Background: an optimization exercise with open tools, aiming at small area and a short achievable clock period. Do not read the settings as production practice.
Function was checked by simulation only, so behaviour that the tests miss may differ from the original.
The series may have gaps, and a smaller design here may also do less where the tests do not look.
The clock port is modelled as an ideal driver; clocking choices that lean on that would not hold on a real chip.
Power and IR drop assume default switching activity.

### flow/config.mk
export PLATFORM = sky130hd
export DESIGN_NAME = singlecycle
export DESIGN_NICKNAME = singlecycle
export VERILOG_FILES = /design/flow/design.v
export SDC_FILE = /design/flow/constraint.sdc
export NUM_CORES = 8
export LEC_CHECK = 0
export CAP_MARGIN = 20
export CORE_MARGIN = 2
export CORE_UTILIZATION = 40
export SLEW_MARGIN = 20
### flow/constraint.sdc
create_clock -name core_clock -period 15.0 [get_ports {i_clk}]
set_input_delay 3.0000 -clock core_clock [delete_from_list [all_inputs] [get_ports {i_clk}]]
set_output_delay 3.0000 -clock core_clock [all_outputs]
set_load 0.01 [all_outputs]
### flow/design.v
module Address_Generator (
  input logic          i_rst   ,
  input logic          i_clk   ,
  input logic          br_sel  ,
  input logic  [31:0]   pc_four,
  input logic  [31:0]   pc_bru ,
  output logic [31:0]   pc
);
  logic [31:0] nxt_pc;
  always_comb begin   
    nxt_pc = br_sel ? pc_bru : pc_four;
  end
  always_ff @(posedge i_clk or posedge i_rst) begin  
    if (i_rst) begin
      pc <= 32'd0;
    end else begin
	   pc <= nxt_pc;
	 end
  end 
endmodule
module PCPlus4(
	input  logic [31:0]   pc,
	output logic [31:0]   pc_four
);
  always_comb begin
	 pc_four = pc + 4;
  end
endmodule
module decoder (
  input  logic [31:0]   instr   ,
  output logic [4:0]    rs1_addr,
  output logic [4:0]    rs2_addr,
  output logic [4:0]    rd_addr ,
  output logic [6:0]    OP      ,
  output logic [2:0]    funct3  ,
  output logic          funct7  ,
  output logic          OPb5    ,
  output logic [24:0]   imm     ,
  output logic [6:0]    funct77
);
  always_comb begin
    rs1_addr = instr[19:15];
	 rs2_addr = instr[24:20];
	 rd_addr  = instr[11:7];
	 OP       = instr[6:0];
	 OPb5	 	 = instr[5];
	 funct3   = instr[14:12];
	 funct7   = instr[30];
	 imm      = instr[31:7];
	 funct77  = instr[31:25];
  end
endmodule
module regfile (
  input  logic [4:0]   i_rs1_addr,
  input  logic [4:0]   i_rs2_addr,
  input  logic [4:0]   i_rd_addr ,
  input  logic [31:0]  i_rd_data ,
  input  logic         i_clk     ,
  input  logic         i_rd_wren ,
  input  logic         i_rst     ,
  output logic [31:0]  o_rs1_data,
  output logic [31:0]  o_rs2_data,
  output logic [31:0]  checkx1   ,   
  output logic [31:0]  checkx2   ,
  output logic [31:0]  checkx3   ,
  output logic [31:0]  checkx4   ,
  output logic [31:0]  checkx5   ,
  output logic [31:0]  checkx6   ,
  output logic [31:0]  checkx7
);
  logic [31:0] Registers[31:0];
  integer j;
  always_comb begin
    o_rs1_data = Registers[i_rs1_addr];
    o_rs2_data = Registers[i_rs2_addr];
    checkx1 = Registers[1];
    checkx2 = Registers[2];
    checkx3 = Registers[3];
    checkx4 = Registers[4];
    checkx5 = Registers[5];
    checkx6 = Registers[6];
	 checkx7 = Registers[7];
  end
  always_ff @(posedge i_clk or posedge i_rst) begin
    if (i_rst) begin
      for(j = 0; j < 32;j = j + 1) begin
        Registers[j] <= 32'd0;
      end
    end else if (i_rd_wren && (|i_rd_addr)) begin     
      Registers[i_rd_addr] <= i_rd_data;
    end
  end
endmodule
module ImmGen (
	input  logic [24:0]   imm    ,
	input  logic [2:0]    ImmSel ,
	output logic [31:0]   ImmExtD
);
  always_comb begin
    casex(ImmSel)
      3'b000:  ImmExtD = {{20{imm[24]}}, imm[24:13]};                             
		3'b001:  ImmExtD = {{20{imm[24]}}, imm[24:18], imm[4:0]};                   
		3'b010:  ImmExtD = {{20{imm[24]}}, imm[0],  imm[23:18], imm[4:1], 1'b0};    
		3'b011:  ImmExtD = {{12{imm[24]}}, imm[12:5],  imm[13], imm[23:14], 1'b0};  
		3'b100:  ImmExtD = {imm[24:5], 12'b000000000000 };                          
		default: ImmExtD = 32'd0;                                                   
    endcase
  end
endmodule
module brc(
  input  logic [31:0]   i_rs1_data,       
  input  logic [31:0]   i_rs2_data,       
  input  logic          i_br_un   ,       
  input  logic [31:0]   ImmExtD   ,
  input  logic				i_slti_sel,
  output logic          o_br_less ,       
  output logic          o_br_equal        
);
  logic [31:0] eq_bits;              
  logic [32:0] sub_result;           
  logic [31:0] i_rs2_data_tmp;
  assign i_rs2_data_tmp = (i_slti_sel)? ImmExtD : i_rs2_data;
  assign eq_bits = ~(i_rs1_data ^ i_rs2_data_tmp);
  assign o_br_equal = &eq_bits;
  always_comb begin
    sub_result = {1'b0, i_rs1_data} + {1'b0, (~i_rs2_data_tmp + 1)};
    if (i_br_un) begin
      o_br_less = !sub_result[32];  
    end else begin
      o_br_less = (i_rs1_data[31] ^ i_rs2_data_tmp[31]) ? i_rs1_data[31] : sub_result[31];
    end
  end
endmodule
module Controller (
  input  logic [31:0]  instr      ,
  input  logic [6:0]   OP         ,
  input  logic [6:0]   funct77    ,
  input  logic [2:0]   funct3     ,
  input  logic         funct7     ,
  input	logic			  OPb5       ,
  input  logic			  br_less    ,
  input  logic			  br_equal   ,
  output logic         mem_wren   ,
  output logic         rd_wren    ,
  output logic 		  op_a_sel   ,
  output logic 		  op_b_sel   ,
  output logic 		  br_sel     ,
  output logic	 		  br_unsigned,
  output logic 		  slti_sel   ,
  output logic 		  insn_vld   ,
  output logic [3:0]   alu_op     ,
  output logic [1:0]   wb_sel     ,
  output logic [2:0]   ImmSel
);
  logic [1:0] alu_control;
  logic 		  br_sel_tmp;
  always_comb begin
    if (instr == 32'b0) begin
      insn_vld = 0;   
    end else begin
      case (OP)
        7'b0000011: insn_vld = 1;  
		  7'b0100011: insn_vld = 1;  
		  7'b0110011: insn_vld = 1;  
	     7'b1100011: insn_vld = 1;  
		  7'b0010011: insn_vld = 1;  
		  7'b1101111: insn_vld = 1;  
		  7'b1100111: insn_vld = 1;  
		  7'b0110111: insn_vld = 1;  
        7'b0010111: insn_vld = 1;  
        default: insn_vld = 0;   
      endcase
    end
  end
  always_comb begin
    br_unsigned = 0;
    slti_sel = 0;
    if (OP == 7'b1100011) begin
      case(funct3)
	     3'b000:   br_unsigned =  0;  
		  3'b001:   br_unsigned =  0;  
		  3'b100:   br_unsigned =  0;   
		  3'b101:   br_unsigned =  0;   
		  3'b110:   br_unsigned =  1;   
		  3'b111:   br_unsigned =  1;  
		  default : br_unsigned =  0;
	   endcase
    end else if (OP == 7'b0110011) begin
		case(funct3)
		  3'b010:   br_unsigned =  0;  
		  3'b011:   br_unsigned =  1;  
		  default: br_unsigned = 0;
		endcase
    end else if (OP == 7'b0010011) begin
		case(funct3)
		  3'b010: begin
		    slti_sel = 1;
			 br_unsigned = 0;	 
		  end
		  3'b011: begin
		    slti_sel = 1;
		    br_unsigned = 1;	 
		  end
		  default: begin
		    slti_sel = 0;
		    br_unsigned = 0;
		  end
      endcase
    end else begin
      br_unsigned = 0;
    end
  end	
  always_comb begin
    case(funct3)
	   3'b000:   br_sel_tmp = (br_equal)? 1'b1 : 1'b0;  
		3'b001:   br_sel_tmp = (~br_equal)? 1'b1 : 1'b0;  
		3'b100:   br_sel_tmp = (br_less)? 1'b1 : 1'b0;   
		3'b101:   br_sel_tmp = (!br_less | br_equal)? 1'b1 : 1'b0;   
		3'b110:   br_sel_tmp = (br_less)? 1'b1 : 1'b0;   
		3'b111:   br_sel_tmp = (!br_less | br_equal)? 1'b1 : 1'b0;  
		default : br_sel_tmp =  1'b0;
    endcase
  end
  always_comb begin
    casex (OP)
	   7'b0000011: begin         
		  mem_wren = 1'b0;
		  rd_wren = 1'b1;
		  op_a_sel = 1'b0;
		  op_b_sel = 1'b1;
		  br_sel = 1'b0;
		  wb_sel = 2'b01;
		  alu_control= 2'b00;
		  ImmSel    = 3'b000;
      end 
      7'b0100011: begin   
		  mem_wren = 1'b1;
		  rd_wren = 1'b0;
		  op_a_sel = 1'b0;
		  op_b_sel = 1'b1;
		  br_sel = 1'b0;
		  wb_sel = 2'b00;
		  alu_control= 2'b00;
		  ImmSel    = 3'b001;
      end
		7'b0110011: begin   
		  mem_wren = 1'b0;
		  rd_wren = 1'b1;
		  op_a_sel = 1'b0;
		  op_b_sel = 1'b0;
		  br_sel = 1'b0;
		  wb_sel = 2'b00;
		  alu_control= 2'b10;
		  ImmSel    = 3'b000;
      end
      7'b1100011: begin   
		  mem_wren = 1'b0;
		  rd_wren = 1'b0;
		  op_a_sel = 1'b1;
		  op_b_sel = 1'b1;
		  br_sel = br_sel_tmp;
		  wb_sel = 2'b00;
		  alu_control= 2'b00;  
		  ImmSel    = 3'b010;
      end
      7'b0010011: begin   
		  mem_wren = 1'b0;
		  rd_wren = 1'b1;
		  op_a_sel = 1'b0;
		  op_b_sel = 1'b1;
		  br_sel = 1'b0;
		  wb_sel = 2'b00;
		  alu_control= 2'b10;
		  ImmSel    = 3'b000;
      end
      7'b1101111: begin  
		  mem_wren = 1'b0;
		  rd_wren = 1'b1;
		  op_a_sel = 1'b1;
		  op_b_sel = 1'b1;
		  br_sel = 1'b1;
		  wb_sel = 2'b11;
		  alu_control= 2'b11;
		  ImmSel    = 3'b011;
	   end
      7'b1100111: begin  
		  mem_wren = 1'b0;	
		  rd_wren = 1'b1;
		  op_a_sel = 1'b0;
		  op_b_sel = 1'b1;
		  br_sel = 1'b1;
		  wb_sel = 2'b11;
		  alu_control= 2'b11;
		  ImmSel    = 3'b000;
      end
      7'b0110111: begin  
		  mem_wren = 1'b0;
		  rd_wren = 1'b1;
		  op_a_sel = 1'b0;
		  op_b_sel = 1'b1;
		  br_sel = 1'b0;
		  wb_sel = 2'b00;
		  alu_control= 2'b01;
		  ImmSel = 3'b100;
      end
      7'b0010111: begin  
		  mem_wren = 1'b0;
		  rd_wren = 1'b1;
		  op_a_sel = 1'b1;
		  op_b_sel = 1'b1;
		  br_sel = 1'b0;
		  wb_sel = 2'b00;
		  alu_control= 2'b00;
		  ImmSel = 3'b100;
      end 
      default: begin
		  mem_wren = 1'b0;
		  rd_wren = 1'b0;
		  op_a_sel = 1'b0;
		  op_b_sel = 1'b0;
		  br_sel = 1'b0;
		  wb_sel = 2'b00;
		  alu_control= 2'b00;
		  ImmSel    = 3'b000;
		end 
    endcase
  end
  logic RtypeSub;
  assign RtypeSub = funct7 & OPb5;  
  always @ (*) begin
    case(alu_control)
      2'b00: alu_op = 4'b0000;  
		2'b01: alu_op = 4'b1100;  
		2'b11: alu_op = 4'b0000;  
	   default: begin
		  case(funct3)  
		    3'b000: 
			   if (RtypeSub)
				  alu_op = 4'b0001;  
				else
				  alu_op = 4'b0000;  
	       3'b001: alu_op = 4'b0100;  
			 3'b010: alu_op = 4'b0101;  
			 3'b011: alu_op = 4'b1000;  
			 3'b100: alu_op = 4'b1010;  
			 3'b101: 
			   if (~funct7)
				  alu_op = 4'b1011;	 
				else
				  alu_op = 4'b0111;   
			 3'b110: alu_op = 4'b0011;  
			 3'b111: alu_op = 4'b0010;  
			 default: alu_op = 4'b0000;  
			endcase
      end		
    endcase
	end
endmodule
module alu(
  input  logic [31:0]   i_operand_a, i_operand_b,   
  input  logic				op_a_sel, op_b_sel      ,	
  input  logic [31:0] 	pc                      ,
  input	logic	[31:0] 	ImmExtD                 ,
  input  logic [3:0]  	i_alu_op                ,   
  input	logic				br_less                 ,
  output logic [31:0] 	o_alu_data  			       
);
  logic [31:0]   o_alu_data_temp;
  logic [31:0]   operand_a, operand_b;
  logic [31:0]   shift_temp;	
  assign operand_a = (op_a_sel)? pc : i_operand_a;
  assign operand_b = (op_b_sel)? ImmExtD : i_operand_b;
  always_comb begin
    shift_temp = operand_a;  
      case(i_alu_op)
        4'b0000: o_alu_data_temp =   operand_a + operand_b;   
        4'b0001: o_alu_data_temp =   operand_a + ~operand_b + 1;   
        4'b0010: o_alu_data_temp =   operand_a & operand_b;	   
        4'b0011: o_alu_data_temp =   operand_a | operand_b;    
		  4'b0100: begin    
		    if (operand_b[0]) shift_temp = {shift_temp[30:0], 1'b0};
          if (operand_b[1]) shift_temp = {shift_temp[29:0], 2'b00};
          if (operand_b[2]) shift_temp = {shift_temp[27:0], 4'b0000};
          if (operand_b[3]) shift_temp = {shift_temp[23:0], 8'b00000000};
          if (operand_b[4]) shift_temp = {shift_temp[15:0], 16'b0000000000000000};
          o_alu_data_temp = shift_temp;
        end 
        4'b0101: o_alu_data_temp =	(br_less) ? 32'd1 : 32'd0 ;  
		  4'b0111: begin
		    if (operand_b[0]) shift_temp = {shift_temp[31], shift_temp[31:1]};
          if (operand_b[1]) shift_temp = {{2{shift_temp[31]}}, shift_temp[31:2]};
          if (operand_b[2]) shift_temp = {{4{shift_temp[31]}}, shift_temp[31:4]};
          if (operand_b[3]) shift_temp = {{8{shift_temp[31]}}, shift_temp[31:8]};
          if (operand_b[4]) shift_temp = {{16{shift_temp[31]}}, shift_temp[31:16]};
          o_alu_data_temp = shift_temp;
		  end
        4'b1000: o_alu_data_temp =   (br_less) ? 32'd1 : 32'd0;  
        4'b1010: o_alu_data_temp =   operand_a ^ operand_b;  
        4'b1011: begin
		    if (operand_b[0]) shift_temp = {1'b0, shift_temp[31:1]};
          if (operand_b[1]) shift_temp = {2'b00, shift_temp[31:2]};
          if (operand_b[2]) shift_temp = {4'b0000, shift_temp[31:4]};
          if (operand_b[3]) shift_temp = {8'b00000000, shift_temp[31:8]};
          if (operand_b[4]) shift_temp = {16'b0000000000000000, shift_temp[31:16]};
          o_alu_data_temp = shift_temp;
		  end
		  4'b1100: o_alu_data_temp = operand_b;  
        default:  o_alu_data_temp = 32'b0;
		endcase
	end
	always_comb begin
	  o_alu_data = o_alu_data_temp;
	end
endmodule 
module lsu (
  input  logic           i_clk      ,                   
  input  logic           i_rst      ,                   
  input  logic [31:0]    i_st_data  ,      
  input  logic [31:0]    i_lsu_addr ,     
  input  logic           i_lsu_wren ,          
  input  logic [2:0]     funct3     ,
  input	logic	[31:0] 	 i_io_sw    ,      
  input	logic	[31:0] 	 i_io_btn   ,     
  output logic [31:0]    o_ld_data  ,      
  output logic [1:0]     byte_offset,
  output logic [6:0] 	 o_io_hex0  ,    
  output logic [6:0] 	 o_io_hex1  ,
  output logic [6:0] 	 o_io_hex2  ,
  output logic [6:0] 	 o_io_hex3  ,
  output logic [6:0] 	 o_io_hex4  ,
  output logic [6:0] 	 o_io_hex5  ,
  output logic [6:0] 	 o_io_hex6  ,
  output logic [6:0] 	 o_io_hex7  ,
  output logic [31:0] 	 o_io_ledg  ,    
  output logic [31:0] 	 o_io_ledr ,    
  output logic [31:0] 	 o_io_lcd	    
);
  logic [7:0] 	reg_7_segment [7:0];
  logic [31:0] sram_ld_data;
  logic [31:0] sram_st_data;
  localparam [31:0] RED_LED_START    = 32'h7000, RED_LED_END   = 32'h700F;
  localparam [31:0] GREEN_LED_START  = 32'h7010, GREEN_LED_END = 32'h701F;
  localparam [31:0] SEVEN_SEG_START  = 32'h7020   , SEVEN_SEG_END = 32'h7027;
  localparam [31:0] LCD_CTRL_START   = 32'h7030, LCD_CTRL_END  = 32'h703F;
  localparam [31:0] SWITCH_START     = 32'h7800, SWITCH_END    = 32'h780F;
  localparam [31:0] BUTTON_START     = 32'h7810, BUTTON_END    = 32'h781F;
  localparam [31:0] SDRAM_START      = 32'h2000, SDRAM_END     = 32'h3FFF;
  localparam F3_B   = 3'b000;   
  localparam F3_H   = 3'b001;   
  localparam F3_W   = 3'b010;   
  localparam F3_BU  = 3'b100;   
  localparam F3_HU  = 3'b101;   
  assign byte_offset = i_lsu_addr[1:0];
  logic [31:0] mem [63:0];
  logic [5:0]  i_addr;
  assign i_addr  = i_lsu_addr[7:2];
  assign sram_ld_data = mem[i_addr];
  always_ff @(posedge i_clk) begin
    if (i_lsu_wren)
      mem[i_addr] <= sram_st_data;
  end
  logic [31:0] ld_data;
  always_comb begin 
    case(i_lsu_addr[1:0]) 
      2'b00: ld_data = sram_ld_data;
      2'b01: ld_data = {8'b0, sram_ld_data[31:8]};
      2'b10: ld_data = {16'b0, sram_ld_data[31:16]};
      2'b11: ld_data = {24'b0, sram_ld_data[31:24]};
    endcase
  end
  always_comb begin
    o_ld_data = 32'b0;
      if (!i_lsu_wren) begin
		  if (i_lsu_addr >= SDRAM_START && i_lsu_addr <= SDRAM_END) begin
		    o_ld_data = ld_data;
			 case (funct3)
			   F3_W: begin  
				o_ld_data = ld_data;
			 end
			 F3_H: begin  
				if (byte_offset != 2'b11)
				  o_ld_data = {{16{ld_data[15]}},ld_data[15:0]};
				else
				  o_ld_data = 32'b0;  
			 end
			 F3_B: begin  
			   o_ld_data = {{24{ld_data[7]}},ld_data[7:0]};
			 end
			 F3_BU: begin  
			   o_ld_data = {24'b0,ld_data[7:0]};
			 end
			 F3_HU: begin  
			   if (byte_offset != 2'b11)
				  o_ld_data = {16'b0,ld_data[15:0]};
				else
				  o_ld_data = 32'b0;  
			 end
			 default : o_ld_data = 32'b0;  
		  endcase	
		  end else if (i_lsu_addr >= RED_LED_START && i_lsu_addr <= RED_LED_END) begin
				o_ld_data = {15'b0, o_io_ledr[16:0]};
			end else if (i_lsu_addr >= GREEN_LED_START && i_lsu_addr <= GREEN_LED_END) begin
				o_ld_data = {24'b0, o_io_ledg[7:0]};
			end else if (i_lsu_addr >= 32'h7020 && i_lsu_addr <= 32'h7023) begin
				case (funct3)
					F3_W: begin  
						case (byte_offset)
							2'b00:
								o_ld_data = {reg_7_segment[3], reg_7_segment[2], reg_7_segment[1], reg_7_segment[0]};
							2'b01: 
								o_ld_data = {8'b0,reg_7_segment[3], reg_7_segment[2], reg_7_segment[1]};
							2'b10:
								o_ld_data = {16'b0,reg_7_segment[3], reg_7_segment[2]};
							2'b11:
								o_ld_data = {24'b0,reg_7_segment[3]};
						endcase		
					end
					F3_H: begin  
						case (byte_offset)
							2'b00:
								o_ld_data = {{16{reg_7_segment[1][7]}}, reg_7_segment[1], reg_7_segment[0]};
							2'b01: 
								o_ld_data = {{16{reg_7_segment[2][7]}}, reg_7_segment[2], reg_7_segment[1]};
							2'b10:
								o_ld_data = {{16{reg_7_segment[3][7]}},reg_7_segment[3], reg_7_segment[2]};
							2'b11:
								o_ld_data = 32'b0;  
						endcase	
					end
					F3_B: begin  
						case (byte_offset)
							2'b00:
								o_ld_data = {{24{reg_7_segment[0][7]}}, reg_7_segment[0]};
							2'b01: 
								o_ld_data = {{24{reg_7_segment[1][7]}}, reg_7_segment[1]};
							2'b10:
								o_ld_data = {{24{reg_7_segment[2][7]}}, reg_7_segment[2]};
							2'b11:
								o_ld_data = {{24{reg_7_segment[3][7]}},reg_7_segment[3]};
						endcase
					end
					F3_BU: begin  
							case (byte_offset)
							2'b00:
								o_ld_data = {24'b0, reg_7_segment[0]};
							2'b01: 
								o_ld_data = {24'b0, reg_7_segment[1]};
							2'b10:
								o_ld_data = {24'b0, reg_7_segment[2]};
							2'b11:
								o_ld_data = {24'b0,reg_7_segment[3]};
						endcase
					end
					F3_HU: begin  
						case (byte_offset)
							2'b00:
								o_ld_data = {16'b0, reg_7_segment[1], reg_7_segment[0]};
							2'b01: 
								o_ld_data = {16'b0, reg_7_segment[2], reg_7_segment[1]};
							2'b10:
								o_ld_data = {16'b0,reg_7_segment[3], reg_7_segment[2]};
							2'b11:
								o_ld_data = 32'b0;  
						endcase	
					end
					default : o_ld_data = 32'b0;  
				endcase
			end else if (i_lsu_addr >= 32'h7024 && i_lsu_addr <= 32'h7027) begin
				case (funct3)
					F3_W: begin  
						case (byte_offset)
							2'b00:
								o_ld_data = {reg_7_segment[7], reg_7_segment[6], reg_7_segment[5], reg_7_segment[4]};
							2'b01: 
								o_ld_data = {8'b0,reg_7_segment[7], reg_7_segment[6], reg_7_segment[5]};
							2'b10:
								o_ld_data = {16'b0,reg_7_segment[7], reg_7_segment[6]};
							2'b11:
								o_ld_data = {24'b0,reg_7_segment[7]};
						endcase		
					end
					F3_H: begin  
						case (byte_offset)
							2'b00:
								o_ld_data = {{16{reg_7_segment[5][7]}}, reg_7_segment[5], reg_7_segment[4]};
							2'b01: 
								o_ld_data = {{16{reg_7_segment[6][7]}}, reg_7_segment[6], reg_7_segment[5]};
							2'b10:
								o_ld_data = {{16{reg_7_segment[7][7]}},reg_7_segment[7], reg_7_segment[6]};
							2'b11:
								o_ld_data = 32'b0;  
						endcase	
					end
					F3_B: begin  
						case (byte_offset)
							2'b00:
								o_ld_data = {{24{reg_7_segment[4][7]}}, reg_7_segment[4]};
							2'b01: 
								o_ld_data = {{24{reg_7_segment[5][7]}}, reg_7_segment[5]};
							2'b10:
								o_ld_data = {{24{reg_7_segment[6][7]}}, reg_7_segment[6]};
							2'b11:
								o_ld_data = {{24{reg_7_segment[7][7]}},reg_7_segment[7]};
						endcase
					end
					F3_BU: begin  
							case (byte_offset)
							2'b00:
								o_ld_data = {24'b0, reg_7_segment[4]};
							2'b01: 
								o_ld_data = {24'b0, reg_7_segment[5]};
							2'b10:
								o_ld_data = {24'b0, reg_7_segment[6]};
							2'b11:
								o_ld_data = {24'b0,reg_7_segment[7]};
						endcase
					end
					F3_HU: begin  
						case (byte_offset)
							2'b00:
								o_ld_data = {16'b0, reg_7_segment[5], reg_7_segment[4]};
							2'b01: 
								o_ld_data = {16'b0, reg_7_segment[6], reg_7_segment[5]};
							2'b10:
								o_ld_data = {16'b0,reg_7_segment[7], reg_7_segment[6]};
							2'b11:
								o_ld_data = 32'b0;  
						endcase	
					end
					default : o_ld_data = 32'b0;  
				endcase
			end else if (i_lsu_addr >= LCD_CTRL_START && i_lsu_addr <= LCD_CTRL_END) begin
				o_ld_data = o_io_lcd;
			end else if (i_lsu_addr >= SWITCH_START && i_lsu_addr <= SWITCH_END) begin
				o_ld_data = {14'b0, i_io_sw[17:0]};
			end else if (i_lsu_addr >= BUTTON_START && i_lsu_addr <= BUTTON_END) begin
				o_ld_data = {22'b0, i_io_btn[9:0]};
			end else begin
				o_ld_data = 32'b0;
			end
		end
	 end
	 always_comb begin
		sram_st_data = sram_ld_data;
		if (i_lsu_addr >= SDRAM_START && i_lsu_addr <= SDRAM_END) begin
			case (byte_offset)
				2'b00: begin
					case (funct3)
						F3_W: begin  
							sram_st_data = i_st_data;
						end
						F3_H: begin  
							sram_st_data [15:0] = i_st_data [15:0];
						end
						F3_B: begin  
							sram_st_data [7:0] = i_st_data [7:0];
						end
						default: ; 
					endcase
				end
				2'b01: begin
					case (funct3)
						F3_W: begin  
							sram_st_data [31:8] = i_st_data [23:0];
						end
						F3_H: begin  
							sram_st_data [23:8] = i_st_data [15:0];
						end
						F3_B: begin  
							sram_st_data [15:8] = i_st_data [7:0];
						end
						default: ; 
					endcase
				end
				2'b10: begin
					case (funct3)
						F3_W: begin  
							sram_st_data [31:16] = i_st_data [15:0];
						end
						F3_H: begin  
							sram_st_data [31:16] = i_st_data [15:0];
						end
						F3_B: begin  
							sram_st_data [23:16] = i_st_data [7:0];
						end
						default: ; 
					endcase
				end
				2'b11: begin
					case (funct3)
						F3_W: begin  
							sram_st_data [31:24] = i_st_data [7:0];
						end
						F3_H: begin  
							sram_st_data [31:24] = i_st_data [7:0];
						end
						F3_B: begin  
							sram_st_data [31:24] = i_st_data [7:0];
						end
						default: ; 
					endcase
				end
			endcase
		end
	 end
	 always_ff @(posedge i_clk or posedge i_rst) begin
        if (i_rst) begin
            reg_7_segment[0] <= 8'h0;
				reg_7_segment[1] <= 8'h0;
				reg_7_segment[2] <= 8'h0;
				reg_7_segment[3] <= 8'h0;
				reg_7_segment[4] <= 8'h0;
				reg_7_segment[5] <= 8'h0;
				reg_7_segment[6] <= 8'h0;
				reg_7_segment[7] <= 8'h0;
            o_io_ledg <= 32'b0;
            o_io_ledr <= 32'b0;
            o_io_lcd  <= 32'b0;
		 end else if(i_lsu_wren) begin
			if (i_lsu_addr >= RED_LED_START && i_lsu_addr <= RED_LED_END) begin
				o_io_ledr <= i_st_data[16:0];
			end else if (i_lsu_addr >= GREEN_LED_START && i_lsu_addr <= GREEN_LED_END) begin
				o_io_ledg <= i_st_data[7:0];
			end else if (i_lsu_addr >= 32'h7020 && i_lsu_addr <= 32'h7023) begin
				case (byte_offset)
				2'b00: begin
					case (funct3)
						F3_W: begin  
							reg_7_segment[0] <= i_st_data [7:0];
							reg_7_segment[1] <= i_st_data [15:8];
							reg_7_segment[2] <= i_st_data [23:16];
							reg_7_segment[3] <= i_st_data [31:24];
						end
						F3_H: begin  
							reg_7_segment[0] <= i_st_data [7:0];
							reg_7_segment[1] <= i_st_data [15:8];
						end
						F3_B: begin  
							reg_7_segment[0] <= i_st_data [7:0];
						end
						default: ; 
					endcase
				end
				2'b01: begin
					case (funct3)
						F3_W: begin  
							reg_7_segment[1] <= i_st_data [7:0];
							reg_7_segment[2] <= i_st_data [15:8];
							reg_7_segment[3] <= i_st_data [23:16];
						end
						F3_H: begin  
							reg_7_segment[1] <= i_st_data [7:0];
							reg_7_segment[2] <= i_st_data [15:8];
						end
						F3_B: begin  
							reg_7_segment[1] <= i_st_data [7:0];
						end
						default: ; 
					endcase
				end
				2'b10: begin
					case (funct3)
						F3_W: begin  
							reg_7_segment[2] <= i_st_data [7:0];
							reg_7_segment[3] <= i_st_data [15:8];
						end
						F3_H: begin  
							reg_7_segment[2] <= i_st_data [7:0];
							reg_7_segment[3] <= i_st_data [15:8];
						end
						F3_B: begin  
							reg_7_segment[2] <= i_st_data [7:0];
						end
						default: ; 
					endcase
				end
				2'b11: begin
					case (funct3)
						F3_W: begin  
							reg_7_segment[3] <= i_st_data [7:0];
						end
						F3_H: begin  
						end
						F3_B: begin  
							reg_7_segment[3] <= i_st_data [7:0];
						end
						default: ; 
					endcase
				end
			endcase	
			end else if (i_lsu_addr >= 32'h7023 && i_lsu_addr <= 32'h7027) begin
				case (byte_offset)
				2'b00: begin
					case (funct3)
						F3_W: begin  
							reg_7_segment[4] <= i_st_data [7:0];
							reg_7_segment[5] <= i_st_data [15:8];
							reg_7_segment[6] <= i_st_data [23:16];
							reg_7_segment[7] <= i_st_data [31:24];
						end
						F3_H: begin  
							reg_7_segment[4] <= i_st_data [7:0];
							reg_7_segment[5] <= i_st_data [15:8];
						end
						F3_B: begin  
							reg_7_segment[4] <= i_st_data [7:0];
						end
						default: ; 
					endcase
				end
				2'b01: begin
					case (funct3)
						F3_W: begin  
							reg_7_segment[5] <= i_st_data [7:0];
							reg_7_segment[6] <= i_st_data [15:8];
							reg_7_segment[7] <= i_st_data [23:16];
						end
						F3_H: begin  
							reg_7_segment[5] <= i_st_data [7:0];
							reg_7_segment[6] <= i_st_data [15:8];
						end
						F3_B: begin  
							reg_7_segment[5] <= i_st_data [7:0];
						end
						default: ; 
					endcase
				end
				2'b10: begin
					case (funct3)
						F3_W: begin  
							reg_7_segment[6] <= i_st_data [7:0];
							reg_7_segment[7] <= i_st_data [15:8];
						end
						F3_H: begin  
							reg_7_segment[6] <= i_st_data [7:0];
							reg_7_segment[7] <= i_st_data [15:8];
						end
						F3_B: begin  
							reg_7_segment[6] <= i_st_data [7:0];
						end
						default: ; 
					endcase
				end
				2'b11: begin
					case (funct3)
						F3_W: begin  
							reg_7_segment[7] <= i_st_data [7:0];
						end
						F3_H: begin  
						end
						F3_B: begin  
							reg_7_segment[7] <= i_st_data [7:0];
						end
						default: ; 
					endcase
				end
			endcase
			end else if (i_lsu_addr >= LCD_CTRL_START && i_lsu_addr <= LCD_CTRL_END) begin
				o_io_lcd <= i_st_data;
			end
		 end
	end
    always_comb begin
        o_io_hex0 = reg_7_segment[0][6:0];
        o_io_hex1 = reg_7_segment[1][6:0];
        o_io_hex2 = reg_7_segment[2][6:0];
        o_io_hex3 = reg_7_segment[3][6:0];
        o_io_hex4 = reg_7_segment[4][6:0];
        o_io_hex5 = reg_7_segment[5][6:0];
        o_io_hex6 = reg_7_segment[6][6:0];
        o_io_hex7 = reg_7_segment[7][6:0];
    end
endmodule
module mux_1(
  input  logic [31:0] 	pc_four  ,
  input 	logic	[31:0] 	alu_data ,
  input 	logic	[31:0] 	ld_data_2,
  input 	logic	[1:0] 	wb_sel   ,
  output logic [31:0] 	wb_data
);
  always_comb begin
    case (wb_sel)
      2'b00: 	wb_data 	= alu_data;
	   2'b01: 	wb_data 	= ld_data_2;
		default: wb_data 	= pc_four;
	 endcase
  end
endmodule	
module pc_inst_debug(
	input  logic          i_clk     ,
	input  logic          i_rst     ,
	input  logic          insn_vld  ,
	input  logic [31:0]   pc        ,
	output logic          o_insn_vld,
	output logic [31:0]   o_pc_debug
);
  always_ff @(posedge i_clk or posedge i_rst) begin
    if (i_rst) begin
	   o_insn_vld <= 1'b0;
		o_pc_debug <= 32'b0;
	 end else begin
		o_insn_vld <= insn_vld;
		o_pc_debug <= pc;
	 end
  end
endmodule
module singlecycle(
	input i_clk,
	input i_rst,
	input [31:0] i_io_sw,
	input [31:0] i_io_btn,
	output wire [31:0]	o_imem_addr,
	input  wire [31:0]	i_imem_data,
	output wire [31:0]	o_pc_debug,
	output wire 			o_insn_vld,
	output wire [31:0] 	o_io_ledg,
	output wire [31:0]	o_io_ledr,
	output wire [31:0]	o_io_lcd,
	output wire [6:0]	o_io_hex0,
	output wire [6:0]	o_io_hex1,
	output wire [6:0]	o_io_hex2,
	output wire [6:0]	o_io_hex3,
	output wire [6:0]	o_io_hex4,
	output wire [6:0]	o_io_hex5,
	output wire [6:0]	o_io_hex6,
	output wire [6:0]	o_io_hex7
);
	wire [31:0] checkx4;
	wire [31:0] checkx5;
	wire 			br_sel;
	wire [31:0] pc, pc_four, pc_bru;
	wire [31:0]	instr;
	wire [4:0] 	rs1_addr, rs2_addr, rd_addr;
	wire [31:0] i_operand_a, i_operand_b;
	wire [31:0] o_alu_data;
	wire [6:0] 	OP;
	wire [2:0] 	funct3;
	wire 			funct7, OPb5;
	wire [24:0] imm;
	wire [6:0] 	funct77;
	wire 			rd_wren;
	wire [31:0] rs1_data, rs2_data, st_data;
	wire [2:0] 	ImmSel;
	wire [31:0] ImmExtD;
	wire 			br_unsigned, br_less, br_equal;
	wire 			mem_wren;
	wire 			op_a_sel, op_b_sel;
	wire [3:0] 	alu_op;
	wire [1:0]	wb_sel;
	wire [31:0] alu_data, addr, wb_data;
	wire [31:0] io_sw;
	wire [31:0] io_hex0, io_hex1, io_hex2, io_hex3, io_hex4, io_hex5, io_hex6, io_hex7;
	wire [31:0] ld_data, io_lcd, io_ledg, io_ledr;
	wire 			slti_sel;
	wire 			insn_vld;
	wire [31:0] ld_data_2;
	wire [6:0] io_hex0_o, io_hex1_o,io_hex2_o,io_hex3_o,io_hex4_o,io_hex5_o,io_hex6_o, io_hex7_o;
	Address_Generator u0(
		.i_rst	(i_rst		),
		.i_clk	(i_clk		),
		.br_sel	(br_sel		),
		.pc_four	(pc_four		),
		.pc_bru	(alu_data	),	
		.pc		(pc			)
	);
	PCPlus4 u1(
		.pc 		(pc		),
		.pc_four (pc_four	)
	);
	assign o_imem_addr = pc;
	assign instr = i_imem_data;
	decoder u3(
		.instr 	(instr	),
		.rs1_addr(rs1_addr),
		.rs2_addr(rs2_addr),
		.rd_addr	(rd_addr	),
		.OP		(OP		),
		.funct3 	(funct3	),
		.funct7 	(funct7	),
		.OPb5 	(OPb5		),
		.imm 		(imm		),
		.funct77 (funct77	)
	);
	regfile u4(
		.i_rs1_addr(rs1_addr),
		.i_rs2_addr(rs2_addr),
		.i_rd_addr	(rd_addr	),
		.i_rd_data	(wb_data	),
		.i_clk 	(i_clk	),
		.i_rd_wren (rd_wren	),
		.i_rst 	(i_rst	),
		.o_rs1_data(rs1_data),
		.o_rs2_data(rs2_data),
		.checkx1 (	),
		.checkx2 (	),
		.checkx3 (	),
		.checkx4 (	),
		.checkx5 (	),
		.checkx6 (	),
		.checkx7 (	)
	);
	ImmGen u5(
		.imm		(imm		),
		.ImmSel 	(ImmSel	),
		.ImmExtD (ImmExtD	)
	);
	brc u6(
		.i_rs1_data 	(rs1_data	),
		.i_rs2_data 	(rs2_data	),
		.ImmExtD		(ImmExtD		),
		.i_slti_sel 	(slti_sel	),
		.i_br_un(br_unsigned),
		.o_br_less 	(br_less		),
		.o_br_equal 	(br_equal	)
	);
	Controller u7(
		.OP				(OP			),
		.instr 			(instr		),
		.funct3 			(funct3		),
		.funct77		(funct77	),
		.funct7 			(funct7		),
		.OPb5 			(OPb5			),
		.br_less 		(br_less		),
		.br_equal 		(br_equal	),
		.mem_wren 		(mem_wren	),
		.rd_wren 		(rd_wren		),
		.op_a_sel 		(op_a_sel	),
		.op_b_sel 		(op_b_sel	),
		.br_sel 			(br_sel		),
		.br_unsigned	(br_unsigned),
		.slti_sel		(slti_sel	),
		.insn_vld 		(insn_vld	),
		.alu_op 			(alu_op		),
		.wb_sel 			(wb_sel		),
		.ImmSel 			(ImmSel		)
	);
	alu u8(
		.i_operand_a 	(rs1_data),
		.i_operand_b 	(rs2_data),
		.op_a_sel 	(op_a_sel),
		.op_b_sel 	(op_b_sel),
		.pc 			(pc		),
		.ImmExtD		(ImmExtD	),
		.i_alu_op 		(alu_op	),
		.br_less 	(br_less	),
		.o_alu_data 	(alu_data)
	);
	lsu u9(
		.i_st_data (rs2_data	),
		.i_lsu_addr 	(alu_data	),
		.i_clk 	(i_clk		),
		.i_lsu_wren 	(mem_wren	),
		.i_rst 	(i_rst		),
		.funct3	(funct3		),
		.i_io_sw 	(i_io_sw		),
		.i_io_btn (i_io_btn),
		.o_io_hex0 (o_io_hex0	),
		.o_io_hex1 (o_io_hex1	),
		.o_io_hex2 (o_io_hex2	),
		.o_io_hex3 (o_io_hex3	),
		.o_io_hex4 (o_io_hex4	),
		.o_io_hex5 (o_io_hex5	),
		.o_io_hex6 (o_io_hex6	),
		.o_io_hex7 (o_io_hex7	),
		.o_io_ledg (o_io_ledg	),
		.o_io_ledr (o_io_ledr	),
		.o_io_lcd 	(o_io_lcd	),
		.byte_offset (	),
		.o_ld_data (ld_data)
	);
	mux_1 u10(
		.pc_four (pc_four	),
		.alu_data(alu_data),
		.ld_data_2 (ld_data),
		.wb_sel 	(wb_sel	),
		.wb_data (wb_data	)
	);
	pc_inst_debug u11(
		.i_clk (i_clk),
		.i_rst (i_rst),
		.insn_vld (insn_vld),
		.pc (pc),
		.o_insn_vld (o_insn_vld),
		.o_pc_debug (o_pc_debug)
	);
endmodule
### flow/run.sh
#!/bin/bash
# synth_recipe.tcl (not shown) runs the flow's synth.tcl, then flattens the netlist and writes it again
# the make line also repeats each setting of config.mk as NAME=value (left out here)
make -C /OpenROAD-flow-scripts/flow DESIGN_CONFIG=/design/flow/config.mk WORK_HOME=/design/flow/orfs CLKGATE_MAP_FILE= SYNTH_SCRIPT=/design/flow/synth_recipe.tcl finish
==> run_1/met2.png <==
Drawn at 1 px/micron. Cells faint in the background.
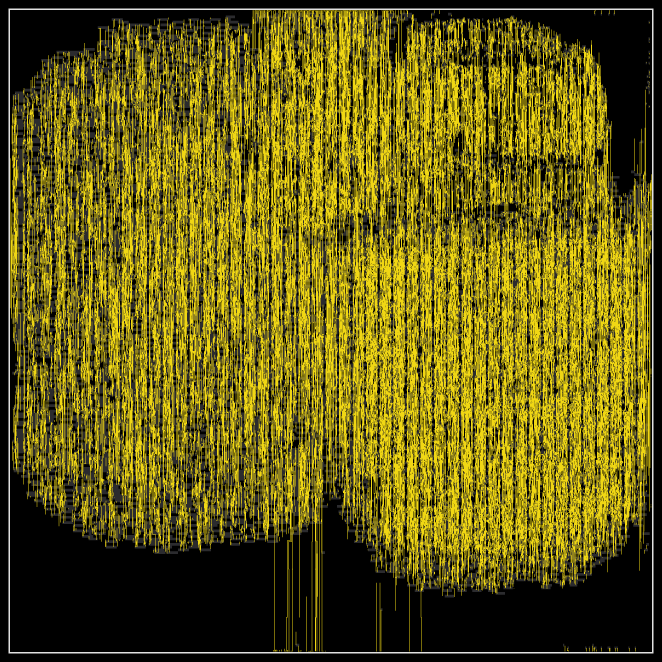
longest straight run: 301 microns
share of all routed wire: 41%
via count: 147.3k
final wirelength: 839.3 mm

==> run_1/metal_stack.png <==
Drawn at 1 px/micron.
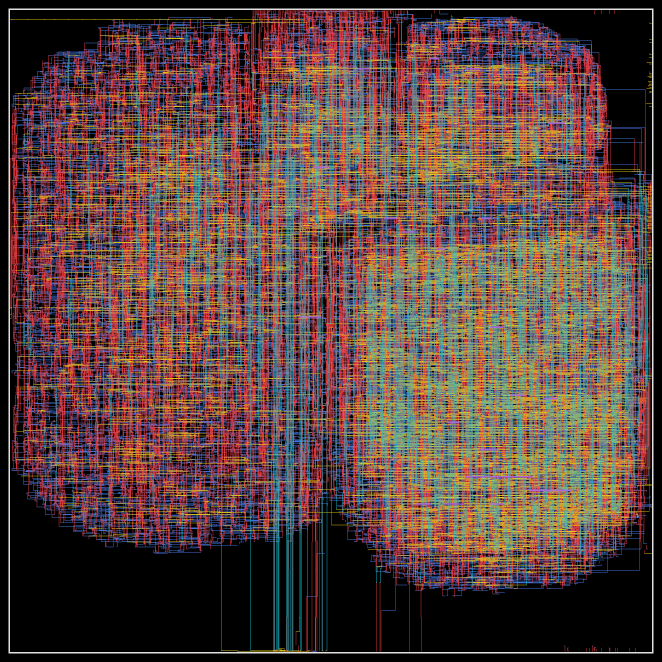
legend:
  met4:
    colour: cyan
    wire_length: 85.4 mm
  met5:
    colour: purple
    wire_length: 339 microns
  met1:
    colour: blue
    wire_length: 299 mm
  met3:
    colour: yellow
    wire_length: 115 mm
  met2:
    colour: red
    wire_length: 340 mm

==> run_1/final_worst_path.png <==
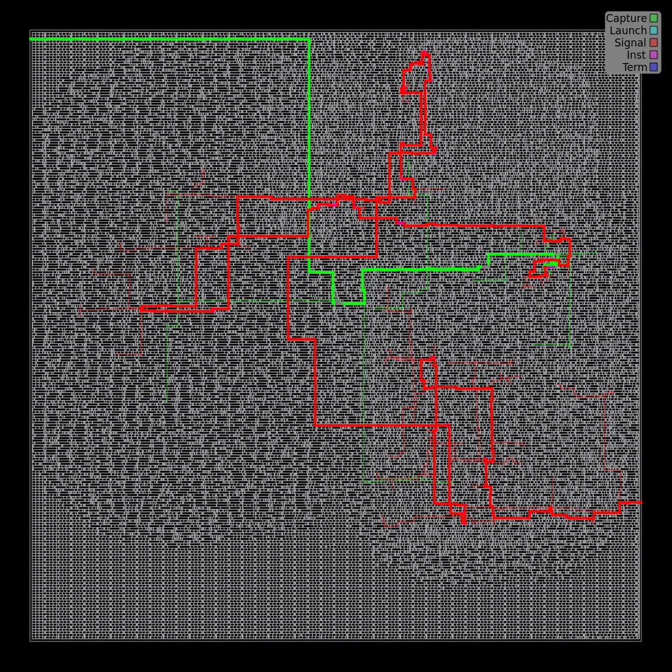
Final Core Density: 46.10%
final worst slack: 0.4833 ns
min Tclk post-route: 14.52 ns

==> run_1/met4.png <==
Drawn at 1 px/micron.
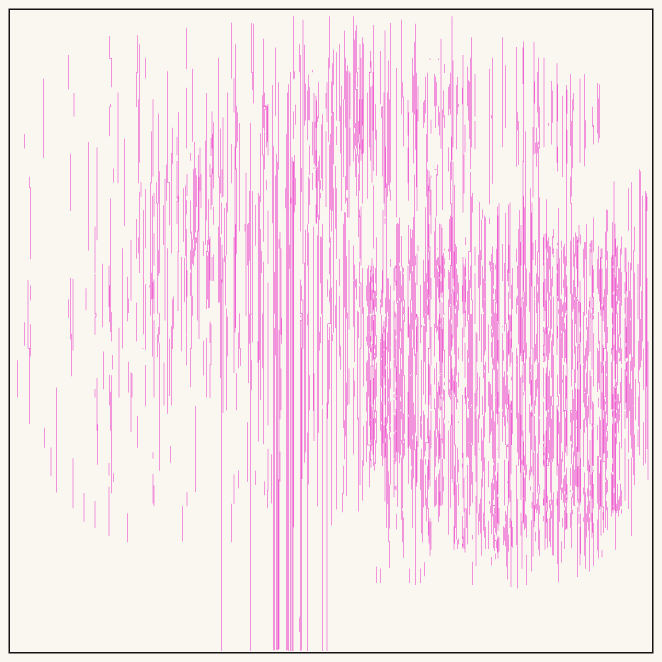
wire length on this layer: 85.4 mm
main direction: vertical
longest straight run: 579 microns
nets with wire on the layer: 903

==> summary.md, run 1 <==
| Metric | Value |
|---|---|
| Top FF cell, synth | `edfxtp_1` |
| Post-DR vias/cell | `6.873` |
| Fillers | `37.78k` |
| Die W | `641.9 microns` |
| Total Power | `26.61 mW` |
| Setup Buffers After CTS | `0` |
| PwrDens | `142.2 nW/um^2` |
| Leak | `71.14 nW` |
| WHS | `0.4040 ns` |
| Part of the cycle the worst path needs | `96.78%` |
| Num ports | `315` |
| Post-synth EDFFs | `2048` |
| Aggregate global routing overflow | `0` |
| Area of the multi-input gates | `64550 sq um` |
| DP HPWL | `550.5 mm` |
| Status | `timing/DRC/antenna clean` |
| Max_slew headroom | `11.76%` |
| DR iter-0 viols | `25.77k` |
| Port Buffer Count | `239` |
| CTS tree | `built` |
| Cell Area, Synth | `162800 sq um` |
| Post-route cell area | `187100 sq um` |
| Clock buf/inv share | `5.785%` |
| CP max stage cell | `nor2_2` |
| RSZ-0062 raised after global routing | `no` |
| Post-synthesis sequential area ratio | `56.39%` |
| Yosys reg bits | `3258` |
| Most used cell, CP | `buf_4` |
## run 1: cells by family (layout without fill, tap and decap cells)
logic type,count (synthesis),in the layout,share of synthesized area [%]
AND/OR/NAND/NOR,5956,5956,16.84
XOR/XNOR,103,103,0.5543
buffers and inverters,1618,2044,5.316
multiplexers,419,419,2.739
flip-flops,3258,3258,56.39
other,1,149,0.002304
adder cells (fa/ha/maj),138,138,1.070
AO/OA/AOI/OAI,3940,3940,17.09
## run 1: worst paths after layout
check                                                start                                  to  slack [ns]  cells after the start
min                         u4.Registers[0][6]$_DFFE_PP0P_      u4.Registers[0][6]$_DFFE_PP0P_        0.40                      0
min reg2reg                 u4.Registers[0][6]$_DFFE_PP0P_      u4.Registers[0][6]$_DFFE_PP0P_        0.40                      0
min in group asynchronous                            i_rst     u4.Registers[4][24]$_DFFE_PP0P_        2.34                      2
max in group asynchronous                            i_rst  u9.reg_7_segment[1][3]$_DFFE_PP0P_        9.76                      5
max                                        i_imem_data[16]    u4.Registers[21][15]$_DFFE_PP0P_        0.48                     31
max reg2reg                u4.Registers[24][0]$_DFFE_PP0P_     u4.Registers[1][17]$_DFFE_PP0P_        3.49                     42
## run 1: critical path, delay by kind of cell
family	cells	cell delay [ns]
muxes	1	0.31
buffers and inverters	6	2.25
AOI/OAI and AO/OA	16	6.17
adders and majority gates	1	0.32
and+or+nand+nor	7	3.10
## run 1: flip-flops by register name (all words and copies together) (netlist names)
register	cells
u4.Registers	1024
u9.reg_7_segment	64
u11.o_insn_vld	1
u0.pc	32
u9.o_io_ledg	8
u9.mem	2048
u9.o_io_lcd	32
u11.o_pc_debug	32
u9.o_io_ledr	17
## run 1: power breakdown
group / total, mW / switching [mW] / internal (mW)
sequential: 11.1 / 0.290 / 10.8
clock: 8.45 / 3.74 / 4.71
combinational: 7.03 / 5.07 / 1.95
total: 26.6 / 9.10 / 17.5
## run 1: layout by cell type, fill, tap and decap left out, drive strengths merged, types with 264 or more instances in the layout
cell type and n:
a21oi 718, a22oi 494, a31oi 629, and3 498, buf 1042, clkbuf 479, dfrtp 1210, edfxtp 2048
mux2i 264, nand2 2323, nand3 899, nor2 1303, nor3 290, o21ai 488
## run 1: per-layer routing
metal  up-vias  wire [microns]  global-route usage [%]
li1      58450               -                       -
met1     72570          298600                   48.42
met2     12680          340000                   54.74
met3      3592          115000                   14.53
met4        40           85370                   31.54
met5         -             339                  0.3469
==> run_1/port_nets.png <==
Drawn at 1 px/micron.
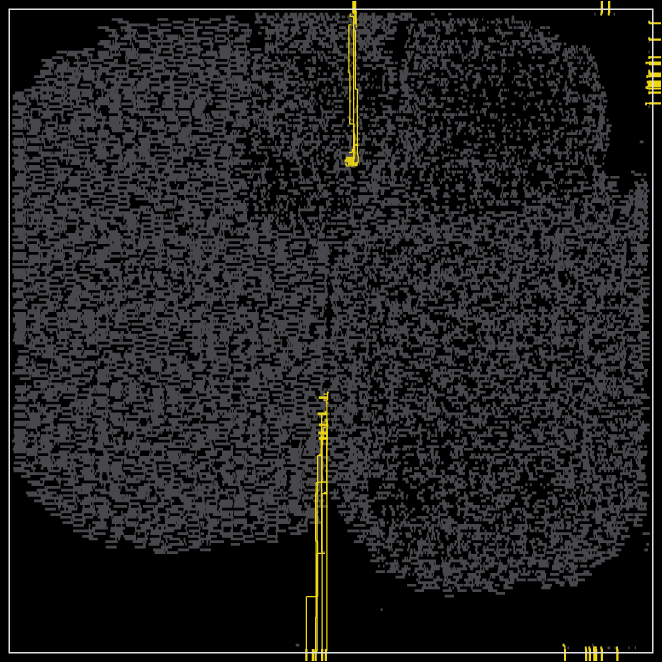

==> run 2: a larger rewrite; changed files in full <==
==> flow/design.v <==
module regfile (
  input  logic        i_clk,
  input  logic        i_rst,
  input  logic [4:0]  i_rs1,
  input  logic [4:0]  i_rs2,
  input  logic [4:0]  i_rd,
  input  logic        i_we,
  input  logic [31:0] i_wd,
  output logic [31:0] o_rs1,
  output logic [31:0] o_rs2
);
  logic [31:0] valid;
  logic [31:0] regs [32];
  assign valid[0] = 1'b0;
  assign regs[0]  = '0;
  genvar i;
  generate
    for (i = 1; i < 32; i++) begin : g_reg
      logic [31:0] r;
      logic        v;
      wire wen = i_we && (i_rd == i);
      always_ff @(posedge i_clk)
        if (wen) r <= i_wd;
      always_ff @(posedge i_clk or posedge i_rst)
        if (i_rst) v <= 1'b0;
        else if (wen) v <= 1'b1;
      assign regs[i]  = r;
      assign valid[i] = v;
    end
  endgenerate
  always_comb begin
    o_rs1 = '0;
    o_rs2 = '0;
    for (int k = 1; k < 32; k++) begin
      o_rs1 = o_rs1 | ({32{valid[k] && (i_rs1 == k)}} & regs[k]);
      o_rs2 = o_rs2 | ({32{valid[k] && (i_rs2 == k)}} & regs[k]);
    end
  end
endmodule
module brc (
  input  logic [31:0] i_a,
  input  logic [31:0] i_b,
  input  logic        i_un,
  output logic        o_less,
  output logic        o_eq
);
  logic [32:0] d;
  assign d = {1'b0, i_a} - {1'b0, i_b};
  assign o_eq = (i_a == i_b);
  assign o_less = i_un ? (d[32] | (i_b == 32'b0))
                       : ((i_a[31] ^ i_b[31]) ? i_a[31] : d[31]);
endmodule
module alu (
  input  logic [31:0] i_a,
  input  logic [31:0] i_b,
  input  logic        i_sub,
  input  logic [2:0]  i_f3,
  input  logic        i_arith,      
  input  logic        i_less,       
  input  logic        i_op,         
  output logic [31:0] o_sum,
  output logic [31:0] o_res
);
  assign o_sum = i_a + (i_sub ? ~i_b : i_b) + {31'b0, i_sub};
  logic [31:0] shr, shl;
  logic [63:0] shr_w;
  assign shr_w = {{32{i_arith & i_a[31]}}, i_a} >> i_b[4:0];
  assign shr   = shr_w[31:0];
  assign shl = i_a << i_b[4:0];
  always_comb begin
    if (!i_op) o_res = o_sum;
    else case (i_f3)
      3'b000: o_res = o_sum;
      3'b001: o_res = shl;
      3'b010: o_res = {31'b0, i_less};
      3'b011: o_res = {31'b0, i_less};
      3'b100: o_res = i_a ^ i_b;
      3'b101: o_res = shr;
      3'b110: o_res = i_a | i_b;
      default: o_res = i_a & i_b;
    endcase
  end
endmodule
module lsu (
  input  logic        i_clk,
  input  logic        i_rst,
  input  logic [31:0] i_addr,
  input  logic [31:0] i_st_data,
  input  logic        i_st,         
  input  logic [2:0]  i_f3,
  input  logic [31:0] i_io_sw,
  input  logic [31:0] i_io_btn,
  output logic [31:0] o_ld_data,
  output logic [16:0] o_ledr,
  output logic [7:0]  o_ledg,
  output logic [31:0] o_lcd,
  output logic [63:0] o_seg
);
  wire [1:0] off = i_addr[1:0];
  wire in_mem  = (i_addr[31:13] == 19'd1);
  wire in_ledr = (i_addr[31:4] == 28'h700);
  wire in_ledg = (i_addr[31:4] == 28'h701);
  wire in_seg0 = (i_addr[31:2] == 30'h1C08);
  wire in_seg1 = (i_addr[31:2] == 30'h1C09);
  wire in_lcd  = (i_addr[31:4] == 28'h703);
  wire in_sw   = (i_addr[31:4] == 28'h780);
  wire in_btn  = (i_addr[31:4] == 28'h781);
  logic [63:0] wsel;
  always_comb
    for (int w = 0; w < 64; w++) wsel[w] = (i_addr[7:2] == w);
  logic [31:0] words [64];
  logic [31:0] mem_rd;
  always_comb begin
    mem_rd = '0;
    for (int w = 0; w < 64; w++) mem_rd = mem_rd | ({32{wsel[w]}} & words[w]);
  end
  logic [3:0]  m0, mask;
  logic [31:0] sdata;
  always_comb begin
    case (i_f3)
      3'b010:  m0 = 4'b1111;
      3'b001:  m0 = 4'b0011;
      3'b000:  m0 = 4'b0001;
      default: m0 = 4'b0000;
    endcase
    mask  = m0 << off;
    sdata = i_st_data << {off, 3'b000};
  end
  logic [31:0] mem_wd;
  always_comb
    for (int b = 0; b < 4; b++)
      mem_wd[8*b +: 8] = mask[b] ? sdata[8*b +: 8] : mem_rd[8*b +: 8];
  wire mem_we = i_st && in_mem;
  genvar g;
  generate
    for (g = 0; g < 64; g++) begin : g_mem
      logic [31:0] q;
      always_ff @(posedge i_clk)
        if (mem_we && wsel[g]) q <= mem_wd;
      assign words[g] = q;
    end
  endgenerate
  logic [63:0] seg;
  wire seg_h3 = (i_f3 == 3'b001) && (off == 2'b11);    
  always_ff @(posedge i_clk or posedge i_rst) begin
    if (i_rst) begin
      o_ledr <= '0;
      o_ledg <= '0;
      o_lcd  <= '0;
      seg    <= '0;
    end else if (i_st) begin
      if (in_ledr) o_ledr <= i_st_data[16:0];
      if (in_ledg) o_ledg <= i_st_data[7:0];
      if (in_lcd)  o_lcd  <= i_st_data;
      for (int b = 0; b < 4; b++) begin
        if (in_seg0 && mask[b] && !seg_h3) seg[8*b +: 8]      <= sdata[8*b +: 8];
        if (in_seg1 && mask[b] && !seg_h3) seg[32 + 8*b +: 8] <= sdata[8*b +: 8];
      end
    end
  end
  assign o_seg = seg;
  logic [31:0] wsrc, al;
  always_comb begin
    wsrc = ({32{in_mem}} & mem_rd) | ({32{in_seg0}} & seg[31:0]) | ({32{in_seg1}} & seg[63:32]);
    al   = wsrc >> {off, 3'b000};
    case (i_f3)
      3'b010:  o_ld_data = al;
      3'b001:  o_ld_data = (off == 2'b11) ? 32'b0 : {{16{al[15]}}, al[15:0]};
      3'b000:  o_ld_data = {{24{al[7]}}, al[7:0]};
      3'b100:  o_ld_data = {24'b0, al[7:0]};
      3'b101:  o_ld_data = (off == 2'b11) ? 32'b0 : {16'b0, al[15:0]};
      default: o_ld_data = 32'b0;
    endcase
    o_ld_data = o_ld_data
              | ({32{in_ledr}} & {15'b0, o_ledr})
              | ({32{in_ledg}} & {24'b0, o_ledg})
              | ({32{in_lcd}}  & o_lcd)
              | ({32{in_sw}}   & {14'b0, i_io_sw[17:0]})
              | ({32{in_btn}}  & {22'b0, i_io_btn[9:0]});
  end
endmodule
module singlecycle(
  input  wire        i_clk,
  input  wire        i_rst,
  input  wire [31:0] i_io_sw,
  input  wire [31:0] i_io_btn,
  output wire [31:0] o_imem_addr,
  input  wire [31:0] i_imem_data,
  output wire [31:0] o_pc_debug,
  output wire        o_insn_vld,
  output wire [31:0] o_io_ledg,
  output wire [31:0] o_io_ledr,
  output wire [31:0] o_io_lcd,
  output wire [6:0]  o_io_hex0,
  output wire [6:0]  o_io_hex1,
  output wire [6:0]  o_io_hex2,
  output wire [6:0]  o_io_hex3,
  output wire [6:0]  o_io_hex4,
  output wire [6:0]  o_io_hex5,
  output wire [6:0]  o_io_hex6,
  output wire [6:0]  o_io_hex7
);
  logic [31:0] pc, pc_dbg;
  logic        vld;
  wire  [31:0] ins = i_imem_data;
  assign o_imem_addr = pc;
  wire [6:0] op = ins[6:0];
  wire [2:0] f3 = ins[14:12];
  wire is_load  = (op == 7'b0000011);
  wire is_store = (op == 7'b0100011);
  wire is_r     = (op == 7'b0110011);
  wire is_br    = (op == 7'b1100011);
  wire is_i     = (op == 7'b0010011);
  wire is_jal   = (op == 7'b1101111);
  wire is_jalr  = (op == 7'b1100111);
  wire is_lui   = (op == 7'b0110111);
  wire is_auipc = (op == 7'b0010111);
  wire insn_vld = is_load | is_store | is_r | is_br | is_i | is_jal | is_jalr | is_lui | is_auipc;
  wire rd_we    = is_load | is_r | is_i | is_jal | is_jalr | is_lui | is_auipc;
  logic [31:0] imm;
  always_comb begin
    if (is_store)             imm = {{20{ins[31]}}, ins[31:25], ins[11:7]};
    else if (is_br)           imm = {{20{ins[31]}}, ins[7], ins[30:25], ins[11:8], 1'b0};
    else if (is_jal)          imm = {{12{ins[31]}}, ins[19:12], ins[20], ins[30:21], 1'b0};
    else if (is_lui | is_auipc) imm = {ins[31:12], 12'b0};
    else                      imm = {{20{ins[31]}}, ins[31:20]};
  end
  logic [31:0] rs1, rs2, wb;
  regfile u_rf (
    .i_clk(i_clk), .i_rst(i_rst),
    .i_rs1(ins[19:15]), .i_rs2(ins[24:20]), .i_rd(ins[11:7]),
    .i_we(rd_we), .i_wd(wb),
    .o_rs1(rs1), .o_rs2(rs2)
  );
  wire slti = is_i && (f3[2:1] == 2'b01);
  wire un   = (is_br && f3[2:1] == 2'b11) || ((is_r || is_i) && f3 == 3'b011);
  logic less, eq;
  brc u_brc (.i_a(rs1), .i_b(slti ? imm : rs2), .i_un(un), .o_less(less), .o_eq(eq));
  logic taken;
  always_comb
    case (f3)
      3'b000:  taken = eq;
      3'b001:  taken = !eq;
      3'b100:  taken = less;
      3'b101:  taken = !less | eq;
      3'b110:  taken = less;
      3'b111:  taken = !less | eq;
      default: taken = 1'b0;
    endcase
  wire a_pc = is_br | is_jal | is_auipc;
  logic [31:0] sum, res;
  alu u_alu (
    .i_a(a_pc ? pc : rs1), .i_b(is_r ? rs2 : imm),
    .i_sub(is_r && ins[30] && f3 == 3'b000),
    .i_f3(f3), .i_arith(ins[30]), .i_less(less), .i_op(is_r | is_i),
    .o_sum(sum), .o_res(res)
  );
  logic [31:0] ld;
  logic [16:0] ledr;
  logic [7:0]  ledg;
  logic [63:0] seg;
  lsu u_lsu (
    .i_clk(i_clk), .i_rst(i_rst), .i_addr(sum), .i_st_data(rs2), .i_st(is_store),
    .i_f3(f3), .i_io_sw(i_io_sw), .i_io_btn(i_io_btn), .o_ld_data(ld),
    .o_ledr(ledr), .o_ledg(ledg), .o_lcd(o_io_lcd), .o_seg(seg)
  );
  assign o_io_ledr = {15'b0, ledr};
  assign o_io_ledg = {24'b0, ledg};
  assign o_io_hex0 = seg[6:0];
  assign o_io_hex1 = seg[14:8];
  assign o_io_hex2 = seg[22:16];
  assign o_io_hex3 = seg[30:24];
  assign o_io_hex4 = seg[38:32];
  assign o_io_hex5 = seg[46:40];
  assign o_io_hex6 = seg[54:48];
  assign o_io_hex7 = seg[62:56];
  wire [31:0] pc4 = pc + 32'd4;
  always_comb begin
    if (is_load)              wb = ld;
    else if (is_jal | is_jalr) wb = pc4;
    else if (is_lui)          wb = imm;
    else                      wb = res;
  end
  wire jump = is_jal | is_jalr | (is_br & taken);
  always_ff @(posedge i_clk or posedge i_rst) begin
    if (i_rst) begin
      pc     <= '0;
      pc_dbg <= '0;
      vld    <= 1'b0;
    end else begin
      pc     <= jump ? sum : pc4;
      pc_dbg <= pc;
      vld    <= insn_vld;
    end
  end
  assign o_pc_debug = pc_dbg;
  assign o_insn_vld = vld;
endmodule
==> run_2/port_nets.png <==
Drawn at 1 px/micron.
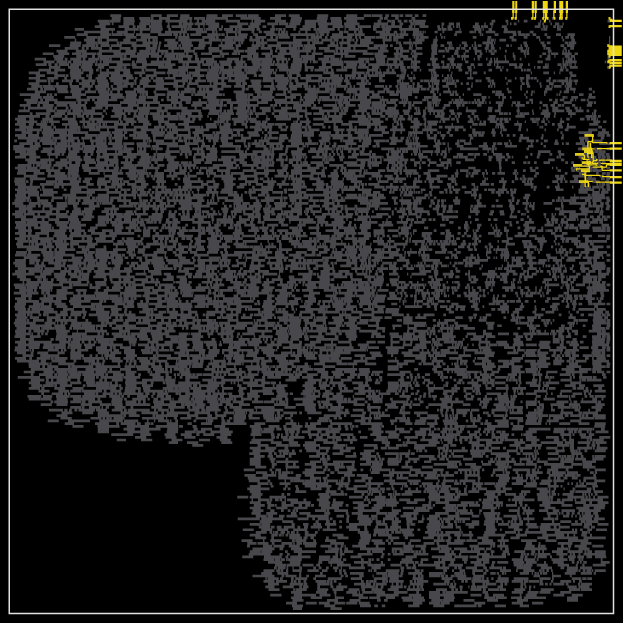
legend:
  o_io_ledg:
    colour: yellow
    bits: 32
    direction: output
    end_cells: 32
    buffers: 8
    wire: 464 microns
Port Buffer Count: 239
num ports: 315

==> run_2/final_worst_path.png <==
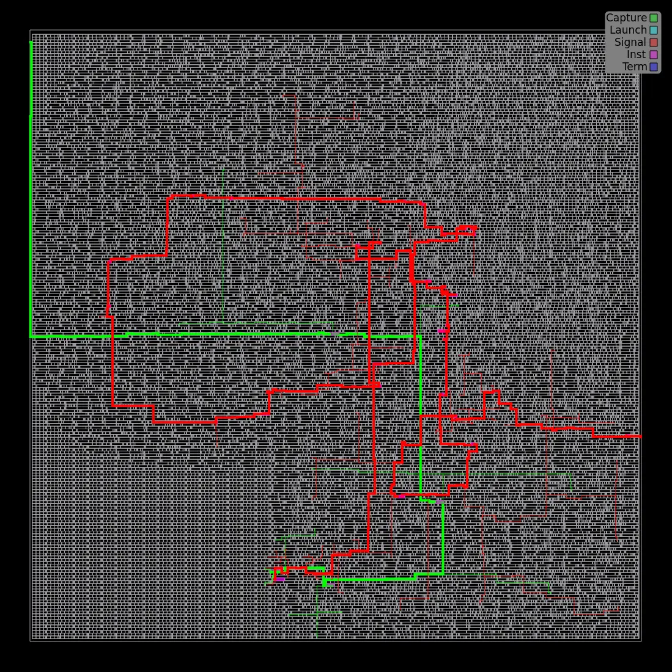
final worst slack: 0.9181 ns
post-route insts no fill: 17.24k

==> run 2 against run 1 <==
  * Highest routed layer unchanged
  * Critical path type unchanged
  * Critical endpoint is now u_rf.g_reg[27].r[6]$_DFFE_PP_
  * Area after synthesis is 12% lower
  * Global-route usage is 5.6 points higher
  * Sequential power hardly changed
  * First-iteration DRC count is 12% higher
  * Setup slack better by 0.43 ns
  * Clock power is 2.5% higher
==> summary.md, run 2 <==
| Metric | Value |
|---|---|
| M1 wire length | `273.1 mm` |
| Most used cell, CP | `buf_4` |
| Top FF cell, synth | `edfxtp_1` |
| Die W | `602.7 microns` |
| Flop pwr share | `43.8%` |
| Status | `timing/DRC/antenna clean` |
| Sw frac | `31.84%` |
| Met3 GRT Util | `19.08%` |
| Top flop regs | `u_lsu.g_mem.q x2048, u_rf.g.r x992, u_lsu.seg x64` |
| Met1 Use GR | `53.64%` |
| DP HPWL | `566.0 mm` |
| Cell Area, Synth | `143400 sq um` |
| Yosys reg bits | `3257` |
| Max_cap viols | `0` |
| M2 GR Usage | `62.02%` |
| Worst Path Buf+Inv | `11` |
| Max_slew headroom | `11.65%` |
| Yosys warns | `6` |
| Most common cell after layout, fill and taps aside | `edfxtp_1` |
| CP max stage cell | `clkdlybuf4s50_1` |
| Leak | `62.06 nW` |
| Crit-path leading delay family | `buffers and inverters` |
| Post-route cell area | `179000 sq um` |
| Max Used Layer | `met5` |
| RSZ-0062 raised after global routing | `no` |
| Setup Buffers After CTS | `0` |
| Met2 Routed Length | `334.0 mm` |
| Final slew viol count | `0` |
| Post-synth EDFFs | `3040` |
| Max reg flops | `2048` |
| Final wirelength | `841.0 mm` |
| Commonest non-fill, non-tap cells in the layout | `edfxtp_1 (3040), buf_4 (1298), a22oi_1 (989), nand2_1 (789), nand3_1 (552)` |
| Post-DR vias/cell | `7.385` |
| Biggest register | `u_lsu.g_mem.q` |
| Initial antenna violation count | `89` |
| Crit end category | `flop` |
| Worst EP required | `15.80 ns` |
| Internal power | `17.33 mW` |
| Top Usage Layer GRT | `met2` |
| Aggregate global routing overflow | `0` |
| Post-synthesis sequential area ratio | `67.45%` |
| Clock Power Share | `34.1%` |
| Total net switching power | `8.095 mW` |
| DR iter-0 viols | `28.92k` |
| Top-count cell post-synth | `edfxtp_1` |
| Min Tclk post-route | `14.08 ns` |
==> run_2/metal_stack.png <==
Drawn at 1 px/micron.
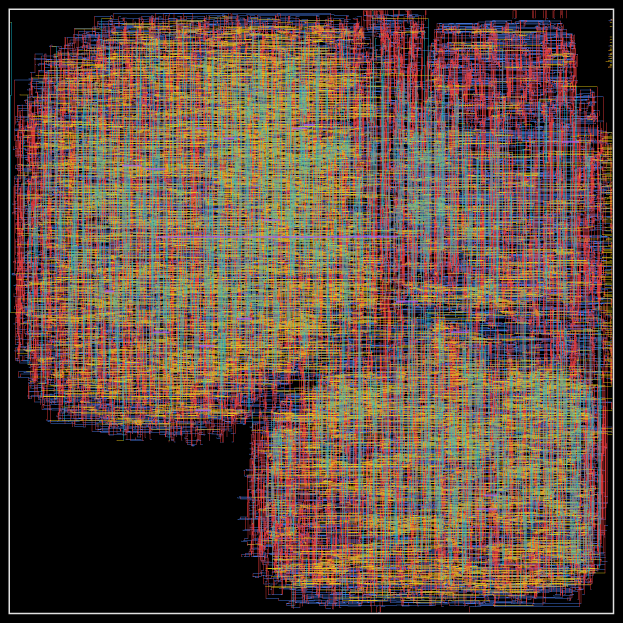
legend:
  met2:
    colour: red
    wire_length: 334 mm
  met5:
    colour: purple
    wire_length: 480 microns
  met1:
    colour: blue
    wire_length: 273 mm
  met3:
    colour: yellow
    wire_length: 142 mm
  met4:
    colour: cyan
    wire_length: 91.4 mm
via count: 127.4k
Routed WL per cell: 48.77 microns

-- run 2: cell types whose count changed in the layout (fill, tap and decap cells not counted), sizes merged, moves of 223 or more --
cell | previous run | this run
and3 | 498 | 177
a311oi | 231 | 8
nand2 | 2323 | 794
nand3 | 899 | 556
a31oi | 629 | 78
edfxtp | 2048 | 3040
nor2 | 1303 | 418
a21oi | 718 | 384
a22oi | 494 | 993
dfrtp | 1210 | 217
nand4 | 169 | 436
buf | 1042 | 1687
-- run 2: power by group through the flow --
stage / clock network (mW) / logic (mW) / registers (mW)
after floorplan: 0 / 1.78 / 11.4
after global placement: 0 / 5.14 / 11.3
after detailed placement: 0 / 5.20 / 11.3
after CTS: 8.59 / 5.22 / 11.1
after global routing: 8.94 / 5.53 / 11.1
final: 8.66 / 5.64 / 11.1
-- run 2: cell type report --
type                            instances  area (sq um)
Clock inverter                        201          1827
Clock buffer                          438          9308
Multi-Input combinational cell       6516         44980
Inverter                               97         376.6
Sequential cell                      3257         96720
Tap cell                             4751          5944
Timing Repair Buffer                 1923         19750
Antenna cell                           61         152.6
Fill cell                           30380        177200
-- run 2: stage by stage --
step / utilization [%] / std cells / hold slack [ns] / setup WS [ns]
after floorplan: - / 10740 / 0.4451 / 2.361
after global placement: 47.03 / 16530 / 0.4623 / 0.5742
after detailed placement: 47.05 / 16540 / 0.4694 / 0.6122
after CTS: 50.18 / 17170 / 0.4811 / 1.590
after global routing: 50.22 / 17190 / 0.5128 / 1.269
final: 50.26 / 17240 / 0.4836 / 0.9181
-- run 2: final timing paths --
kind	endpoint	cells after the start	slack, ns	start
max	u_rf.g_reg[27].r[6]$_DFFE_PP_	32	0.92	i_imem_data[20]
min	u_lsu.seg[15]$_DFFE_PP0P_	2	0.48	u_lsu.seg[15]$_DFFE_PP0P_
max reg2reg	u_rf.g_reg[27].r[6]$_DFFE_PP_	30	3.84	u_rf.g_reg[10].v$_DFFE_PP0P_
min reg2reg	u_lsu.seg[15]$_DFFE_PP0P_	2	0.48	u_lsu.seg[15]$_DFFE_PP0P_
max in group asynchronous	u_rf.g_reg[18].v$_DFFE_PP0P_	3	10.85	i_rst
min in group asynchronous	pc[15]$_DFF_PP0_	2	2.58	i_rst
-- run 2: cells by family after synthesis --
logic type | share of synthesized area, %
mux | 2.590
simple gates | 11.02
fa+ha+maj | 1.145
xor+xnor | 0.4153
buf+inv | 2.972
flops | 67.45
compound gates | 14.40
other cells | 0.002615
==> run_2/met4.png <==
Drawn at 1 px/micron.
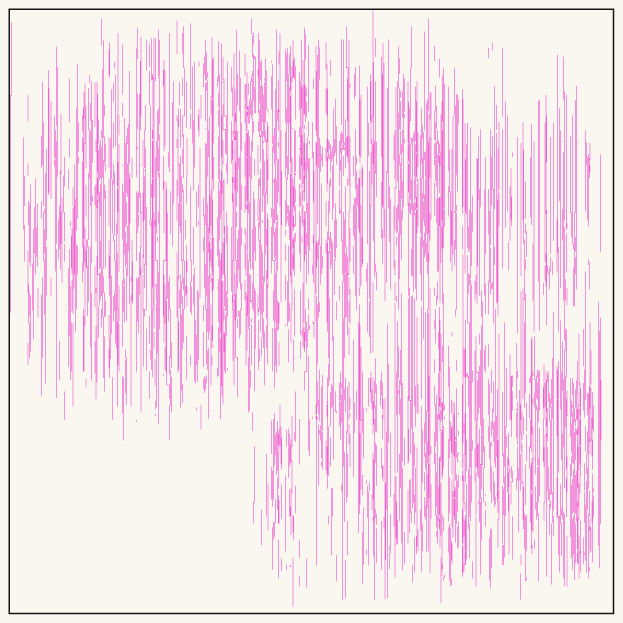

## Run 3: files that changed since run 2, shown whole
==> flow/design.v <==
module rf_rd_bit (
  input  logic [31:1] s,
  input  logic [31:1] d,
  output logic        y
);
  logic [3:0] p;
  ao8  u0 (.s(s[8:1]),   .d(d[8:1]),   .y(p[0]));
  ao8  u1 (.s(s[16:9]),  .d(d[16:9]),  .y(p[1]));
  ao8  u2 (.s(s[24:17]), .d(d[24:17]), .y(p[2]));
  ao7  u3 (.s(s[31:25]), .d(d[31:25]), .y(p[3]));
  or4x uo (.a(p), .y(y));
endmodule
module mem_rd_bit (
  input  logic [63:0] s,
  input  logic [63:0] d,
  output logic        y
);
  logic [7:0] p;
  genvar i;
  generate
    for (i = 0; i < 8; i++) begin : g_p
      ao8 u (.s(s[8*i +: 8]), .d(d[8*i +: 8]), .y(p[i]));
    end
  endgenerate
  or8x uo (.a(p), .y(y));
endmodule
module ao8 (
  input  logic [7:0] s,
  input  logic [7:0] d,
  output logic       y
);
  assign y = |(s & d);
endmodule
module ao7 (
  input  logic [6:0] s,
  input  logic [6:0] d,
  output logic       y
);
  assign y = |(s & d);
endmodule
module or4x (
  input  logic [3:0] a,
  output logic       y
);
  assign y = |a;
endmodule
module or8x (
  input  logic [7:0] a,
  output logic       y
);
  assign y = |a;
endmodule
module singlecycle(
  input  wire        i_clk,
  input  wire        i_rst,
  input  wire [31:0] i_io_sw,
  input  wire [31:0] i_io_btn,
  output wire [31:0] o_imem_addr,
  input  wire [31:0] i_imem_data,
  output wire [31:0] o_pc_debug,
  output wire        o_insn_vld,
  output wire [31:0] o_io_ledg,
  output wire [31:0] o_io_ledr,
  output wire [31:0] o_io_lcd,
  output wire [6:0]  o_io_hex0,
  output wire [6:0]  o_io_hex1,
  output wire [6:0]  o_io_hex2,
  output wire [6:0]  o_io_hex3,
  output wire [6:0]  o_io_hex4,
  output wire [6:0]  o_io_hex5,
  output wire [6:0]  o_io_hex6,
  output wire [6:0]  o_io_hex7
);
  logic [31:0] pc, pc_dbg;
  logic        vld;
  wire  [31:0] ins = i_imem_data;
  assign o_imem_addr = pc;
  wire [6:0] op  = ins[6:0];
  wire [2:0] f3  = ins[14:12];
  wire [4:0] rs1a = ins[19:15];
  wire [4:0] rs2a = ins[24:20];
  wire [4:0] rda  = ins[11:7];
  wire is_load  = (op == 7'b0000011);
  wire is_store = (op == 7'b0100011);
  wire is_r     = (op == 7'b0110011);
  wire is_br    = (op == 7'b1100011);
  wire is_i     = (op == 7'b0010011);
  wire is_jal   = (op == 7'b1101111);
  wire is_jalr  = (op == 7'b1100111);
  wire is_lui   = (op == 7'b0110111);
  wire is_auipc = (op == 7'b0010111);
  wire insn_vld = is_load | is_store | is_r | is_br | is_i | is_jal | is_jalr | is_lui | is_auipc;
  wire rd_we    = is_load | is_r | is_i | is_jal | is_jalr | is_lui | is_auipc;
  wire [31:0] imm_i = {{20{ins[31]}}, ins[31:20]};
  wire [31:0] imm_s = {{20{ins[31]}}, ins[31:25], ins[11:7]};
  wire [31:0] imm_b = {{20{ins[31]}}, ins[7], ins[30:25], ins[11:8], 1'b0};
  wire [31:0] imm_j = {{12{ins[31]}}, ins[19:12], ins[20], ins[30:21], 1'b0};
  wire [31:0] imm_u = {ins[31:12], 12'b0};
  logic [31:0] wb;
  logic [31:0] rfq [32];
  logic [31:1] rf_v;
  logic [31:1] rf_we;
  genvar g, b;
  generate
    for (g = 1; g < 32; g++) begin : g_rf
      logic [31:0] q;
      logic        v;
      assign rf_we[g] = rd_we && (rda == g);
      always_ff @(posedge i_clk)
        if (rf_we[g]) q <= wb;
      always_ff @(posedge i_clk or posedge i_rst)
        if (i_rst) v <= 1'b0;
        else if (rf_we[g]) v <= 1'b1;
      assign rfq[g]  = q;
      assign rf_v[g] = v;
    end
  endgenerate
  logic [31:1] s1, s2;
  always_comb
    for (int k = 1; k < 32; k++) begin
      s1[k] = rf_v[k] && (rs1a == k);
      s2[k] = rf_v[k] && (rs2a == k);
    end
  logic [31:0] rs1, rs2;
  generate
    for (b = 0; b < 32; b++) begin : g_rfrd
      logic [31:1] col;
      for (g = 1; g < 32; g++) begin : g_c
        assign col[g] = rfq[g][b];
      end
      rf_rd_bit u1 (.s(s1), .d(col), .y(rs1[b]));
      rf_rd_bit u2 (.s(s2), .d(col), .y(rs2[b]));
    end
  endgenerate
  wire slti = is_i && (f3[2:1] == 2'b01);
  wire un   = (is_br && f3[2:1] == 2'b11) || ((is_r || is_i) && f3 == 3'b011);
  wire [31:0] cmp_b = slti ? imm_i : rs2;
  wire [32:0] cmp_d = {1'b0, rs1} - {1'b0, cmp_b};
  wire eq   = (rs1 == cmp_b);
  wire less = un ? (cmp_d[32] | (cmp_b == 32'b0))
                 : ((rs1[31] ^ cmp_b[31]) ? rs1[31] : cmp_d[31]);
  logic taken;
  always_comb
    case (f3)
      3'b000:  taken = eq;
      3'b001:  taken = !eq;
      3'b100:  taken = less;
      3'b101:  taken = !less | eq;
      3'b110:  taken = less;
      3'b111:  taken = !less | eq;
      default: taken = 1'b0;
    endcase
  wire [31:0] alu_a = (is_br | is_jal | is_auipc) ? pc : rs1;
  logic [31:0] alu_b;
  always_comb begin
    if (is_r)       alu_b = rs2;
    else if (is_br) alu_b = imm_b;
    else if (is_jal) alu_b = imm_j;
    else if (is_auipc) alu_b = imm_u;
    else            alu_b = imm_i;
  end
  wire        sub = is_r && ins[30];
  wire [31:0] sum = alu_a + (sub ? ~alu_b : alu_b) + {31'b0, sub};
  wire [4:0]  sh = alu_b[4:0];
  wire        shl_op = ~f3[2];
  logic [31:0] sh_in, shl;
  always_comb
    for (int k = 0; k < 32; k++) sh_in[k] = shl_op ? rs1[31-k] : rs1[k];
  wire [63:0] shr_w = {{32{ins[30] & rs1[31] & ~shl_op}}, sh_in} >> sh;
  always_comb
    for (int k = 0; k < 32; k++) shl[k] = shr_w[31-k];
  logic [31:0] res;
  always_comb
    case (f3)
      3'b000:  res = sum;
      3'b001:  res = shl;
      3'b010:  res = {31'b0, less};
      3'b011:  res = {31'b0, less};
      3'b100:  res = rs1 ^ alu_b;
      3'b101:  res = shr_w[31:0];
      3'b110:  res = rs1 | alu_b;
      default: res = rs1 & alu_b;
    endcase
  wire [31:0] imm_ls = is_store ? imm_s : imm_i;
  wire [31:0] addr = rs1 + imm_ls;
  wire [1:0]  off  = addr[1:0];
  wire in_mem  = (addr[31:13] == 19'd1);
  wire in_ledr = (addr[31:4] == 28'h700);
  wire in_ledg = (addr[31:4] == 28'h701);
  wire in_seg0 = (addr[31:2] == 30'h1C08);
  wire in_seg1 = (addr[31:2] == 30'h1C09);
  wire in_lcd  = (addr[31:4] == 28'h703);
  wire in_sw   = (addr[31:4] == 28'h780);
  wire in_btn  = (addr[31:4] == 28'h781);
  wire [7:0] sa = rs1[7:0];
  wire [7:0] sb = imm_ls[7:0];
  wire       c2 = (sa[1] & sb[1]) | ((sa[1] | sb[1]) & sa[0] & sb[0]);
  logic [63:0] wsel;
  always_comb
    for (int w = 0; w < 64; w++) begin
      logic [7:0] k;
      logic       ok, ci;
      k  = {w[5:0], 2'b00};
      ok = ~(sa[2] ^ sb[2] ^ c2 ^ k[2]);
      for (int i = 3; i < 8; i++) begin
        ci = (sa[i-1] == sb[i-1]) ? sa[i-1] : ~k[i-1];
        ok = ok & ~(sa[i] ^ sb[i] ^ ci ^ k[i]);
      end
      wsel[w] = ok;
    end
  logic [31:0] memq [64];
  logic [31:0] mem_rd, mem_wd;
  wire mem_we = is_store && in_mem;
  generate
    for (g = 0; g < 64; g++) begin : g_mem
      logic [31:0] q;
      always_ff @(posedge i_clk)
        if (mem_we && wsel[g]) q <= mem_wd;
      assign memq[g] = q;
    end
    for (b = 0; b < 32; b++) begin : g_mrd
      logic [63:0] col;
      for (g = 0; g < 64; g++) begin : g_c
        assign col[g] = memq[g][b];
      end
      mem_rd_bit u (.s(wsel), .d(col), .y(mem_rd[b]));
    end
  endgenerate
  logic [3:0]  m0, mask;
  logic [31:0] sdata;
  always_comb begin
    case (f3)
      3'b010:  m0 = 4'b1111;
      3'b001:  m0 = 4'b0011;
      3'b000:  m0 = 4'b0001;
      default: m0 = 4'b0000;
    endcase
    mask  = m0 << off;
    sdata = rs2 << {off, 3'b000};
    for (int k = 0; k < 4; k++)
      mem_wd[8*k +: 8] = mask[k] ? sdata[8*k +: 8] : mem_rd[8*k +: 8];
  end
  logic [16:0] ledr;
  logic [7:0]  ledg;
  logic [31:0] lcd;
  logic [63:0] seg;
  wire seg_h3 = (f3 == 3'b001) && (off == 2'b11);    
  always_ff @(posedge i_clk or posedge i_rst) begin
    if (i_rst) begin
      ledr <= '0;
      ledg <= '0;
      lcd  <= '0;
      seg  <= '0;
    end else if (is_store) begin
      if (in_ledr) ledr <= rs2[16:0];
      if (in_ledg) ledg <= rs2[7:0];
      if (in_lcd)  lcd  <= rs2;
      for (int k = 0; k < 4; k++) begin
        if (in_seg0 && mask[k] && !seg_h3) seg[8*k +: 8]      <= sdata[8*k +: 8];
        if (in_seg1 && mask[k] && !seg_h3) seg[32 + 8*k +: 8] <= sdata[8*k +: 8];
      end
    end
  end
  assign o_io_ledr = {15'b0, ledr};
  assign o_io_ledg = {24'b0, ledg};
  assign o_io_lcd  = lcd;
  assign o_io_hex0 = seg[6:0];
  assign o_io_hex1 = seg[14:8];
  assign o_io_hex2 = seg[22:16];
  assign o_io_hex3 = seg[30:24];
  assign o_io_hex4 = seg[38:32];
  assign o_io_hex5 = seg[46:40];
  assign o_io_hex6 = seg[54:48];
  assign o_io_hex7 = seg[62:56];
  logic [31:0] wsrc, al, ld;
  always_comb begin
    wsrc = ({32{in_mem}} & mem_rd) | ({32{in_seg0}} & seg[31:0]) | ({32{in_seg1}} & seg[63:32]);
    al   = wsrc >> {off, 3'b000};
    case (f3)
      3'b010:  ld = al;
      3'b001:  ld = (off == 2'b11) ? 32'b0 : {{16{al[15]}}, al[15:0]};
      3'b000:  ld = {{24{al[7]}}, al[7:0]};
      3'b100:  ld = {24'b0, al[7:0]};
      3'b101:  ld = (off == 2'b11) ? 32'b0 : {16'b0, al[15:0]};
      default: ld = 32'b0;
    endcase
    ld = ld | ({32{in_ledr}} & {15'b0, ledr})
            | ({32{in_ledg}} & {24'b0, ledg})
            | ({32{in_lcd}}  & lcd)
            | ({32{in_sw}}   & {14'b0, i_io_sw[17:0]})
            | ({32{in_btn}}  & {22'b0, i_io_btn[9:0]});
  end
  wire [31:0] pc4 = pc + 32'd4;
  always_comb begin
    if (is_load)                wb = ld;
    else if (is_jal | is_jalr)  wb = pc4;
    else if (is_lui)            wb = imm_u;
    else if (is_r | is_i)       wb = res;
    else                        wb = sum;       
  end
  logic [31:0] pc_nx;
  always_comb begin
    if (is_jalr)                      pc_nx = addr;
    else if (is_jal | (is_br & taken)) pc_nx = sum;
    else                              pc_nx = pc4;
  end
  always_ff @(posedge i_clk or posedge i_rst) begin
    if (i_rst) begin
      pc     <= '0;
      pc_dbg <= '0;
      vld    <= 1'b0;
    end else begin
      pc     <= pc_nx;
      pc_dbg <= pc;
      vld    <= insn_vld;
    end
  end
  assign o_pc_debug = pc_dbg;
  assign o_insn_vld = vld;
endmodule
==> flow/config.mk <==
export PLATFORM = sky130hd
export DESIGN_NAME = singlecycle
export DESIGN_NICKNAME = singlecycle
export VERILOG_FILES = /design/flow/design.v
export SDC_FILE = /design/flow/constraint.sdc
export NUM_CORES = 8
export LEC_CHECK = 0
export CAP_MARGIN = 20
export CORE_MARGIN = 2
export CORE_UTILIZATION = 60
export SETUP_SLACK_MARGIN = 5
export SLEW_MARGIN = 20
export SYNTH_HIERARCHICAL = 1
export SYNTH_MINIMUM_KEEP_SIZE = 0
==> run_3/met4.png <==
Drawn at 1 px/micron.
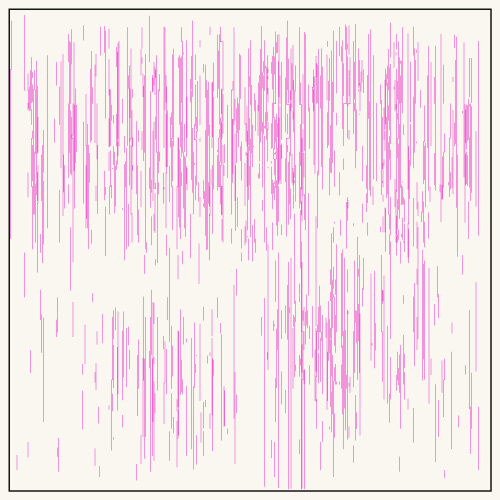
via count: 102.5k
final wirelength: 551.4 mm

==> run_3/met2.png <==
Drawn at 1 px/micron. Cells faint in the background.
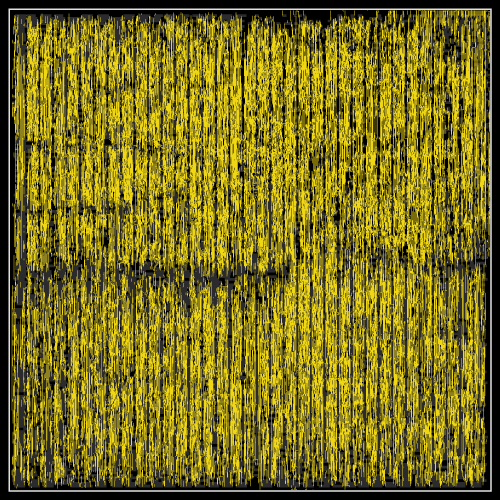
M2 GR Usage: 64.08%

==> run_3/port_nets.png <==
Drawn at 1 px/micron.
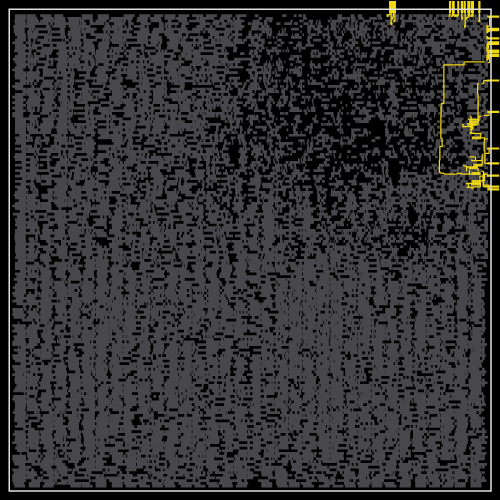
legend:
  o_io_ledg:
    colour: yellow
    bits: 32
    direction: output
    end_cells: 32
    buffers: 8
    wire: 752 microns

==> run 3 against run 2 <==
  * Critical path type unchanged
  * Sequential share of layout area up 5.9 points
  * Setup slack better by 3.8 ns
  * Critical path depth down 8
  * Worst hold slack worse by 0.0021 ns
  * Critical endpoint is now g_rf[4].q[11]$_DFFE_PP_
  * Combinational power down about 50%
==> summary.md, run 3 <==
| Metric | Value |
|---|---|
| Worst r2r dst | `g_rf[21].q[6]$_DFFE_PP_` |
| R2r setup slk | `7.14 ns` |
| Max_cap viols | `0` |
| Top FF cell, synth | `edfxtp_1` |
| Comb power frac | `13.0%` |
| Clock Power Share | `37.7%` |
| Final Core Density | `71.75%` |
| Commonest non-fill, non-tap cells in the layout | `edfxtp_1 (3040), a22oi_1 (1953), buf_4 (565), nand4_1 (484), nand2_1 (355)` |
| Top flop regs | `g_mem.q x2048, g_rf.q x992, seg x64` |
| Flop pwr share | `49.3%` |
| Port Buffer Count | `239` |
| CP Capture Point | `g_rf[4].q[11]$_DFFE_PP_` |
| Crit end category | `flop` |
| RSZ-0062 raised after global routing | `yes` |
| Adder-Cell Fraction of Synth Area | `1.598%` |
| Worst r2r path cells | `24` |
| Total Power | `21.70 mW` |
| Synth Area in Compound Gates | `15.42%` |
| Part of the cycle the worst path needs | `68.63%` |
| Placed Instances | `12.44k` |
| Status | `timing/DRC/antenna clean` |
| Routed WL per cell | `41.39 microns` |
| DR iter-0 viols | `19.16k` |
| Initial antenna violation count | `49` |
| Aggregate global routing overflow | `0` |
| Post-route insts no fill | `13.32k` |
| Post-route cell area | `161500 sq um` |
| Cell Area, Synth | `136100 sq um` |
| Max_slew headroom | `11.00%` |
| PwrDens | `134.4 nW/um^2` |
| Worst EP required | `15.79 ns` |
| Top-count cell post-synth | `edfxtp_1` |
| Synth Area in Simple Gates | `7.196%` |
| Synth Area in XOR/XNOR | `0.7660%` |
| Sw frac | `26.29%` |
| WHS | `0.4815 ns` |
| Fillers | `14.56k` |
| Leak | `53.86 nW` |
| Post-synthesis sequential area ratio | `71.08%` |
| CP startpoint | `i_imem_data[22]` |
| Final worst slack | `4.705 ns` |
| CP max stage cell | `and3_2` |
| Post-synth top area share | `67.09%` |
| Mux cell area share after synthesis | `2.435%` |
| CTS tree | `built` |
| Main combinational cell family by area after synthesis | `compound AO/OA/AOI/OAI gates` |
| Setup Buffers After CTS | `121` |
| Yosys warns | `9` |
## run 3: changes by cell type in the layout (fill, tap and decap cells not counted), sizes merged, moves of 88 or more
cell	change
and3	-88
a22o	-149
nor3	-227
a22oi	+964
a21oi	-151
nand2	-412
nand3	-412
o21ai	-164
buf	-1015
## run 3: worst min-delay path by stage
| stage | to | slack [ns] | startpoint | cells after the start |
|---|---|---|---|---|
| 6_report | g_rf[11].v$_DFFE_PP0P_ | 0.48 | g_rf[11].v$_DFFE_PP0P_ | 1 |
| 3_3_place_gp | g_rf[30].v$_DFFE_PP0P_ | 0.46 | g_rf[30].v$_DFFE_PP0P_ | 1 |
| 4_1_cts | g_rf[19].v$_DFFE_PP0P_ | 0.48 | g_rf[19].v$_DFFE_PP0P_ | 1 |
| 2_1_floorplan | pc_dbg[30]$_DFF_PP0_ | 0.43 | pc[30]$_DFF_PP0_ | 0 |
| 5_1_grt | g_rf[18].v$_DFFE_PP0P_ | 0.50 | g_rf[18].v$_DFFE_PP0P_ | 1 |
| 3_5_place_dp | g_rf[19].v$_DFFE_PP0P_ | 0.46 | g_rf[19].v$_DFFE_PP0P_ | 1 |
## run 3: power by group through the flow
stage | logic (mW) | registers [mW] | clock network [mW]
final | 2.82 | 10.7 | 8.19
after detailed placement | 2.41 | 10.9 | 0
after global placement | 2.36 | 10.9 | 0
after CTS | 2.57 | 10.7 | 8.16
after floorplan | 1.02 | 10.9 | 0
after global routing | 2.82 | 10.7 | 8.53
## run 3: critical path, delay by kind of cell
| family | cells | cell delay [ns] |
|---|---|---|
| muxes | 1 | 0.56 |
| AOI/OAI and AO/OA | 7 | 1.57 |
| and+or+nand+nor | 8 | 3.18 |
| buffers and inverters | 8 | 2.68 |
## run 3: per-layer routing
metal | GRT usage, % | routed length (microns)
met1 | 62.07 | 187600
met2 | 64.08 | 226000
met3 | 19.61 | 96100
met4 | 26.88 | 41310
met5 | 0 | 384
## run 3: final cells by class
type / instances / area [sq um] / area share (%)
timing repair buffer: 910 / 8557 / 5.298
clock inverter: 172 / 1704 / 1.055
tap: 2992 / 3744 / 2.318
clock buffer: 412 / 8838 / 5.473
multi-input combinational: 5438 / 41440 / 25.66
antenna: 37 / 92.59 / 0.05733
sequential: 3257 / 96720 / 59.88
inverter: 106 / 412.9 / 0.2557
==> run_3/metal_stack.png <==
Drawn at 1.5 px/micron.
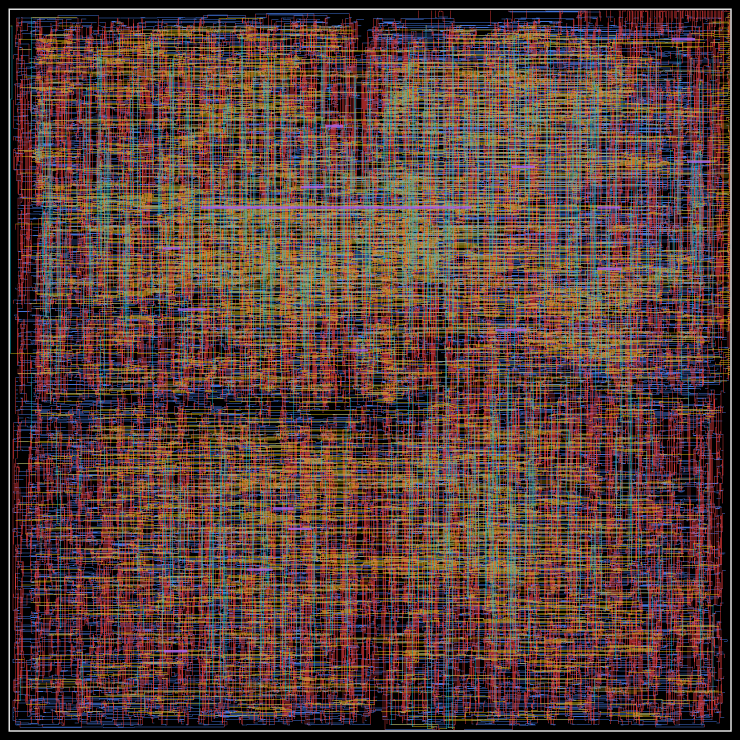

--- run 4 (changed files replaced; the others as in run 3) ---
==> flow/design.v <==
module rf_rd_bit (
  input  logic [31:1] s,
  input  logic [31:1] d,
  output logic        y
);
  logic [3:0] p;
  ao8  u0 (.s(s[8:1]),   .d(d[8:1]),   .y(p[0]));
  ao8  u1 (.s(s[16:9]),  .d(d[16:9]),  .y(p[1]));
  ao8  u2 (.s(s[24:17]), .d(d[24:17]), .y(p[2]));
  ao7  u3 (.s(s[31:25]), .d(d[31:25]), .y(p[3]));
  or4x uo (.a(p), .y(y));
endmodule
module mem_rd_bit (
  input  logic [63:0] s,
  input  logic [63:0] d,
  output logic        y
);
  logic [7:0] p;
  genvar i;
  generate
    for (i = 0; i < 8; i++) begin : g_p
      ao8 u (.s(s[8*i +: 8]), .d(d[8*i +: 8]), .y(p[i]));
    end
  endgenerate
  or8x uo (.a(p), .y(y));
endmodule
module ao8 (
  input  logic [7:0] s,
  input  logic [7:0] d,
  output logic       y
);
  assign y = |(s & d);
endmodule
module ao7 (
  input  logic [6:0] s,
  input  logic [6:0] d,
  output logic       y
);
  assign y = |(s & d);
endmodule
module g_nor2 (
  input  logic a, b,
  output logic y
);
  assign y = ~(a | b);
endmodule
module g_nand2 (
  input  logic a, b,
  output logic y
);
  assign y = ~(a & b);
endmodule
module g_nand4 (
  input  logic a, b, c, d,
  output logic y
);
  assign y = ~(a & b & c & d);
endmodule
module or4x (
  input  logic [3:0] a,
  output logic       y
);
  logic [1:0] n;
  g_nor2  u0 (.a(a[0]), .b(a[1]), .y(n[0]));
  g_nor2  u1 (.a(a[2]), .b(a[3]), .y(n[1]));
  g_nand2 u2 (.a(n[0]), .b(n[1]), .y(y));
endmodule
module or8x (
  input  logic [7:0] a,
  output logic       y
);
  logic [3:0] n;
  g_nor2  u0 (.a(a[0]), .b(a[1]), .y(n[0]));
  g_nor2  u1 (.a(a[2]), .b(a[3]), .y(n[1]));
  g_nor2  u2 (.a(a[4]), .b(a[5]), .y(n[2]));
  g_nor2  u3 (.a(a[6]), .b(a[7]), .y(n[3]));
  g_nand4 u4 (.a(n[0]), .b(n[1]), .c(n[2]), .d(n[3]), .y(y));
endmodule
module singlecycle(
  input  wire        i_clk,
  input  wire        i_rst,
  input  wire [31:0] i_io_sw,
  input  wire [31:0] i_io_btn,
  output wire [31:0] o_imem_addr,
  input  wire [31:0] i_imem_data,
  output wire [31:0] o_pc_debug,
  output wire        o_insn_vld,
  output wire [31:0] o_io_ledg,
  output wire [31:0] o_io_ledr,
  output wire [31:0] o_io_lcd,
  output wire [6:0]  o_io_hex0,
  output wire [6:0]  o_io_hex1,
  output wire [6:0]  o_io_hex2,
  output wire [6:0]  o_io_hex3,
  output wire [6:0]  o_io_hex4,
  output wire [6:0]  o_io_hex5,
  output wire [6:0]  o_io_hex6,
  output wire [6:0]  o_io_hex7
);
  logic [31:0] pc, pc_dbg;
  logic        vld;
  wire  [31:0] ins = i_imem_data;
  assign o_imem_addr = pc;
  wire [6:0] op  = ins[6:0];
  wire [2:0] f3  = ins[14:12];
  wire [4:0] rs1a = ins[19:15];
  wire [4:0] rs2a = ins[24:20];
  wire [4:0] rda  = ins[11:7];
  wire is_load  = (op == 7'b0000011);
  wire is_store = (op == 7'b0100011);
  wire is_r     = (op == 7'b0110011);
  wire is_br    = (op == 7'b1100011);
  wire is_i     = (op == 7'b0010011);
  wire is_jal   = (op == 7'b1101111);
  wire is_jalr  = (op == 7'b1100111);
  wire is_lui   = (op == 7'b0110111);
  wire is_auipc = (op == 7'b0010111);
  wire insn_vld = is_load | is_store | is_r | is_br | is_i | is_jal | is_jalr | is_lui | is_auipc;
  wire rd_we    = is_load | is_r | is_i | is_jal | is_jalr | is_lui | is_auipc;
  wire [31:0] imm_i = {{20{ins[31]}}, ins[31:20]};
  wire [31:0] imm_s = {{20{ins[31]}}, ins[31:25], ins[11:7]};
  wire [31:0] imm_b = {{20{ins[31]}}, ins[7], ins[30:25], ins[11:8], 1'b0};
  wire [31:0] imm_j = {{12{ins[31]}}, ins[19:12], ins[20], ins[30:21], 1'b0};
  wire [31:0] imm_u = {ins[31:12], 12'b0};
  logic [31:0] wb;
  logic [31:0] rfq [32];
  logic [31:1] rf_v;
  logic [31:1] rf_we;
  genvar g, b;
  generate
    for (g = 1; g < 32; g++) begin : g_rf
      logic [31:0] q;
      logic        v;
      assign rf_we[g] = rd_we && (rda == g);
      always_ff @(posedge i_clk)
        if (rf_we[g]) q <= wb;
      always_ff @(posedge i_clk or posedge i_rst)
        if (i_rst) v <= 1'b0;
        else if (rf_we[g]) v <= 1'b1;
      assign rfq[g]  = q;
      assign rf_v[g] = v;
    end
  endgenerate
  logic [31:1] s1, s2;
  always_comb
    for (int k = 1; k < 32; k++) begin
      s1[k] = rf_v[k] && (rs1a == k);
      s2[k] = rf_v[k] && (rs2a == k);
    end
  logic [31:0] rs1, rs2;
  generate
    for (b = 0; b < 32; b++) begin : g_rfrd
      logic [31:1] col;
      for (g = 1; g < 32; g++) begin : g_c
        assign col[g] = rfq[g][b];
      end
      rf_rd_bit u1 (.s(s1), .d(col), .y(rs1[b]));
      rf_rd_bit u2 (.s(s2), .d(col), .y(rs2[b]));
    end
  endgenerate
  wire [31:0] imm_ls = is_store ? imm_s : imm_i;
  wire [31:0] opb    = (is_r | is_br) ? rs2 : imm_ls;
  wire slt_op = (is_r | is_i) && (f3[2:1] == 2'b01);
  wire msub   = is_br | slt_op | (is_r && f3 == 3'b000 && ins[30]);
  wire [32:0] madd = {1'b0, rs1} + {1'b0, opb ^ {32{msub}}} + {32'b0, msub};
  wire un   = (is_br && f3[2:1] == 2'b11) || ((is_r || is_i) && f3 == 3'b011);
  wire eq   = (rs1 == opb);
  wire less = un ? (~madd[32] | (opb == 32'b0))
                 : ((rs1[31] ^ opb[31]) ? rs1[31] : madd[31]);
  logic taken;
  always_comb
    case (f3)
      3'b000:  taken = eq;
      3'b001:  taken = !eq;
      3'b100:  taken = less;
      3'b101:  taken = !less | eq;
      3'b110:  taken = less;
      3'b111:  taken = !less | eq;
      default: taken = 1'b0;
    endcase
  logic [31:0] imm_pc;
  always_comb begin
    if (is_br)       imm_pc = imm_b;
    else if (is_jal) imm_pc = imm_j;
    else             imm_pc = imm_u;
  end
  wire [31:0] pct = pc + imm_pc;
  wire [4:0]  sh = opb[4:0];
  wire        shl_op = ~f3[2];
  logic [31:0] sh_in, shl;
  always_comb
    for (int k = 0; k < 32; k++) sh_in[k] = shl_op ? rs1[31-k] : rs1[k];
  wire [63:0] shr_w = {{32{ins[30] & rs1[31] & ~shl_op}}, sh_in} >> sh;
  always_comb
    for (int k = 0; k < 32; k++) shl[k] = shr_w[31-k];
  logic [31:0] res;
  always_comb
    case (f3)
      3'b000:  res = madd[31:0];
      3'b001:  res = shl;
      3'b010:  res = {31'b0, less};
      3'b011:  res = {31'b0, less};
      3'b100:  res = rs1 ^ opb;
      3'b101:  res = shr_w[31:0];
      3'b110:  res = rs1 | opb;
      default: res = rs1 & opb;
    endcase
  wire [13:0] alo = {1'b0, rs1[12:0]} + {1'b0, imm_ls[12:0]};    
  wire [1:0]  off = alo[1:0];
  wire [31:0] ax = rs1 ^ imm_ls;
  wire [31:0] ag = rs1 & imm_ls;
  localparam [31:0] K_MEM = 32'h0000_2000;    
  localparam [31:0] K_IO  = 32'h0000_7000;    
  logic [31:0] e_mem, e_io;
  always_comb begin
    e_mem = '1;
    e_io  = '1;
    e_mem[13] = ~(ax[13] ^ alo[13] ^ K_MEM[13]);
    for (int i = 14; i < 32; i++)
      e_mem[i] = ~(ax[i] ^ (ax[i-1] ? ~K_MEM[i-1] : ag[i-1]) ^ K_MEM[i]);
    e_io[12] = ~(alo[12] ^ K_IO[12]);
    for (int i = 13; i < 32; i++)
      e_io[i] = ~(ax[i] ^ (ax[i-1] ? ~K_IO[i-1] : ag[i-1]) ^ K_IO[i]);
  end
  wire in_mem  = &e_mem;
  wire in_io   = &e_io;
  wire in_ledr = in_io && (alo[11:4] == 8'h00);
  wire in_ledg = in_io && (alo[11:4] == 8'h01);
  wire in_seg0 = in_io && (alo[11:2] == 10'h008);
  wire in_seg1 = in_io && (alo[11:2] == 10'h009);
  wire in_lcd  = in_io && (alo[11:4] == 8'h03);
  wire in_sw   = in_io && (alo[11:4] == 8'h80);
  wire in_btn  = in_io && (alo[11:4] == 8'h81);
  wire [7:0] sa = rs1[7:0];
  wire [7:0] sb = imm_ls[7:0];
  wire       c2 = (sa[1] & sb[1]) | ((sa[1] | sb[1]) & sa[0] & sb[0]);
  logic [63:0] wsel;
  always_comb
    for (int w = 0; w < 64; w++) begin
      logic [7:0] k;
      logic       ok, ci;
      k  = {w[5:0], 2'b00};
      ok = ~(sa[2] ^ sb[2] ^ c2 ^ k[2]);
      for (int i = 3; i < 8; i++) begin
        ci = (sa[i-1] == sb[i-1]) ? sa[i-1] : ~k[i-1];
        ok = ok & ~(sa[i] ^ sb[i] ^ ci ^ k[i]);
      end
      wsel[w] = ok;
    end
  logic [31:0] memq [64];
  logic [31:0] mem_rd, mem_wd;
  generate
    for (g = 0; g < 64; g++) begin : g_mem
      logic [31:0] q;
      always_ff @(posedge i_clk)
        if (is_store && wsel[g]) q <= mem_wd;
      assign memq[g] = q;
    end
    for (b = 0; b < 32; b++) begin : g_mrd
      logic [63:0] col;
      for (g = 0; g < 64; g++) begin : g_c
        assign col[g] = memq[g][b];
      end
      mem_rd_bit u (.s(wsel), .d(col), .y(mem_rd[b]));
    end
  endgenerate
  logic [3:0]  m0, mask;
  logic [31:0] sdata;
  always_comb begin
    case (f3)
      3'b010:  m0 = 4'b1111;
      3'b001:  m0 = 4'b0011;
      3'b000:  m0 = 4'b0001;
      default: m0 = 4'b0000;
    endcase
    mask  = m0 << off;
    sdata = rs2 << {off, 3'b000};
    for (int k = 0; k < 4; k++)
      mem_wd[8*k +: 8] = (mask[k] && in_mem) ? sdata[8*k +: 8] : mem_rd[8*k +: 8];
  end
  logic [16:0] ledr;
  logic [7:0]  ledg;
  logic [31:0] lcd;
  logic [63:0] seg;
  wire seg_h3 = (f3 == 3'b001) && (off == 2'b11);    
  always_ff @(posedge i_clk or posedge i_rst) begin
    if (i_rst) begin
      ledr <= '0;
      ledg <= '0;
      lcd  <= '0;
      seg  <= '0;
    end else if (is_store) begin
      if (in_ledr) ledr <= rs2[16:0];
      if (in_ledg) ledg <= rs2[7:0];
      if (in_lcd)  lcd  <= rs2;
      for (int k = 0; k < 4; k++) begin
        if (in_seg0 && mask[k] && !seg_h3) seg[8*k +: 8]      <= sdata[8*k +: 8];
        if (in_seg1 && mask[k] && !seg_h3) seg[32 + 8*k +: 8] <= sdata[8*k +: 8];
      end
    end
  end
  assign o_io_ledr = {15'b0, ledr};
  assign o_io_ledg = {24'b0, ledg};
  assign o_io_lcd  = lcd;
  assign o_io_hex0 = seg[6:0];
  assign o_io_hex1 = seg[14:8];
  assign o_io_hex2 = seg[22:16];
  assign o_io_hex3 = seg[30:24];
  assign o_io_hex4 = seg[38:32];
  assign o_io_hex5 = seg[46:40];
  assign o_io_hex6 = seg[54:48];
  assign o_io_hex7 = seg[62:56];
  wire ld_w  = is_load && (f3 == 3'b010);
  wire ld_h  = is_load && (f3 == 3'b001) && (off != 2'b11);
  wire ld_hu = is_load && (f3 == 3'b101) && (off != 2'b11);
  wire ld_b  = is_load && (f3 == 3'b000);
  wire ld_bu = is_load && (f3 == 3'b100);
  logic [3:0] lane_ok;    
  always_comb begin
    lane_ok[0] = ld_w | ld_h | ld_hu | ld_b | ld_bu;
    lane_ok[1] = ld_w | ld_h | ld_hu;
    lane_ok[2] = ld_w;
    lane_ok[3] = ld_w;
  end
  logic [31:0] wsrc;
  always_comb
    wsrc = ({32{in_mem}} & mem_rd) | ({32{in_seg0}} & seg[31:0]) | ({32{in_seg1}} & seg[63:32]);
  logic [31:0] ld;
  logic        sign8, sign16;
  always_comb begin
    sign8  = 1'b0;
    sign16 = 1'b0;
    for (int s2 = 0; s2 < 4; s2++) begin
      sign8  = sign8  | ((off == s2)     & wsrc[8*s2 + 7]);
      sign16 = sign16 | ((off + 1 == s2) & wsrc[8*s2 + 7]);
    end
    for (int r = 0; r < 4; r++) begin
      logic [7:0] byt;
      byt = '0;
      for (int s2 = r; s2 < 4; s2++)
        byt = byt | ({8{lane_ok[r] && (s2 - r == off)}} & wsrc[8*s2 +: 8]);
      if (r >= 1) byt = byt | {8{ld_b & sign8}};
      if (r >= 2) byt = byt | {8{ld_h & sign16}};
      ld[8*r +: 8] = byt;
    end
    ld = ld | ({32{is_load & in_ledr}} & {15'b0, ledr})
            | ({32{is_load & in_ledg}} & {24'b0, ledg})
            | ({32{is_load & in_lcd}}  & lcd)
            | ({32{is_load & in_sw}}   & {14'b0, i_io_sw[17:0]})
            | ({32{is_load & in_btn}}  & {22'b0, i_io_btn[9:0]});
  end
  wire [31:0] pc4 = pc + 32'd4;
  logic [31:0] wb_nl;
  always_comb begin
    if (is_jal | is_jalr)       wb_nl = pc4;
    else if (is_lui)            wb_nl = imm_u;
    else if (is_r | is_i)       wb_nl = res;
    else                        wb_nl = pct;       
    wb = ld | ({32{~is_load}} & wb_nl);
  end
  logic [31:0] pc_nx;
  always_comb begin
    if (is_jalr)                      pc_nx = madd[31:0];
    else if (is_jal | (is_br & taken)) pc_nx = pct;
    else                              pc_nx = pc4;
  end
  always_ff @(posedge i_clk or posedge i_rst) begin
    if (i_rst) begin
      pc     <= '0;
      pc_dbg <= '0;
      vld    <= 1'b0;
    end else begin
      pc     <= pc_nx;
      pc_dbg <= pc;
      vld    <= insn_vld;
    end
  end
  assign o_pc_debug = pc_dbg;
  assign o_insn_vld = vld;
endmodule
==> flow/config.mk <==
export PLATFORM = sky130hd
export DESIGN_NAME = singlecycle
export DESIGN_NICKNAME = singlecycle
export VERILOG_FILES = /design/flow/design.v
export SDC_FILE = /design/flow/constraint.sdc
export NUM_CORES = 8
export LEC_CHECK = 0
export CAP_MARGIN = 20
export CORE_MARGIN = 2
export CORE_UTILIZATION = 60
export CTS_CLUSTER_DIAMETER = 80
export CTS_CLUSTER_SIZE = 24
export SETUP_SLACK_MARGIN = 5
export SLEW_MARGIN = 20
export SYNTH_HIERARCHICAL = 1
export SYNTH_MINIMUM_KEEP_SIZE = 0
==> run_4/metal_stack.png <==
Drawn at 1.5 px/micron.
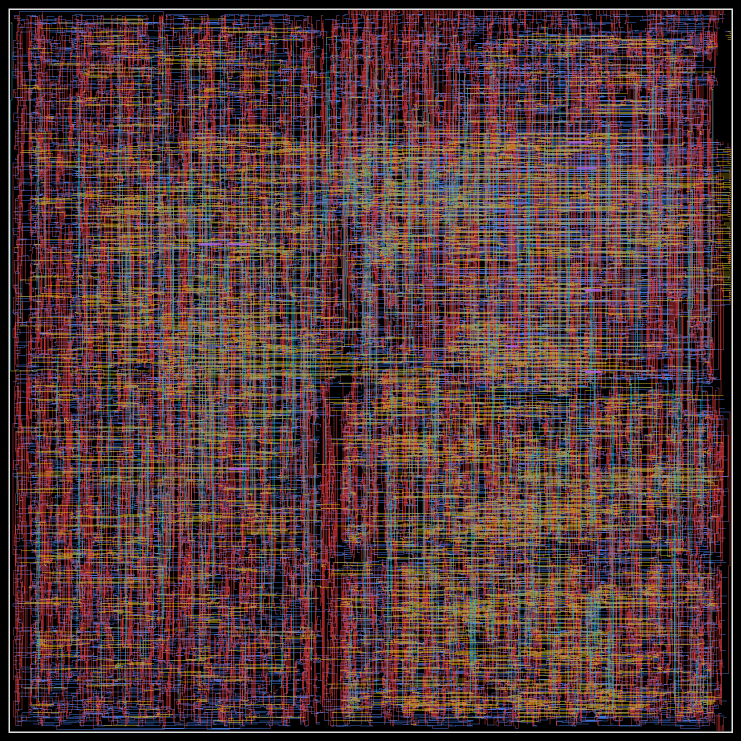
legend:
  met3:
    colour: yellow
    wire_length: 64.2 mm
  met5:
    colour: purple
    wire_length: 91.1 microns
  met1:
    colour: blue
    wire_length: 173 mm
  met2:
    colour: red
    wire_length: 234 mm
  met4:
    colour: cyan
    wire_length: 45.2 mm
Routed WL per cell: 39.57 microns
all-layer global routing usage: 44.03%
via count: 98.09k

==> run_4/port_nets.png <==
Drawn at 1 px/micron.
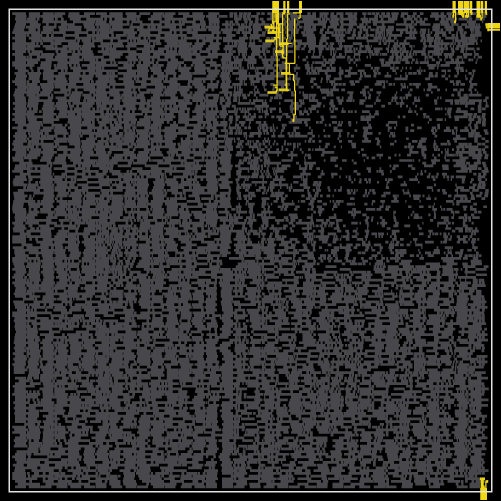
legend:
  o_io_ledg:
    colour: yellow
    bits: 32
    direction: output
    end_cells: 32
    buffers: 8
    wire: 722 microns

==> run 4 against run 3 <==
  * Still clean on timing, DRC and antenna
  * Total power shrank 5.1%
  * Count of clock-buffer cells in the layout shrank 216
  * Die area increased by 0.32%
  * Clock power fell by 38%
  * Via count fell by 4.3%
  * Critical path type unchanged
  * Critical endpoint is now g_rf[9].q[7]$_DFFE_PP_
  * Highest routed layer unchanged
==> summary.md, run 4 <==
| Metric | Value |
|---|---|
| Placed Instances | `12.72k` |
| CTS tree | `built` |
| End of the worst hold path | `pc_dbg[29]$_DFF_PP0_` |
| Leak | `49.88 nW` |
| RSZ-0062 raised after global routing | `yes` |
| Top-count cell post-synth | `edfxtp_1` |
| Part of the cycle the worst path needs | `67.99%` |
| Worst EP required | `15.59 ns` |
| DR iter-0 viols | `16.56k` |
| Biggest register | `g_mem.q` |
| Post-route cell area | `153100 sq um` |
| CP max stage cell | `a221oi_1` |
| Max reg flops | `2048` |
| Worst Hold Path Cells | `0` |
| Worst r2r path cells | `26` |
| Post-route insts no fill | `13.08k` |
| Main combinational cell family by area after synthesis | `compound AO/OA/AOI/OAI gates` |
| Post-synth EDFFs | `3040` |
| Dpl ws | `1.701 ns` |
| Commonest non-fill, non-tap cells in the layout | `edfxtp_1 (3040), a22oi_1 (1945), nand4_1 (523), buf_4 (499), nor2_1 (420)` |
| Yosys reg bits | `3257` |
| Cell Area, Synth | `136500 sq um` |
| WHS | `0.4801 ns` |
| Most common cell after layout, fill and taps aside | `edfxtp_1` |
| Final slew viol count | `0` |
| Max_cap viols | `0` |
| Synth Area in Compound Gates | `15.80%` |
| Post-DR vias/cell | `7.501` |
| Synth Area in XOR/XNOR | `1.050%` |
| Die W | `481.0 microns` |
| Crit-path leading delay family | `compound AO/OA/AOI/OAI gates` |
| Status | `timing/DRC/antenna clean` |
| Post-synthesis sequential area ratio | `70.85%` |
| Synth Area in Simple Gates | `7.419%` |
| Crit end category | `flop` |
| Final worst slack | `4.801 ns` |
| DP HPWL | `338.5 mm` |
| Aggregate global routing overflow | `0` |
| PwrDens | `134.6 nW/um^2` |
| Top FF cell, synth | `edfxtp_1` |
| Post-synth top area share | `66.88%` |
==> run_4/met4.png <==
Drawn at 1 px/micron.
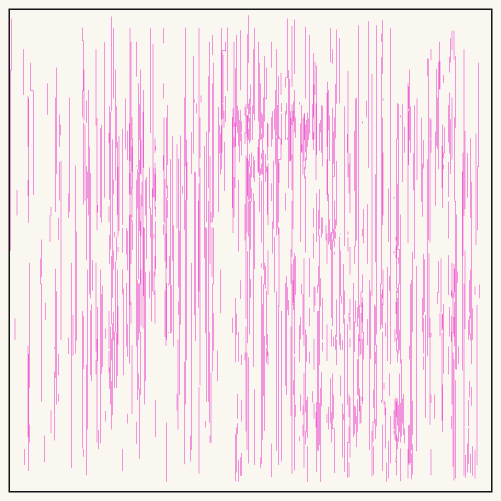
nets with wire on the layer: 552
main direction: vertical
longest straight run: 309 microns
share of all routed wire: 8.7%
wire length on this layer: 45.2 mm

-- run 4: changes by cell type after synthesis, sizes merged, moves of 14 or more --
cell | previous run | this run
xnor2 | 78 | 103
mux2i | 157 | 114
nand4 | 484 | 523
a21oi | 233 | 272
nor4 | 87 | 23
a211oi | 30 | 71
or4 | 76 | 2
mux2 | 134 | 104
nand2 | 382 | 417
xor2 | 41 | 59
nor2 | 378 | 627
nand3b | 1 | 15
a31oi | 47 | 29
a21o | 44 | 65
-- run 4: worst max path at each step --
stage	from	end	cells after the start
floorplan	i_imem_data[17]	g_mem[0].q[29]$_DFFE_PP_	18
global placement	i_imem_data[17]	g_rf[11].q[22]$_DFFE_PP_	25
detailed placement	i_imem_data[17]	g_rf[13].q[22]$_DFFE_PP_	25
CTS	i_imem_data[22]	g_rf[28].q[30]$_DFFE_PP_	27
global route	i_imem_data[15]	g_rf[7].q[22]$_DFFE_PP_	29
finish	i_imem_data[20]	g_rf[9].q[7]$_DFFE_PP_	24
-- run 4: area by class of cell --
| type | instances | area [sq um] |
|---|---|---|
| inverter | 119 | 457.9 |
| clock inverter | 38 | 580.6 |
| timing repair buffer | 795 | 7311 |
| antenna | 33 | 82.58 |
| tap | 3009 | 3765 |
| clock buffer | 196 | 4382 |
| sequential | 3257 | 96720 |
| multi-input combinational | 5630 | 39840 |
| fill | 15580 | 73710 |
-- run 4: per-layer routing --
| metal | part of all wire (%) | up-vias | GRT usage (%) |
|---|---|---|---|
| met5 | 0.018 | - | 0 |
| met3 | 12 | 1753 | 10.57 |
| met2 | 45 | 7962 | 67.20 |
| li1 | - | 39630 | - |
| met1 | 34 | 48730 | 56.02 |
| met4 | 8.7 | 16 | 30.49 |
-- run 4: where the power goes --
group / total, mW / internal, mW / leakage (nW) / switching (mW)
registers: 11.5 / 11.4 / 30.3 / 0.115
logic: 4.05 / 0.868 / 17.2 / 3.18
clock network: 5.05 / 2.20 / 2.42 / 2.85
total: 20.6 / 14.5 / 49.9 / 6.15
-- run 4: repair_timing --
action	4_1_cts	5_1_grt
pin swaps	21	9
setup endpoints to repair	3136	1386
setup buffers	56	16
cloned	1	0
endpoints found under the hold margin	0	0
gates resized for setup	147	73
==> run_4/met2.png <==
Drawn at 1 px/micron. Cells faint in the background.
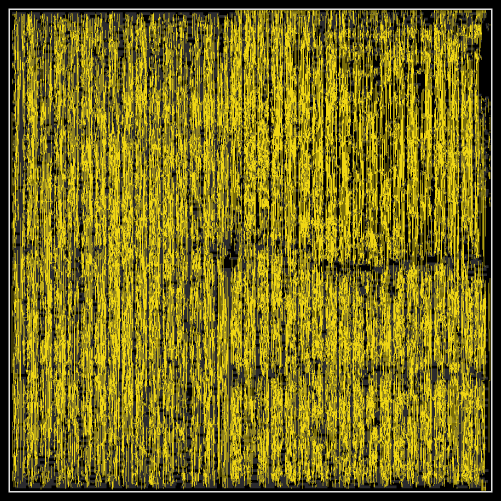

==> run 5: changes to the inputs <==
--- a/flow/design.v
+++ b/flow/design.v
@@ -76,6 +76,15 @@
   g_nor2  u3 (.a(a[6]), .b(a[7]), .y(n[3]));
   g_nand4 u4 (.a(n[0]), .b(n[1]), .c(n[2]), .d(n[3]), .y(y));
 endmodule
+module ld_bit (
+  input  logic [3:0] s,
+  input  logic [3:0] d,
+  input  logic       a,
+  input  logic       e,
+  output logic       y
+);
+  assign y = (|(s & d)) | a | e;
+endmodule
 module singlecycle(
   input  wire        i_clk,
   input  wire        i_rst,
@@ -322,33 +331,43 @@
     lane_ok[2] = ld_w;
     lane_ok[3] = ld_w;
   end
-  logic [31:0] wsrc;
+  logic [3:0] tk [4];     
+  logic [3:0] sg [4];     
   always_comb
-    wsrc = ({32{in_mem}} & mem_rd) | ({32{in_seg0}} & seg[31:0]) | ({32{in_seg1}} & seg[63:32]);
-  logic [31:0] ld;
-  logic        sign8, sign16;
+    for (int r = 0; r < 4; r++)
+      for (int s2 = 0; s2 < 4; s2++) begin
+        tk[r][s2] = (s2 >= r) && lane_ok[r] && (s2 - r == off);
+        sg[r][s2] = ((r >= 1) && ld_b && (off == s2)) || ((r >= 2) && ld_h && (off + 1 == s2));
+      end
+  wire [31:0] segw = ({32{in_seg0}} & seg[31:0]) | ({32{in_seg1}} & seg[63:32]);
+  logic [31:0] ld_io;
   always_comb begin
-    sign8  = 1'b0;
-    sign16 = 1'b0;
-    for (int s2 = 0; s2 < 4; s2++) begin
-      sign8  = sign8  | ((off == s2)     & wsrc[8*s2 + 7]);
-      sign16 = sign16 | ((off + 1 == s2) & wsrc[8*s2 + 7]);
-    end
     for (int r = 0; r < 4; r++) begin
       logic [7:0] byt;
+      logic       sb7;
       byt = '0;
-      for (int s2 = r; s2 < 4; s2++)
-        byt = byt | ({8{lane_ok[r] && (s2 - r == off)}} & wsrc[8*s2 +: 8]);
-      if (r >= 1) byt = byt | {8{ld_b & sign8}};
-      if (r >= 2) byt = byt | {8{ld_h & sign16}};
-      ld[8*r +: 8] = byt;
+      sb7 = 1'b0;
+      for (int s2 = 0; s2 < 4; s2++) begin
+        byt = byt | ({8{tk[r][s2]}} & segw[8*s2 +: 8]);
+        sb7 = sb7 | (sg[r][s2] & segw[8*s2 + 7]);
+      end
+      ld_io[8*r +: 8] = byt | {8{sb7}};
     end
-    ld = ld | ({32{is_load & in_ledr}} & {15'b0, ledr})
-            | ({32{is_load & in_ledg}} & {24'b0, ledg})
-            | ({32{is_load & in_lcd}}  & lcd)
-            | ({32{is_load & in_sw}}   & {14'b0, i_io_sw[17:0]})
-            | ({32{is_load & in_btn}}  & {22'b0, i_io_btn[9:0]});
+    ld_io = ld_io | ({32{is_load & in_ledr}} & {15'b0, ledr})
+                  | ({32{is_load & in_ledg}} & {24'b0, ledg})
+                  | ({32{is_load & in_lcd}}  & lcd)
+                  | ({32{is_load & in_sw}}   & {14'b0, i_io_sw[17:0]})
+                  | ({32{is_load & in_btn}}  & {22'b0, i_io_btn[9:0]});
   end
+  logic [3:0] tkm [4];
+  logic [3:0] sgm;        
+  always_comb
+    for (int r = 0; r < 4; r++) begin
+      tkm[r] = tk[r] & {4{in_mem}};
+      sgm[r] = 1'b0;
+      for (int s2 = 0; s2 < 4; s2++)
+        sgm[r] = sgm[r] | (sg[r][s2] & in_mem & mem_rd[8*s2 + 7]);
+    end
   wire [31:0] pc4 = pc + 32'd4;
   logic [31:0] wb_nl;
   always_comb begin
@@ -356,8 +375,17 @@
     else if (is_lui)            wb_nl = imm_u;
     else if (is_r | is_i)       wb_nl = res;
     else                        wb_nl = pct;       
-    wb = ld | ({32{~is_load}} & wb_nl);
   end
+  wire [31:0] wb_e = ld_io | ({32{~is_load}} & wb_nl);
+  generate
+    for (b = 0; b < 32; b++) begin : g_wb
+      logic [3:0] dsrc;
+      for (g = 0; g < 4; g++) begin : g_s
+        assign dsrc[g] = mem_rd[8*g + (b % 8)];
+      end
+      ld_bit u (.s(tkm[b / 8]), .d(dsrc), .a(sgm[b / 8]), .e(wb_e[b]), .y(wb[b]));
+    end
+  endgenerate
   logic [31:0] pc_nx;
   always_comb begin
     if (is_jalr)                      pc_nx = madd[31:0];
==> flow/flow/run.sh (new file) <==
#!/bin/bash
set -euo pipefail
LATE_MARGIN=6.5

bash standard.sh synth floorplan place > flow_1_synth_floorplan_place.log 2>&1

# the make command of standard.sh, with the late setup margin
MK=$(grep '^make ' standard.sh | sed -e 's/ "\${@:-finish}"$//' -e 's/ SETUP_SLACK_MARGIN=[^ ]*//')
MK="$MK SETUP_SLACK_MARGIN=$LATE_MARGIN"
eval "$MK cts"    > flow_2_cts.log 2>&1
eval "$MK route"  > flow_3_route.log 2>&1
eval "$MK finish" > flow_4_finish.log 2>&1

# nothing left to make; standard.sh writes out/final.def
bash standard.sh finish > flow_5_write_def.log 2>&1
==> flow/standard.sh (new file) <==
#!/bin/bash
# synth_recipe.tcl (not shown) runs the flow's synth.tcl, then flattens the netlist and writes it again
# the make line also repeats each setting of config.mk as NAME=value (left out here)
make -C /OpenROAD-flow-scripts/flow DESIGN_CONFIG=/design/flow/config.mk WORK_HOME=/design/flow/orfs CLKGATE_MAP_FILE= SYNTH_SCRIPT=/design/flow/synth_recipe.tcl "${@:-finish}"
removed: flow/run.sh
==> run_5/met2.png <==
Drawn at 1 px/micron. Cells faint in the background.
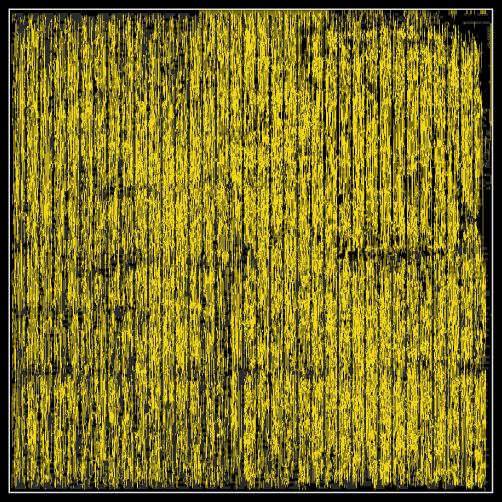
longest straight run: 155 microns
nets with wire on the layer: 9428
main direction: vertical
share of all routed wire: 43%
wire length on this layer: 237 mm

==> run_5/port_nets.png <==
Drawn at 1 px/micron.
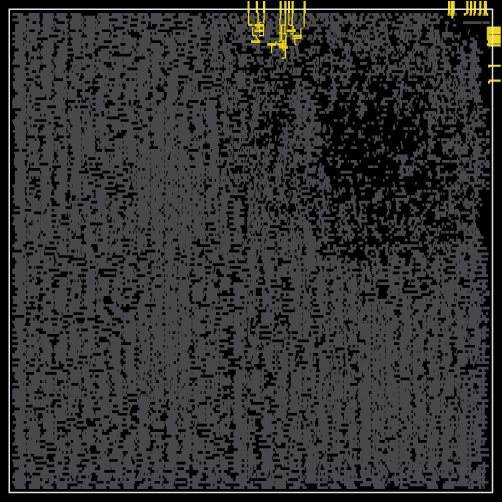

==> run 5 against run 4 <==
  * Setup slack gained 1.4 ns
  * Sequential power shrank 3%
  * Still clean
  * Critical path depth grew 2
  * Maximum frequency grew 15%
  * Utilization grew 4.8 points
  * First-iteration DRC count grew 14%
  * Combinational power grew 23%
  * Largest cell class unchanged
  * Highest routed layer unchanged
==> summary.md, run 5 <==
| Metric | Value |
|---|---|
| Post-synth EDFFs | `3040` |
| Post-synthesis sequential area ratio | `70.62%` |
| Max reg flops | `2048` |
| Initial antenna violation count | `38` |
| Final slew viol count | `0` |
| CP Capture Point | `g_rf[19].q[0]$_DFFE_PP_` |
| Yosys warns | `17` |
| Top flop regs | `g_mem.q x2048, g_rf.q x992, seg x64` |
| Most common cell after layout, fill and taps aside | `edfxtp_1` |
| Final Core Density | `72.32%` |
| Min Tclk post-route | `8.840 ns` |
| Area of the multi-input gates | `44630 sq um` |
| Commonest non-fill, non-tap cells in the layout | `edfxtp_1 (3040), a22oi_1 (1907), buf_4 (696), nand4_1 (520), nand2_1 (349)` |
| Leak | `53.95 nW` |
| DR iter-0 viols | `18.92k` |
| RSZ-0062 raised after global routing | `yes` |
| WHS | `0.4986 ns` |
| Status | `timing/DRC/antenna clean` |
| Top FF cell, synth | `edfxtp_1` |
| Worst r2r dst | `g_rf[19].q[0]$_DFFE_PP_` |
| Final worst slack | `6.160 ns` |
| R2r setup slk | `8.26 ns` |
| End of the worst hold path | `pc_dbg[29]$_DFF_PP0_` |
| Part of the cycle the worst path needs | `58.94%` |
| Max_slew headroom | `23.24%` |
| Dpl ws | `1.733 ns` |
| DP HPWL | `341.1 mm` |
| CP startpoint | `i_imem_data[23]` |
| Reg2Reg Launch Point | `g_rf[16].v$_DFFE_PP0P_` |
| Port Buffer Count | `239` |
| Cell Area, Synth | `137000 sq um` |
| Top-count cell post-synth | `edfxtp_1` |
| Crit end category | `flop` |
| Register Area | `96720 sq um` |
| Worst Hold Path Cells | `0` |
| Post-synth top area share | `66.65%` |
==> run_5/metal_stack.png <==
Drawn at 1.5 px/micron.
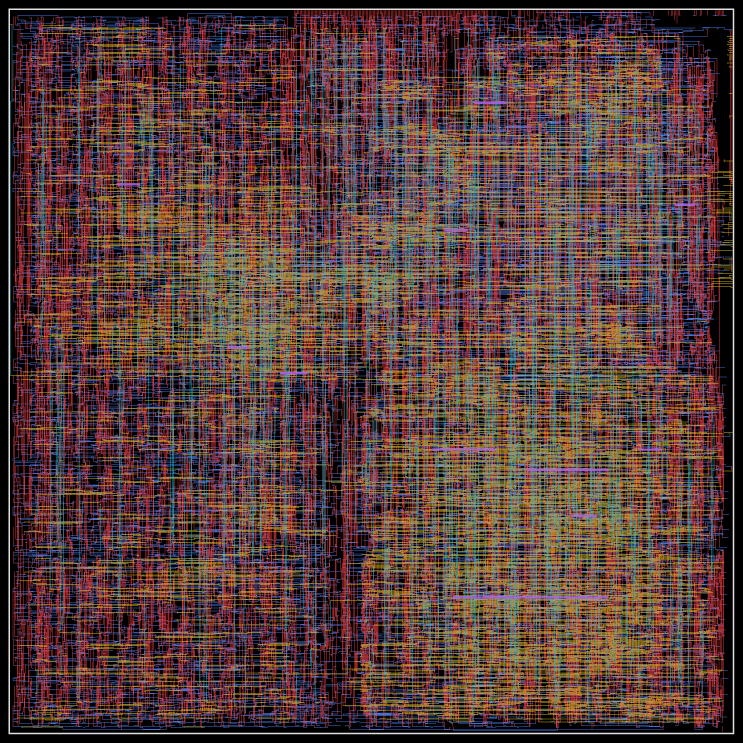
legend:
  met4:
    colour: cyan
    wire_length: 51.8 mm
  met3:
    colour: yellow
    wire_length: 83.9 mm
  met5:
    colour: purple
    wire_length: 313 microns
  met1:
    colour: blue
    wire_length: 179 mm
  met2:
    colour: red
    wire_length: 237 mm
via count: 103.6k
Routed WL per cell: 40.36 microns
final wirelength: 551.8 mm
all-layer global routing usage: 45.74%

## run 5: cell type report
cell class / instances / share of cell area (%)
Sequential cell: 3257 / 58.84
Multi-Input combinational cell: 5749 / 27.15
Timing Repair Buffer: 1263 / 8.282
Clock buffer: 205 / 2.648
Tap cell: 3009 / 2.290
Clock inverter: 35 / 0.4179
Inverter: 125 / 0.3243
Antenna cell: 29 / 0.04415
## run 5: critical path, cell delays in order
cell	delay, ns
buf_4	0.16
buf_12	0.16
nor3b_4	0.17
and3_4	0.22
buf_4	0.15
buf_4	0.17
a22oi_1	0.21
nand4_1	0.45
nor2_2	0.36
nand2_2	0.30
a21oi_4	0.37
xnor2_1	0.12
ha_1	0.41
nand2_1	0.11
nor2_1	0.05
a211oi_2	0.36
o21bai_1	0.23
nor3_4	0.27
mux2i_1	0.21
o31a_1	0.24
o21ai_2	0.09
and3_4	0.24
or4_4	0.49
a211oi_4	0.32
nand2_4	0.25
clkbuf_16	0.30
## run 5: kinds of logic (layout without fill, tap and decap cells)
logic type | Yosys count | after routing | synth area share, %
simple gates | 2091 | 2108 | 7.552
compound gates | 3001 | 3002 | 16.05
fa+ha+maj | 174 | 174 | 1.606
mux | 197 | 199 | 1.610
buf+inv | 420 | 1628 | 1.471
xor+xnor | 171 | 171 | 1.093
flops | 3257 | 3257 | 70.62
other cells | 1 | 124 | 0.002738
## run 5: stage by stage
stage	std cells	instance area (sq um)	power (mW)
2_1_floorplan	9406	137300	12.84
3_3_place_gp	12780	146300	14.66
3_5_place_dp	12800	146800	14.77
4_1_cts	13380	159400	20.42
5_1_grt	13650	164300	21.44
6_report	13670	164400	21.16
## run 5: metal layers
| layer | routed length, microns | track usage [%] | part of all wire [%] |
|---|---|---|---|
| met5 | 312 | 0 | 0.057 |
| met4 | 51770 | 32.27 | 9.4 |
| met3 | 83930 | 14.26 | 15 |
| met2 | 236800 | 66.27 | 43 |
| met1 | 179000 | 58.93 | 32 |
## run 5: where the power goes
| group | leakage (nW) | internal, mW | total, mW | switching [mW] |
|---|---|---|---|---|
| logic | 21.3 | 1.52 | 4.97 | 3.45 |
| clock network | 2.42 | 2.21 | 5.11 | 2.89 |
| registers | 30.2 | 11.0 | 11.1 | 0.110 |
==> run_5/met4.png <==
Drawn at 1 px/micron.
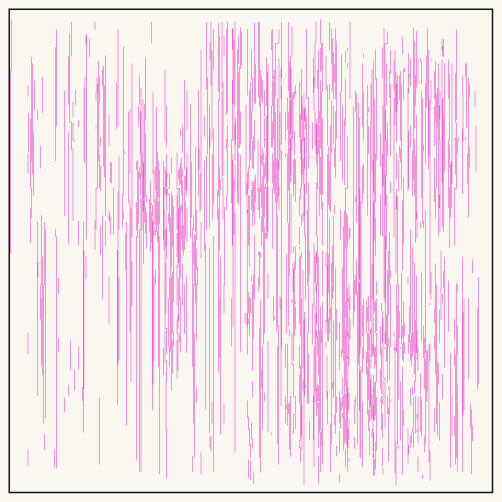

==> run 6: changes to the inputs <==
--- a/flow/design.v
+++ b/flow/design.v
@@ -10,6 +10,35 @@
   ao7  u3 (.s(s[31:25]), .d(d[31:25]), .y(p[3]));
   or4x uo (.a(p), .y(y));
 endmodule
+module add33 (
+  input  logic [31:0] a,
+  input  logic [31:0] b,
+  input  logic        ci,
+  output logic [32:0] s
+);
+  logic [31:0] g0, p0;
+  logic [31:0] g [6];
+  logic [31:0] p [6];
+  assign g0 = a & b;
+  assign p0 = a ^ b;
+  always_comb begin
+    g[0] = g0;
+    p[0] = p0;
+    g[0][0] = g0[0] | (p0[0] & ci);
+    for (int l = 0; l < 5; l++)
+      for (int i = 0; i < 32; i++)
+        if ((i >> l) & 1) begin
+          g[l+1][i] = g[l][i] | (p[l][i] & g[l][((i >> l) << l) - 1]);
+          p[l+1][i] = p[l][i] & p[l][((i >> l) << l) - 1];
+        end else begin
+          g[l+1][i] = g[l][i];
+          p[l+1][i] = p[l][i];
+        end
+    s[0] = p0[0] ^ ci;
+    for (int i = 1; i < 32; i++) s[i] = p0[i] ^ g[5][i-1];
+    s[32] = g[5][31];
+  end
+endmodule
 module mem_rd_bit (
   input  logic [63:0] s,
   input  logic [63:0] d,
@@ -85,6 +114,14 @@
 );
   assign y = (|(s & d)) | a | e;
 endmodule
+module wb_ao (
+  input  logic [8:0] s,
+  input  logic [8:0] d,
+  input  logic       e,
+  output logic       y
+);
+  assign y = (|(s & d)) | e;
+endmodule
 module singlecycle(
   input  wire        i_clk,
   input  wire        i_rst,
@@ -171,7 +208,8 @@
   wire [31:0] opb    = (is_r | is_br) ? rs2 : imm_ls;
   wire slt_op = (is_r | is_i) && (f3[2:1] == 2'b01);
   wire msub   = is_br | slt_op | (is_r && f3 == 3'b000 && ins[30]);
-  wire [32:0] madd = {1'b0, rs1} + {1'b0, opb ^ {32{msub}}} + {32'b0, msub};
+  logic [32:0] madd;
+  add33 u_add (.a(rs1), .b(opb ^ {32{msub}}), .ci(msub), .s(madd));
   wire un   = (is_br && f3[2:1] == 2'b11) || ((is_r || is_i) && f3 == 3'b011);
   wire eq   = (rs1 == opb);
   wire less = un ? (~madd[32] | (opb == 32'b0))
@@ -202,18 +240,6 @@
   wire [63:0] shr_w = {{32{ins[30] & rs1[31] & ~shl_op}}, sh_in} >> sh;
   always_comb
     for (int k = 0; k < 32; k++) shl[k] = shr_w[31-k];
-  logic [31:0] res;
-  always_comb
-    case (f3)
-      3'b000:  res = madd[31:0];
-      3'b001:  res = shl;
-      3'b010:  res = {31'b0, less};
-      3'b011:  res = {31'b0, less};
-      3'b100:  res = rs1 ^ opb;
-      3'b101:  res = shr_w[31:0];
-      3'b110:  res = rs1 | opb;
-      default: res = rs1 & opb;
-    endcase
   wire [13:0] alo = {1'b0, rs1[12:0]} + {1'b0, imm_ls[12:0]};    
   wire [1:0]  off = alo[1:0];
   wire [31:0] ax = rs1 ^ imm_ls;
@@ -257,12 +283,15 @@
       wsel[w] = ok;
     end
   logic [31:0] memq [64];
-  logic [31:0] mem_rd, mem_wd;
+  logic [31:0] mem_rd;
+  logic [3:0]  lane_we;
   generate
     for (g = 0; g < 64; g++) begin : g_mem
       logic [31:0] q;
-      always_ff @(posedge i_clk)
-        if (is_store && wsel[g]) q <= mem_wd;
+      for (b = 0; b < 4; b++) begin : g_lane
+        always_ff @(posedge i_clk)
+          if (lane_we[b] && wsel[g]) q[8*b +: 8] <= sdata[8*b +: 8];
+      end
       assign memq[g] = q;
     end
     for (b = 0; b < 32; b++) begin : g_mrd
@@ -284,8 +313,7 @@
     endcase
     mask  = m0 << off;
     sdata = rs2 << {off, 3'b000};
-    for (int k = 0; k < 4; k++)
-      mem_wd[8*k +: 8] = (mask[k] && in_mem) ? sdata[8*k +: 8] : mem_rd[8*k +: 8];
+    lane_we = mask & {4{is_store & in_mem}};
   end
   logic [16:0] ledr;
   logic [7:0]  ledg;
@@ -369,14 +397,31 @@
         sgm[r] = sgm[r] | (sg[r][s2] & in_mem & mem_rd[8*s2 + 7]);
     end
   wire [31:0] pc4 = pc + 32'd4;
-  logic [31:0] wb_nl;
+  wire alu_op = is_r | is_i;
+  logic [8:0] wsl;
   always_comb begin
-    if (is_jal | is_jalr)       wb_nl = pc4;
-    else if (is_lui)            wb_nl = imm_u;
-    else if (is_r | is_i)       wb_nl = res;
-    else                        wb_nl = pct;       
+    wsl[0] = alu_op && f3 == 3'b000;       
+    wsl[1] = alu_op && f3 == 3'b001;       
+    wsl[2] = alu_op && f3 == 3'b100;       
+    wsl[3] = alu_op && f3 == 3'b101;       
+    wsl[4] = alu_op && f3 == 3'b110;       
+    wsl[5] = alu_op && f3 == 3'b111;       
+    wsl[6] = is_jal | is_jalr;             
+    wsl[7] = is_lui;
+    wsl[8] = is_auipc;
   end
-  wire [31:0] wb_e = ld_io | ({32{~is_load}} & wb_nl);
+  wire slt_wb = alu_op && f3[2:1] == 2'b01 && less;
+  logic [31:0] wb_e;
+  generate
+    for (b = 0; b < 32; b++) begin : g_wbe
+      wb_ao u (
+        .s(wsl),
+        .d({pct[b], imm_u[b], pc4[b], rs1[b] & opb[b], rs1[b] | opb[b], shr_w[b],
+            rs1[b] ^ opb[b], shl[b], madd[b]}),
+        .e(ld_io[b] | (b == 0 ? slt_wb : 1'b0)),
+        .y(wb_e[b]));
+    end
+  endgenerate
   generate
     for (b = 0; b < 32; b++) begin : g_wb
       logic [3:0] dsrc;
==> run_6/met4.png <==
Drawn at 1 px/micron.
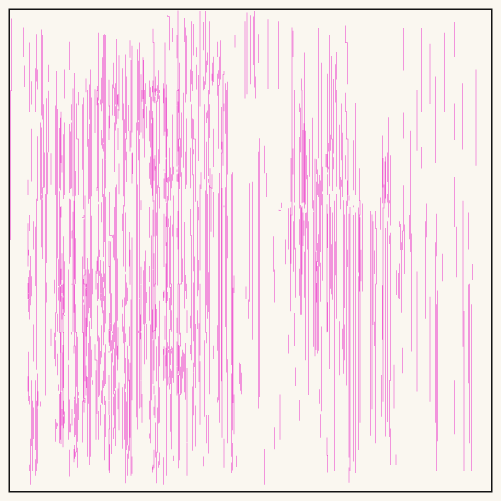
share of all routed wire: 9.0%
wire length on this layer: 44.9 mm
main direction: vertical
nets with wire on the layer: 549
final wirelength: 498.8 mm
via count: 98.10k

==> run_6/port_nets.png <==
Drawn at 1 px/micron.
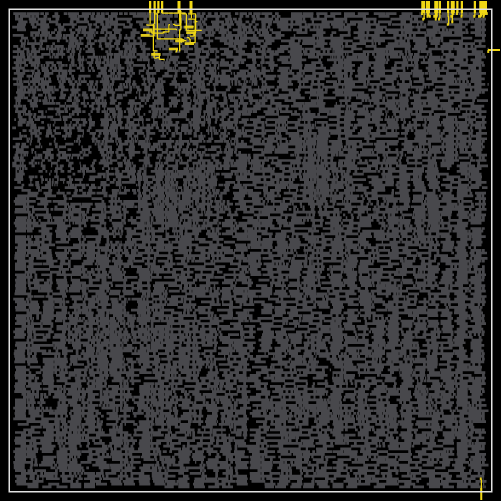

==> run 6 against run 5 <==
  * Die area fell by 0.33%
  * First-iteration DRC count fell by 12%
  * Utilization fell by 2.2 points
  * Register-to-register slack got worse by 0.56 ns
  * Still clean
  * Cell count fell by 2.4%
  * Sequential cell count did not move
  * Worst hold slack got worse by 0.0021 ns
  * Maximum frequency fell by 6.9%
  * Critical path depth rose by 7
  * Synthesized cell count fell by 1.9%
  * Area after synthesis fell by 0.33%
==> summary.md, run 6 <==
| Metric | Value |
|---|---|
| Min Tclk post-route | `9.490 ns` |
| Post-synth EDFFs | `3040` |
| R2r setup slk | `7.70 ns` |
| All-layer global routing usage | `42.00%` |
| Top-count cell post-synth | `edfxtp_1` |
| Yosys reg bits | `3257` |
| Top flop regs | `g_mem.q x2048, g_rf.q x992, seg x64` |
| Comb power frac | `13.1%` |
| CTS tree | `built` |
| Reg2Reg Launch Point | `g_rf[12].v$_DFFE_PP0P_` |
| Max_slew headroom | `20.73%` |
| Placed Instances | `12.64k` |
| Total Power | `17.56 mW` |
| Commonest non-fill, non-tap cells in the layout | `edfxtp_1 (3040), a22oi_1 (1953), buf_4 (624), nand4_1 (545), nor2_1 (501)` |
| Max reg flops | `2048` |
| Routed WL per cell | `37.38 microns` |
| Post-route insts no fill | `13.34k` |
| Final slew viol count | `0` |
| CP Capture Point | `g_rf[24].q[0]$_DFFE_PP_` |
| DR iter-0 viols | `16.68k` |
| Yosys warns | `20` |
| Post-synthesis sequential area ratio | `70.85%` |
| WP depth | `33` |
| Port Buffer Count | `239` |
| Status | `timing/DRC/antenna clean` |
| Mux cell area share after synthesis | `2.432%` |
| Synth Area in XOR/XNOR | `0.9496%` |
| Aggregate global routing overflow | `0` |
| Initial antenna violation count | `16` |
| Final Core Density | `70.11%` |
| Post-synth top area share | `66.87%` |
| CP max stage cell | `a21oi_2` |
| Worst Hold Path Cells | `0` |
| Internal power | `13.02 mW` |
| Worst r2r dst | `g_rf[24].q[0]$_DFFE_PP_` |
| Flop pwr share | `58.4%` |
| Part of the cycle the worst path needs | `63.27%` |
| Post-route cell area | `159000 sq um` |
| Main combinational cell family by area after synthesis | `compound AO/OA/AOI/OAI gates` |
| Cell Area, Synth | `136500 sq um` |
| Worst r2r path cells | `27` |
| DP HPWL | `317.3 mm` |
| HP Start | `pc[30]$_DFF_PP0_` |
| Worst EP required | `15.66 ns` |
| WHS | `0.4965 ns` |
| Sw frac | `25.84%` |
| Adder-Cell Fraction of Synth Area | `1.666%` |
==> run_6/met2.png <==
Drawn at 1 px/micron. Cells faint in the background.
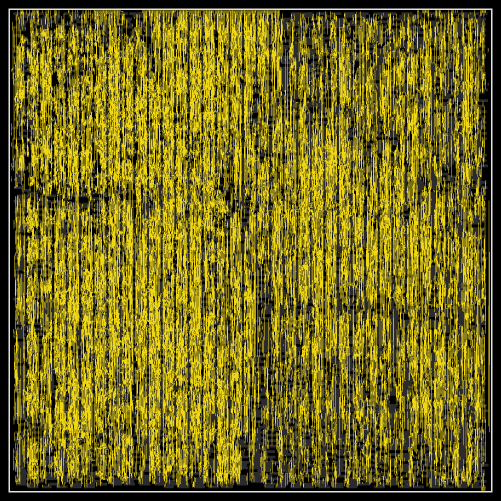
main direction: vertical
nets with wire on the layer: 9133
longest straight run: 180 microns
share of all routed wire: 44%
wire length on this layer: 217 mm

run 6: changes by cell type after synthesis, moves of 64 or more:
cell	delta
inv_1	+123
nand2_1	-100
o21ai_0	-74
mux2i_1	+69
nand3_1	-64
run 6: modules after synthesis (local to each module, per instance), excerpt:
module	cells inside	cell area, sq um	times used	flip-flops and latches
g_nand4	1	6.256	32	0
ao7	4	30.03	64	0
add33	175	1366	1	0
ao8	5	36.28	448	0
g_nor2	1	3.754	256	0
singlecycle	5821	113300	1	3257
g_nand2	1	3.754	64	0
ld_bit	3	21.27	32	0
wb_ao	6	50.05	32	0
run 6: cells by family after synthesis:
kind of cell,after synthesis
flops,3257
compound gates,2726
simple gates,2038
buf+inv,490
mux,295
fa+ha+maj,177
xor+xnor,148
other cells,1
run 6: metal layers:
layer	up-vias	track usage [%]	part of all wire (%)
met5	-	0	0.037
met4	10	29.25	9.0
met3	1788	11.48	13
met2	7578	61.67	44
met1	48910	54.66	34
li1	39810	-	-
run 6: area by class of cell:
class | count | area, sq um
tap | 3009 | 3765
timing repair inverter | 7 | 45.04
fill | 15280 | 67800
antenna | 11 | 27.53
clock buffer | 209 | 4294
inverter | 247 | 1157
clock inverter | 34 | 570.5
sequential | 3257 | 96720
timing repair buffer | 1066 | 10500
multi-input combinational | 5504 | 41970
run 6: power groups by stage:
stage	logic [mW]	clock network (mW)	registers, mW
6_report	2.30	5.01	10.3
5_1_grt	2.36	5.33	10.3
4_1_cts	1.98	5.01	10.3
3_5_place_dp	1.80	0	10.5
3_3_place_gp	1.76	0	10.5
2_1_floorplan	0.881	0	10.5
run 6: worst register-to-register path: stages (launching register included):
cell and delay [ns]:
dfrtp_1 0.43, and3_4 0.26, buf_4 0.27, a22oi_1 0.24, nand4_1 0.11, nor2_1 0.43, nand2_1 0.49, a21oi_2 0.51
xnor2_1 0.14, ha_1 0.39, a21o_1 0.21, a21o_1 0.22, a221o_1 0.41, a211o_4 0.37, nand3_2 0.07, nand3b_1 0.16
mux2i_1 0.24, nand2_1 0.11, or4b_4 0.26, o311ai_1 0.09, nand3b_1 0.35, a21oi_2 0.23, nand4_1 0.19, a211oi_2 0.24
nand2_2 0.10, buf_12 0.19, buf_12 0.16, buf_16 0.16
run 6: repair_timing:
action                      CTS  global route
gates cloned                 23            20
pin swaps                   122           158
setup buffers               251           160
setup endpoints to repair  5224          2185
hold endpoints to repair      0             0
gates resized for setup     796           442
==> run_6/final_worst_path.png <==
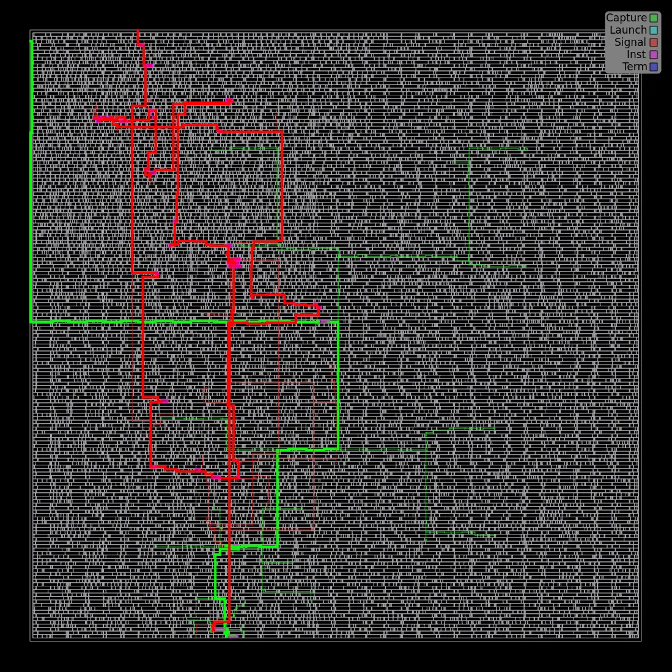

==> run 7: changes to the inputs <==
--- a/flow/design.v
+++ b/flow/design.v
@@ -10,6 +10,18 @@
   ao7  u3 (.s(s[31:25]), .d(d[31:25]), .y(p[3]));
   or4x uo (.a(p), .y(y));
 endmodule
+module rf_rd_bit2 (
+  input  logic [32:1] s,
+  input  logic [32:1] d,
+  output logic        y
+);
+  logic [3:0] p;
+  ao8  u0 (.s(s[8:1]),   .d(d[8:1]),   .y(p[0]));
+  ao8  u1 (.s(s[16:9]),  .d(d[16:9]),  .y(p[1]));
+  ao8  u2 (.s(s[24:17]), .d(d[24:17]), .y(p[2]));
+  ao8  u3 (.s(s[32:25]), .d(d[32:25]), .y(p[3]));
+  or4x uo (.a(p), .y(y));
+endmodule
 module add33 (
   input  logic [31:0] a,
   input  logic [31:0] b,
@@ -39,6 +51,28 @@
     s[32] = g[5][31];
   end
 endmodule
+module cla13 (
+  input  logic [12:0] a,
+  input  logic [12:0] b,
+  output logic [13:1] c
+);
+  logic [12:0] g [5];
+  logic [12:0] t [5];
+  always_comb begin
+    g[0] = a & b;
+    t[0] = a | b;
+    for (int l = 0; l < 4; l++)
+      for (int i = 0; i < 13; i++)
+        if ((i >> l) & 1) begin
+          g[l+1][i] = g[l][i] | (t[l][i] & g[l][((i >> l) << l) - 1]);
+          t[l+1][i] = t[l][i] & t[l][((i >> l) << l) - 1];
+        end else begin
+          g[l+1][i] = g[l][i];
+          t[l+1][i] = t[l][i];
+        end
+    for (int i = 1; i < 14; i++) c[i] = g[4][i-1];
+  end
+endmodule
 module mem_rd_bit (
   input  logic [63:0] s,
   input  logic [63:0] d,
@@ -110,17 +144,24 @@
   input  logic [3:0] d,
   input  logic       a,
   input  logic       e,
+  input  logic       f,
   output logic       y
 );
-  assign y = (|(s & d)) | a | e;
+  assign y = (|(s & d)) | a | e | f;
 endmodule
 module wb_ao (
   input  logic [8:0] s,
   input  logic [8:0] d,
-  input  logic       e,
   output logic       y
 );
-  assign y = (|(s & d)) | e;
+  assign y = |(s & d);
+endmodule
+module and4x (
+  input  logic [3:0] a,
+  input  logic       en,
+  output logic [3:0] y
+);
+  assign y = a & {4{en}};
 endmodule
 module singlecycle(
   input  wire        i_clk,
@@ -187,30 +228,32 @@
       assign rf_v[g] = v;
     end
   endgenerate
+  wire use_rs2 = ins[5] & ~ins[3] & ~ins[2];
+  wire [31:0] imm_i_w = imm_i;
   logic [31:1] s1, s2;
   always_comb
     for (int k = 1; k < 32; k++) begin
       s1[k] = rf_v[k] && (rs1a == k);
-      s2[k] = rf_v[k] && (rs2a == k);
+      s2[k] = rf_v[k] && (rs2a == k) && use_rs2;
     end
-  logic [31:0] rs1, rs2;
+  logic [31:0] rs1, opb;
   generate
     for (b = 0; b < 32; b++) begin : g_rfrd
       logic [31:1] col;
       for (g = 1; g < 32; g++) begin : g_c
         assign col[g] = rfq[g][b];
       end
-      rf_rd_bit u1 (.s(s1), .d(col), .y(rs1[b]));
-      rf_rd_bit u2 (.s(s2), .d(col), .y(rs2[b]));
+      rf_rd_bit  u1 (.s(s1), .d(col), .y(rs1[b]));
+      rf_rd_bit2 u2 (.s({~use_rs2, s2}), .d({imm_i_w[b], col}), .y(opb[b]));
     end
   endgenerate
-  wire [31:0] imm_ls = is_store ? imm_s : imm_i;
-  wire [31:0] opb    = (is_r | is_br) ? rs2 : imm_ls;
-  wire slt_op = (is_r | is_i) && (f3[2:1] == 2'b01);
-  wire msub   = is_br | slt_op | (is_r && f3 == 3'b000 && ins[30]);
+  wire [31:0] imm_ls = {imm_i[31:5], ins[5] ? ins[11:7] : ins[24:20]};
+  wire op_br  = ins[6] & ~ins[2];
+  wire op_ri  = ins[4] & ~ins[2];
+  wire msub   = op_br | (op_ri && f3[2:1] == 2'b01) | (op_ri && ins[5] && f3 == 3'b000 && ins[30]);
   logic [32:0] madd;
   add33 u_add (.a(rs1), .b(opb ^ {32{msub}}), .ci(msub), .s(madd));
-  wire un   = (is_br && f3[2:1] == 2'b11) || ((is_r || is_i) && f3 == 3'b011);
+  wire un   = (op_br && f3[2:1] == 2'b11) || (op_ri && f3 == 3'b011);
   wire eq   = (rs1 == opb);
   wire less = un ? (~madd[32] | (opb == 32'b0))
                  : ((rs1[31] ^ opb[31]) ? rs1[31] : madd[31]);
@@ -240,32 +283,39 @@
   wire [63:0] shr_w = {{32{ins[30] & rs1[31] & ~shl_op}}, sh_in} >> sh;
   always_comb
     for (int k = 0; k < 32; k++) shl[k] = shr_w[31-k];
-  wire [13:0] alo = {1'b0, rs1[12:0]} + {1'b0, imm_ls[12:0]};    
-  wire [1:0]  off = alo[1:0];
+  logic [13:1] cy;                     
+  cla13 u_cla (.a(rs1[12:0]), .b(imm_ls[12:0]), .c(cy));
+  wire [1:0]  off = rs1[1:0] + imm_ls[1:0];
   wire [31:0] ax = rs1 ^ imm_ls;
   wire [31:0] ag = rs1 & imm_ls;
-  localparam [31:0] K_MEM = 32'h0000_2000;    
-  localparam [31:0] K_IO  = 32'h0000_7000;    
-  logic [31:0] e_mem, e_io;
-  always_comb begin
-    e_mem = '1;
-    e_io  = '1;
-    e_mem[13] = ~(ax[13] ^ alo[13] ^ K_MEM[13]);
-    for (int i = 14; i < 32; i++)
-      e_mem[i] = ~(ax[i] ^ (ax[i-1] ? ~K_MEM[i-1] : ag[i-1]) ^ K_MEM[i]);
-    e_io[12] = ~(alo[12] ^ K_IO[12]);
-    for (int i = 13; i < 32; i++)
-      e_io[i] = ~(ax[i] ^ (ax[i-1] ? ~K_IO[i-1] : ag[i-1]) ^ K_IO[i]);
-  end
-  wire in_mem  = &e_mem;
-  wire in_io   = &e_io;
-  wire in_ledr = in_io && (alo[11:4] == 8'h00);
-  wire in_ledg = in_io && (alo[11:4] == 8'h01);
-  wire in_seg0 = in_io && (alo[11:2] == 10'h008);
-  wire in_seg1 = in_io && (alo[11:2] == 10'h009);
-  wire in_lcd  = in_io && (alo[11:4] == 8'h03);
-  wire in_sw   = in_io && (alo[11:4] == 8'h80);
-  wire in_btn  = in_io && (alo[11:4] == 8'h81);
+  localparam int NR = 8;
+  localparam logic [32*NR-1:0] RK  = {32'h7810, 32'h7800, 32'h7030, 32'h7024,
+                                      32'h7020, 32'h7010, 32'h7000, 32'h2000};
+  localparam logic [5*NR-1:0]  RLO = {5'd4, 5'd4, 5'd4, 5'd2, 5'd2, 5'd4, 5'd4, 5'd13};
+  logic [NR-1:0] hit;
+  always_comb
+    for (int r = 0; r < NR; r++) begin
+      logic ok, ci;
+      ok = 1'b1;
+      for (int i = 2; i < 32; i++) begin
+        if (i == RLO[5*r +: 5]) begin
+          ci = (i == 13) ? cy[13] : (i == 4) ? cy[4] : cy[2];
+          ok = ok & ~(ax[i] ^ ci ^ RK[32*r + i]);
+        end else if (i > RLO[5*r +: 5]) begin
+          ci = ax[i-1] ? ~RK[32*r + i - 1] : ag[i-1];
+          ok = ok & ~(ax[i] ^ ci ^ RK[32*r + i]);
+        end
+      end
+      hit[r] = ok;
+    end
+  wire in_mem  = hit[0];
+  wire in_ledr = hit[1];
+  wire in_ledg = hit[2];
+  wire in_seg0 = hit[3];
+  wire in_seg1 = hit[4];
+  wire in_lcd  = hit[5];
+  wire in_sw   = hit[6];
+  wire in_btn  = hit[7];
   wire [7:0] sa = rs1[7:0];
   wire [7:0] sb = imm_ls[7:0];
   wire       c2 = (sa[1] & sb[1]) | ((sa[1] | sb[1]) & sa[0] & sb[0]);
@@ -284,13 +334,13 @@
     end
   logic [31:0] memq [64];
   logic [31:0] mem_rd;
-  logic [3:0]  lane_we;
+  logic [3:0]  lane_we [4];    
   generate
     for (g = 0; g < 64; g++) begin : g_mem
       logic [31:0] q;
       for (b = 0; b < 4; b++) begin : g_lane
         always_ff @(posedge i_clk)
-          if (lane_we[b] && wsel[g]) q[8*b +: 8] <= sdata[8*b +: 8];
+          if (lane_we[g / 16][b] && wsel[g]) q[8*b +: 8] <= sdata[8*b +: 8];
       end
       assign memq[g] = q;
     end
@@ -312,9 +362,14 @@
       default: m0 = 4'b0000;
     endcase
     mask  = m0 << off;
-    sdata = rs2 << {off, 3'b000};
-    lane_we = mask & {4{is_store & in_mem}};
+    sdata = opb << {off, 3'b000};
   end
+  wire st_mem = is_store & in_mem;
+  generate
+    for (g = 0; g < 4; g++) begin : g_lwe
+      and4x u (.a(mask), .en(st_mem), .y(lane_we[g]));
+    end
+  endgenerate
   logic [16:0] ledr;
   logic [7:0]  ledg;
   logic [31:0] lcd;
@@ -327,9 +382,9 @@
       lcd  <= '0;
       seg  <= '0;
     end else if (is_store) begin
-      if (in_ledr) ledr <= rs2[16:0];
-      if (in_ledg) ledg <= rs2[7:0];
-      if (in_lcd)  lcd  <= rs2;
+      if (in_ledr) ledr <= opb[16:0];
+      if (in_ledg) ledg <= opb[7:0];
+      if (in_lcd)  lcd  <= opb;
       for (int k = 0; k < 4; k++) begin
         if (in_seg0 && mask[k] && !seg_h3) seg[8*k +: 8]      <= sdata[8*k +: 8];
         if (in_seg1 && mask[k] && !seg_h3) seg[32 + 8*k +: 8] <= sdata[8*k +: 8];
@@ -418,7 +473,6 @@
         .s(wsl),
         .d({pct[b], imm_u[b], pc4[b], rs1[b] & opb[b], rs1[b] | opb[b], shr_w[b],
             rs1[b] ^ opb[b], shl[b], madd[b]}),
-        .e(ld_io[b] | (b == 0 ? slt_wb : 1'b0)),
         .y(wb_e[b]));
     end
   endgenerate
@@ -428,7 +482,7 @@
       for (g = 0; g < 4; g++) begin : g_s
         assign dsrc[g] = mem_rd[8*g + (b % 8)];
       end
-      ld_bit u (.s(tkm[b / 8]), .d(dsrc), .a(sgm[b / 8]), .e(wb_e[b]), .y(wb[b]));
+      ld_bit u (.s(tkm[b / 8]), .d(dsrc), .a(b == 0 ? slt_wb : sgm[b / 8]), .e(wb_e[b]), .f(ld_io[b]), .y(wb[b]));
     end
   endgenerate
   logic [31:0] pc_nx;
==> flow/flow/run.sh (replaced) <==
#!/bin/bash
set -euo pipefail
LATE_MARGIN=6.5

bash standard.sh synth floorplan > flow_1_synth_floorplan.log 2>&1

# the make command of standard.sh, without its setup margin
MK=$(grep '^make ' standard.sh | sed -e 's/ "\${@:-finish}"$//' -e 's/ SETUP_SLACK_MARGIN=[^ ]*//')
eval "$MK SETUP_SLACK_MARGIN=5 'BUFFER_PORTS_ARGS=-buffer_cell sky130_fd_sc_hd__buf_2' place" > flow_2_place.log 2>&1
eval "$MK SETUP_SLACK_MARGIN=$LATE_MARGIN cts"    > flow_3_cts.log 2>&1
eval "$MK SETUP_SLACK_MARGIN=$LATE_MARGIN route"  > flow_4_route.log 2>&1
eval "$MK SETUP_SLACK_MARGIN=$LATE_MARGIN finish" > flow_5_finish.log 2>&1

# nothing left to make; standard.sh writes out/final.def
bash standard.sh finish > flow_6_write_def.log 2>&1
==> run_7/final_worst_path.png <==
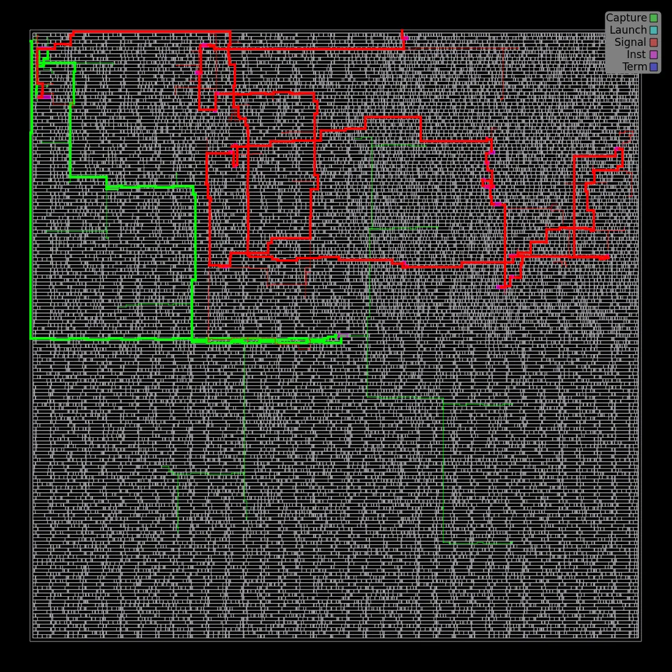
min Tclk post-route: 8.796 ns
Final Core Density: 67.54%
final worst slack: 6.204 ns
post-route insts no fill: 13.09k
Final TNS setup: 0 ns

==> run_7/met4.png <==
Drawn at 1 px/micron.
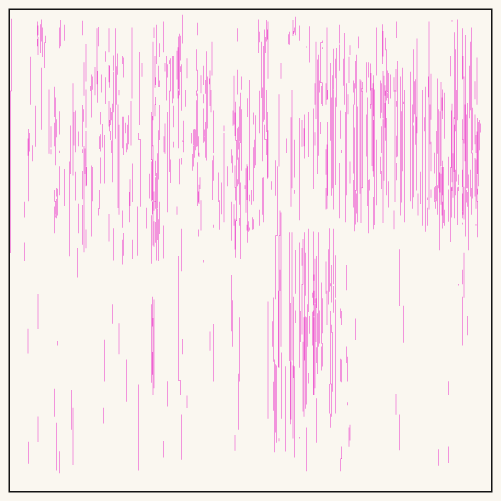
final wirelength: 496.8 mm
via count: 97.61k

==> run 7 against run 6 <==
  * Critical path depth down 9
  * Sequential cell count unchanged
  * Clock power down 2%
  * Via count down 0.51%
  * Count of clock-buffer cells in the layout down 27
  * Register-to-register slack better by 0.75 ns
  * Synthesized cell count up 1.1%
  * First-iteration DRC count up 10%
  * Combinational power up 17%
  * Worst hold slack about the same
  * Total power up 3.2%
  * Largest cell class unchanged
  * Largest power group unchanged
==> summary.md, run 7 <==
| Metric | Value |
|---|---|
| Status | `timing/DRC/antenna clean` |
| Area of the multi-input gates | `40870 sq um` |
| Die W | `481.1 microns` |
| Total Power | `18.13 mW` |
| Top flop regs | `g_mem.q x2048, g_rf.q x992, seg x64` |
| Routed WL per cell | `37.96 microns` |
| RSZ-0062 raised after global routing | `yes` |
| WHS | `0.4963 ns` |
| Max_cap viols | `0` |
| All-layer global routing usage | `41.39%` |
| PwrDens | `118.3 nW/um^2` |
| Comb power frac | `14.9%` |
| Crit end category | `flop` |
| Part of the cycle the worst path needs | `58.64%` |
| Max reg flops | `2048` |
| DP HPWL | `319.5 mm` |
| Total net switching power | `5.013 mW` |
| Clock Power Share | `27.0%` |
| Yosys warns | `24` |
| Register Area | `96720 sq um` |
| Initial antenna violation count | `26` |
| Leak | `50.61 nW` |
| Biggest register | `g_mem.q` |
| Most common cell after layout, fill and taps aside | `edfxtp_1` |
| Commonest non-fill, non-tap cells in the layout | `edfxtp_1 (3040), a22oi_1 (2111), nand4_1 (546), nand2_1 (381), buf_4 (363)` |
| Cell Area, Synth | `136600 sq um` |
| Port Buffer Count | `239` |
| Post-DR vias/cell | `7.458` |
| Final slew viol count | `0` |
| Flop pwr share | `58.2%` |
| Slew @ Worst Pin | `1.276 ns` |
| Fillers | `15.68k` |
| DR iter-0 viols | `18.42k` |
==> run_7/metal_stack.png <==
Drawn at 1.5 px/micron.
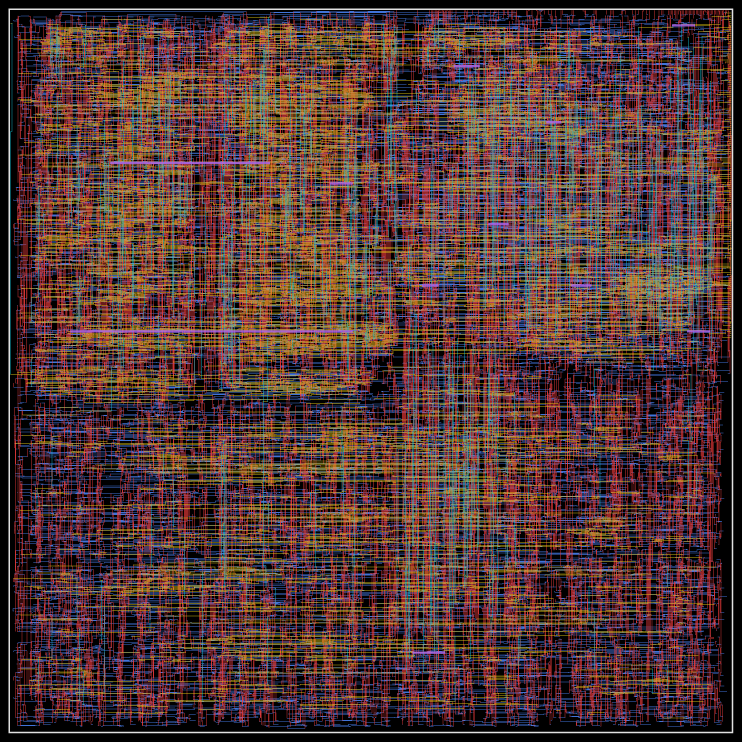
legend:
  met1:
    colour: blue
    wire_length: 179 mm
  met2:
    colour: red
    wire_length: 212 mm
  met4:
    colour: cyan
    wire_length: 26.5 mm
  met3:
    colour: yellow
    wire_length: 78.9 mm
  met5:
    colour: purple
    wire_length: 410 microns

run 7: what timing repair did:
action                                  4_1_cts  5_1_grt
setup buffers                                84       38
pin swaps                                    73      100
cloned                                        7       15
endpoints found under the setup margin     3079     3071
resized for setup                           493      263
run 7: power groups by stage:
stage                     clock network (mW)  logic, mW  registers, mW
after floorplan                            0       1.14           10.8
after global placement                     0       2.35           10.7
after detailed placement                   0       2.40           10.7
after CTS                               4.89       2.52           10.5
after global routing                    5.19       2.77           10.5
final                                   4.89       2.70           10.5
run 7: final cells by class:
class	count	area share (%)
Tap cell	3009	2.457
Clock buffer	182	2.667
Inverter	185	0.5202
Sequential cell	3257	63.13
Clock inverter	33	0.3961
Timing Repair Buffer	736	4.117
Antenna cell	26	0.04246
Multi-Input combinational cell	5659	26.67
run 7: final timing paths:
check                                            from                       to  slack, ns  cells past startpoint
max in group asynchronous                       i_rst      lcd[21]$_DFFE_PP0P_      11.31                      3
worst max-delay path                  i_imem_data[16]  g_rf[10].q[1]$_DFFE_PP_       6.20                     24
worst min register to register     seg[7]$_DFFE_PP0P_       seg[7]$_DFFE_PP0P_       0.50                      2
worst min-delay path               seg[7]$_DFFE_PP0P_       seg[7]$_DFFE_PP0P_       0.50                      2
min in group asynchronous                       i_rst     pc_dbg[11]$_DFF_PP0_       2.21                      2
worst max register to register  g_rf[9].v$_DFFE_PP0P_  g_rf[10].q[1]$_DFFE_PP_       8.45                     20
run 7: layer usage:
layer | vias up | routed length, microns | track usage, %
met1 | 48780 | 179000 | 58.24
li1 | 39490 | - | -
met5 | - | 410 | 0.9114
met4 | 22 | 26540 | 17.79
met3 | 1430 | 78870 | 13.95
met2 | 7891 | 211900 | 59.04
run 7: critical path: stages:
cell      delay (ns)
buf_8           0.18
nor2b_4         0.25
nor2b_4         0.27
and3_1          0.20
buf_4           0.33
buf_6           0.30
a22oi_1         0.12
nand4_1         0.13
nor2_1          0.05
nand2_1         0.43
inv_1           0.17
ha_1            0.33
xor2_1          0.17
nand3_1         0.16
nor4_4          0.07
buf_4           0.16
nand3_4         0.20
nor4_4          0.08
buf_4           0.26
a222oi_1        1.03
nand4_1         0.55
nor3_4          0.42
nand3_1         0.12
buf_4           0.26
run 7: metrics by stage:
step | std cells | area [sq um]
after floorplan | 9334 | 137000
after global placement | 12700 | 143900
after detailed placement | 12700 | 143900
after CTS | 13010 | 151400
after global routing | 13060 | 153200
final | 13090 | 153200
==> run_7/met2.png <==
Drawn at 1 px/micron. Cells faint in the background.
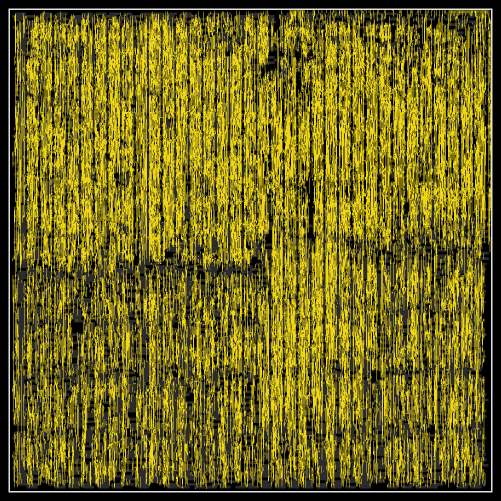

==> run 8: changes to the inputs <==
--- a/flow/flow/run.sh
+++ b/flow/flow/run.sh
@@ -1,6 +1,6 @@
 #!/bin/bash
 set -euo pipefail
-LATE_MARGIN=6.5
+LATE_MARGIN=7.0
 
 bash standard.sh synth floorplan > flow_1_synth_floorplan.log 2>&1
 
==> run_8/met2.png <==
Drawn at 1 px/micron. Cells faint in the background.
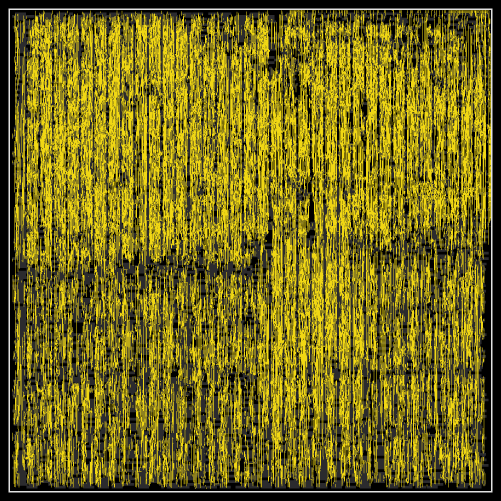
share of all routed wire: 42%
nets with wire on the layer: 9280
longest straight run: 143 microns
wire length on this layer: 218 mm
main direction: vertical
M2 GR Usage: 60.15%
via count: 101.1k
final wirelength: 521.4 mm

==> run_8/metal_stack.png <==
Drawn at 1.5 px/micron.
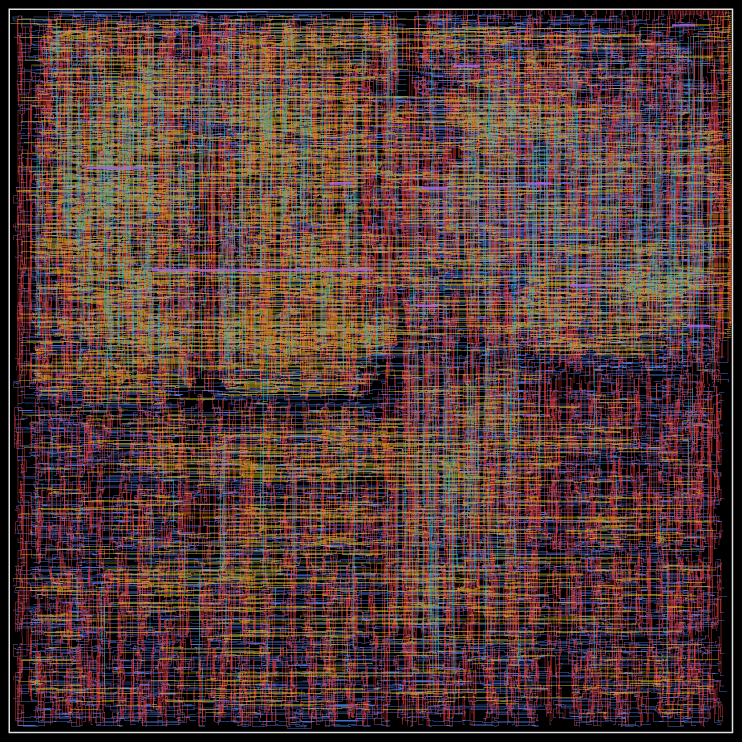
legend:
  met4:
    colour: cyan
    wire_length: 33.9 mm
  met1:
    colour: blue
    wire_length: 182 mm
  met2:
    colour: red
    wire_length: 218 mm
  met3:
    colour: yellow
    wire_length: 87.2 mm
  met5:
    colour: purple
    wire_length: 296 microns

==> run 8 against run 7 <==
  * Still clean
  * Count of clock-buffer cells in the layout unchanged
  * Via count up 3.6%
  * Non-clock buffer count rose by 374
  * Sequential cell count unchanged
  * Global-route usage grew 1.0 points
  * Synthesized cell count unchanged
  * Critical path depth grew 4
  * Sequential share of layout area shrank 2.9 points
  * Critical path type unchanged
  * Largest cell class unchanged
==> summary.md, run 8 <==
| Metric | Value |
|---|---|
| Status | `timing/DRC/antenna clean` |
| Num ports | `315` |
| Crit end category | `flop` |
| Worst EP required | `15.63 ns` |
| Part of the cycle the worst path needs | `58.23%` |
| Post-route insts no fill | `13.46k` |
| Die W | `481.1 microns` |
| Clock Power Share | `26.3%` |
| DR iter-0 viols | `19.05k` |
| Internal power | `13.39 mW` |
| Min Tclk post-route | `8.735 ns` |
| DP HPWL | `319.5 mm` |
| Max_cap viols | `0` |
| Final slew viol count | `0` |
| Cell Area, Synth | `136600 sq um` |
| Comb power frac | `17.1%` |
| Port Buffer Count | `239` |
| RSZ-0062 raised after global routing | `yes` |
| Biggest register | `g_mem.q` |
| Leak | `53.90 nW` |
| Flop pwr share | `56.6%` |
| Yosys warns | `24` |
| Routed WL per cell | `38.74 microns` |
| Commonest non-fill, non-tap cells in the layout | `edfxtp_1 (3040), a22oi_1 (2043), buf_4 (553), nand4_1 (546), nand2_1 (361)` |
| Most common cell after layout, fill and taps aside | `edfxtp_1` |
| Initial antenna violation count | `29` |
| Final TNS setup | `0 ns` |
| CP max stage cell | `a222oi_1` |
| Max reg flops | `2048` |
| CP startpoint | `i_imem_data[21]` |
| Total Power | `18.62 mW` |
| Most used cell, CP | `buf_6` |
| Aggregate global routing overflow | `0` |
| Slew @ Worst Pin | `1.392 ns` |
| All-layer global routing usage | `42.44%` |
==> run_8/met4.png <==
Drawn at 1 px/micron.
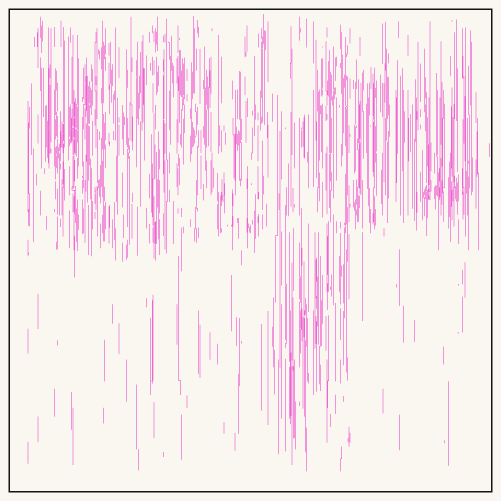
main direction: vertical
wire length on this layer: 33.9 mm
share of all routed wire: 6.5%

run 8: power groups by stage:
stage               Sequential (mW)  Clock (mW)  Combinational [mW]
floorplan                      10.8           0                1.14
detailed placement             10.7           0                2.40
global route                   10.5        5.20                3.23
finish                         10.5        4.91                3.18
CTS                            10.5        4.89                2.69
global placement               10.7           0                2.35
run 8: cell type report:
class	instances	area (sq um)	area share, %
repair buffers	1110	11430	7.118
inverters	185	864.6	0.5383
flip-flops and latches	3257	96720	60.22
well taps	3009	3765	2.344
clock inverters	33	606.8	0.3778
repair inverters	1	8.758	0.005453
clock buffers	182	4086	2.544
diodes	19	47.55	0.02960
multi-input cells	5663	43090	26.83
run 8: stage by stage:
stage	worst slack (ns)	utilization (%)	area (sq um)	hold slack, ns
after global routing	6.420	70.79	160600	0.5047
after global placement	2.733	63.45	143900	0.4596
after CTS	6.702	67.91	154000	0.4862
after detailed placement	2.589	63.45	143900	0.4672
final	6.265	70.81	160600	0.5002
after floorplan	5.110	-	137000	0.4111
run 8: per-layer routing:
metal  part of all wire (%)  wire length, microns
met4                    6.5                 33870
met2                     42                217500
met3                     17                 87200
met1                     35                182500
met5                  0.057                   296
run 8: worst max-delay path, delay by kind of cell:
kind / cells / cell delay [ns]
simple gates: 9 / 2.11
compound gates: 8 / 2.06
buf+inv: 9 / 1.65
xor+xnor: 1 / 0.25
fa+ha+maj: 1 / 0.24
run 8: worst paths after layout:
check                                           end  slack, ns  cells after the start
setup / recovery           g_rf[23].q[27]$_DFFE_PP_       6.27                     28
hold / removal                  seg[31]$_DFFE_PP0P_       0.50                      2
setup reg to reg           g_rf[23].q[27]$_DFFE_PP_       8.62                     26
hold reg to reg                 seg[31]$_DFFE_PP0P_       0.50                      2
max in group asynchronous       seg[61]$_DFFE_PP0P_      11.30                      3
min in group asynchronous      pc_dbg[11]$_DFF_PP0_       2.20                      2
run 8: what timing repair did:
action,in CTS,in global routing
hold endpoints to repair,0,0
pin swaps,164,263
buffers inserted,147,301
resized for setup,873,800
gates cloned,26,50
endpoints found under the setup margin,3154,3070
==> run_8/final_worst_path.png <==
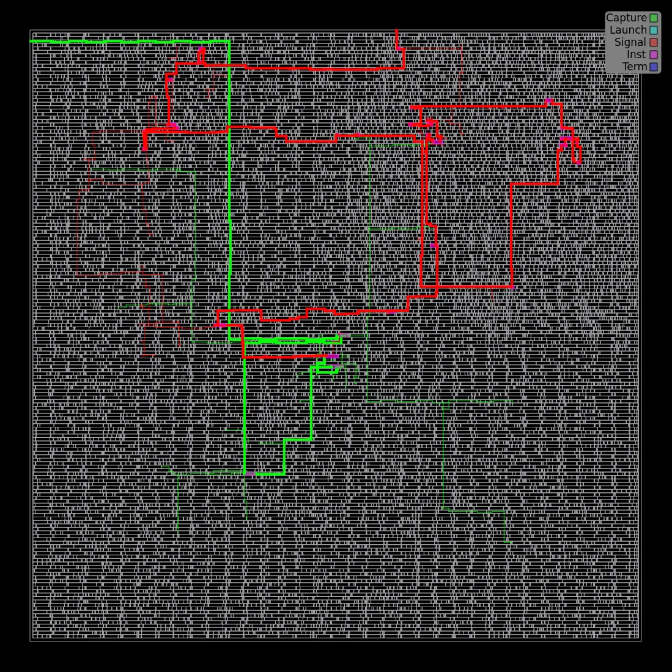

==> run 9: changes to the inputs <==
--- a/flow/flow/run.sh
+++ b/flow/flow/run.sh
@@ -1,6 +1,6 @@
 #!/bin/bash
 set -euo pipefail
-LATE_MARGIN=7.0
+LATE_MARGIN=6.0
 
 bash standard.sh synth floorplan > flow_1_synth_floorplan.log 2>&1
 
==> run_9/final_worst_path.png <==
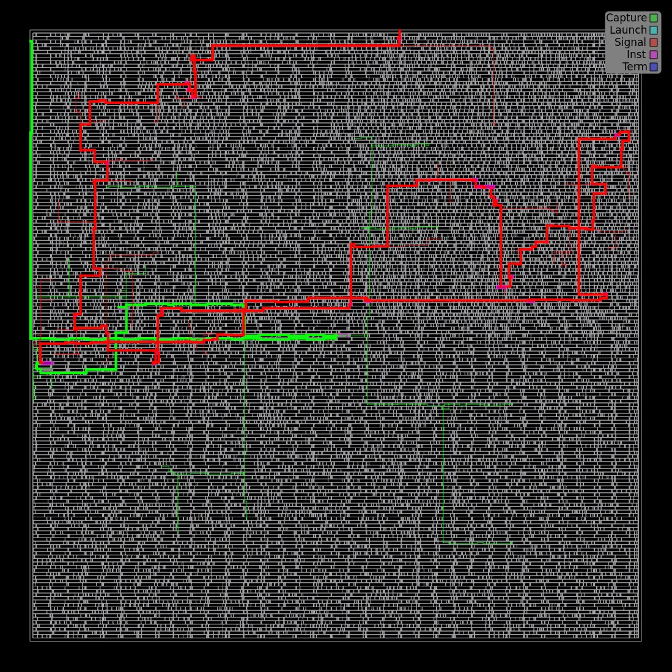
post-route insts no fill: 13.01k
final worst slack: 5.818 ns
Final Core Density: 66.63%
min Tclk post-route: 9.182 ns

==> run_9/met4.png <==
Drawn at 1 px/micron.
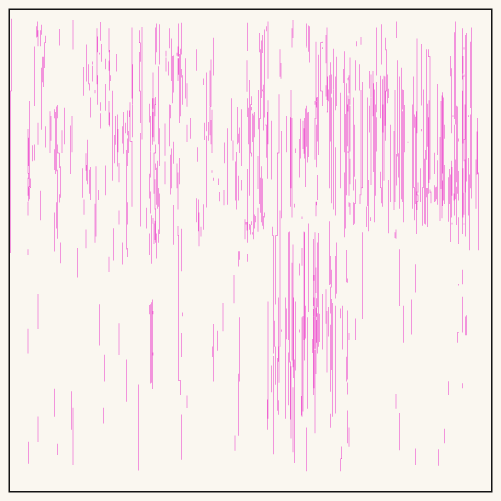
via count: 96.65k
final wirelength: 486.8 mm

==> run 9 against run 8 <==
  * Still clean on timing, DRC and antenna
  * Total power shrank 3.1%
  * Setup slack lost 0.45 ns
  * Utilization shrank 4.2 points
  * Sequential cell count is the same
  * Count of clock-buffer cells in the layout is the same
  * Cell area shrank 5.9%
  * Cell count shrank 3.3%
  * Combinational power shrank 18%
  * Critical path depth shrank 5
  * Clock skew shrank 0.0012 ns
  * Critical endpoint is now g_rf[9].q[12]$_DFFE_PP_
  * Largest cell class unchanged
==> summary.md, run 9 <==
| Metric | Value |
|---|---|
| Status | `timing/DRC/antenna clean` |
| DR iter-0 viols | `17.53k` |
| Crit end category | `flop` |
| Fillers | `15.90k` |
| Routed WL per cell | `37.41 microns` |
| Crit-path leading delay family | `simple AND/OR/NAND/NOR gates` |
| CP max stage cell | `a222oi_1` |
| DP HPWL | `319.5 mm` |
| Max reg flops | `2048` |
| PwrDens | `119.4 nW/um^2` |
| Post-route cell area | `151200 sq um` |
| Cell Area, Synth | `136600 sq um` |
| CTS tree | `built` |
| Top flop regs | `g_mem.q x2048, g_rf.q x992, seg x64` |
| Worst Path Buf+Inv | `6` |
| Area of the multi-input gates | `40040 sq um` |
| Final slew viol count | `0` |
| Post-DR vias/cell | `7.428` |
| Dpl ws | `2.589 ns` |
| Max_slew headroom | `15.11%` |
| Final TNS setup | `0 ns` |
| Commonest non-fill, non-tap cells in the layout | `edfxtp_1 (3040), a22oi_1 (2122), nand4_1 (546), nand2_1 (398), nor2_1 (375)` |
| Die W | `481.1 microns` |
| Placed Instances | `12.70k` |
| Worst EP required | `15.57 ns` |
| Aggregate global routing overflow | `0` |
| Biggest register | `g_mem.q` |
==> run_9/met2.png <==
Drawn at 1 px/micron. Cells faint in the background.
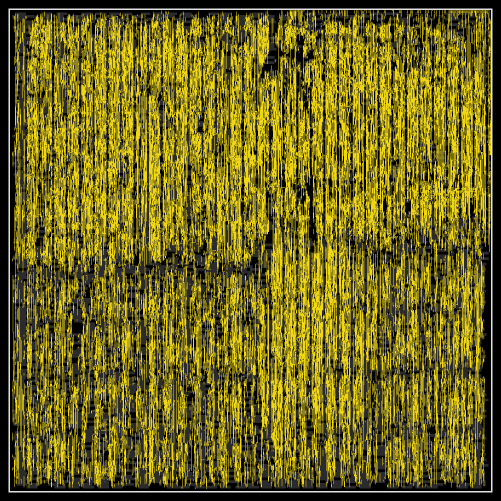
M2 GR Usage: 58.53%

==> run 9: final timing paths <==
kind | start | end | cells after the start | slack (ns)
worst max-delay path | i_imem_data[18] | g_rf[9].q[12]$_DFFE_PP_ | 23 | 5.82
worst min-delay path | g_rf[28].v$_DFFE_PP0P_ | g_rf[28].v$_DFFE_PP0P_ | 1 | 0.49
worst max register to register | g_rf[9].v$_DFFE_PP0P_ | g_rf[9].q[12]$_DFFE_PP_ | 19 | 8.15
worst min register to register | g_rf[28].v$_DFFE_PP0P_ | g_rf[28].v$_DFFE_PP0P_ | 1 | 0.49
max in group asynchronous | i_rst | lcd[20]$_DFFE_PP0P_ | 3 | 11.30
min in group asynchronous | i_rst | pc_dbg[11]$_DFF_PP0_ | 2 | 2.21
==> run 9: metrics by stage <==
| step | util (%) | total power [mW] |
|---|---|---|
| 2_1_floorplan | - | 11.89 |
| 3_3_place_gp | 63.45 | 13.09 |
| 3_5_place_dp | 63.45 | 13.15 |
| 4_1_cts | 66.12 | 17.90 |
| 5_1_grt | 66.62 | 18.44 |
| 6_report | 66.63 | 18.04 |
==> run 9: final cells by class <==
class	count	share of cell area, %
timing repair buffer	675	3.394
sequential	3257	63.99
antenna	15	0.02483
multi-input combinational	5656	26.49
inverter	185	0.5107
tap	3009	2.491
clock inverter	33	0.4015
clock buffer	182	2.703
==> run 9: layer usage <==
layer	track usage, %	vias up	routed length [microns]
li1	-	39320	-
met1	58.18	48340	178600
met2	58.53	7635	207100
met3	13.66	1322	75790
met4	17.57	30	24890
met5	0.9114	-	455
==> run 9: worst register-to-register path: stages (launching register included) <==
cell and delay [ns]:
dfrtp_1 0.42, and3_4 0.26, buf_4 0.24, a22oi_1 0.21, nand4_1 0.12, nor2_1 0.67
nand2_1 0.42, inv_1 0.31, ha_1 0.29, xor2_1 0.17, nand4_1 0.18, nor4_4 0.08
nand3_2 0.29, nor4_4 0.09, buf_4 0.27, a222oi_1 1.17, nand4b_1 0.47, nor3_4 0.45
nand3_1 0.12, buf_4 0.26
==> run 9: power by group <==
part / total [mW] / internal, mW / switching (mW)
combinational: 2.62 / 0.605 / 2.02
sequential: 10.5 / 10.4 / 0.0968
clock: 4.88 / 2.03 / 2.85
==> run 9: timing repair <==
action	4_1_cts	5_1_grt
hold buffers	0	0
endpoints found under the setup margin	3071	3071
resized for setup	267	187
cloned	4	3
setup buffers	32	42
pin swaps	24	32
==> run_9/metal_stack.png <==
Drawn at 1.5 px/micron.
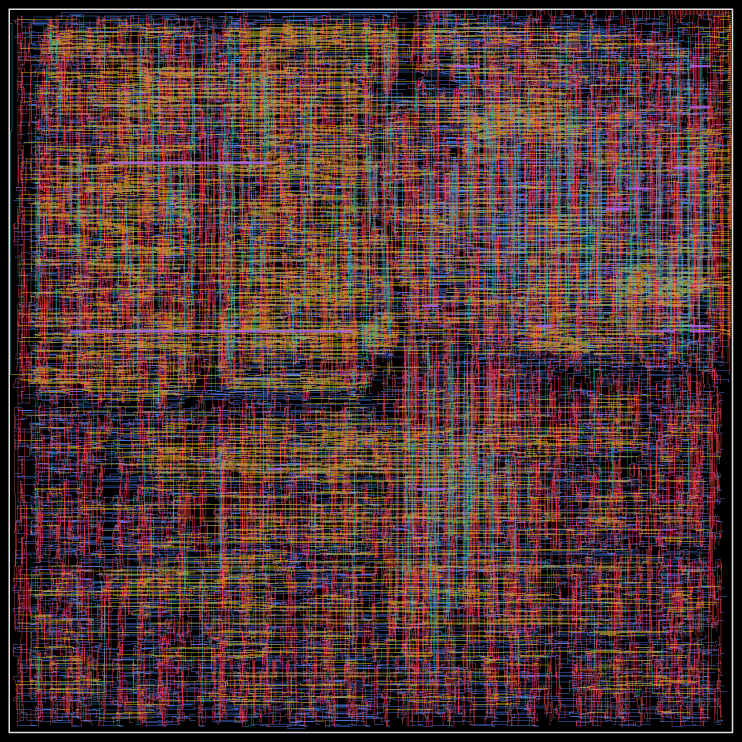

==> run 10: changes to the inputs <==
--- a/flow/flow/run.sh
+++ b/flow/flow/run.sh
@@ -1,6 +1,6 @@
 #!/bin/bash
 set -euo pipefail
-LATE_MARGIN=6.0
+LATE_MARGIN=6.5
 
 bash standard.sh synth floorplan > flow_1_synth_floorplan.log 2>&1
 
--- a/flow/config.mk
+++ b/flow/config.mk
@@ -14,3 +14,4 @@
 export SLEW_MARGIN = 20
 export SYNTH_HIERARCHICAL = 1
 export SYNTH_MINIMUM_KEEP_SIZE = 0
+export TNS_END_PERCENT = 0
==> run_10/metal_stack.png <==
Drawn at 1.5 px/micron.
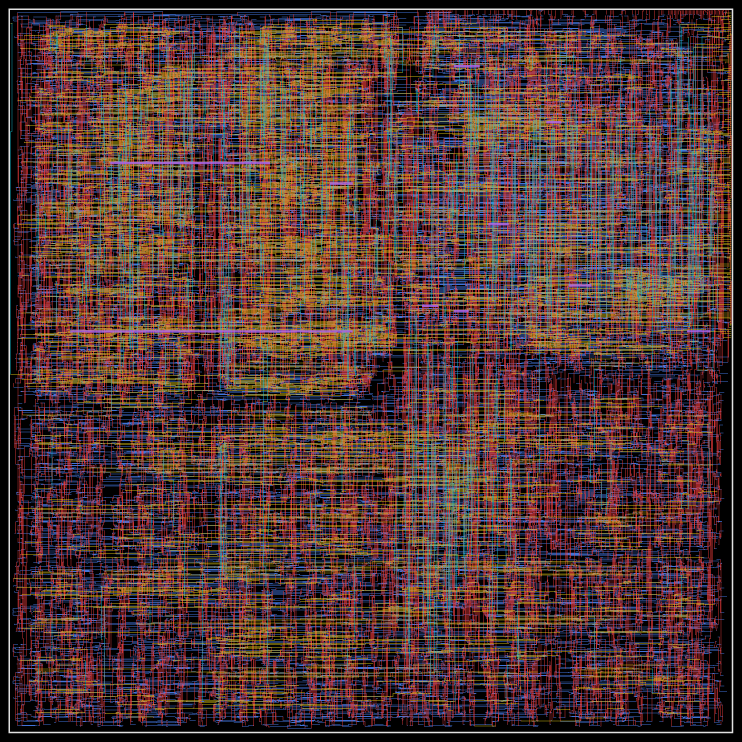
legend:
  met4:
    colour: cyan
    wire_length: 27.7 mm
  met5:
    colour: purple
    wire_length: 386 microns
  met1:
    colour: blue
    wire_length: 179 mm
  met2:
    colour: red
    wire_length: 211 mm
  met3:
    colour: yellow
    wire_length: 78.9 mm

==> run_10/met4.png <==
Drawn at 1 px/micron.
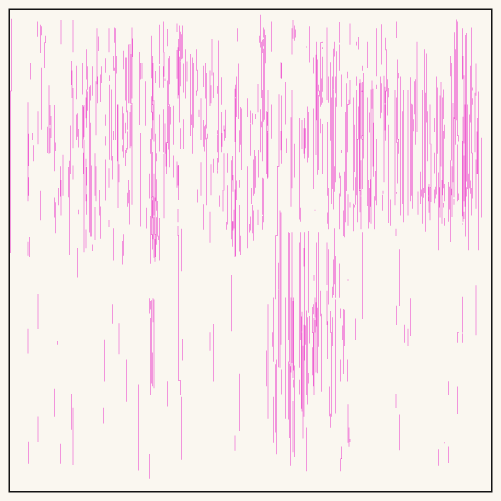
longest straight run: 201 microns
nets with wire on the layer: 431
share of all routed wire: 5.6%
wire length on this layer: 27.7 mm
main direction: vertical

==> run_10/port_nets.png <==
Drawn at 1 px/micron.
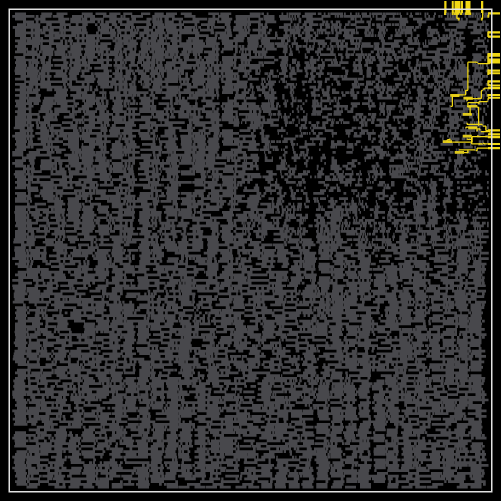
legend:
  o_io_ledg:
    colour: yellow
    bits: 32
    direction: output
    end_cells: 32
    buffers: 8
    wire: 457 microns

==> run 10 against run 9 <==
  * Total power up 0.28%
  * Die area unchanged
  * Sequential power about the same
  * Via count is 1.2% higher
  * Combinational power increased by 2%
  * Utilization is 0.73 points higher
  * Sequential cell count is the same
  * Clock power hardly changed
  * Largest cell class unchanged
==> summary.md, run 10 <==
| Metric | Value |
|---|---|
| Num ports | `315` |
| Met3 GRT Util | `13.87%` |
| Aggregate global routing overflow | `0` |
| Part of the cycle the worst path needs | `59.25%` |
| Commonest non-fill, non-tap cells in the layout | `edfxtp_1 (3040), a22oi_1 (2121), nand4_1 (546), buf_4 (390), nand2_1 (387)` |
| Cell Area, Synth | `136600 sq um` |
| Post-route cell area | `152800 sq um` |
| Post-DR vias/cell | `7.480` |
| CP max stage cell | `a222oi_1` |
| M2 GR Usage | `58.86%` |
| Total Power | `18.09 mW` |
| Area after DPL | `143900 sq um` |
| Total net switching power | `5.000 mW` |
| All-layer global routing usage | `41.40%` |
| Top Usage Layer GRT | `met2` |
| Final TNS setup | `0 ns` |
| Final slew viol count | `0` |
| Most common cell after layout, fill and taps aside | `edfxtp_1` |
| Routed WL per cell | `38.00 microns` |
| Final wirelength | `496.9 mm` |
| Min Tclk post-route | `8.888 ns` |
| WHS | `0.4966 ns` |
| Cts hold-fix bufs | `0` |
| DR WL met3 | `78.87 mm` |
| CTS tree | `built` |
| Via count | `97.81k` |
| Slew @ Worst Pin | `1.212 ns` |
| Max_slew headroom | `18.33%` |
| Clock Power Share | `27.0%` |
| Met1 Use GR | `58.37%` |
| Crit-path cells | `buf_6 -> nor2b_4 -> and2_1 -> and3_4 -> buf_4 -> buf_4 -> a22oi_1 -> nand4_1 -> nor2_2 -> nand2_2 -> inv_1 -> ha_1 -> xor2_1 -> nand4_1 -> nor4_4 -> nand3_4 -> nor4_4 -> buf_4 -> a222oi_1 -> nand4_1 -> nor3_4 -> nand3_1 -> buf_4` |
| Yosys warns | `24` |
| Internal power | `13.10 mW` |
| Max reg flops | `2048` |
| PwrDens | `118.4 nW/um^2` |
| Most used cell, CP | `buf_4` |
| Max Used Layer | `met5` |
| Status | `timing/DRC/antenna clean` |
| Max_cap viols | `0` |
| Comb power frac | `14.7%` |
| Port Buffer Count | `239` |
| Met2 Routed Length | `210.6 mm` |
| Crit end category | `flop` |
| Initial antenna violation count | `26` |
| Biggest register | `g_mem.q` |
| Worst path max stage delay | `1.09 ns` |
| RSZ-0062 raised after global routing | `yes` |
## run 10: cell count changes in the layout (fill, tap and decap cells not counted), sizes merged
cell	before	now
inv	181	178
clkinvlp	18	21
bufbuf	1	4
and3	80	81
clkbuf	192	197
buf	664	720
## run 10: cell type report
| class | count | area (sq um) |
|---|---|---|
| Sequential cell | 3257 | 96720 |
| Tap cell | 3009 | 3765 |
| Inverter | 185 | 798.3 |
| Fill cell | 15680 | 74040 |
| Clock inverter | 33 | 606.8 |
| Multi-Input combinational cell | 5657 | 40590 |
| Antenna cell | 15 | 37.54 |
| Clock buffer | 182 | 4086 |
| Timing Repair Buffer | 739 | 6203 |
## run 10: through the flow
step / instances / setup slack, ns / utilization, %
final: 13080 / 6.112 / 67.36
after global routing: 13060 / 6.212 / 67.35
after CTS: 13000 / 6.457 / 66.68
after detailed placement: 12700 / 2.589 / 63.45
after global placement: 12700 / 2.733 / 63.45
after floorplan: 9334 / 5.110 / -
## run 10: power groups by stage
stage                     logic [mW]  clock network (mW)  registers [mW]
after floorplan                 1.14                   0            10.8
after global placement          2.35                   0            10.7
after detailed placement        2.40                   0            10.7
after CTS                       2.52                4.89            10.5
after global routing            2.73                5.19            10.6
final                           2.67                4.89            10.5
## run 10: worst max-delay path: cells and delay by family
family,cells,cell delay (ns)
and+or+nand+nor,13,3.17
buffers and inverters,6,1.43
AOI/OAI and AO/OA,2,1.29
adders and majority gates,1,0.28
xor gates and xnor gates,1,0.16
## run 10: repair_timing
item,in CTS,in global routing
gates resized for setup,468,174
buffers inserted,77,48
pin swaps,62,64
hold endpoints to repair,0,0
setup endpoints to repair,3079,3071
cloned,7,15
## run 10: worst paths after layout
check / startpoint / endpoint / slack (ns) / cells past startpoint
setup / recovery: i_imem_data[18] / g_rf[21].q[3]$_DFFE_PP_ / 6.11 / 23
hold reg to reg: seg[7]$_DFFE_PP0P_ / seg[7]$_DFFE_PP0P_ / 0.50 / 2
max in group asynchronous: i_rst / seg[54]$_DFFE_PP0P_ / 11.31 / 3
hold / removal: seg[7]$_DFFE_PP0P_ / seg[7]$_DFFE_PP0P_ / 0.50 / 2
min in group asynchronous: i_rst / pc_dbg[11]$_DFF_PP0_ / 2.21 / 2
setup reg to reg: g_rf[16].v$_DFFE_PP0P_ / g_rf[21].q[3]$_DFFE_PP_ / 8.27 / 18
==> run_10/met2.png <==
Drawn at 1 px/micron. Cells faint in the background.
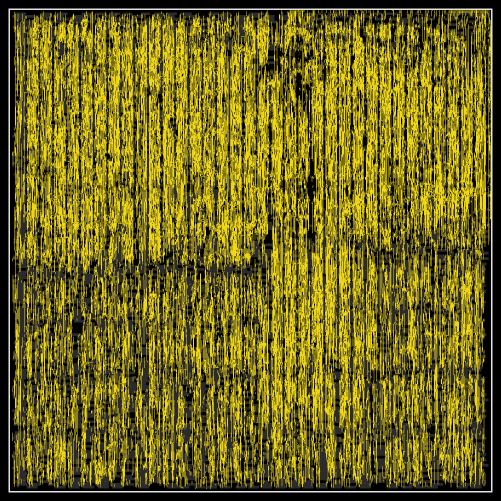

==> run 11: changes to the inputs <==
==> flow/flow/run.sh (replaced) <==
#!/bin/bash
set -euo pipefail
LATE_MARGIN=6.5

bash standard.sh synth floorplan > flow_1_synth_floorplan.log 2>&1

# the make command of standard.sh, without its setup margin
MK=$(grep '^make ' standard.sh | sed -e 's/ "\${@:-finish}"$//' -e 's/ SETUP_SLACK_MARGIN=[^ ]*//')
eval "$MK SETUP_SLACK_MARGIN=5 'BUFFER_PORTS_ARGS=-buffer_cell sky130_fd_sc_hd__buf_2' place" > flow_2_place.log 2>&1
eval "$MK SETUP_SLACK_MARGIN=$LATE_MARGIN SKIP_GATE_CLONING=1 cts"    > flow_3_cts.log 2>&1
eval "$MK SETUP_SLACK_MARGIN=$LATE_MARGIN SKIP_GATE_CLONING=1 route"  > flow_4_route.log 2>&1
eval "$MK SETUP_SLACK_MARGIN=$LATE_MARGIN SKIP_GATE_CLONING=1 finish" > flow_5_finish.log 2>&1

# nothing left to make; standard.sh writes out/final.def
bash standard.sh finish > flow_6_write_def.log 2>&1
--- a/flow/config.mk
+++ b/flow/config.mk
@@ -14,4 +14,3 @@
 export SLEW_MARGIN = 20
 export SYNTH_HIERARCHICAL = 1
 export SYNTH_MINIMUM_KEEP_SIZE = 0
-export TNS_END_PERCENT = 0
==> run_11/met2.png <==
Drawn at 1 px/micron. Cells faint in the background.
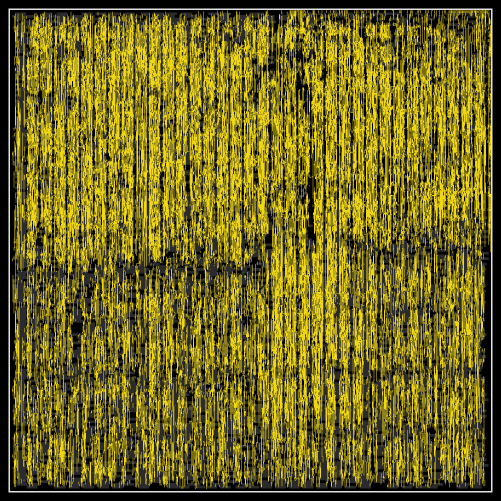
final wirelength: 498.1 mm
via count: 97.82k
M2 GR Usage: 58.87%

==> run_11/port_nets.png <==
Drawn at 1 px/micron.
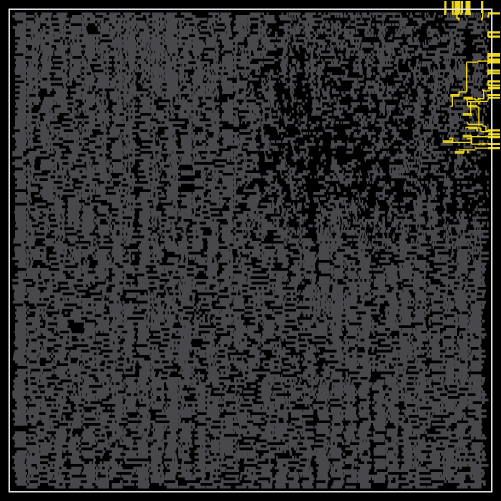
legend:
  o_io_ledg:
    colour: yellow
    bits: 32
    direction: output
    end_cells: 32
    buffers: 8
    wire: 469 microns

==> run_11/metal_stack.png <==
Drawn at 1.5 px/micron.
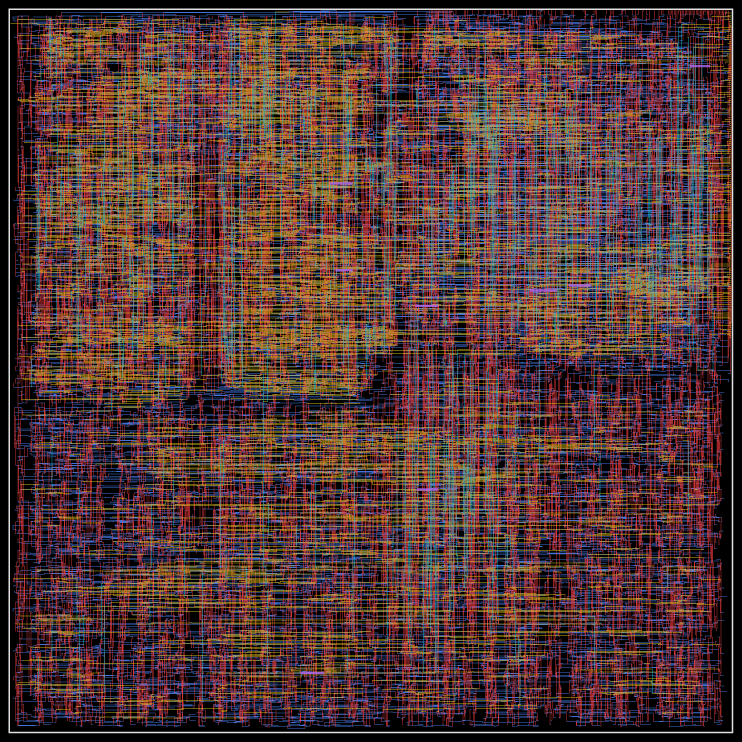
all-layer global routing usage: 41.38%
Routed WL per cell: 37.97 microns

==> run 11 against run 10 <==
  * Count of clock-buffer cells in the layout unchanged
  * Still clean
  * Worst hold slack got worse by 0.00081 ns
  * Routed wire length increased by 0.25%
  * Highest routed layer unchanged
  * Critical endpoint unchanged
  * Critical path depth decreased by 1
  * Non-clock buffer count increased by 47
  * Total power increased by 0.19%
  * Die area unchanged
==> summary.md, run 11 <==
| Metric | Value |
|---|---|
| Final slew viol count | `0` |
| Startpoint types | `input port` |
| Die W | `481.1 microns` |
| Initial antenna violation count | `26` |
| Max_cap viols | `0` |
| Min Tclk post-route | `8.790 ns` |
| Worst r2r path cells | `20` |
| Biggest register | `g_mem.q` |
| TritonRoute pass-1 iters | `14` |
| Worst Hold Class | `flop to flop` |
| Cell Area, Synth | `136600 sq um` |
| Final TNS setup | `0 ns` |
| WS Path Type | `input port to flop` |
| Peak VDD IR | `0.1388 mV` |
| PwrDens | `118.1 nW/um^2` |
| CTS H-tree depth | `4` |
| Most common cell after layout, fill and taps aside | `edfxtp_1` |
| Num ports | `315` |
| Commonest non-fill, non-tap cells in the layout | `edfxtp_1 (3040), a22oi_1 (2112), nand4_1 (546), buf_4 (397), nand2_1 (380)` |
| Leak | `50.82 nW` |
| Clk_skew | `0.07287 ns` |
| Crit-path cells | `buf_6 -> and2_4 -> nor2b_4 -> and3_1 -> buf_8 -> a22oi_1 -> nand4_1 -> nor2_1 -> nand2_2 -> inv_1 -> ha_1 -> xor2_1 -> nand4_1 -> nor4_4 -> nand3_4 -> nor4_4 -> buf_4 -> a222oi_1 -> nand4_1 -> nor3_4 -> nand3_1 -> buf_4` |
| Crit end category | `flop` |
| Worst Hold Path Cells | `2` |
| Yosys warns | `24` |
| Drt drc | `0` |
| Part of the cycle the worst path needs | `58.60%` |
| Slew @ Worst Pin | `1.298 ns` |
| Mean Syn Cell Area | `14.80 sq um` |
| CTS tree | `built` |
| Vias in the first global route | `89.39k` |
| Max_slew headroom | `13.48%` |
| Max reg flops | `2048` |
| Worst path max stage delay | `1.10 ns` |
| Share of layout cells above drive strength 1 | `16.09%` |
| Worst EP required | `15.57 ns` |
| RSZ-0062 raised after global routing | `yes` |
| Most used cell, CP | `nand4_1` |
| Status | `timing/DRC/antenna clean` |
| Largest net degree at the start of global routing | `101` |
| Synth-to-Final Area Change | `12.40%` |
| DR iter-0 viols | `18.24k` |
| Port Buffer Count | `239` |
| CP max stage cell | `a222oi_1` |
| Total Power | `18.13 mW` |
| Routed Antenna Nets | `0` |
| Cts hold-fix bufs | `0` |
| Max Fclk | `113.8 MHz` |
| Aggregate global routing overflow | `0` |
| Arrival @ worst endpoint | `9.36 ns` |
| Post-DR vias/cell | `7.457` |
| Top flop regs | `g_mem.q x2048, g_rf.q x992, seg x64` |
| DP HPWL | `319.5 mm` |
run 11: what timing repair did:
| action | in CTS | in global routing |
|---|---|---|
| endpoints found under the setup margin | 3079 | 3071 |
| setup buffers | 81 | 109 |
| resized for setup | 470 | 285 |
| pin swaps | 60 | 90 |
run 11: worst paths after layout:
path | start | slack [ns] | to
hold / removal | seg[7]$_DFFE_PP0P_ | 0.50 | seg[7]$_DFFE_PP0P_
max in group asynchronous | i_rst | 11.31 | lcd[20]$_DFFE_PP0P_
hold reg to reg | seg[7]$_DFFE_PP0P_ | 0.50 | seg[7]$_DFFE_PP0P_
setup reg to reg | g_rf[1].v$_DFFE_PP0P_ | 8.39 | g_rf[21].q[3]$_DFFE_PP_
min in group asynchronous | i_rst | 2.21 | pc_dbg[11]$_DFF_PP0_
setup / recovery | i_imem_data[16] | 6.21 | g_rf[21].q[3]$_DFFE_PP_
run 11: layer usage:
metal  vias up  share of wire, %  global-route usage [%]
met1     48700                36                   58.67
met2      8130                42                   58.87
li1      39530                 -                       -
met4        16               5.5                   17.98
met5         -             0.021                       0
met3      1453                16                   13.53
run 11: layout make-up:
cell class                 count  area [sq um]
sequential                  3257         96720
fill                       15660         73320
multi-input combinational   5653         40780
timing repair buffer         786          6735
clock buffer                 182          4086
tap                         3009          3765
inverter                     185         799.5
clock inverter                33         606.8
antenna                       14         35.03
run 11: stage by stage:
stage / cell area, sq um / hold WS, ns / std cells / util (%) / worst slack [ns]
2_1_floorplan: 137000 / 0.4111 / 9334 / - / 5.110
3_3_place_gp: 143900 / 0.4596 / 12700 / 63.45 / 2.733
3_5_place_dp: 143900 / 0.4672 / 12700 / 63.45 / 2.589
4_1_cts: 151200 / 0.4862 / 13000 / 66.66 / 6.497
5_1_grt: 153500 / 0.5055 / 13110 / 67.66 / 6.304
6_report: 153500 / 0.4958 / 13120 / 67.68 / 6.210
run 11: worst max-delay path: cells and delay by family:
family | cells | cell delay, ns
AND/OR/NAND/NOR | 13 | 3.27
AO/OA/AOI/OAI | 2 | 1.33
buffers and inverters | 5 | 1.20
adder cells (fa/ha/maj) | 1 | 0.29
XOR/XNOR | 1 | 0.17
run 11: where the power goes:
group / total [mW] / leakage (nW) / internal [mW] / switching [mW]
clock: 4.90 / 2.26 / 2.03 / 2.87
sequential: 10.5 / 30.5 / 10.4 / 0.0976
combinational: 2.69 / 18.0 / 0.643 / 2.05
total: 18.1 / 50.8 / 13.1 / 5.01
==> run_11/final_worst_path.png <==
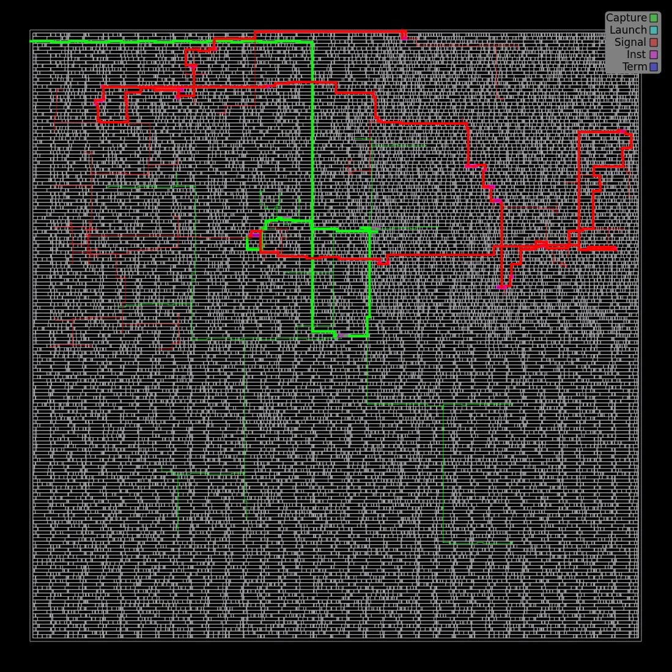

==> run 12: changes to the inputs <==
--- a/flow/design.v
+++ b/flow/design.v
@@ -22,6 +22,21 @@
   ao8  u3 (.s(s[32:25]), .d(d[32:25]), .y(p[3]));
   or4x uo (.a(p), .y(y));
 endmodule
+module dec2 (
+  input  logic [1:0] a,
+  output logic [3:0] y
+);
+  always_comb
+    for (int k = 0; k < 4; k++) y[k] = (a == k);
+endmodule
+module dec3e (
+  input  logic [2:0] a,
+  input  logic       en,
+  output logic [7:0] y
+);
+  always_comb
+    for (int k = 0; k < 8; k++) y[k] = en && (a == k);
+endmodule
 module add33 (
   input  logic [31:0] a,
   input  logic [31:0] b,
@@ -230,11 +245,17 @@
   endgenerate
   wire use_rs2 = ins[5] & ~ins[3] & ~ins[2];
   wire [31:0] imm_i_w = imm_i;
+  logic [3:0] d1lo, d2lo;
+  logic [7:0] d1hi, d2hi;
+  dec2  u_d1lo (.a(rs1a[1:0]), .y(d1lo));
+  dec3e u_d1hi (.a(rs1a[4:2]), .en(1'b1), .y(d1hi));
+  dec2  u_d2lo (.a(rs2a[1:0]), .y(d2lo));
+  dec3e u_d2hi (.a(rs2a[4:2]), .en(use_rs2), .y(d2hi));
   logic [31:1] s1, s2;
   always_comb
     for (int k = 1; k < 32; k++) begin
-      s1[k] = rf_v[k] && (rs1a == k);
-      s2[k] = rf_v[k] && (rs2a == k) && use_rs2;
+      s1[k] = rf_v[k] & d1lo[k % 4] & d1hi[k / 4];
+      s2[k] = rf_v[k] & d2lo[k % 4] & d2hi[k / 4];
     end
   logic [31:0] rs1, opb;
   generate
==> flow/flow/run.sh (replaced) <==
#!/bin/bash
set -euo pipefail
LATE_MARGIN=6.5

bash standard.sh synth floorplan > flow_1_synth_floorplan.log 2>&1

# the make command of standard.sh, without its setup margin
MK=$(grep '^make ' standard.sh | sed -e 's/ "\${@:-finish}"$//' -e 's/ SETUP_SLACK_MARGIN=[^ ]*//')
eval "$MK SETUP_SLACK_MARGIN=5 'BUFFER_PORTS_ARGS=-buffer_cell sky130_fd_sc_hd__buf_2' place" > flow_2_place.log 2>&1
eval "$MK SETUP_SLACK_MARGIN=$LATE_MARGIN cts"    > flow_3_cts.log 2>&1
eval "$MK SETUP_SLACK_MARGIN=$LATE_MARGIN route"  > flow_4_route.log 2>&1
eval "$MK SETUP_SLACK_MARGIN=$LATE_MARGIN finish" > flow_5_finish.log 2>&1

# nothing left to make; standard.sh writes out/final.def
bash standard.sh finish > flow_6_write_def.log 2>&1
==> run_12/final_worst_path.png <==
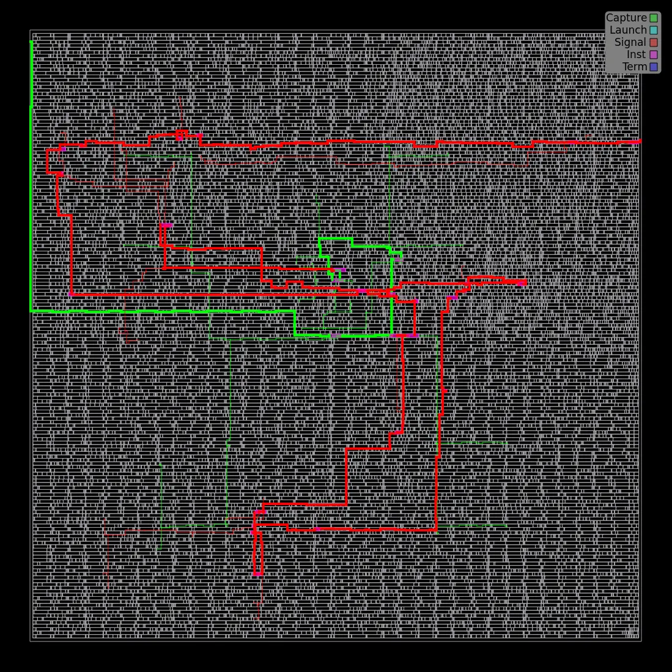
final worst slack: 6.230 ns
Final Core Density: 69.20%
post-route insts no fill: 13.32k
min Tclk post-route: 8.770 ns

==> run_12/port_nets.png <==
Drawn at 1 px/micron.
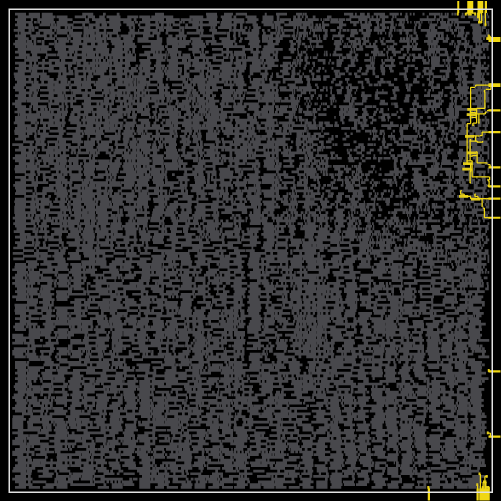

==> run 12 against run 11 <==
  * Worst hold slack got worse by 0.023 ns
  * Setup slack improved by 0.020 ns
  * Highest routed layer unchanged
  * Clock power increased by 3%
  * Total power decreased by 1.4%
  * Non-clock buffer count increased by 178
  * Critical path depth increased by 5
  * Combinational power decreased by 9.7%
==> summary.md, run 12 <==
| Metric | Value |
|---|---|
| Aggregate global routing overflow | `0` |
| Status | `timing/DRC/antenna clean` |
| WP depth | `27` |
| DP HPWL | `315.6 mm` |
| Placed Instances | `12.62k` |
| Area of the multi-input gates | `42290 sq um` |
| CTS H-tree depth | `4` |
| Worst Hold Class | `flop to flop` |
| Cell Area, Synth | `136800 sq um` |
| Share of layout cells above drive strength 1 | `19.49%` |
| Crit end category | `flop` |
| Final TNS setup | `0 ns` |
| Crit-path leading delay family | `simple AND/OR/NAND/NOR gates` |
| Fillers | `15.34k` |
| Commonest non-fill, non-tap cells in the layout | `edfxtp_1 (3040), a22oi_1 (2064), nand4_1 (537), buf_4 (525), nor2_1 (326)` |
| HP Start | `pc[29]$_DFF_PP0_` |
| Max_cap viols | `0` |
| Routed Antenna Nets | `0` |
| TritonRoute pass-1 iters | `10` |
| Max_slew headroom | `14.34%` |
| DR iter-0 viols | `18.19k` |
| Worst Path Buf+Inv | `8` |
| Post-DR vias/cell | `7.478` |
| Yosys warns | `26` |
| Initial antenna violation count | `31` |
| Worst r2r dst | `g_rf[2].q[12]$_DFFE_PP_` |
| R2r setup slk | `8.25 ns` |
| CP Capture Point | `g_rf[26].q[13]$_DFFE_PP_` |
| Startpoint types | `input port` |
| Vias in the first global route | `91.30k` |
| Drt drc | `0` |
| Leak | `52.55 nW` |
| Worst path max stage delay | `0.54 ns` |
| Max Fclk | `114.0 MHz` |
| CP startpoint | `i_imem_data[17]` |
| CP max stage cell | `mux4_2` |
| WS Path Type | `input port to flop` |
| Synth-to-Final Area Change | `14.89%` |
==> run_12/metal_stack.png <==
Drawn at 1.5 px/micron.
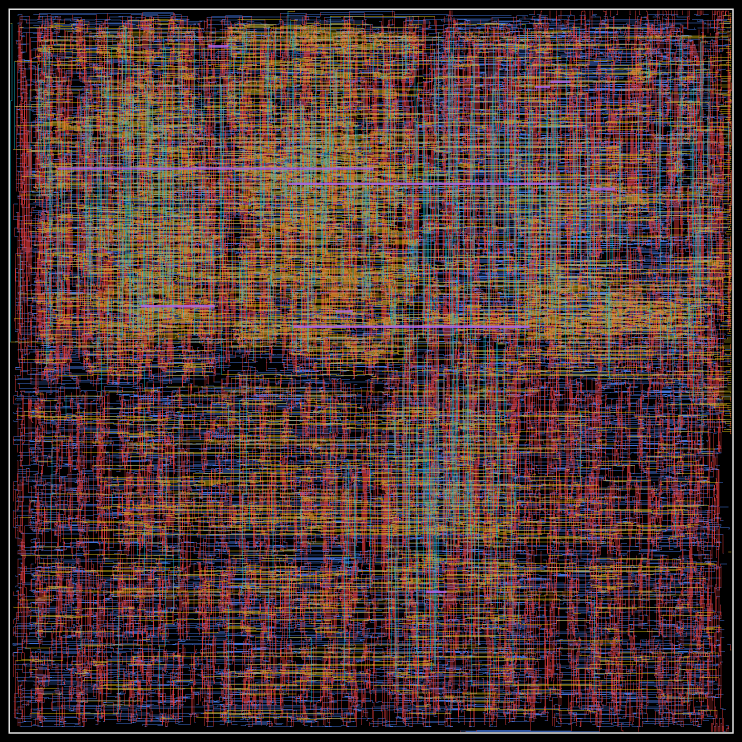
legend:
  met1:
    colour: blue
    wire_length: 180 mm
  met4:
    colour: cyan
    wire_length: 33.0 mm
  met2:
    colour: red
    wire_length: 211 mm
  met5:
    colour: purple
    wire_length: 660 microns
  met3:
    colour: yellow
    wire_length: 81.5 mm
Routed WL per cell: 38.04 microns
final wirelength: 506.8 mm
all-layer global routing usage: 42.18%

==> run 12: cell type report <==
| class | instances | area share (%) |
|---|---|---|
| repair inverters | 1 | 0.004778 |
| well taps | 3009 | 2.396 |
| repair buffers | 964 | 5.456 |
| inverters | 182 | 0.4969 |
| clock buffers | 191 | 2.689 |
| diodes | 20 | 0.03185 |
| flip-flops and latches | 3257 | 61.55 |
| clock inverters | 41 | 0.4547 |
| multi-input cells | 5659 | 26.92 |
==> run 12: power by group <==
group / switching [mW] / internal [mW] / total [mW]
logic: 1.77 / 0.658 / 2.43
clock network: 2.90 / 2.17 / 5.07
registers: 0.120 / 10.3 / 10.4
total: 4.79 / 13.1 / 17.9
==> run 12: what timing repair did <==
action / in CTS / in global routing
cloned: 33 / 24
setup buffers: 193 / 206
pin swaps: 136 / 163
gates resized for setup: 554 / 456
endpoints found under the setup margin: 3183 / 2239
==> run 12: metal layers <==
| layer | up-vias | part of all wire [%] | GRT usage (%) |
|---|---|---|---|
| li1 | 40020 | - | - |
| met1 | 49540 | 36 | 57.79 |
| met2 | 8440 | 42 | 59.50 |
| met3 | 1616 | 16 | 15.38 |
| met4 | 20 | 6.5 | 21.49 |
| met5 | - | 0.13 | 0.08285 |
==> run 12: stage by stage <==
| stage | hold WS, ns | util [%] | power [mW] | setup slack [ns] | instance area (sq um) |
|---|---|---|---|---|---|
| detailed placement | 0.4408 | 63.35 | 12.57 | 2.304 | 143900 |
| floorplan | 0.4111 | - | 11.53 | 5.083 | 137300 |
| global route | 0.4858 | 69.18 | 18.24 | 6.211 | 157100 |
| global placement | 0.4326 | 63.35 | 12.53 | 2.509 | 143800 |
| CTS | 0.4730 | 67.35 | 17.56 | 6.491 | 152900 |
| finish | 0.4733 | 69.20 | 17.87 | 6.230 | 157100 |
==> run 12: worst min path at each step <==
stage                                 to
floorplan            pc_dbg[0]$_DFF_PP0_
global placement     pc_dbg[0]$_DFF_PP0_
detailed placement   pc_dbg[0]$_DFF_PP0_
CTS                 pc_dbg[29]$_DFF_PP0_
global route        pc_dbg[29]$_DFF_PP0_
finish              pc_dbg[29]$_DFF_PP0_
==> run_12/met4.png <==
Drawn at 1 px/micron.
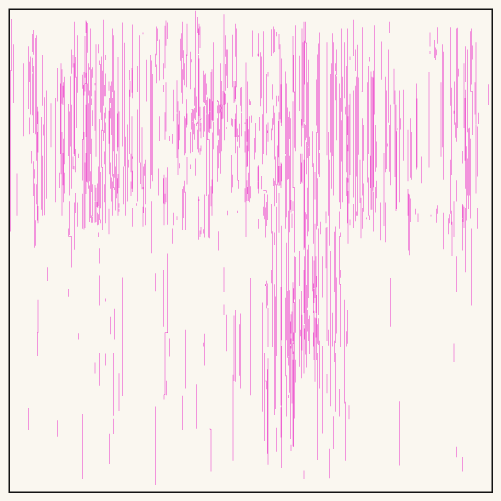

==> run 13: changes to the inputs <==
--- a/flow/design.v
+++ b/flow/design.v
@@ -22,21 +22,6 @@
   ao8  u3 (.s(s[32:25]), .d(d[32:25]), .y(p[3]));
   or4x uo (.a(p), .y(y));
 endmodule
-module dec2 (
-  input  logic [1:0] a,
-  output logic [3:0] y
-);
-  always_comb
-    for (int k = 0; k < 4; k++) y[k] = (a == k);
-endmodule
-module dec3e (
-  input  logic [2:0] a,
-  input  logic       en,
-  output logic [7:0] y
-);
-  always_comb
-    for (int k = 0; k < 8; k++) y[k] = en && (a == k);
-endmodule
 module add33 (
   input  logic [31:0] a,
   input  logic [31:0] b,
@@ -245,17 +230,11 @@
   endgenerate
   wire use_rs2 = ins[5] & ~ins[3] & ~ins[2];
   wire [31:0] imm_i_w = imm_i;
-  logic [3:0] d1lo, d2lo;
-  logic [7:0] d1hi, d2hi;
-  dec2  u_d1lo (.a(rs1a[1:0]), .y(d1lo));
-  dec3e u_d1hi (.a(rs1a[4:2]), .en(1'b1), .y(d1hi));
-  dec2  u_d2lo (.a(rs2a[1:0]), .y(d2lo));
-  dec3e u_d2hi (.a(rs2a[4:2]), .en(use_rs2), .y(d2hi));
   logic [31:1] s1, s2;
   always_comb
     for (int k = 1; k < 32; k++) begin
-      s1[k] = rf_v[k] & d1lo[k % 4] & d1hi[k / 4];
-      s2[k] = rf_v[k] & d2lo[k % 4] & d2hi[k / 4];
+      s1[k] = rf_v[k] && (rs1a == k);
+      s2[k] = rf_v[k] && (rs2a == k) && use_rs2;
     end
   logic [31:0] rs1, opb;
   generate
==> flow/flow/run.sh (replaced) <==
#!/bin/bash
set -euo pipefail
LATE_MARGIN=6.5

PLAT_DU=$(sed -n '/^export DONT_USE_CELLS += /,/^#/p' "$FLOW_HOME/platforms/sky130hd/config.mk" \
          | grep -o 'sky130_fd_sc_hd__[a-z0-9_]*' | tr '\n' ' ')
DU="${PLAT_DU}sky130_fd_sc_hd__a222oi_1"

# the make command of standard.sh, without its setup margin
MK=$(grep '^make ' standard.sh | sed -e 's/ "\${@:-finish}"$//' -e 's/ SETUP_SLACK_MARGIN=[^ ]*//')
MK="$MK 'DONT_USE_CELLS=$DU'"
eval "$MK SETUP_SLACK_MARGIN=5 synth"     > flow_1_synth.log 2>&1
eval "$MK SETUP_SLACK_MARGIN=5 floorplan" > flow_2_floorplan.log 2>&1
eval "$MK SETUP_SLACK_MARGIN=5 'BUFFER_PORTS_ARGS=-buffer_cell sky130_fd_sc_hd__buf_2' place" > flow_3_place.log 2>&1
eval "$MK SETUP_SLACK_MARGIN=$LATE_MARGIN cts"    > flow_4_cts.log 2>&1
eval "$MK SETUP_SLACK_MARGIN=$LATE_MARGIN route"  > flow_5_route.log 2>&1
eval "$MK SETUP_SLACK_MARGIN=$LATE_MARGIN finish" > flow_6_finish.log 2>&1

# nothing left to make; standard.sh writes out/final.def
bash standard.sh finish > flow_7_write_def.log 2>&1
==> run_13/met4.png <==
Drawn at 1 px/micron.
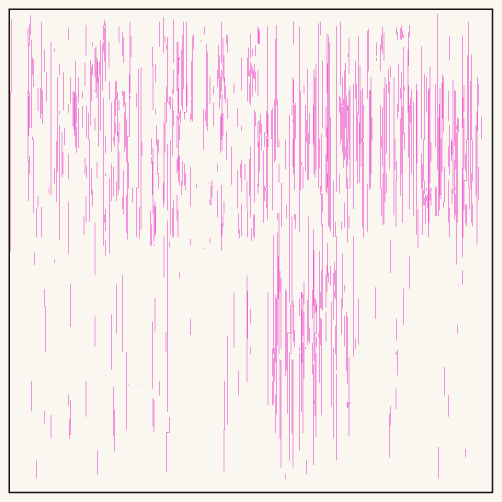
wire length on this layer: 28.5 mm
longest straight run: 191 microns
main direction: vertical
final wirelength: 502.0 mm
via count: 99.02k

==> run_13/met2.png <==
Drawn at 1 px/micron. Cells faint in the background.
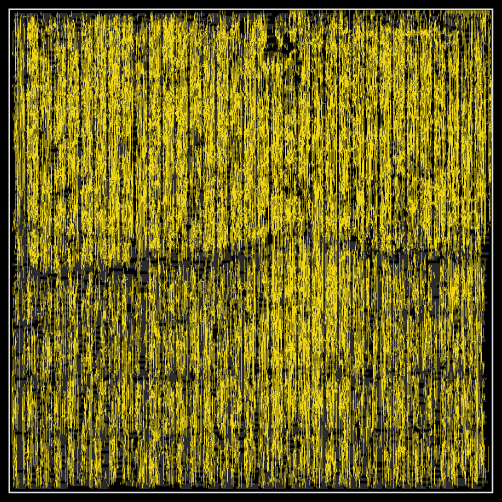
share of all routed wire: 43%
nets with wire on the layer: 9141
main direction: vertical
wire length on this layer: 215 mm

==> run_13/port_nets.png <==
Drawn at 1 px/micron.
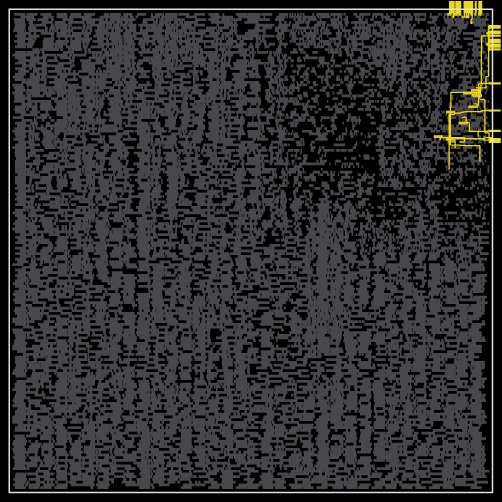
legend:
  o_io_ledg:
    colour: yellow
    bits: 32
    direction: output
    end_cells: 32
    buffers: 8
    wire: 765 microns

==> run 13 against run 12 <==
  * Now fails the layout checks on slew limit
  * Worst hold slack better by 0.018 ns
  * Utilization down 0.51 points
  * Clock skew is 0.0057 ns higher
  * Global-route usage shrank 0.31 points
  * Die area about the same
  * Routed wire length down 0.96%
  * Setup slack got worse by 0.033 ns
  * Clock power fell by 2%
  * Total power up 2.8%
  * Via count is 0.62% lower
  * Area after synthesis hardly changed
  * Largest cell class unchanged
==> summary.md, run 13 <==
| Metric | Value |
|---|---|
| Max Fclk | `113.6 MHz` |
| Commonest non-fill, non-tap cells in the layout | `edfxtp_1 (3040), a22oi_1 (2132), nand4_1 (580), buf_4 (478), nand2_1 (421)` |
| Clk_skew | `0.06692 ns` |
| Slew @ Worst Pin | `1.697 ns` |
| Arrival @ worst endpoint | `9.57 ns` |
| Top flop regs | `g_mem.q x2048, g_rf.q x992, seg x64` |
| Initial antenna violation count | `30` |
| Min Tclk post-route | `8.803 ns` |
| PwrDens | `117.8 nW/um^2` |
| Worst EP required | `15.77 ns` |
| WS Path Type | `input port to flop` |
| Comb group | `2.88 mW` |
| Most common cell after layout, fill and taps aside | `edfxtp_1` |
| Final TNS setup | `0 ns` |
| Pwr top | `registers` |
| Yosys warns | `24` |
| Status | `failed layout checks` |
| Worst Hold Path Cells | `2` |
| Flop pwr share | `57.3%` |
| CTS H-tree depth | `4` |
| Aggregate global routing overflow | `0` |
| Final slew viol count | `4` |
| Internal power | `13.27 mW` |
| All-layer global routing usage | `41.87%` |
| Worst path max stage delay | `0.65 ns` |
| Total net switching power | `5.106 mW` |
| Peak VDD IR | `0.1305 mV` |
| Mean Syn Cell Area | `14.68 sq um` |
| Synth-to-Final Area Change | `13.95%` |
| Comb power frac | `15.7%` |
| CTS tree | `built` |
| DP HPWL | `324.6 mm` |
| Sw frac | `27.78%` |
| DR iter-0 viols | `17.79k` |
| Startpoint types | `input port` |
| Blocking Checks | `slew limit` |
| Routed WL per cell | `37.59 microns` |
| Post-route insts no fill | `13.36k` |
run 13: changes by cell type in the layout (fill, tap and decap cells not counted), moves of 31 or more:
cell and change:
a22o_1 +59, o21ai_0 +52, a22oi_2 -31, buf_4 -47, mux2_2 -45, a222oi_1 -86
nor2_1 +33, a22oi_1 +68, nand4_1 +43, and3_4 -33, nand2_1 +96, nand3_1 -42
run 13: area by class of cell:
cell class                      count  area, sq um
Timing Repair Buffer              902         8074
Clock buffer                      192         4262
Tap cell                         3009         3765
Multi-Input combinational cell   5761        41740
Sequential cell                  3257        96720
Fill cell                       15520        71080
Antenna cell                       15        37.54
Clock inverter                     34        549.3
Inverter                          185        835.8
run 13: metrics by stage:
stage	setup slack (ns)	hold WS (ns)	utilization [%]	total power [mW]	instance area, sq um
finish	6.197	0.4911	68.69	18.38	156000
global route	6.100	0.5088	68.68	18.74	155900
CTS	6.400	0.4937	67.32	18.08	152900
detailed placement	1.840	0.4662	63.53	13.14	144300
global placement	1.999	0.4591	63.52	13.08	144200
floorplan	5.136	0.4118	-	11.89	137300
run 13: worst max-delay path: cells and delay by family:
family / cells / cell delay (ns)
compound gates: 12 / 2.43
simple gates: 7 / 1.88
buf+inv: 6 / 1.29
mux: 2 / 0.41
fa+ha+maj: 1 / 0.29
xor+xnor: 1 / 0.21
run 13: final timing paths:
path	from	endpoint
max in group asynchronous	i_rst	g_rf[1].v$_DFFE_PP0P_
worst max-delay path	i_imem_data[23]	pc[28]$_DFF_PP0_
worst min-delay path	seg[63]$_DFFE_PP0P_	seg[63]$_DFFE_PP0P_
worst max register to register	g_rf[16].v$_DFFE_PP0P_	g_rf[29].q[16]$_DFFE_PP_
worst min register to register	seg[63]$_DFFE_PP0P_	seg[63]$_DFFE_PP0P_
min in group asynchronous	i_rst	pc_dbg[10]$_DFF_PP0_
run 13: layer usage:
| layer | GRT usage (%) | vias up | routed length (microns) |
|---|---|---|---|
| met5 | 0 | - | 86 |
| met2 | 60.33 | 8016 | 215300 |
| li1 | - | 40050 | - |
| met4 | 18.77 | 14 | 28520 |
| met1 | 57.91 | 49450 | 178700 |
| met3 | 14.37 | 1491 | 79360 |
run 13: what timing repair did:
item,4_1_cts,5_1_grt
setup buffers,137,145
pin swaps,95,120
setup endpoints to repair,3079,3071
cloned,20,16
resized for setup,560,359
hold buffers,0,0
==> run_13/metal_stack.png <==
Drawn at 1.5 px/micron.
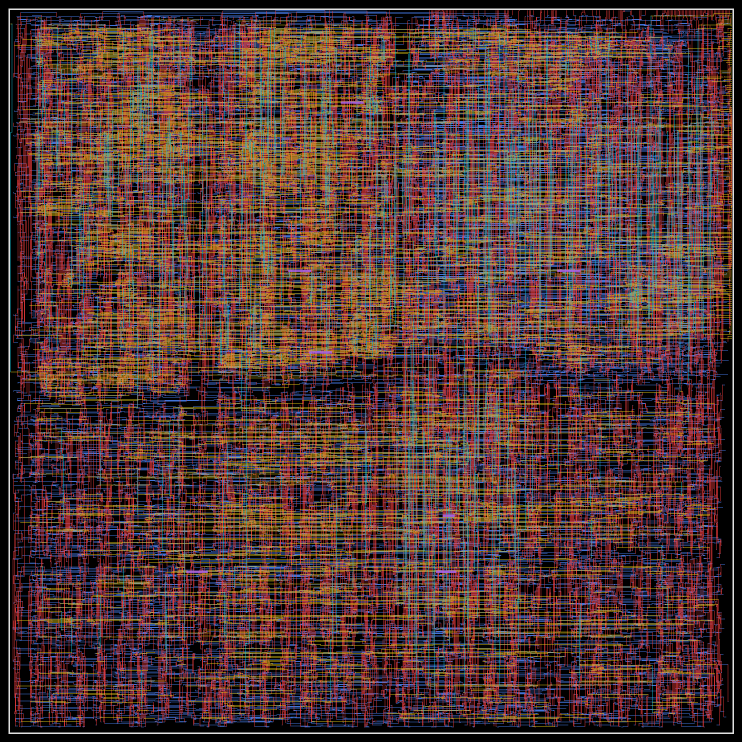

==> run 14: changes to the inputs <==
--- a/flow/flow/run.sh
+++ b/flow/flow/run.sh
@@ -12,9 +12,9 @@
 eval "$MK SETUP_SLACK_MARGIN=5 synth"     > flow_1_synth.log 2>&1
 eval "$MK SETUP_SLACK_MARGIN=5 floorplan" > flow_2_floorplan.log 2>&1
 eval "$MK SETUP_SLACK_MARGIN=5 'BUFFER_PORTS_ARGS=-buffer_cell sky130_fd_sc_hd__buf_2' place" > flow_3_place.log 2>&1
-eval "$MK SETUP_SLACK_MARGIN=$LATE_MARGIN cts"    > flow_4_cts.log 2>&1
-eval "$MK SETUP_SLACK_MARGIN=$LATE_MARGIN route"  > flow_5_route.log 2>&1
-eval "$MK SETUP_SLACK_MARGIN=$LATE_MARGIN finish" > flow_6_finish.log 2>&1
+eval "$MK SETUP_SLACK_MARGIN=$LATE_MARGIN SKIP_GATE_CLONING=1 cts"    > flow_4_cts.log 2>&1
+eval "$MK SETUP_SLACK_MARGIN=$LATE_MARGIN SKIP_GATE_CLONING=1 route"  > flow_5_route.log 2>&1
+eval "$MK SETUP_SLACK_MARGIN=$LATE_MARGIN SKIP_GATE_CLONING=1 finish" > flow_6_finish.log 2>&1
 
 # nothing left to make; standard.sh writes out/final.def
 bash standard.sh finish > flow_7_write_def.log 2>&1
==> run_14/metal_stack.png <==
Drawn at 1.5 px/micron.
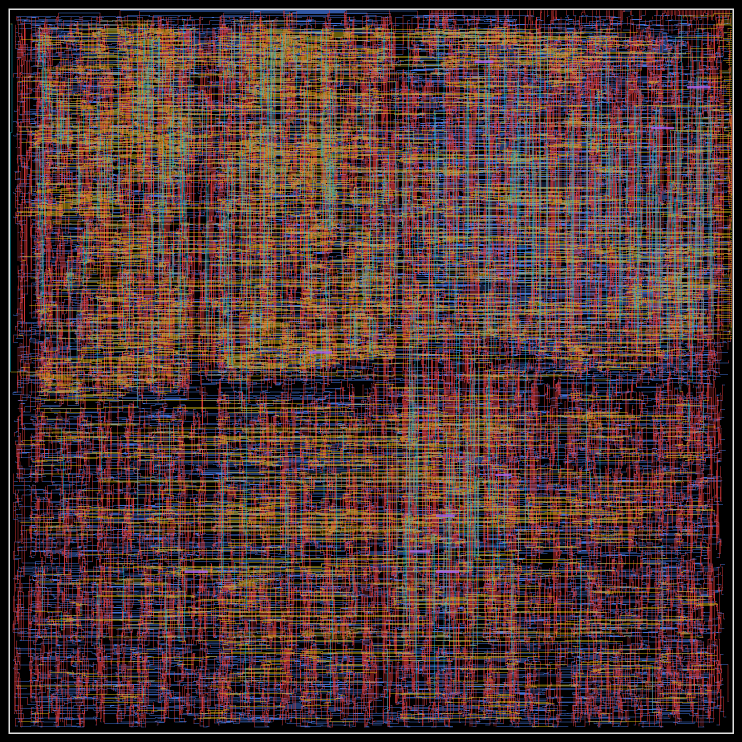
legend:
  met5:
    colour: purple
    wire_length: 112 microns
  met2:
    colour: red
    wire_length: 214 mm
  met1:
    colour: blue
    wire_length: 179 mm
  met3:
    colour: yellow
    wire_length: 77.2 mm
  met4:
    colour: cyan
    wire_length: 29.3 mm
final wirelength: 499.3 mm
all-layer global routing usage: 41.60%
Routed WL per cell: 37.48 microns
via count: 98.75k

==> run_14/final_worst_path.png <==
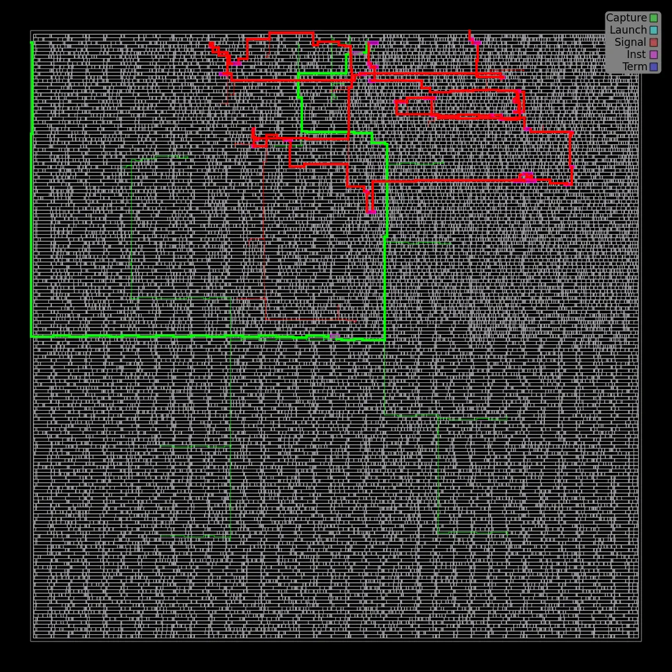
post-route insts no fill: 13.32k
final worst slack: 6.290 ns

==> run_14/port_nets.png <==
Drawn at 1 px/micron.
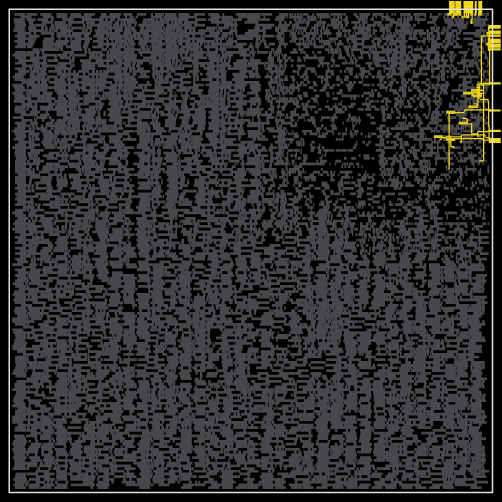
legend:
  o_io_ledg:
    colour: yellow
    bits: 32
    direction: output
    end_cells: 32
    buffers: 8
    wire: 727 microns

==> run 14 against run 13 <==
  * The run now finishes clean
  * Largest power group unchanged
  * Global-route usage shrank 0.27 points
  * Largest cell class unchanged
  * Combinational power down 3%
  * Critical path depth is 7 higher
  * Setup slack improved by 0.093 ns
  * Area after synthesis stayed put
==> summary.md, run 14 <==
| Metric | Value |
|---|---|
| Status | `timing/DRC/antenna clean` |
| Die W | `481.6 microns` |
| PwrDens | `117.8 nW/um^2` |
| Most used cell, CP | `buf_12` |
| Vias in the first global route | `90.55k` |
| Routed Antenna Nets | `0` |
| Post-route cell area | `155200 sq um` |
| Final Core Density | `68.36%` |
| WS Path Type | `input port to flop` |
| Share of layout cells above drive strength 1 | `17.12%` |
| Commonest non-fill, non-tap cells in the layout | `edfxtp_1 (3040), a22oi_1 (2150), nand4_1 (580), buf_4 (452), nand2_1 (416)` |
| Top flop regs | `g_mem.q x2048, g_rf.q x992, seg x64` |
| Worst EP required | `15.74 ns` |
| DR iter-0 viols | `17.36k` |
| Max_cap viols | `0` |
| CP max stage cell | `o32a_1` |
| End of the worst hold path | `seg[31]$_DFFE_PP0P_` |
| Min Tclk post-route | `8.710 ns` |
| Worst Hold Class | `flop to flop` |
| Dpl ws | `1.840 ns` |
| Part of the cycle the worst path needs | `58.07%` |
| R2r setup slk | `8.59 ns` |
| Initial antenna violation count | `31` |
| HP Start | `seg[31]$_DFFE_PP0P_` |
| Worst r2r dst | `g_rf[24].q[22]$_DFFE_PP_` |
| DP HPWL | `324.6 mm` |
| Mean Syn Cell Area | `14.68 sq um` |
| Max_slew headroom | `19.80%` |
| Peak VDD IR | `0.1301 mV` |
| Leak | `51.60 nW` |
| Arrival @ worst endpoint | `9.45 ns` |
| Num ports | `315` |
-- run 14: what timing repair did --
action	4_1_cts	5_1_grt
pin swaps	85	118
buffers inserted	149	133
resized for setup	551	299
setup endpoints to repair	3079	3071
hold endpoints to repair	0	0
-- run 14: worst max-delay path by stage --
stage | start | end | depth (start not counted)
2_1_floorplan | i_imem_data[2] | pc[25]$_DFF_PP0_ | 35
3_3_place_gp | i_imem_data[17] | g_rf[11].q[8]$_DFFE_PP_ | 27
3_5_place_dp | i_imem_data[17] | g_rf[11].q[8]$_DFFE_PP_ | 27
4_1_cts | i_imem_data[5] | g_rf[17].q[31]$_DFFE_PP_ | 23
5_1_grt | i_imem_data[3] | pc[29]$_DFF_PP0_ | 32
6_report | i_imem_data[3] | pc[29]$_DFF_PP0_ | 36
-- run 14: worst max-delay path, delay by kind of cell --
family,cells,cell delay [ns]
AOI/OAI and AO/OA,12,2.53
xor gates and xnor gates,1,0.12
adders and majority gates,2,0.57
buffers and inverters,10,1.03
muxes,2,0.41
and+or+nand+nor,9,1.73
-- run 14: layout make-up --
type	count	area, sq um
clock inverters	34	549.3
clock buffers	192	4262
multi-input cells	5748	41290
fillers	15620	71850
well taps	3009	3765
repair buffers	879	7740
diodes	18	45.04
flip-flops and latches	3257	96720
inverters	185	837.1
-- run 14: per-stage QoR --
step           hold WS, ns  cells  total power, mW
2_1_floorplan       0.4118   9430            11.89
3_3_place_gp        0.4591  12800            13.08
3_5_place_dp        0.4662  12800            13.14
4_1_cts             0.4937  13170            18.06
5_1_grt             0.5153  13310            18.66
6_report            0.4900  13320            18.29
-- run 14: layer usage --
metal,global-route usage [%],vias to the layer above
met5,0,-
met4,18.94,18
met3,13.66,1569
met2,60.12,8001
met1,57.67,49210
li1,-,39950
-- run 14: power by group --
part	switching, mW	total (mW)	internal, mW
clock network	2.86	4.96	2.10
logic	2.09	2.79	0.702
registers	0.0959	10.5	10.4
total	5.05	18.3	13.2
==> run_14/met4.png <==
Drawn at 1 px/micron.
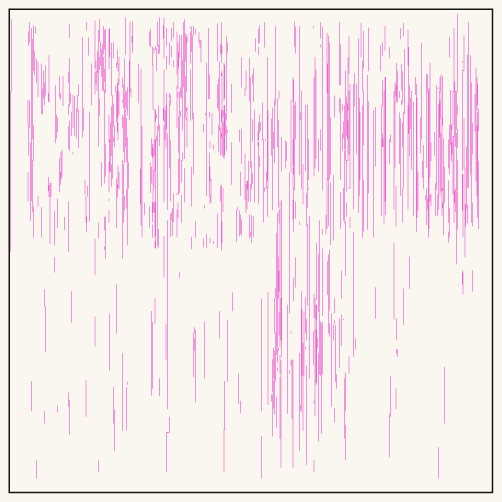

==> run 15: changes to the inputs <==
--- a/flow/flow/run.sh
+++ b/flow/flow/run.sh
@@ -1,6 +1,6 @@
 #!/bin/bash
 set -euo pipefail
-LATE_MARGIN=6.5
+LATE_MARGIN=7.0
 
 PLAT_DU=$(sed -n '/^export DONT_USE_CELLS += /,/^#/p' "$FLOW_HOME/platforms/sky130hd/config.mk" \
           | grep -o 'sky130_fd_sc_hd__[a-z0-9_]*' | tr '\n' ' ')
==> run_15/met4.png <==
Drawn at 1 px/micron.
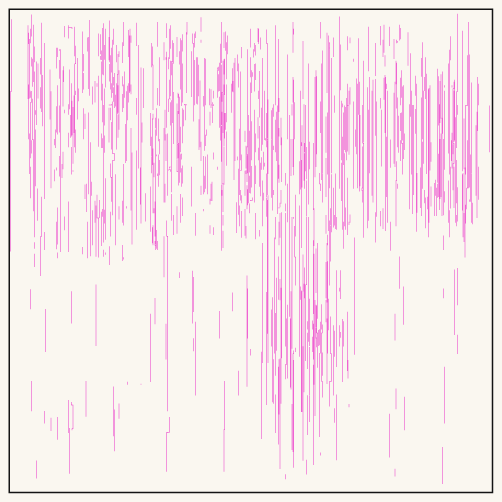
main direction: vertical
wire length on this layer: 34.0 mm
nets with wire on the layer: 558
via count: 101.3k
final wirelength: 522.6 mm

==> run_15/met2.png <==
Drawn at 1 px/micron. Cells faint in the background.
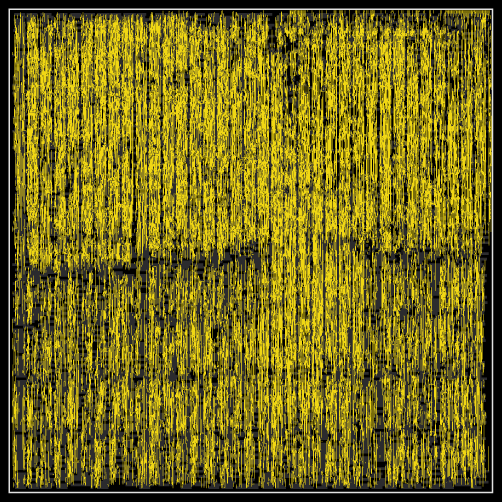
longest straight run: 154 microns
main direction: vertical
share of all routed wire: 42%
wire length on this layer: 219 mm
nets with wire on the layer: 9396

==> run 15 against run 14 <==
  * Utilization is 2.4 points higher
  * Worst hold slack better by 0.0061 ns
  * Critical endpoint is now g_rf[1].q[20]$_DFFE_PP_
  * Non-clock buffer count up 263
  * Sequential cell count unchanged
  * Count of clock-buffer cells in the layout did not move
  * Via count is 2.6% higher
  * Maximum frequency is 1.9% lower
  * Setup slack got worse by 0.17 ns
  * Sequential share of layout area is 2.1 points lower
  * Critical path type unchanged
  * Highest routed layer unchanged
  * Cell area grew 3.5%
  * Cell count increased by 2.0%
==> summary.md, run 15 <==
| Metric | Value |
|---|---|
| Crit end category | `flop` |
| Status | `timing/DRC/antenna clean` |
| Cts hold-fix bufs | `0` |
| Max_cap viols | `0` |
| Top flop regs | `g_mem.q x2048, g_rf.q x992, seg x64` |
| Most used cell, CP | `buf_12` |
| Routed Antenna Nets | `0` |
| Clock Power Share | `25.9%` |
| Worst path max stage delay | `0.44 ns` |
| Aggregate global routing overflow | `0` |
| M2 GR Usage | `61.12%` |
| Post-route cell area | `160600 sq um` |
| Routed WL per cell | `38.45 microns` |
| Clk_skew | `0.06829 ns` |
| Worst Hold Path Cells | `2` |
| Max_slew headroom | `17.71%` |
| WHS | `0.4961 ns` |
| Part of the cycle the worst path needs | `59.21%` |
| Max reg flops | `2048` |
| Largest net degree at the start of global routing | `82` |
| CTS H-tree depth | `4` |
| Port Buffer Count | `239` |
| Cell Area, Synth | `136900 sq um` |
| Met1 Use GR | `58.36%` |
| Internal power | `13.76 mW` |
| CTS tree | `built` |
| Worst Hold Class | `flop to flop` |
| Mean Syn Cell Area | `14.68 sq um` |
| DR WL met3 | `86.95 mm` |
| Worst r2r path cells | `34` |
==> run_15/metal_stack.png <==
Drawn at 1.5 px/micron.
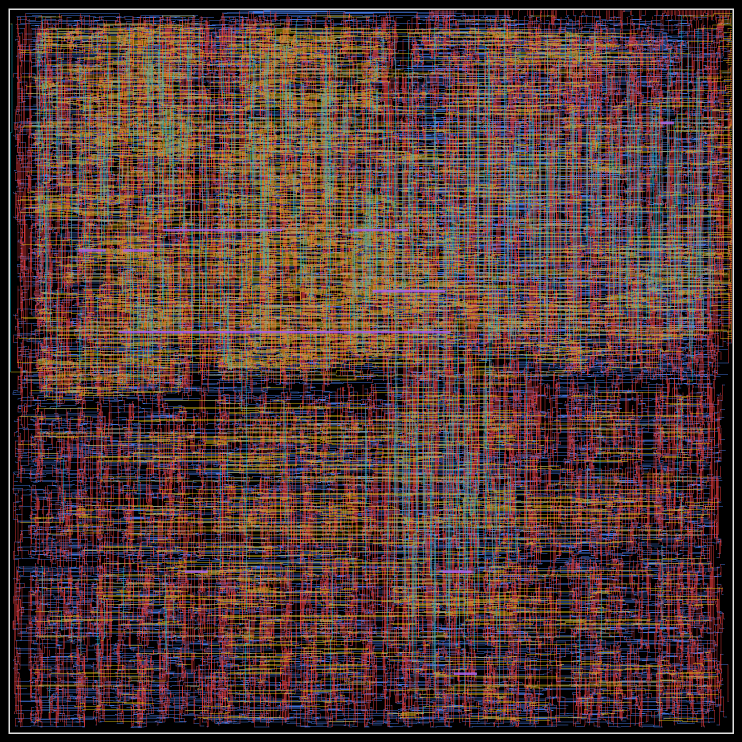
legend:
  met2:
    colour: red
    wire_length: 219 mm
  met4:
    colour: cyan
    wire_length: 34.0 mm
  met3:
    colour: yellow
    wire_length: 87.0 mm
  met5:
    colour: purple
    wire_length: 470 microns
  met1:
    colour: blue
    wire_length: 183 mm

run 15: cell types whose count changed in the layout (fill, tap and decap cells not counted), sizes merged:
cell / previous run / this run
clkbuf: 197 / 199
diode: 18 / 27
inv: 171 / 169
clkinv: 20 / 22
buf: 874 / 1135
run 15: critical path, delay by kind of cell:
kind | cells | cell delay, ns
and+or+nand+nor | 16 | 2.81
xor gates and xnor gates | 1 | 0.30
AOI/OAI and AO/OA | 4 | 0.60
adders and majority gates | 1 | 0.44
buffers and inverters | 15 | 2.32
run 15: worst max-delay path by stage:
stage,startpoint,to,slack [ns],cells past startpoint
6_report,i_imem_data[17],g_rf[1].q[20]$_DFFE_PP_,6.12,37
5_1_grt,i_imem_data[3],pc[25]$_DFF_PP0_,6.10,33
4_1_cts,i_imem_data[3],pc[29]$_DFF_PP0_,6.49,36
3_5_place_dp,i_imem_data[17],g_rf[11].q[8]$_DFFE_PP_,1.84,27
3_3_place_gp,i_imem_data[17],g_rf[11].q[8]$_DFFE_PP_,2.00,27
2_1_floorplan,i_imem_data[2],pc[25]$_DFF_PP0_,5.14,35
run 15: layout make-up:
cell class                 count  area [sq um]  share of cell area (%)
timing repair buffer        1142         11900                   7.407
multi-input combinational   5748         42550                   26.49
sequential                  3257         96720                   60.20
antenna                       27         67.56                 0.04206
clock inverter                34         549.3                  0.3419
inverter                     185         839.6                  0.5226
tap                         3009          3765                   2.344
clock buffer                 192          4262                   2.653
run 15: timing repair:
item / CTS / global route
buffers inserted: 285 / 260
hold endpoints to repair: 0 / 0
resized for setup: 942 / 546
endpoints found under the setup margin: 3481 / 3071
pin swaps: 179 / 161
run 15: power groups by stage:
stage	clock network (mW)	registers [mW]	logic, mW
3_3_place_gp	0	10.7	2.34
5_1_grt	5.26	10.5	3.74
6_report	4.98	10.5	3.73
3_5_place_dp	0	10.7	2.39
2_1_floorplan	0	10.8	1.14
4_1_cts	4.96	10.5	2.82
run 15: per-stage QoR:
| step | utilization, % | instances | setup slack, ns |
|---|---|---|---|
| floorplan | - | 9430 | 5.136 |
| global placement | 63.52 | 12800 | 1.999 |
| detailed placement | 63.53 | 12800 | 1.840 |
| CTS | 68.58 | 13310 | 6.495 |
| global route | 70.72 | 13570 | 6.103 |
| finish | 70.75 | 13590 | 6.118 |
==> run_15/port_nets.png <==
Drawn at 1 px/micron.
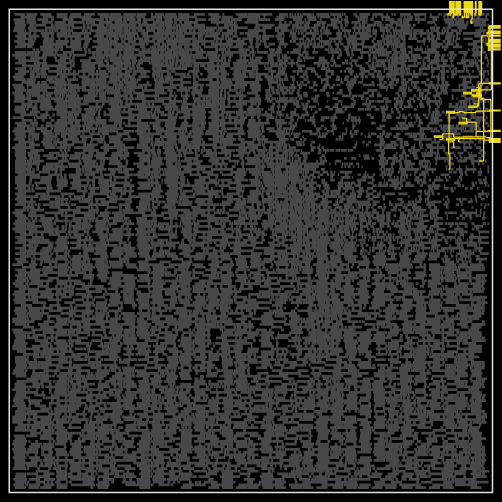

==> run 16: changes to the inputs <==
--- a/flow/flow/run.sh
+++ b/flow/flow/run.sh
@@ -1,6 +1,6 @@
 #!/bin/bash
 set -euo pipefail
-LATE_MARGIN=7.0
+LATE_MARGIN=6.75
 
 PLAT_DU=$(sed -n '/^export DONT_USE_CELLS += /,/^#/p' "$FLOW_HOME/platforms/sky130hd/config.mk" \
           | grep -o 'sky130_fd_sc_hd__[a-z0-9_]*' | tr '\n' ' ')
==> run_16/port_nets.png <==
Drawn at 1 px/micron.
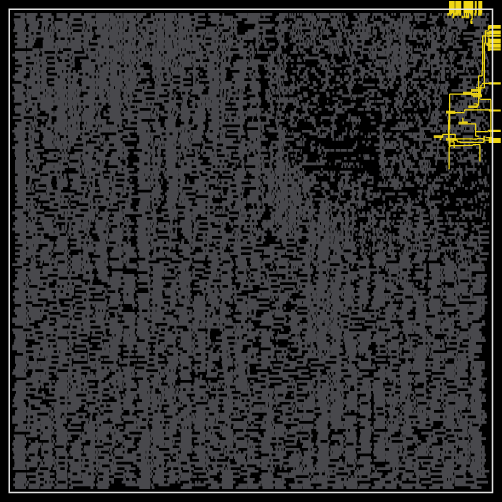

==> run_16/met2.png <==
Drawn at 1 px/micron. Cells faint in the background.
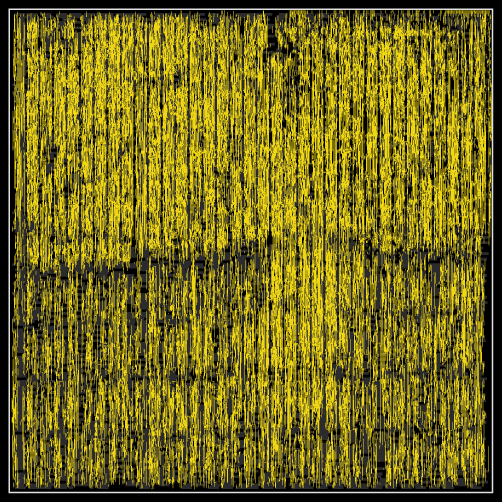
main direction: vertical
nets with wire on the layer: 9289
via count: 99.94k
final wirelength: 513.6 mm
M2 GR Usage: 60.66%

==> run_16/metal_stack.png <==
Drawn at 1.5 px/micron.
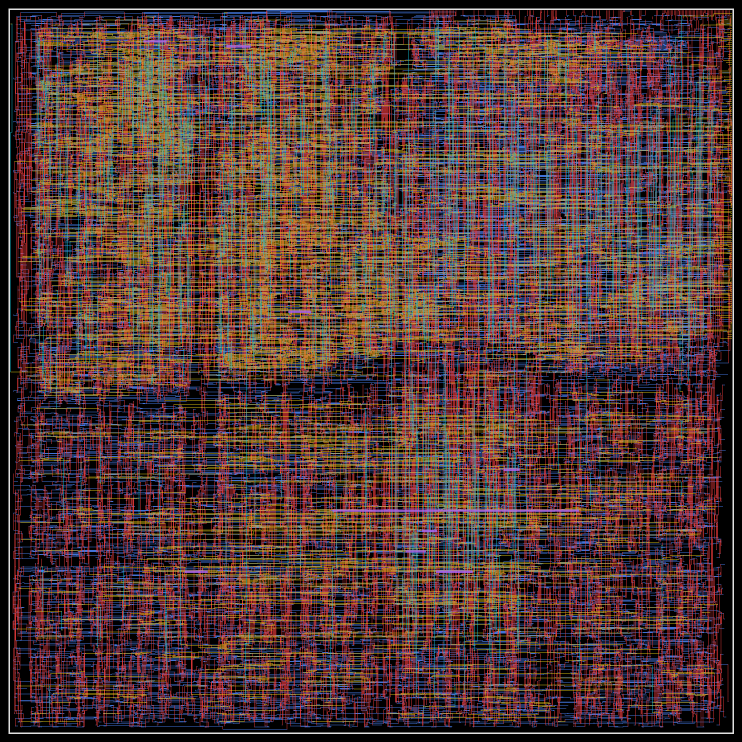
legend:
  met1:
    colour: blue
    wire_length: 180 mm
  met3:
    colour: yellow
    wire_length: 83.3 mm
  met2:
    colour: red
    wire_length: 216 mm
  met5:
    colour: purple
    wire_length: 271 microns
  met4:
    colour: cyan
    wire_length: 33.7 mm
Routed WL per cell: 38.08 microns
all-layer global routing usage: 42.15%

==> run 16 against run 15 <==
  * Still clean
  * Synthesized cell count unchanged
  * Critical path depth is 1 higher
  * Die area unchanged
  * Setup slack better by 0.089 ns
  * Cell count is 0.77% lower
  * Sequential power is essentially flat
  * Critical endpoint unchanged
==> summary.md, run 16 <==
| Metric | Value |
|---|---|
| Port Buffer Count | `239` |
| Post-DR vias/cell | `7.408` |
| Drt drc | `0` |
| Final slew viol count | `0` |
| WS Path Type | `input port to flop` |
| Cell Area, Synth | `136900 sq um` |
| Worst Path Buf+Inv | `16` |
| Part of the cycle the worst path needs | `58.62%` |
| Biggest register | `g_mem.q` |
| CP max stage cell | `a31oi_4` |
| Yosys warns | `24` |
| Max_slew headroom | `21.79%` |
| WP depth | `38` |
| Largest net degree at the start of global routing | `82` |
| Status | `timing/DRC/antenna clean` |
| Crit end category | `flop` |
| Die W | `481.6 microns` |
| Most common cell after layout, fill and taps aside | `edfxtp_1` |
| Leak | `53.06 nW` |
| Crit-path leading delay family | `simple AND/OR/NAND/NOR gates` |
| PwrDens | `118.3 nW/um^2` |
| Worst EP required | `15.65 ns` |
| TritonRoute pass-1 iters | `7` |
| Min Tclk post-route | `8.793 ns` |
| RSZ-0062 raised after global routing | `yes` |
| Aggregate global routing overflow | `0` |
| Worst Hold Class | `flop to flop` |
| Arrival @ worst endpoint | `9.44 ns` |
| CTS tree | `built` |
| CTS H-tree depth | `4` |
| Final Core Density | `69.78%` |
| Final TNS setup | `0 ns` |
| Most used cell, CP | `buf_12` |
| Peak VDD IR | `0.1304 mV` |
| Cts hold-fix bufs | `0` |
| Vias in the first global route | `91.34k` |
| Area after DPL | `144300 sq um` |
| Clk_skew | `0.06349 ns` |
| Routed Antenna Nets | `0` |
| Slew @ Worst Pin | `1.158 ns` |
| Worst r2r path cells | `35` |
==> run 16: routing by layer <==
layer | part of all wire, % | GRT usage [%] | vias up
met5 | 0.053 | 0 | -
met4 | 6.6 | 19.85 | 18
met3 | 16 | 14.46 | 1759
met2 | 42 | 60.66 | 8187
met1 | 35 | 57.95 | 49690
li1 | - | - | 40290
==> run 16: worst register-to-register path: cells and delay by family, from the launching register on <==
family,cells,cell delay (ns)
flip-flops,1,0.41
XOR/XNOR,1,0.17
buffers and inverters,15,2.17
AO/OA/AOI/OAI,6,1.14
AND/OR/NAND/NOR,13,2.51
==> run 16: where the power goes <==
group / total (mW) / internal (mW) / switching (mW)
Combinational: 3.24 / 0.944 / 2.29
Sequential: 10.5 / 10.4 / 0.0962
Clock: 4.97 / 2.10 / 2.88
Total: 18.7 / 13.5 / 5.27
==> run 16: area by class of cell <==
| cell class | count | area (sq um) |
|---|---|---|
| multi-input cells | 5748 | 41990 |
| clock inverters | 34 | 549.3 |
| fillers | 15200 | 68620 |
| clock buffers | 192 | 4262 |
| inverters | 185 | 833.3 |
| repair buffers | 1051 | 10290 |
| well taps | 3009 | 3765 |
| flip-flops and latches | 3257 | 96720 |
| diodes | 14 | 35.03 |
==> run 16: what timing repair did <==
item                                    in CTS  in global routing
pin swaps                                  129                152
endpoints found under the setup margin    3098               3071
setup buffers                              224                230
gates cloned                                 0                  0
resized for setup                          765                404
==> run 16: stage by stage <==
stage	instances	power, mW	worst slack (ns)	hold slack (ns)
finish	13490	18.75	6.207	0.4921
global route	13480	19.09	6.104	0.5153
CTS	13250	18.12	6.468	0.4937
detailed placement	12800	13.14	1.840	0.4662
global placement	12800	13.08	1.999	0.4591
floorplan	9430	11.89	5.136	0.4118
==> run 16: final timing paths <==
| path | startpoint | end | slack, ns |
|---|---|---|---|
| min in group asynchronous | i_rst | pc_dbg[10]$_DFF_PP0_ | 2.16 |
| hold / removal | pc[31]$_DFF_PP0_ | pc_dbg[31]$_DFF_PP0_ | 0.49 |
| setup / recovery | i_imem_data[17] | g_rf[1].q[20]$_DFFE_PP_ | 6.21 |
| setup reg to reg | g_rf[8].v$_DFFE_PP0P_ | g_rf[1].q[20]$_DFFE_PP_ | 8.33 |
| hold reg to reg | pc[31]$_DFF_PP0_ | pc_dbg[31]$_DFF_PP0_ | 0.49 |
| max in group asynchronous | i_rst | g_rf[13].v$_DFFE_PP0P_ | 11.47 |
==> run_16/final_worst_path.png <==
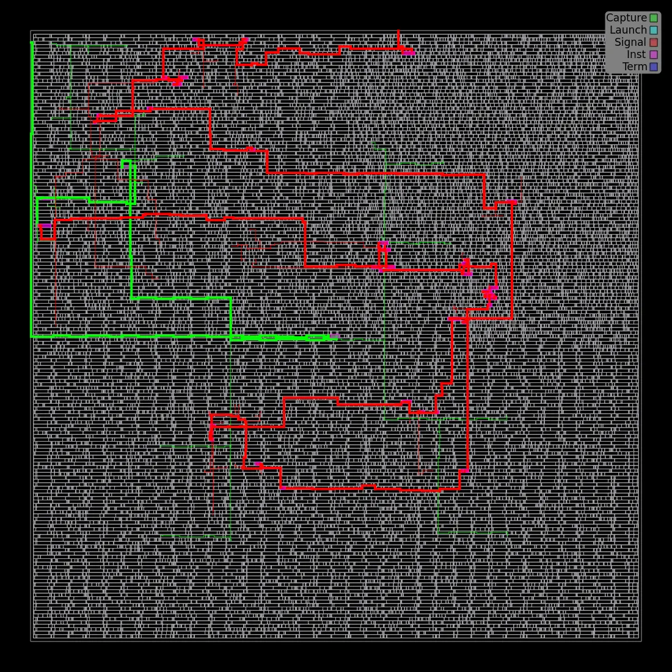

==> run 17: changes to the inputs <==
--- a/flow/design.v
+++ b/flow/design.v
@@ -7,7 +7,7 @@
   ao8  u0 (.s(s[8:1]),   .d(d[8:1]),   .y(p[0]));
   ao8  u1 (.s(s[16:9]),  .d(d[16:9]),  .y(p[1]));
   ao8  u2 (.s(s[24:17]), .d(d[24:17]), .y(p[2]));
-  ao7  u3 (.s(s[31:25]), .d(d[31:25]), .y(p[3]));
+  ao8  u3 (.s({1'b0, s[31:25]}), .d({1'b0, d[31:25]}), .y(p[3]));
   or4x uo (.a(p), .y(y));
 endmodule
 module rf_rd_bit2 (
@@ -94,13 +94,6 @@
 );
   assign y = |(s & d);
 endmodule
-module ao7 (
-  input  logic [6:0] s,
-  input  logic [6:0] d,
-  output logic       y
-);
-  assign y = |(s & d);
-endmodule
 module g_nor2 (
   input  logic a, b,
   output logic y
@@ -149,13 +142,6 @@
 );
   assign y = (|(s & d)) | a | e | f;
 endmodule
-module wb_ao (
-  input  logic [8:0] s,
-  input  logic [8:0] d,
-  output logic       y
-);
-  assign y = |(s & d);
-endmodule
 module and4x (
   input  logic [3:0] a,
   input  logic       en,
@@ -422,26 +408,37 @@
         tk[r][s2] = (s2 >= r) && lane_ok[r] && (s2 - r == off);
         sg[r][s2] = ((r >= 1) && ld_b && (off == s2)) || ((r >= 2) && ld_h && (off + 1 == s2));
       end
-  wire [31:0] segw = ({32{in_seg0}} & seg[31:0]) | ({32{in_seg1}} & seg[63:32]);
-  logic [31:0] ld_io;
-  always_comb begin
+  function automatic logic [31:0] seg_align(input logic [31:0] w, input logic [15:0] tkv,
+                                            input logic [15:0] sgv);
     for (int r = 0; r < 4; r++) begin
       logic [7:0] byt;
       logic       sb7;
       byt = '0;
       sb7 = 1'b0;
       for (int s2 = 0; s2 < 4; s2++) begin
-        byt = byt | ({8{tk[r][s2]}} & segw[8*s2 +: 8]);
-        sb7 = sb7 | (sg[r][s2] & segw[8*s2 + 7]);
+        byt = byt | ({8{tkv[4*r + s2]}} & w[8*s2 +: 8]);
+        sb7 = sb7 | (sgv[4*r + s2] & w[8*s2 + 7]);
       end
-      ld_io[8*r +: 8] = byt | {8{sb7}};
+      seg_align[8*r +: 8] = byt | {8{sb7}};
     end
-    ld_io = ld_io | ({32{is_load & in_ledr}} & {15'b0, ledr})
-                  | ({32{is_load & in_ledg}} & {24'b0, ledg})
-                  | ({32{is_load & in_lcd}}  & lcd)
-                  | ({32{is_load & in_sw}}   & {14'b0, i_io_sw[17:0]})
-                  | ({32{is_load & in_btn}}  & {22'b0, i_io_btn[9:0]});
-  end
+  endfunction
+  wire [15:0] tkp = {tk[3], tk[2], tk[1], tk[0]};
+  wire [15:0] sgp = {sg[3], sg[2], sg[1], sg[0]};
+  wire [31:0] seg0_v = seg_align(seg[31:0], tkp, sgp);
+  wire [31:0] seg1_v = seg_align(seg[63:32], tkp, sgp);
+  wire [7:0] io_sel = {is_auipc, {in_btn, in_sw, in_lcd, in_seg1, in_seg0, in_ledg, in_ledr} & {7{is_load}}};
+  logic [31:0] ld_io;
+  generate
+    for (b = 0; b < 32; b++) begin : g_ldio
+      wire [31:0] ledr_w = {15'b0, ledr};
+      wire [31:0] ledg_w = {24'b0, ledg};
+      wire [31:0] sw_w   = {14'b0, i_io_sw[17:0]};
+      wire [31:0] btn_w  = {22'b0, i_io_btn[9:0]};
+      ao8 u (.s(io_sel),
+             .d({pct[b], btn_w[b], sw_w[b], lcd[b], seg1_v[b], seg0_v[b], ledg_w[b], ledr_w[b]}),
+             .y(ld_io[b]));
+    end
+  endgenerate
   logic [3:0] tkm [4];
   logic [3:0] sgm;        
   always_comb
@@ -453,7 +450,7 @@
     end
   wire [31:0] pc4 = pc + 32'd4;
   wire alu_op = is_r | is_i;
-  logic [8:0] wsl;
+  logic [7:0] wsl;
   always_comb begin
     wsl[0] = alu_op && f3 == 3'b000;       
     wsl[1] = alu_op && f3 == 3'b001;       
@@ -463,15 +460,14 @@
     wsl[5] = alu_op && f3 == 3'b111;       
     wsl[6] = is_jal | is_jalr;             
     wsl[7] = is_lui;
-    wsl[8] = is_auipc;
   end
   wire slt_wb = alu_op && f3[2:1] == 2'b01 && less;
   logic [31:0] wb_e;
   generate
     for (b = 0; b < 32; b++) begin : g_wbe
-      wb_ao u (
+      ao8 u (
         .s(wsl),
-        .d({pct[b], imm_u[b], pc4[b], rs1[b] & opb[b], rs1[b] | opb[b], shr_w[b],
+        .d({imm_u[b], pc4[b], rs1[b] & opb[b], rs1[b] | opb[b], shr_w[b],
             rs1[b] ^ opb[b], shl[b], madd[b]}),
         .y(wb_e[b]));
     end
==> flow/flow/run.sh (replaced) <==
#!/bin/bash
set -euo pipefail
LATE_MARGIN=6.5

bash standard.sh synth floorplan > flow_1_synth_floorplan.log 2>&1

# the make command of standard.sh, without its setup margin
MK=$(grep '^make ' standard.sh | sed -e 's/ "\${@:-finish}"$//' -e 's/ SETUP_SLACK_MARGIN=[^ ]*//')
eval "$MK SETUP_SLACK_MARGIN=5 'BUFFER_PORTS_ARGS=-buffer_cell sky130_fd_sc_hd__buf_2' place" > flow_2_place.log 2>&1
eval "$MK SETUP_SLACK_MARGIN=$LATE_MARGIN cts"    > flow_3_cts.log 2>&1
eval "$MK SETUP_SLACK_MARGIN=$LATE_MARGIN route"  > flow_4_route.log 2>&1
eval "$MK SETUP_SLACK_MARGIN=$LATE_MARGIN finish" > flow_5_finish.log 2>&1

# nothing left to make; standard.sh writes out/final.def
bash standard.sh finish > flow_6_write_def.log 2>&1
==> run_17/final_worst_path.png <==
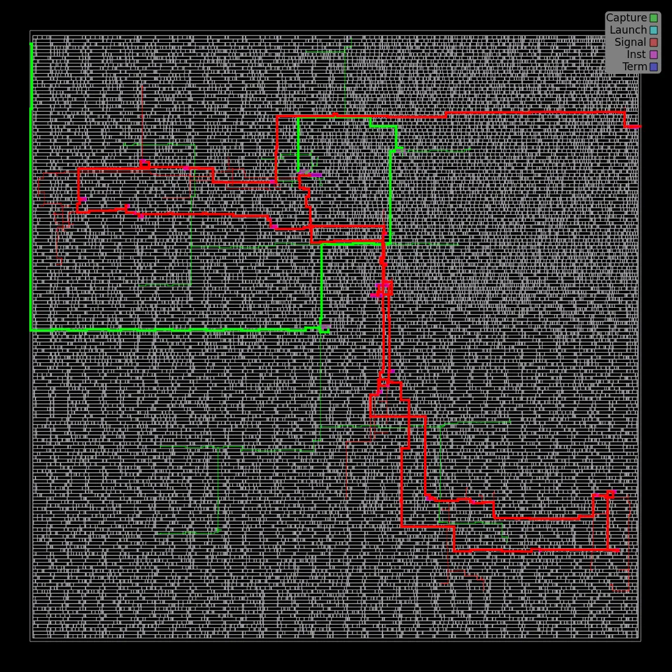
post-route insts no fill: 13.53k
Final Core Density: 69.31%

==> run_17/met4.png <==
Drawn at 1 px/micron.
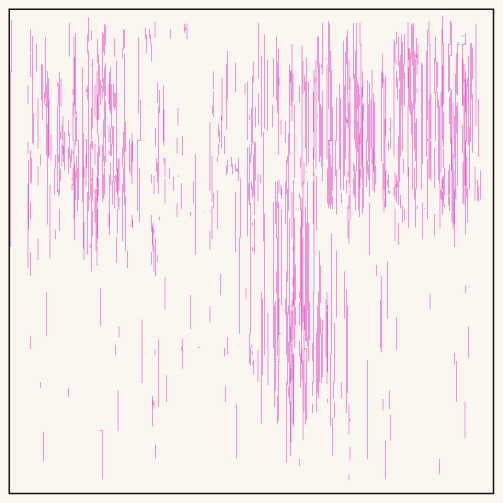
nets with wire on the layer: 497
share of all routed wire: 5.8%
main direction: vertical
wire length on this layer: 29.4 mm
longest straight run: 175 microns
via count: 100.0k
final wirelength: 506.2 mm

==> run 17 against run 16 <==
  * Sequential cell count unchanged
  * Largest cell class unchanged
  * The layout now fails its checks (slew limit)
  * Critical path depth fell by 13
  * Count of clock-buffer cells in the layout is 11 higher
  * Sequential share of layout area rose by 0.24 points
  * Critical path type unchanged
  * Cell count is 0.32% higher
==> summary.md, run 17 <==
| Metric | Value |
|---|---|
| Status | `failed layout checks` |
| Blocking Checks | `slew limit` |
| CP Capture Point | `g_rf[28].q[4]$_DFFE_PP_` |
| Min Tclk post-route | `8.815 ns` |
| Final slew viol count | `3` |
| Placed Instances | `12.95k` |
==> run_17/port_nets.png <==
Drawn at 1 px/micron.
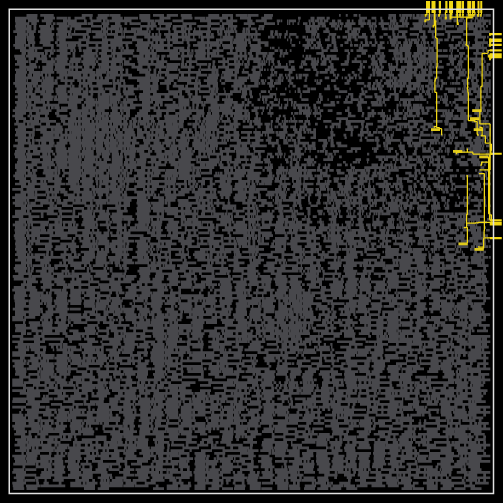

[run 17: where the power goes]
part           internal (mW)  switching, mW  total, mW
Clock                   2.15           2.94       5.09
Sequential              10.5          0.133       10.7
Combinational          0.892           2.66       3.55
Total                   13.6           5.73       19.3
[run 17: final cells by class]
type                            count  area, sq um
Tap cell                         3009         3765
Timing Repair Buffer              943         8922
Clock buffer                      203         4293
Sequential cell                  3257        96720
Clock inverter                     42        709.4
Multi-Input combinational cell   5871        42580
Antenna cell                       24        60.06
Inverter                          184        783.3
Fill cell                       15460        69890

==> gallery <==
Met2 routing.
Drawn at 1 px/micron. Cells faint in the background.
Plate I
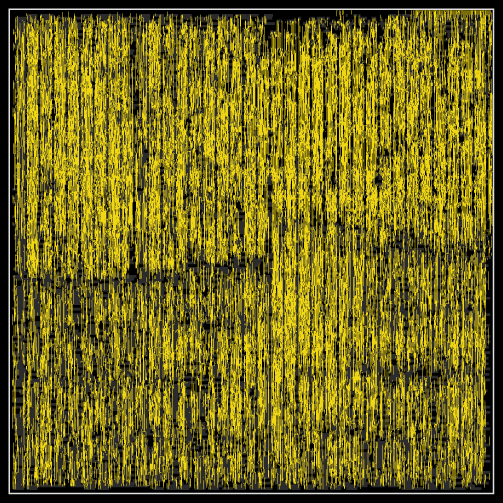
Plate II
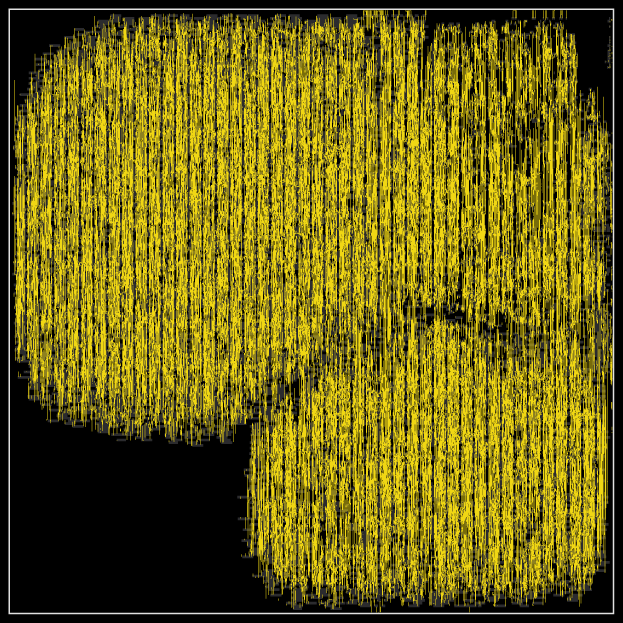
The one with the largest die is Plate II.
Plate I comes from run 17.
Plate II comes from run 2.

==> afterwards: timing with drivers on the ports <==
How much do the figures lean on ideal ports? The routed layouts below were timed once more, with nothing changed but the port constraints.
Step 1 assumes that a clkbuf_16 drives the clock port and a buf_2 every other input.
Step 2 also shifts input and output timing later by t, the mid clock arrival at the registers, as if the neighbouring blocks saw the same clock.
a / b / c = no drivers / after step 1 / after step 2; a / b = the first two.
| run | shift t [ns] | setup slack, ns | latest minus earliest clock arrival (ns) | worst register clock-pin slew, ns | pins driven straight from the clock port |
|---|---|---|---|---|---|
| run 1 | 1.115 | 0.483 / 0.567 / -0.547 | 0.060 / 0.059 | 0.07 / 0.07 | 1 |
| run 2 | 1.093 | 0.918 / 0.999 / -0.094 | 0.101 / 0.101 | 0.07 / 0.07 | 1 |
| run 3 | 1.038 | 4.705 / 4.775 / 3.738 | 0.115 / 0.115 | 0.07 / 0.07 | 1 |
| run 4 | 0.978 | 4.801 / 4.863 / 3.884 | 0.068 / 0.069 | 0.10 / 0.10 | 1 |
| run 5 | 0.973 | 6.160 / 6.221 / 5.248 | 0.103 / 0.104 | 0.11 / 0.11 | 1 |
| run 6 | 0.988 | 5.510 / 5.571 / 4.583 | 0.065 / 0.065 | 0.10 / 0.10 | 1 |
| run 7 | 0.973 | 6.204 / 6.244 / 5.272 | 0.080 / 0.079 | 0.10 / 0.10 | 1 |
| run 8 | 1.002 | 6.265 / 6.322 / 5.320 | 0.082 / 0.082 | 0.11 / 0.11 | 1 |
| run 9 | 0.969 | 5.818 / 5.881 / 4.913 | 0.084 / 0.083 | 0.10 / 0.10 | 1 |
| run 10 | 0.976 | 6.112 / 6.167 / 5.191 | 0.083 / 0.082 | 0.10 / 0.10 | 1 |
| run 11 | 0.996 | 6.210 / 6.263 / 5.268 | 0.077 / 0.077 | 0.10 / 0.10 | 1 |
| run 12 | 0.968 | 6.230 / 6.271 / 5.302 | 0.061 / 0.061 | 0.10 / 0.10 | 1 |
| run 13 | 0.962 | 6.197 / 6.173 / 5.211 | 0.067 / 0.067 | 0.10 / 0.10 | 1 |
| run 14 | 0.962 | 6.290 / 6.332 / 5.370 | 0.072 / 0.072 | 0.10 / 0.10 | 1 |
| run 15 | 0.965 | 6.118 / 6.134 / 5.169 | 0.069 / 0.068 | 0.10 / 0.10 | 1 |
| run 16 | 0.963 | 6.207 / 6.222 / 5.259 | 0.064 / 0.063 | 0.11 / 0.11 | 1 |
| run 17 | 0.971 | 6.185 / 6.209 / 5.239 | 0.086 / 0.087 | 0.11 / 0.11 | 1 |
With both steps, setup timing fails in run 1 and run 2, where it was met with ideal ports. For run 1, which loses most, drivers alone change the setup slack by +0.084 ns; drivers and shift together by -1.030 ns.
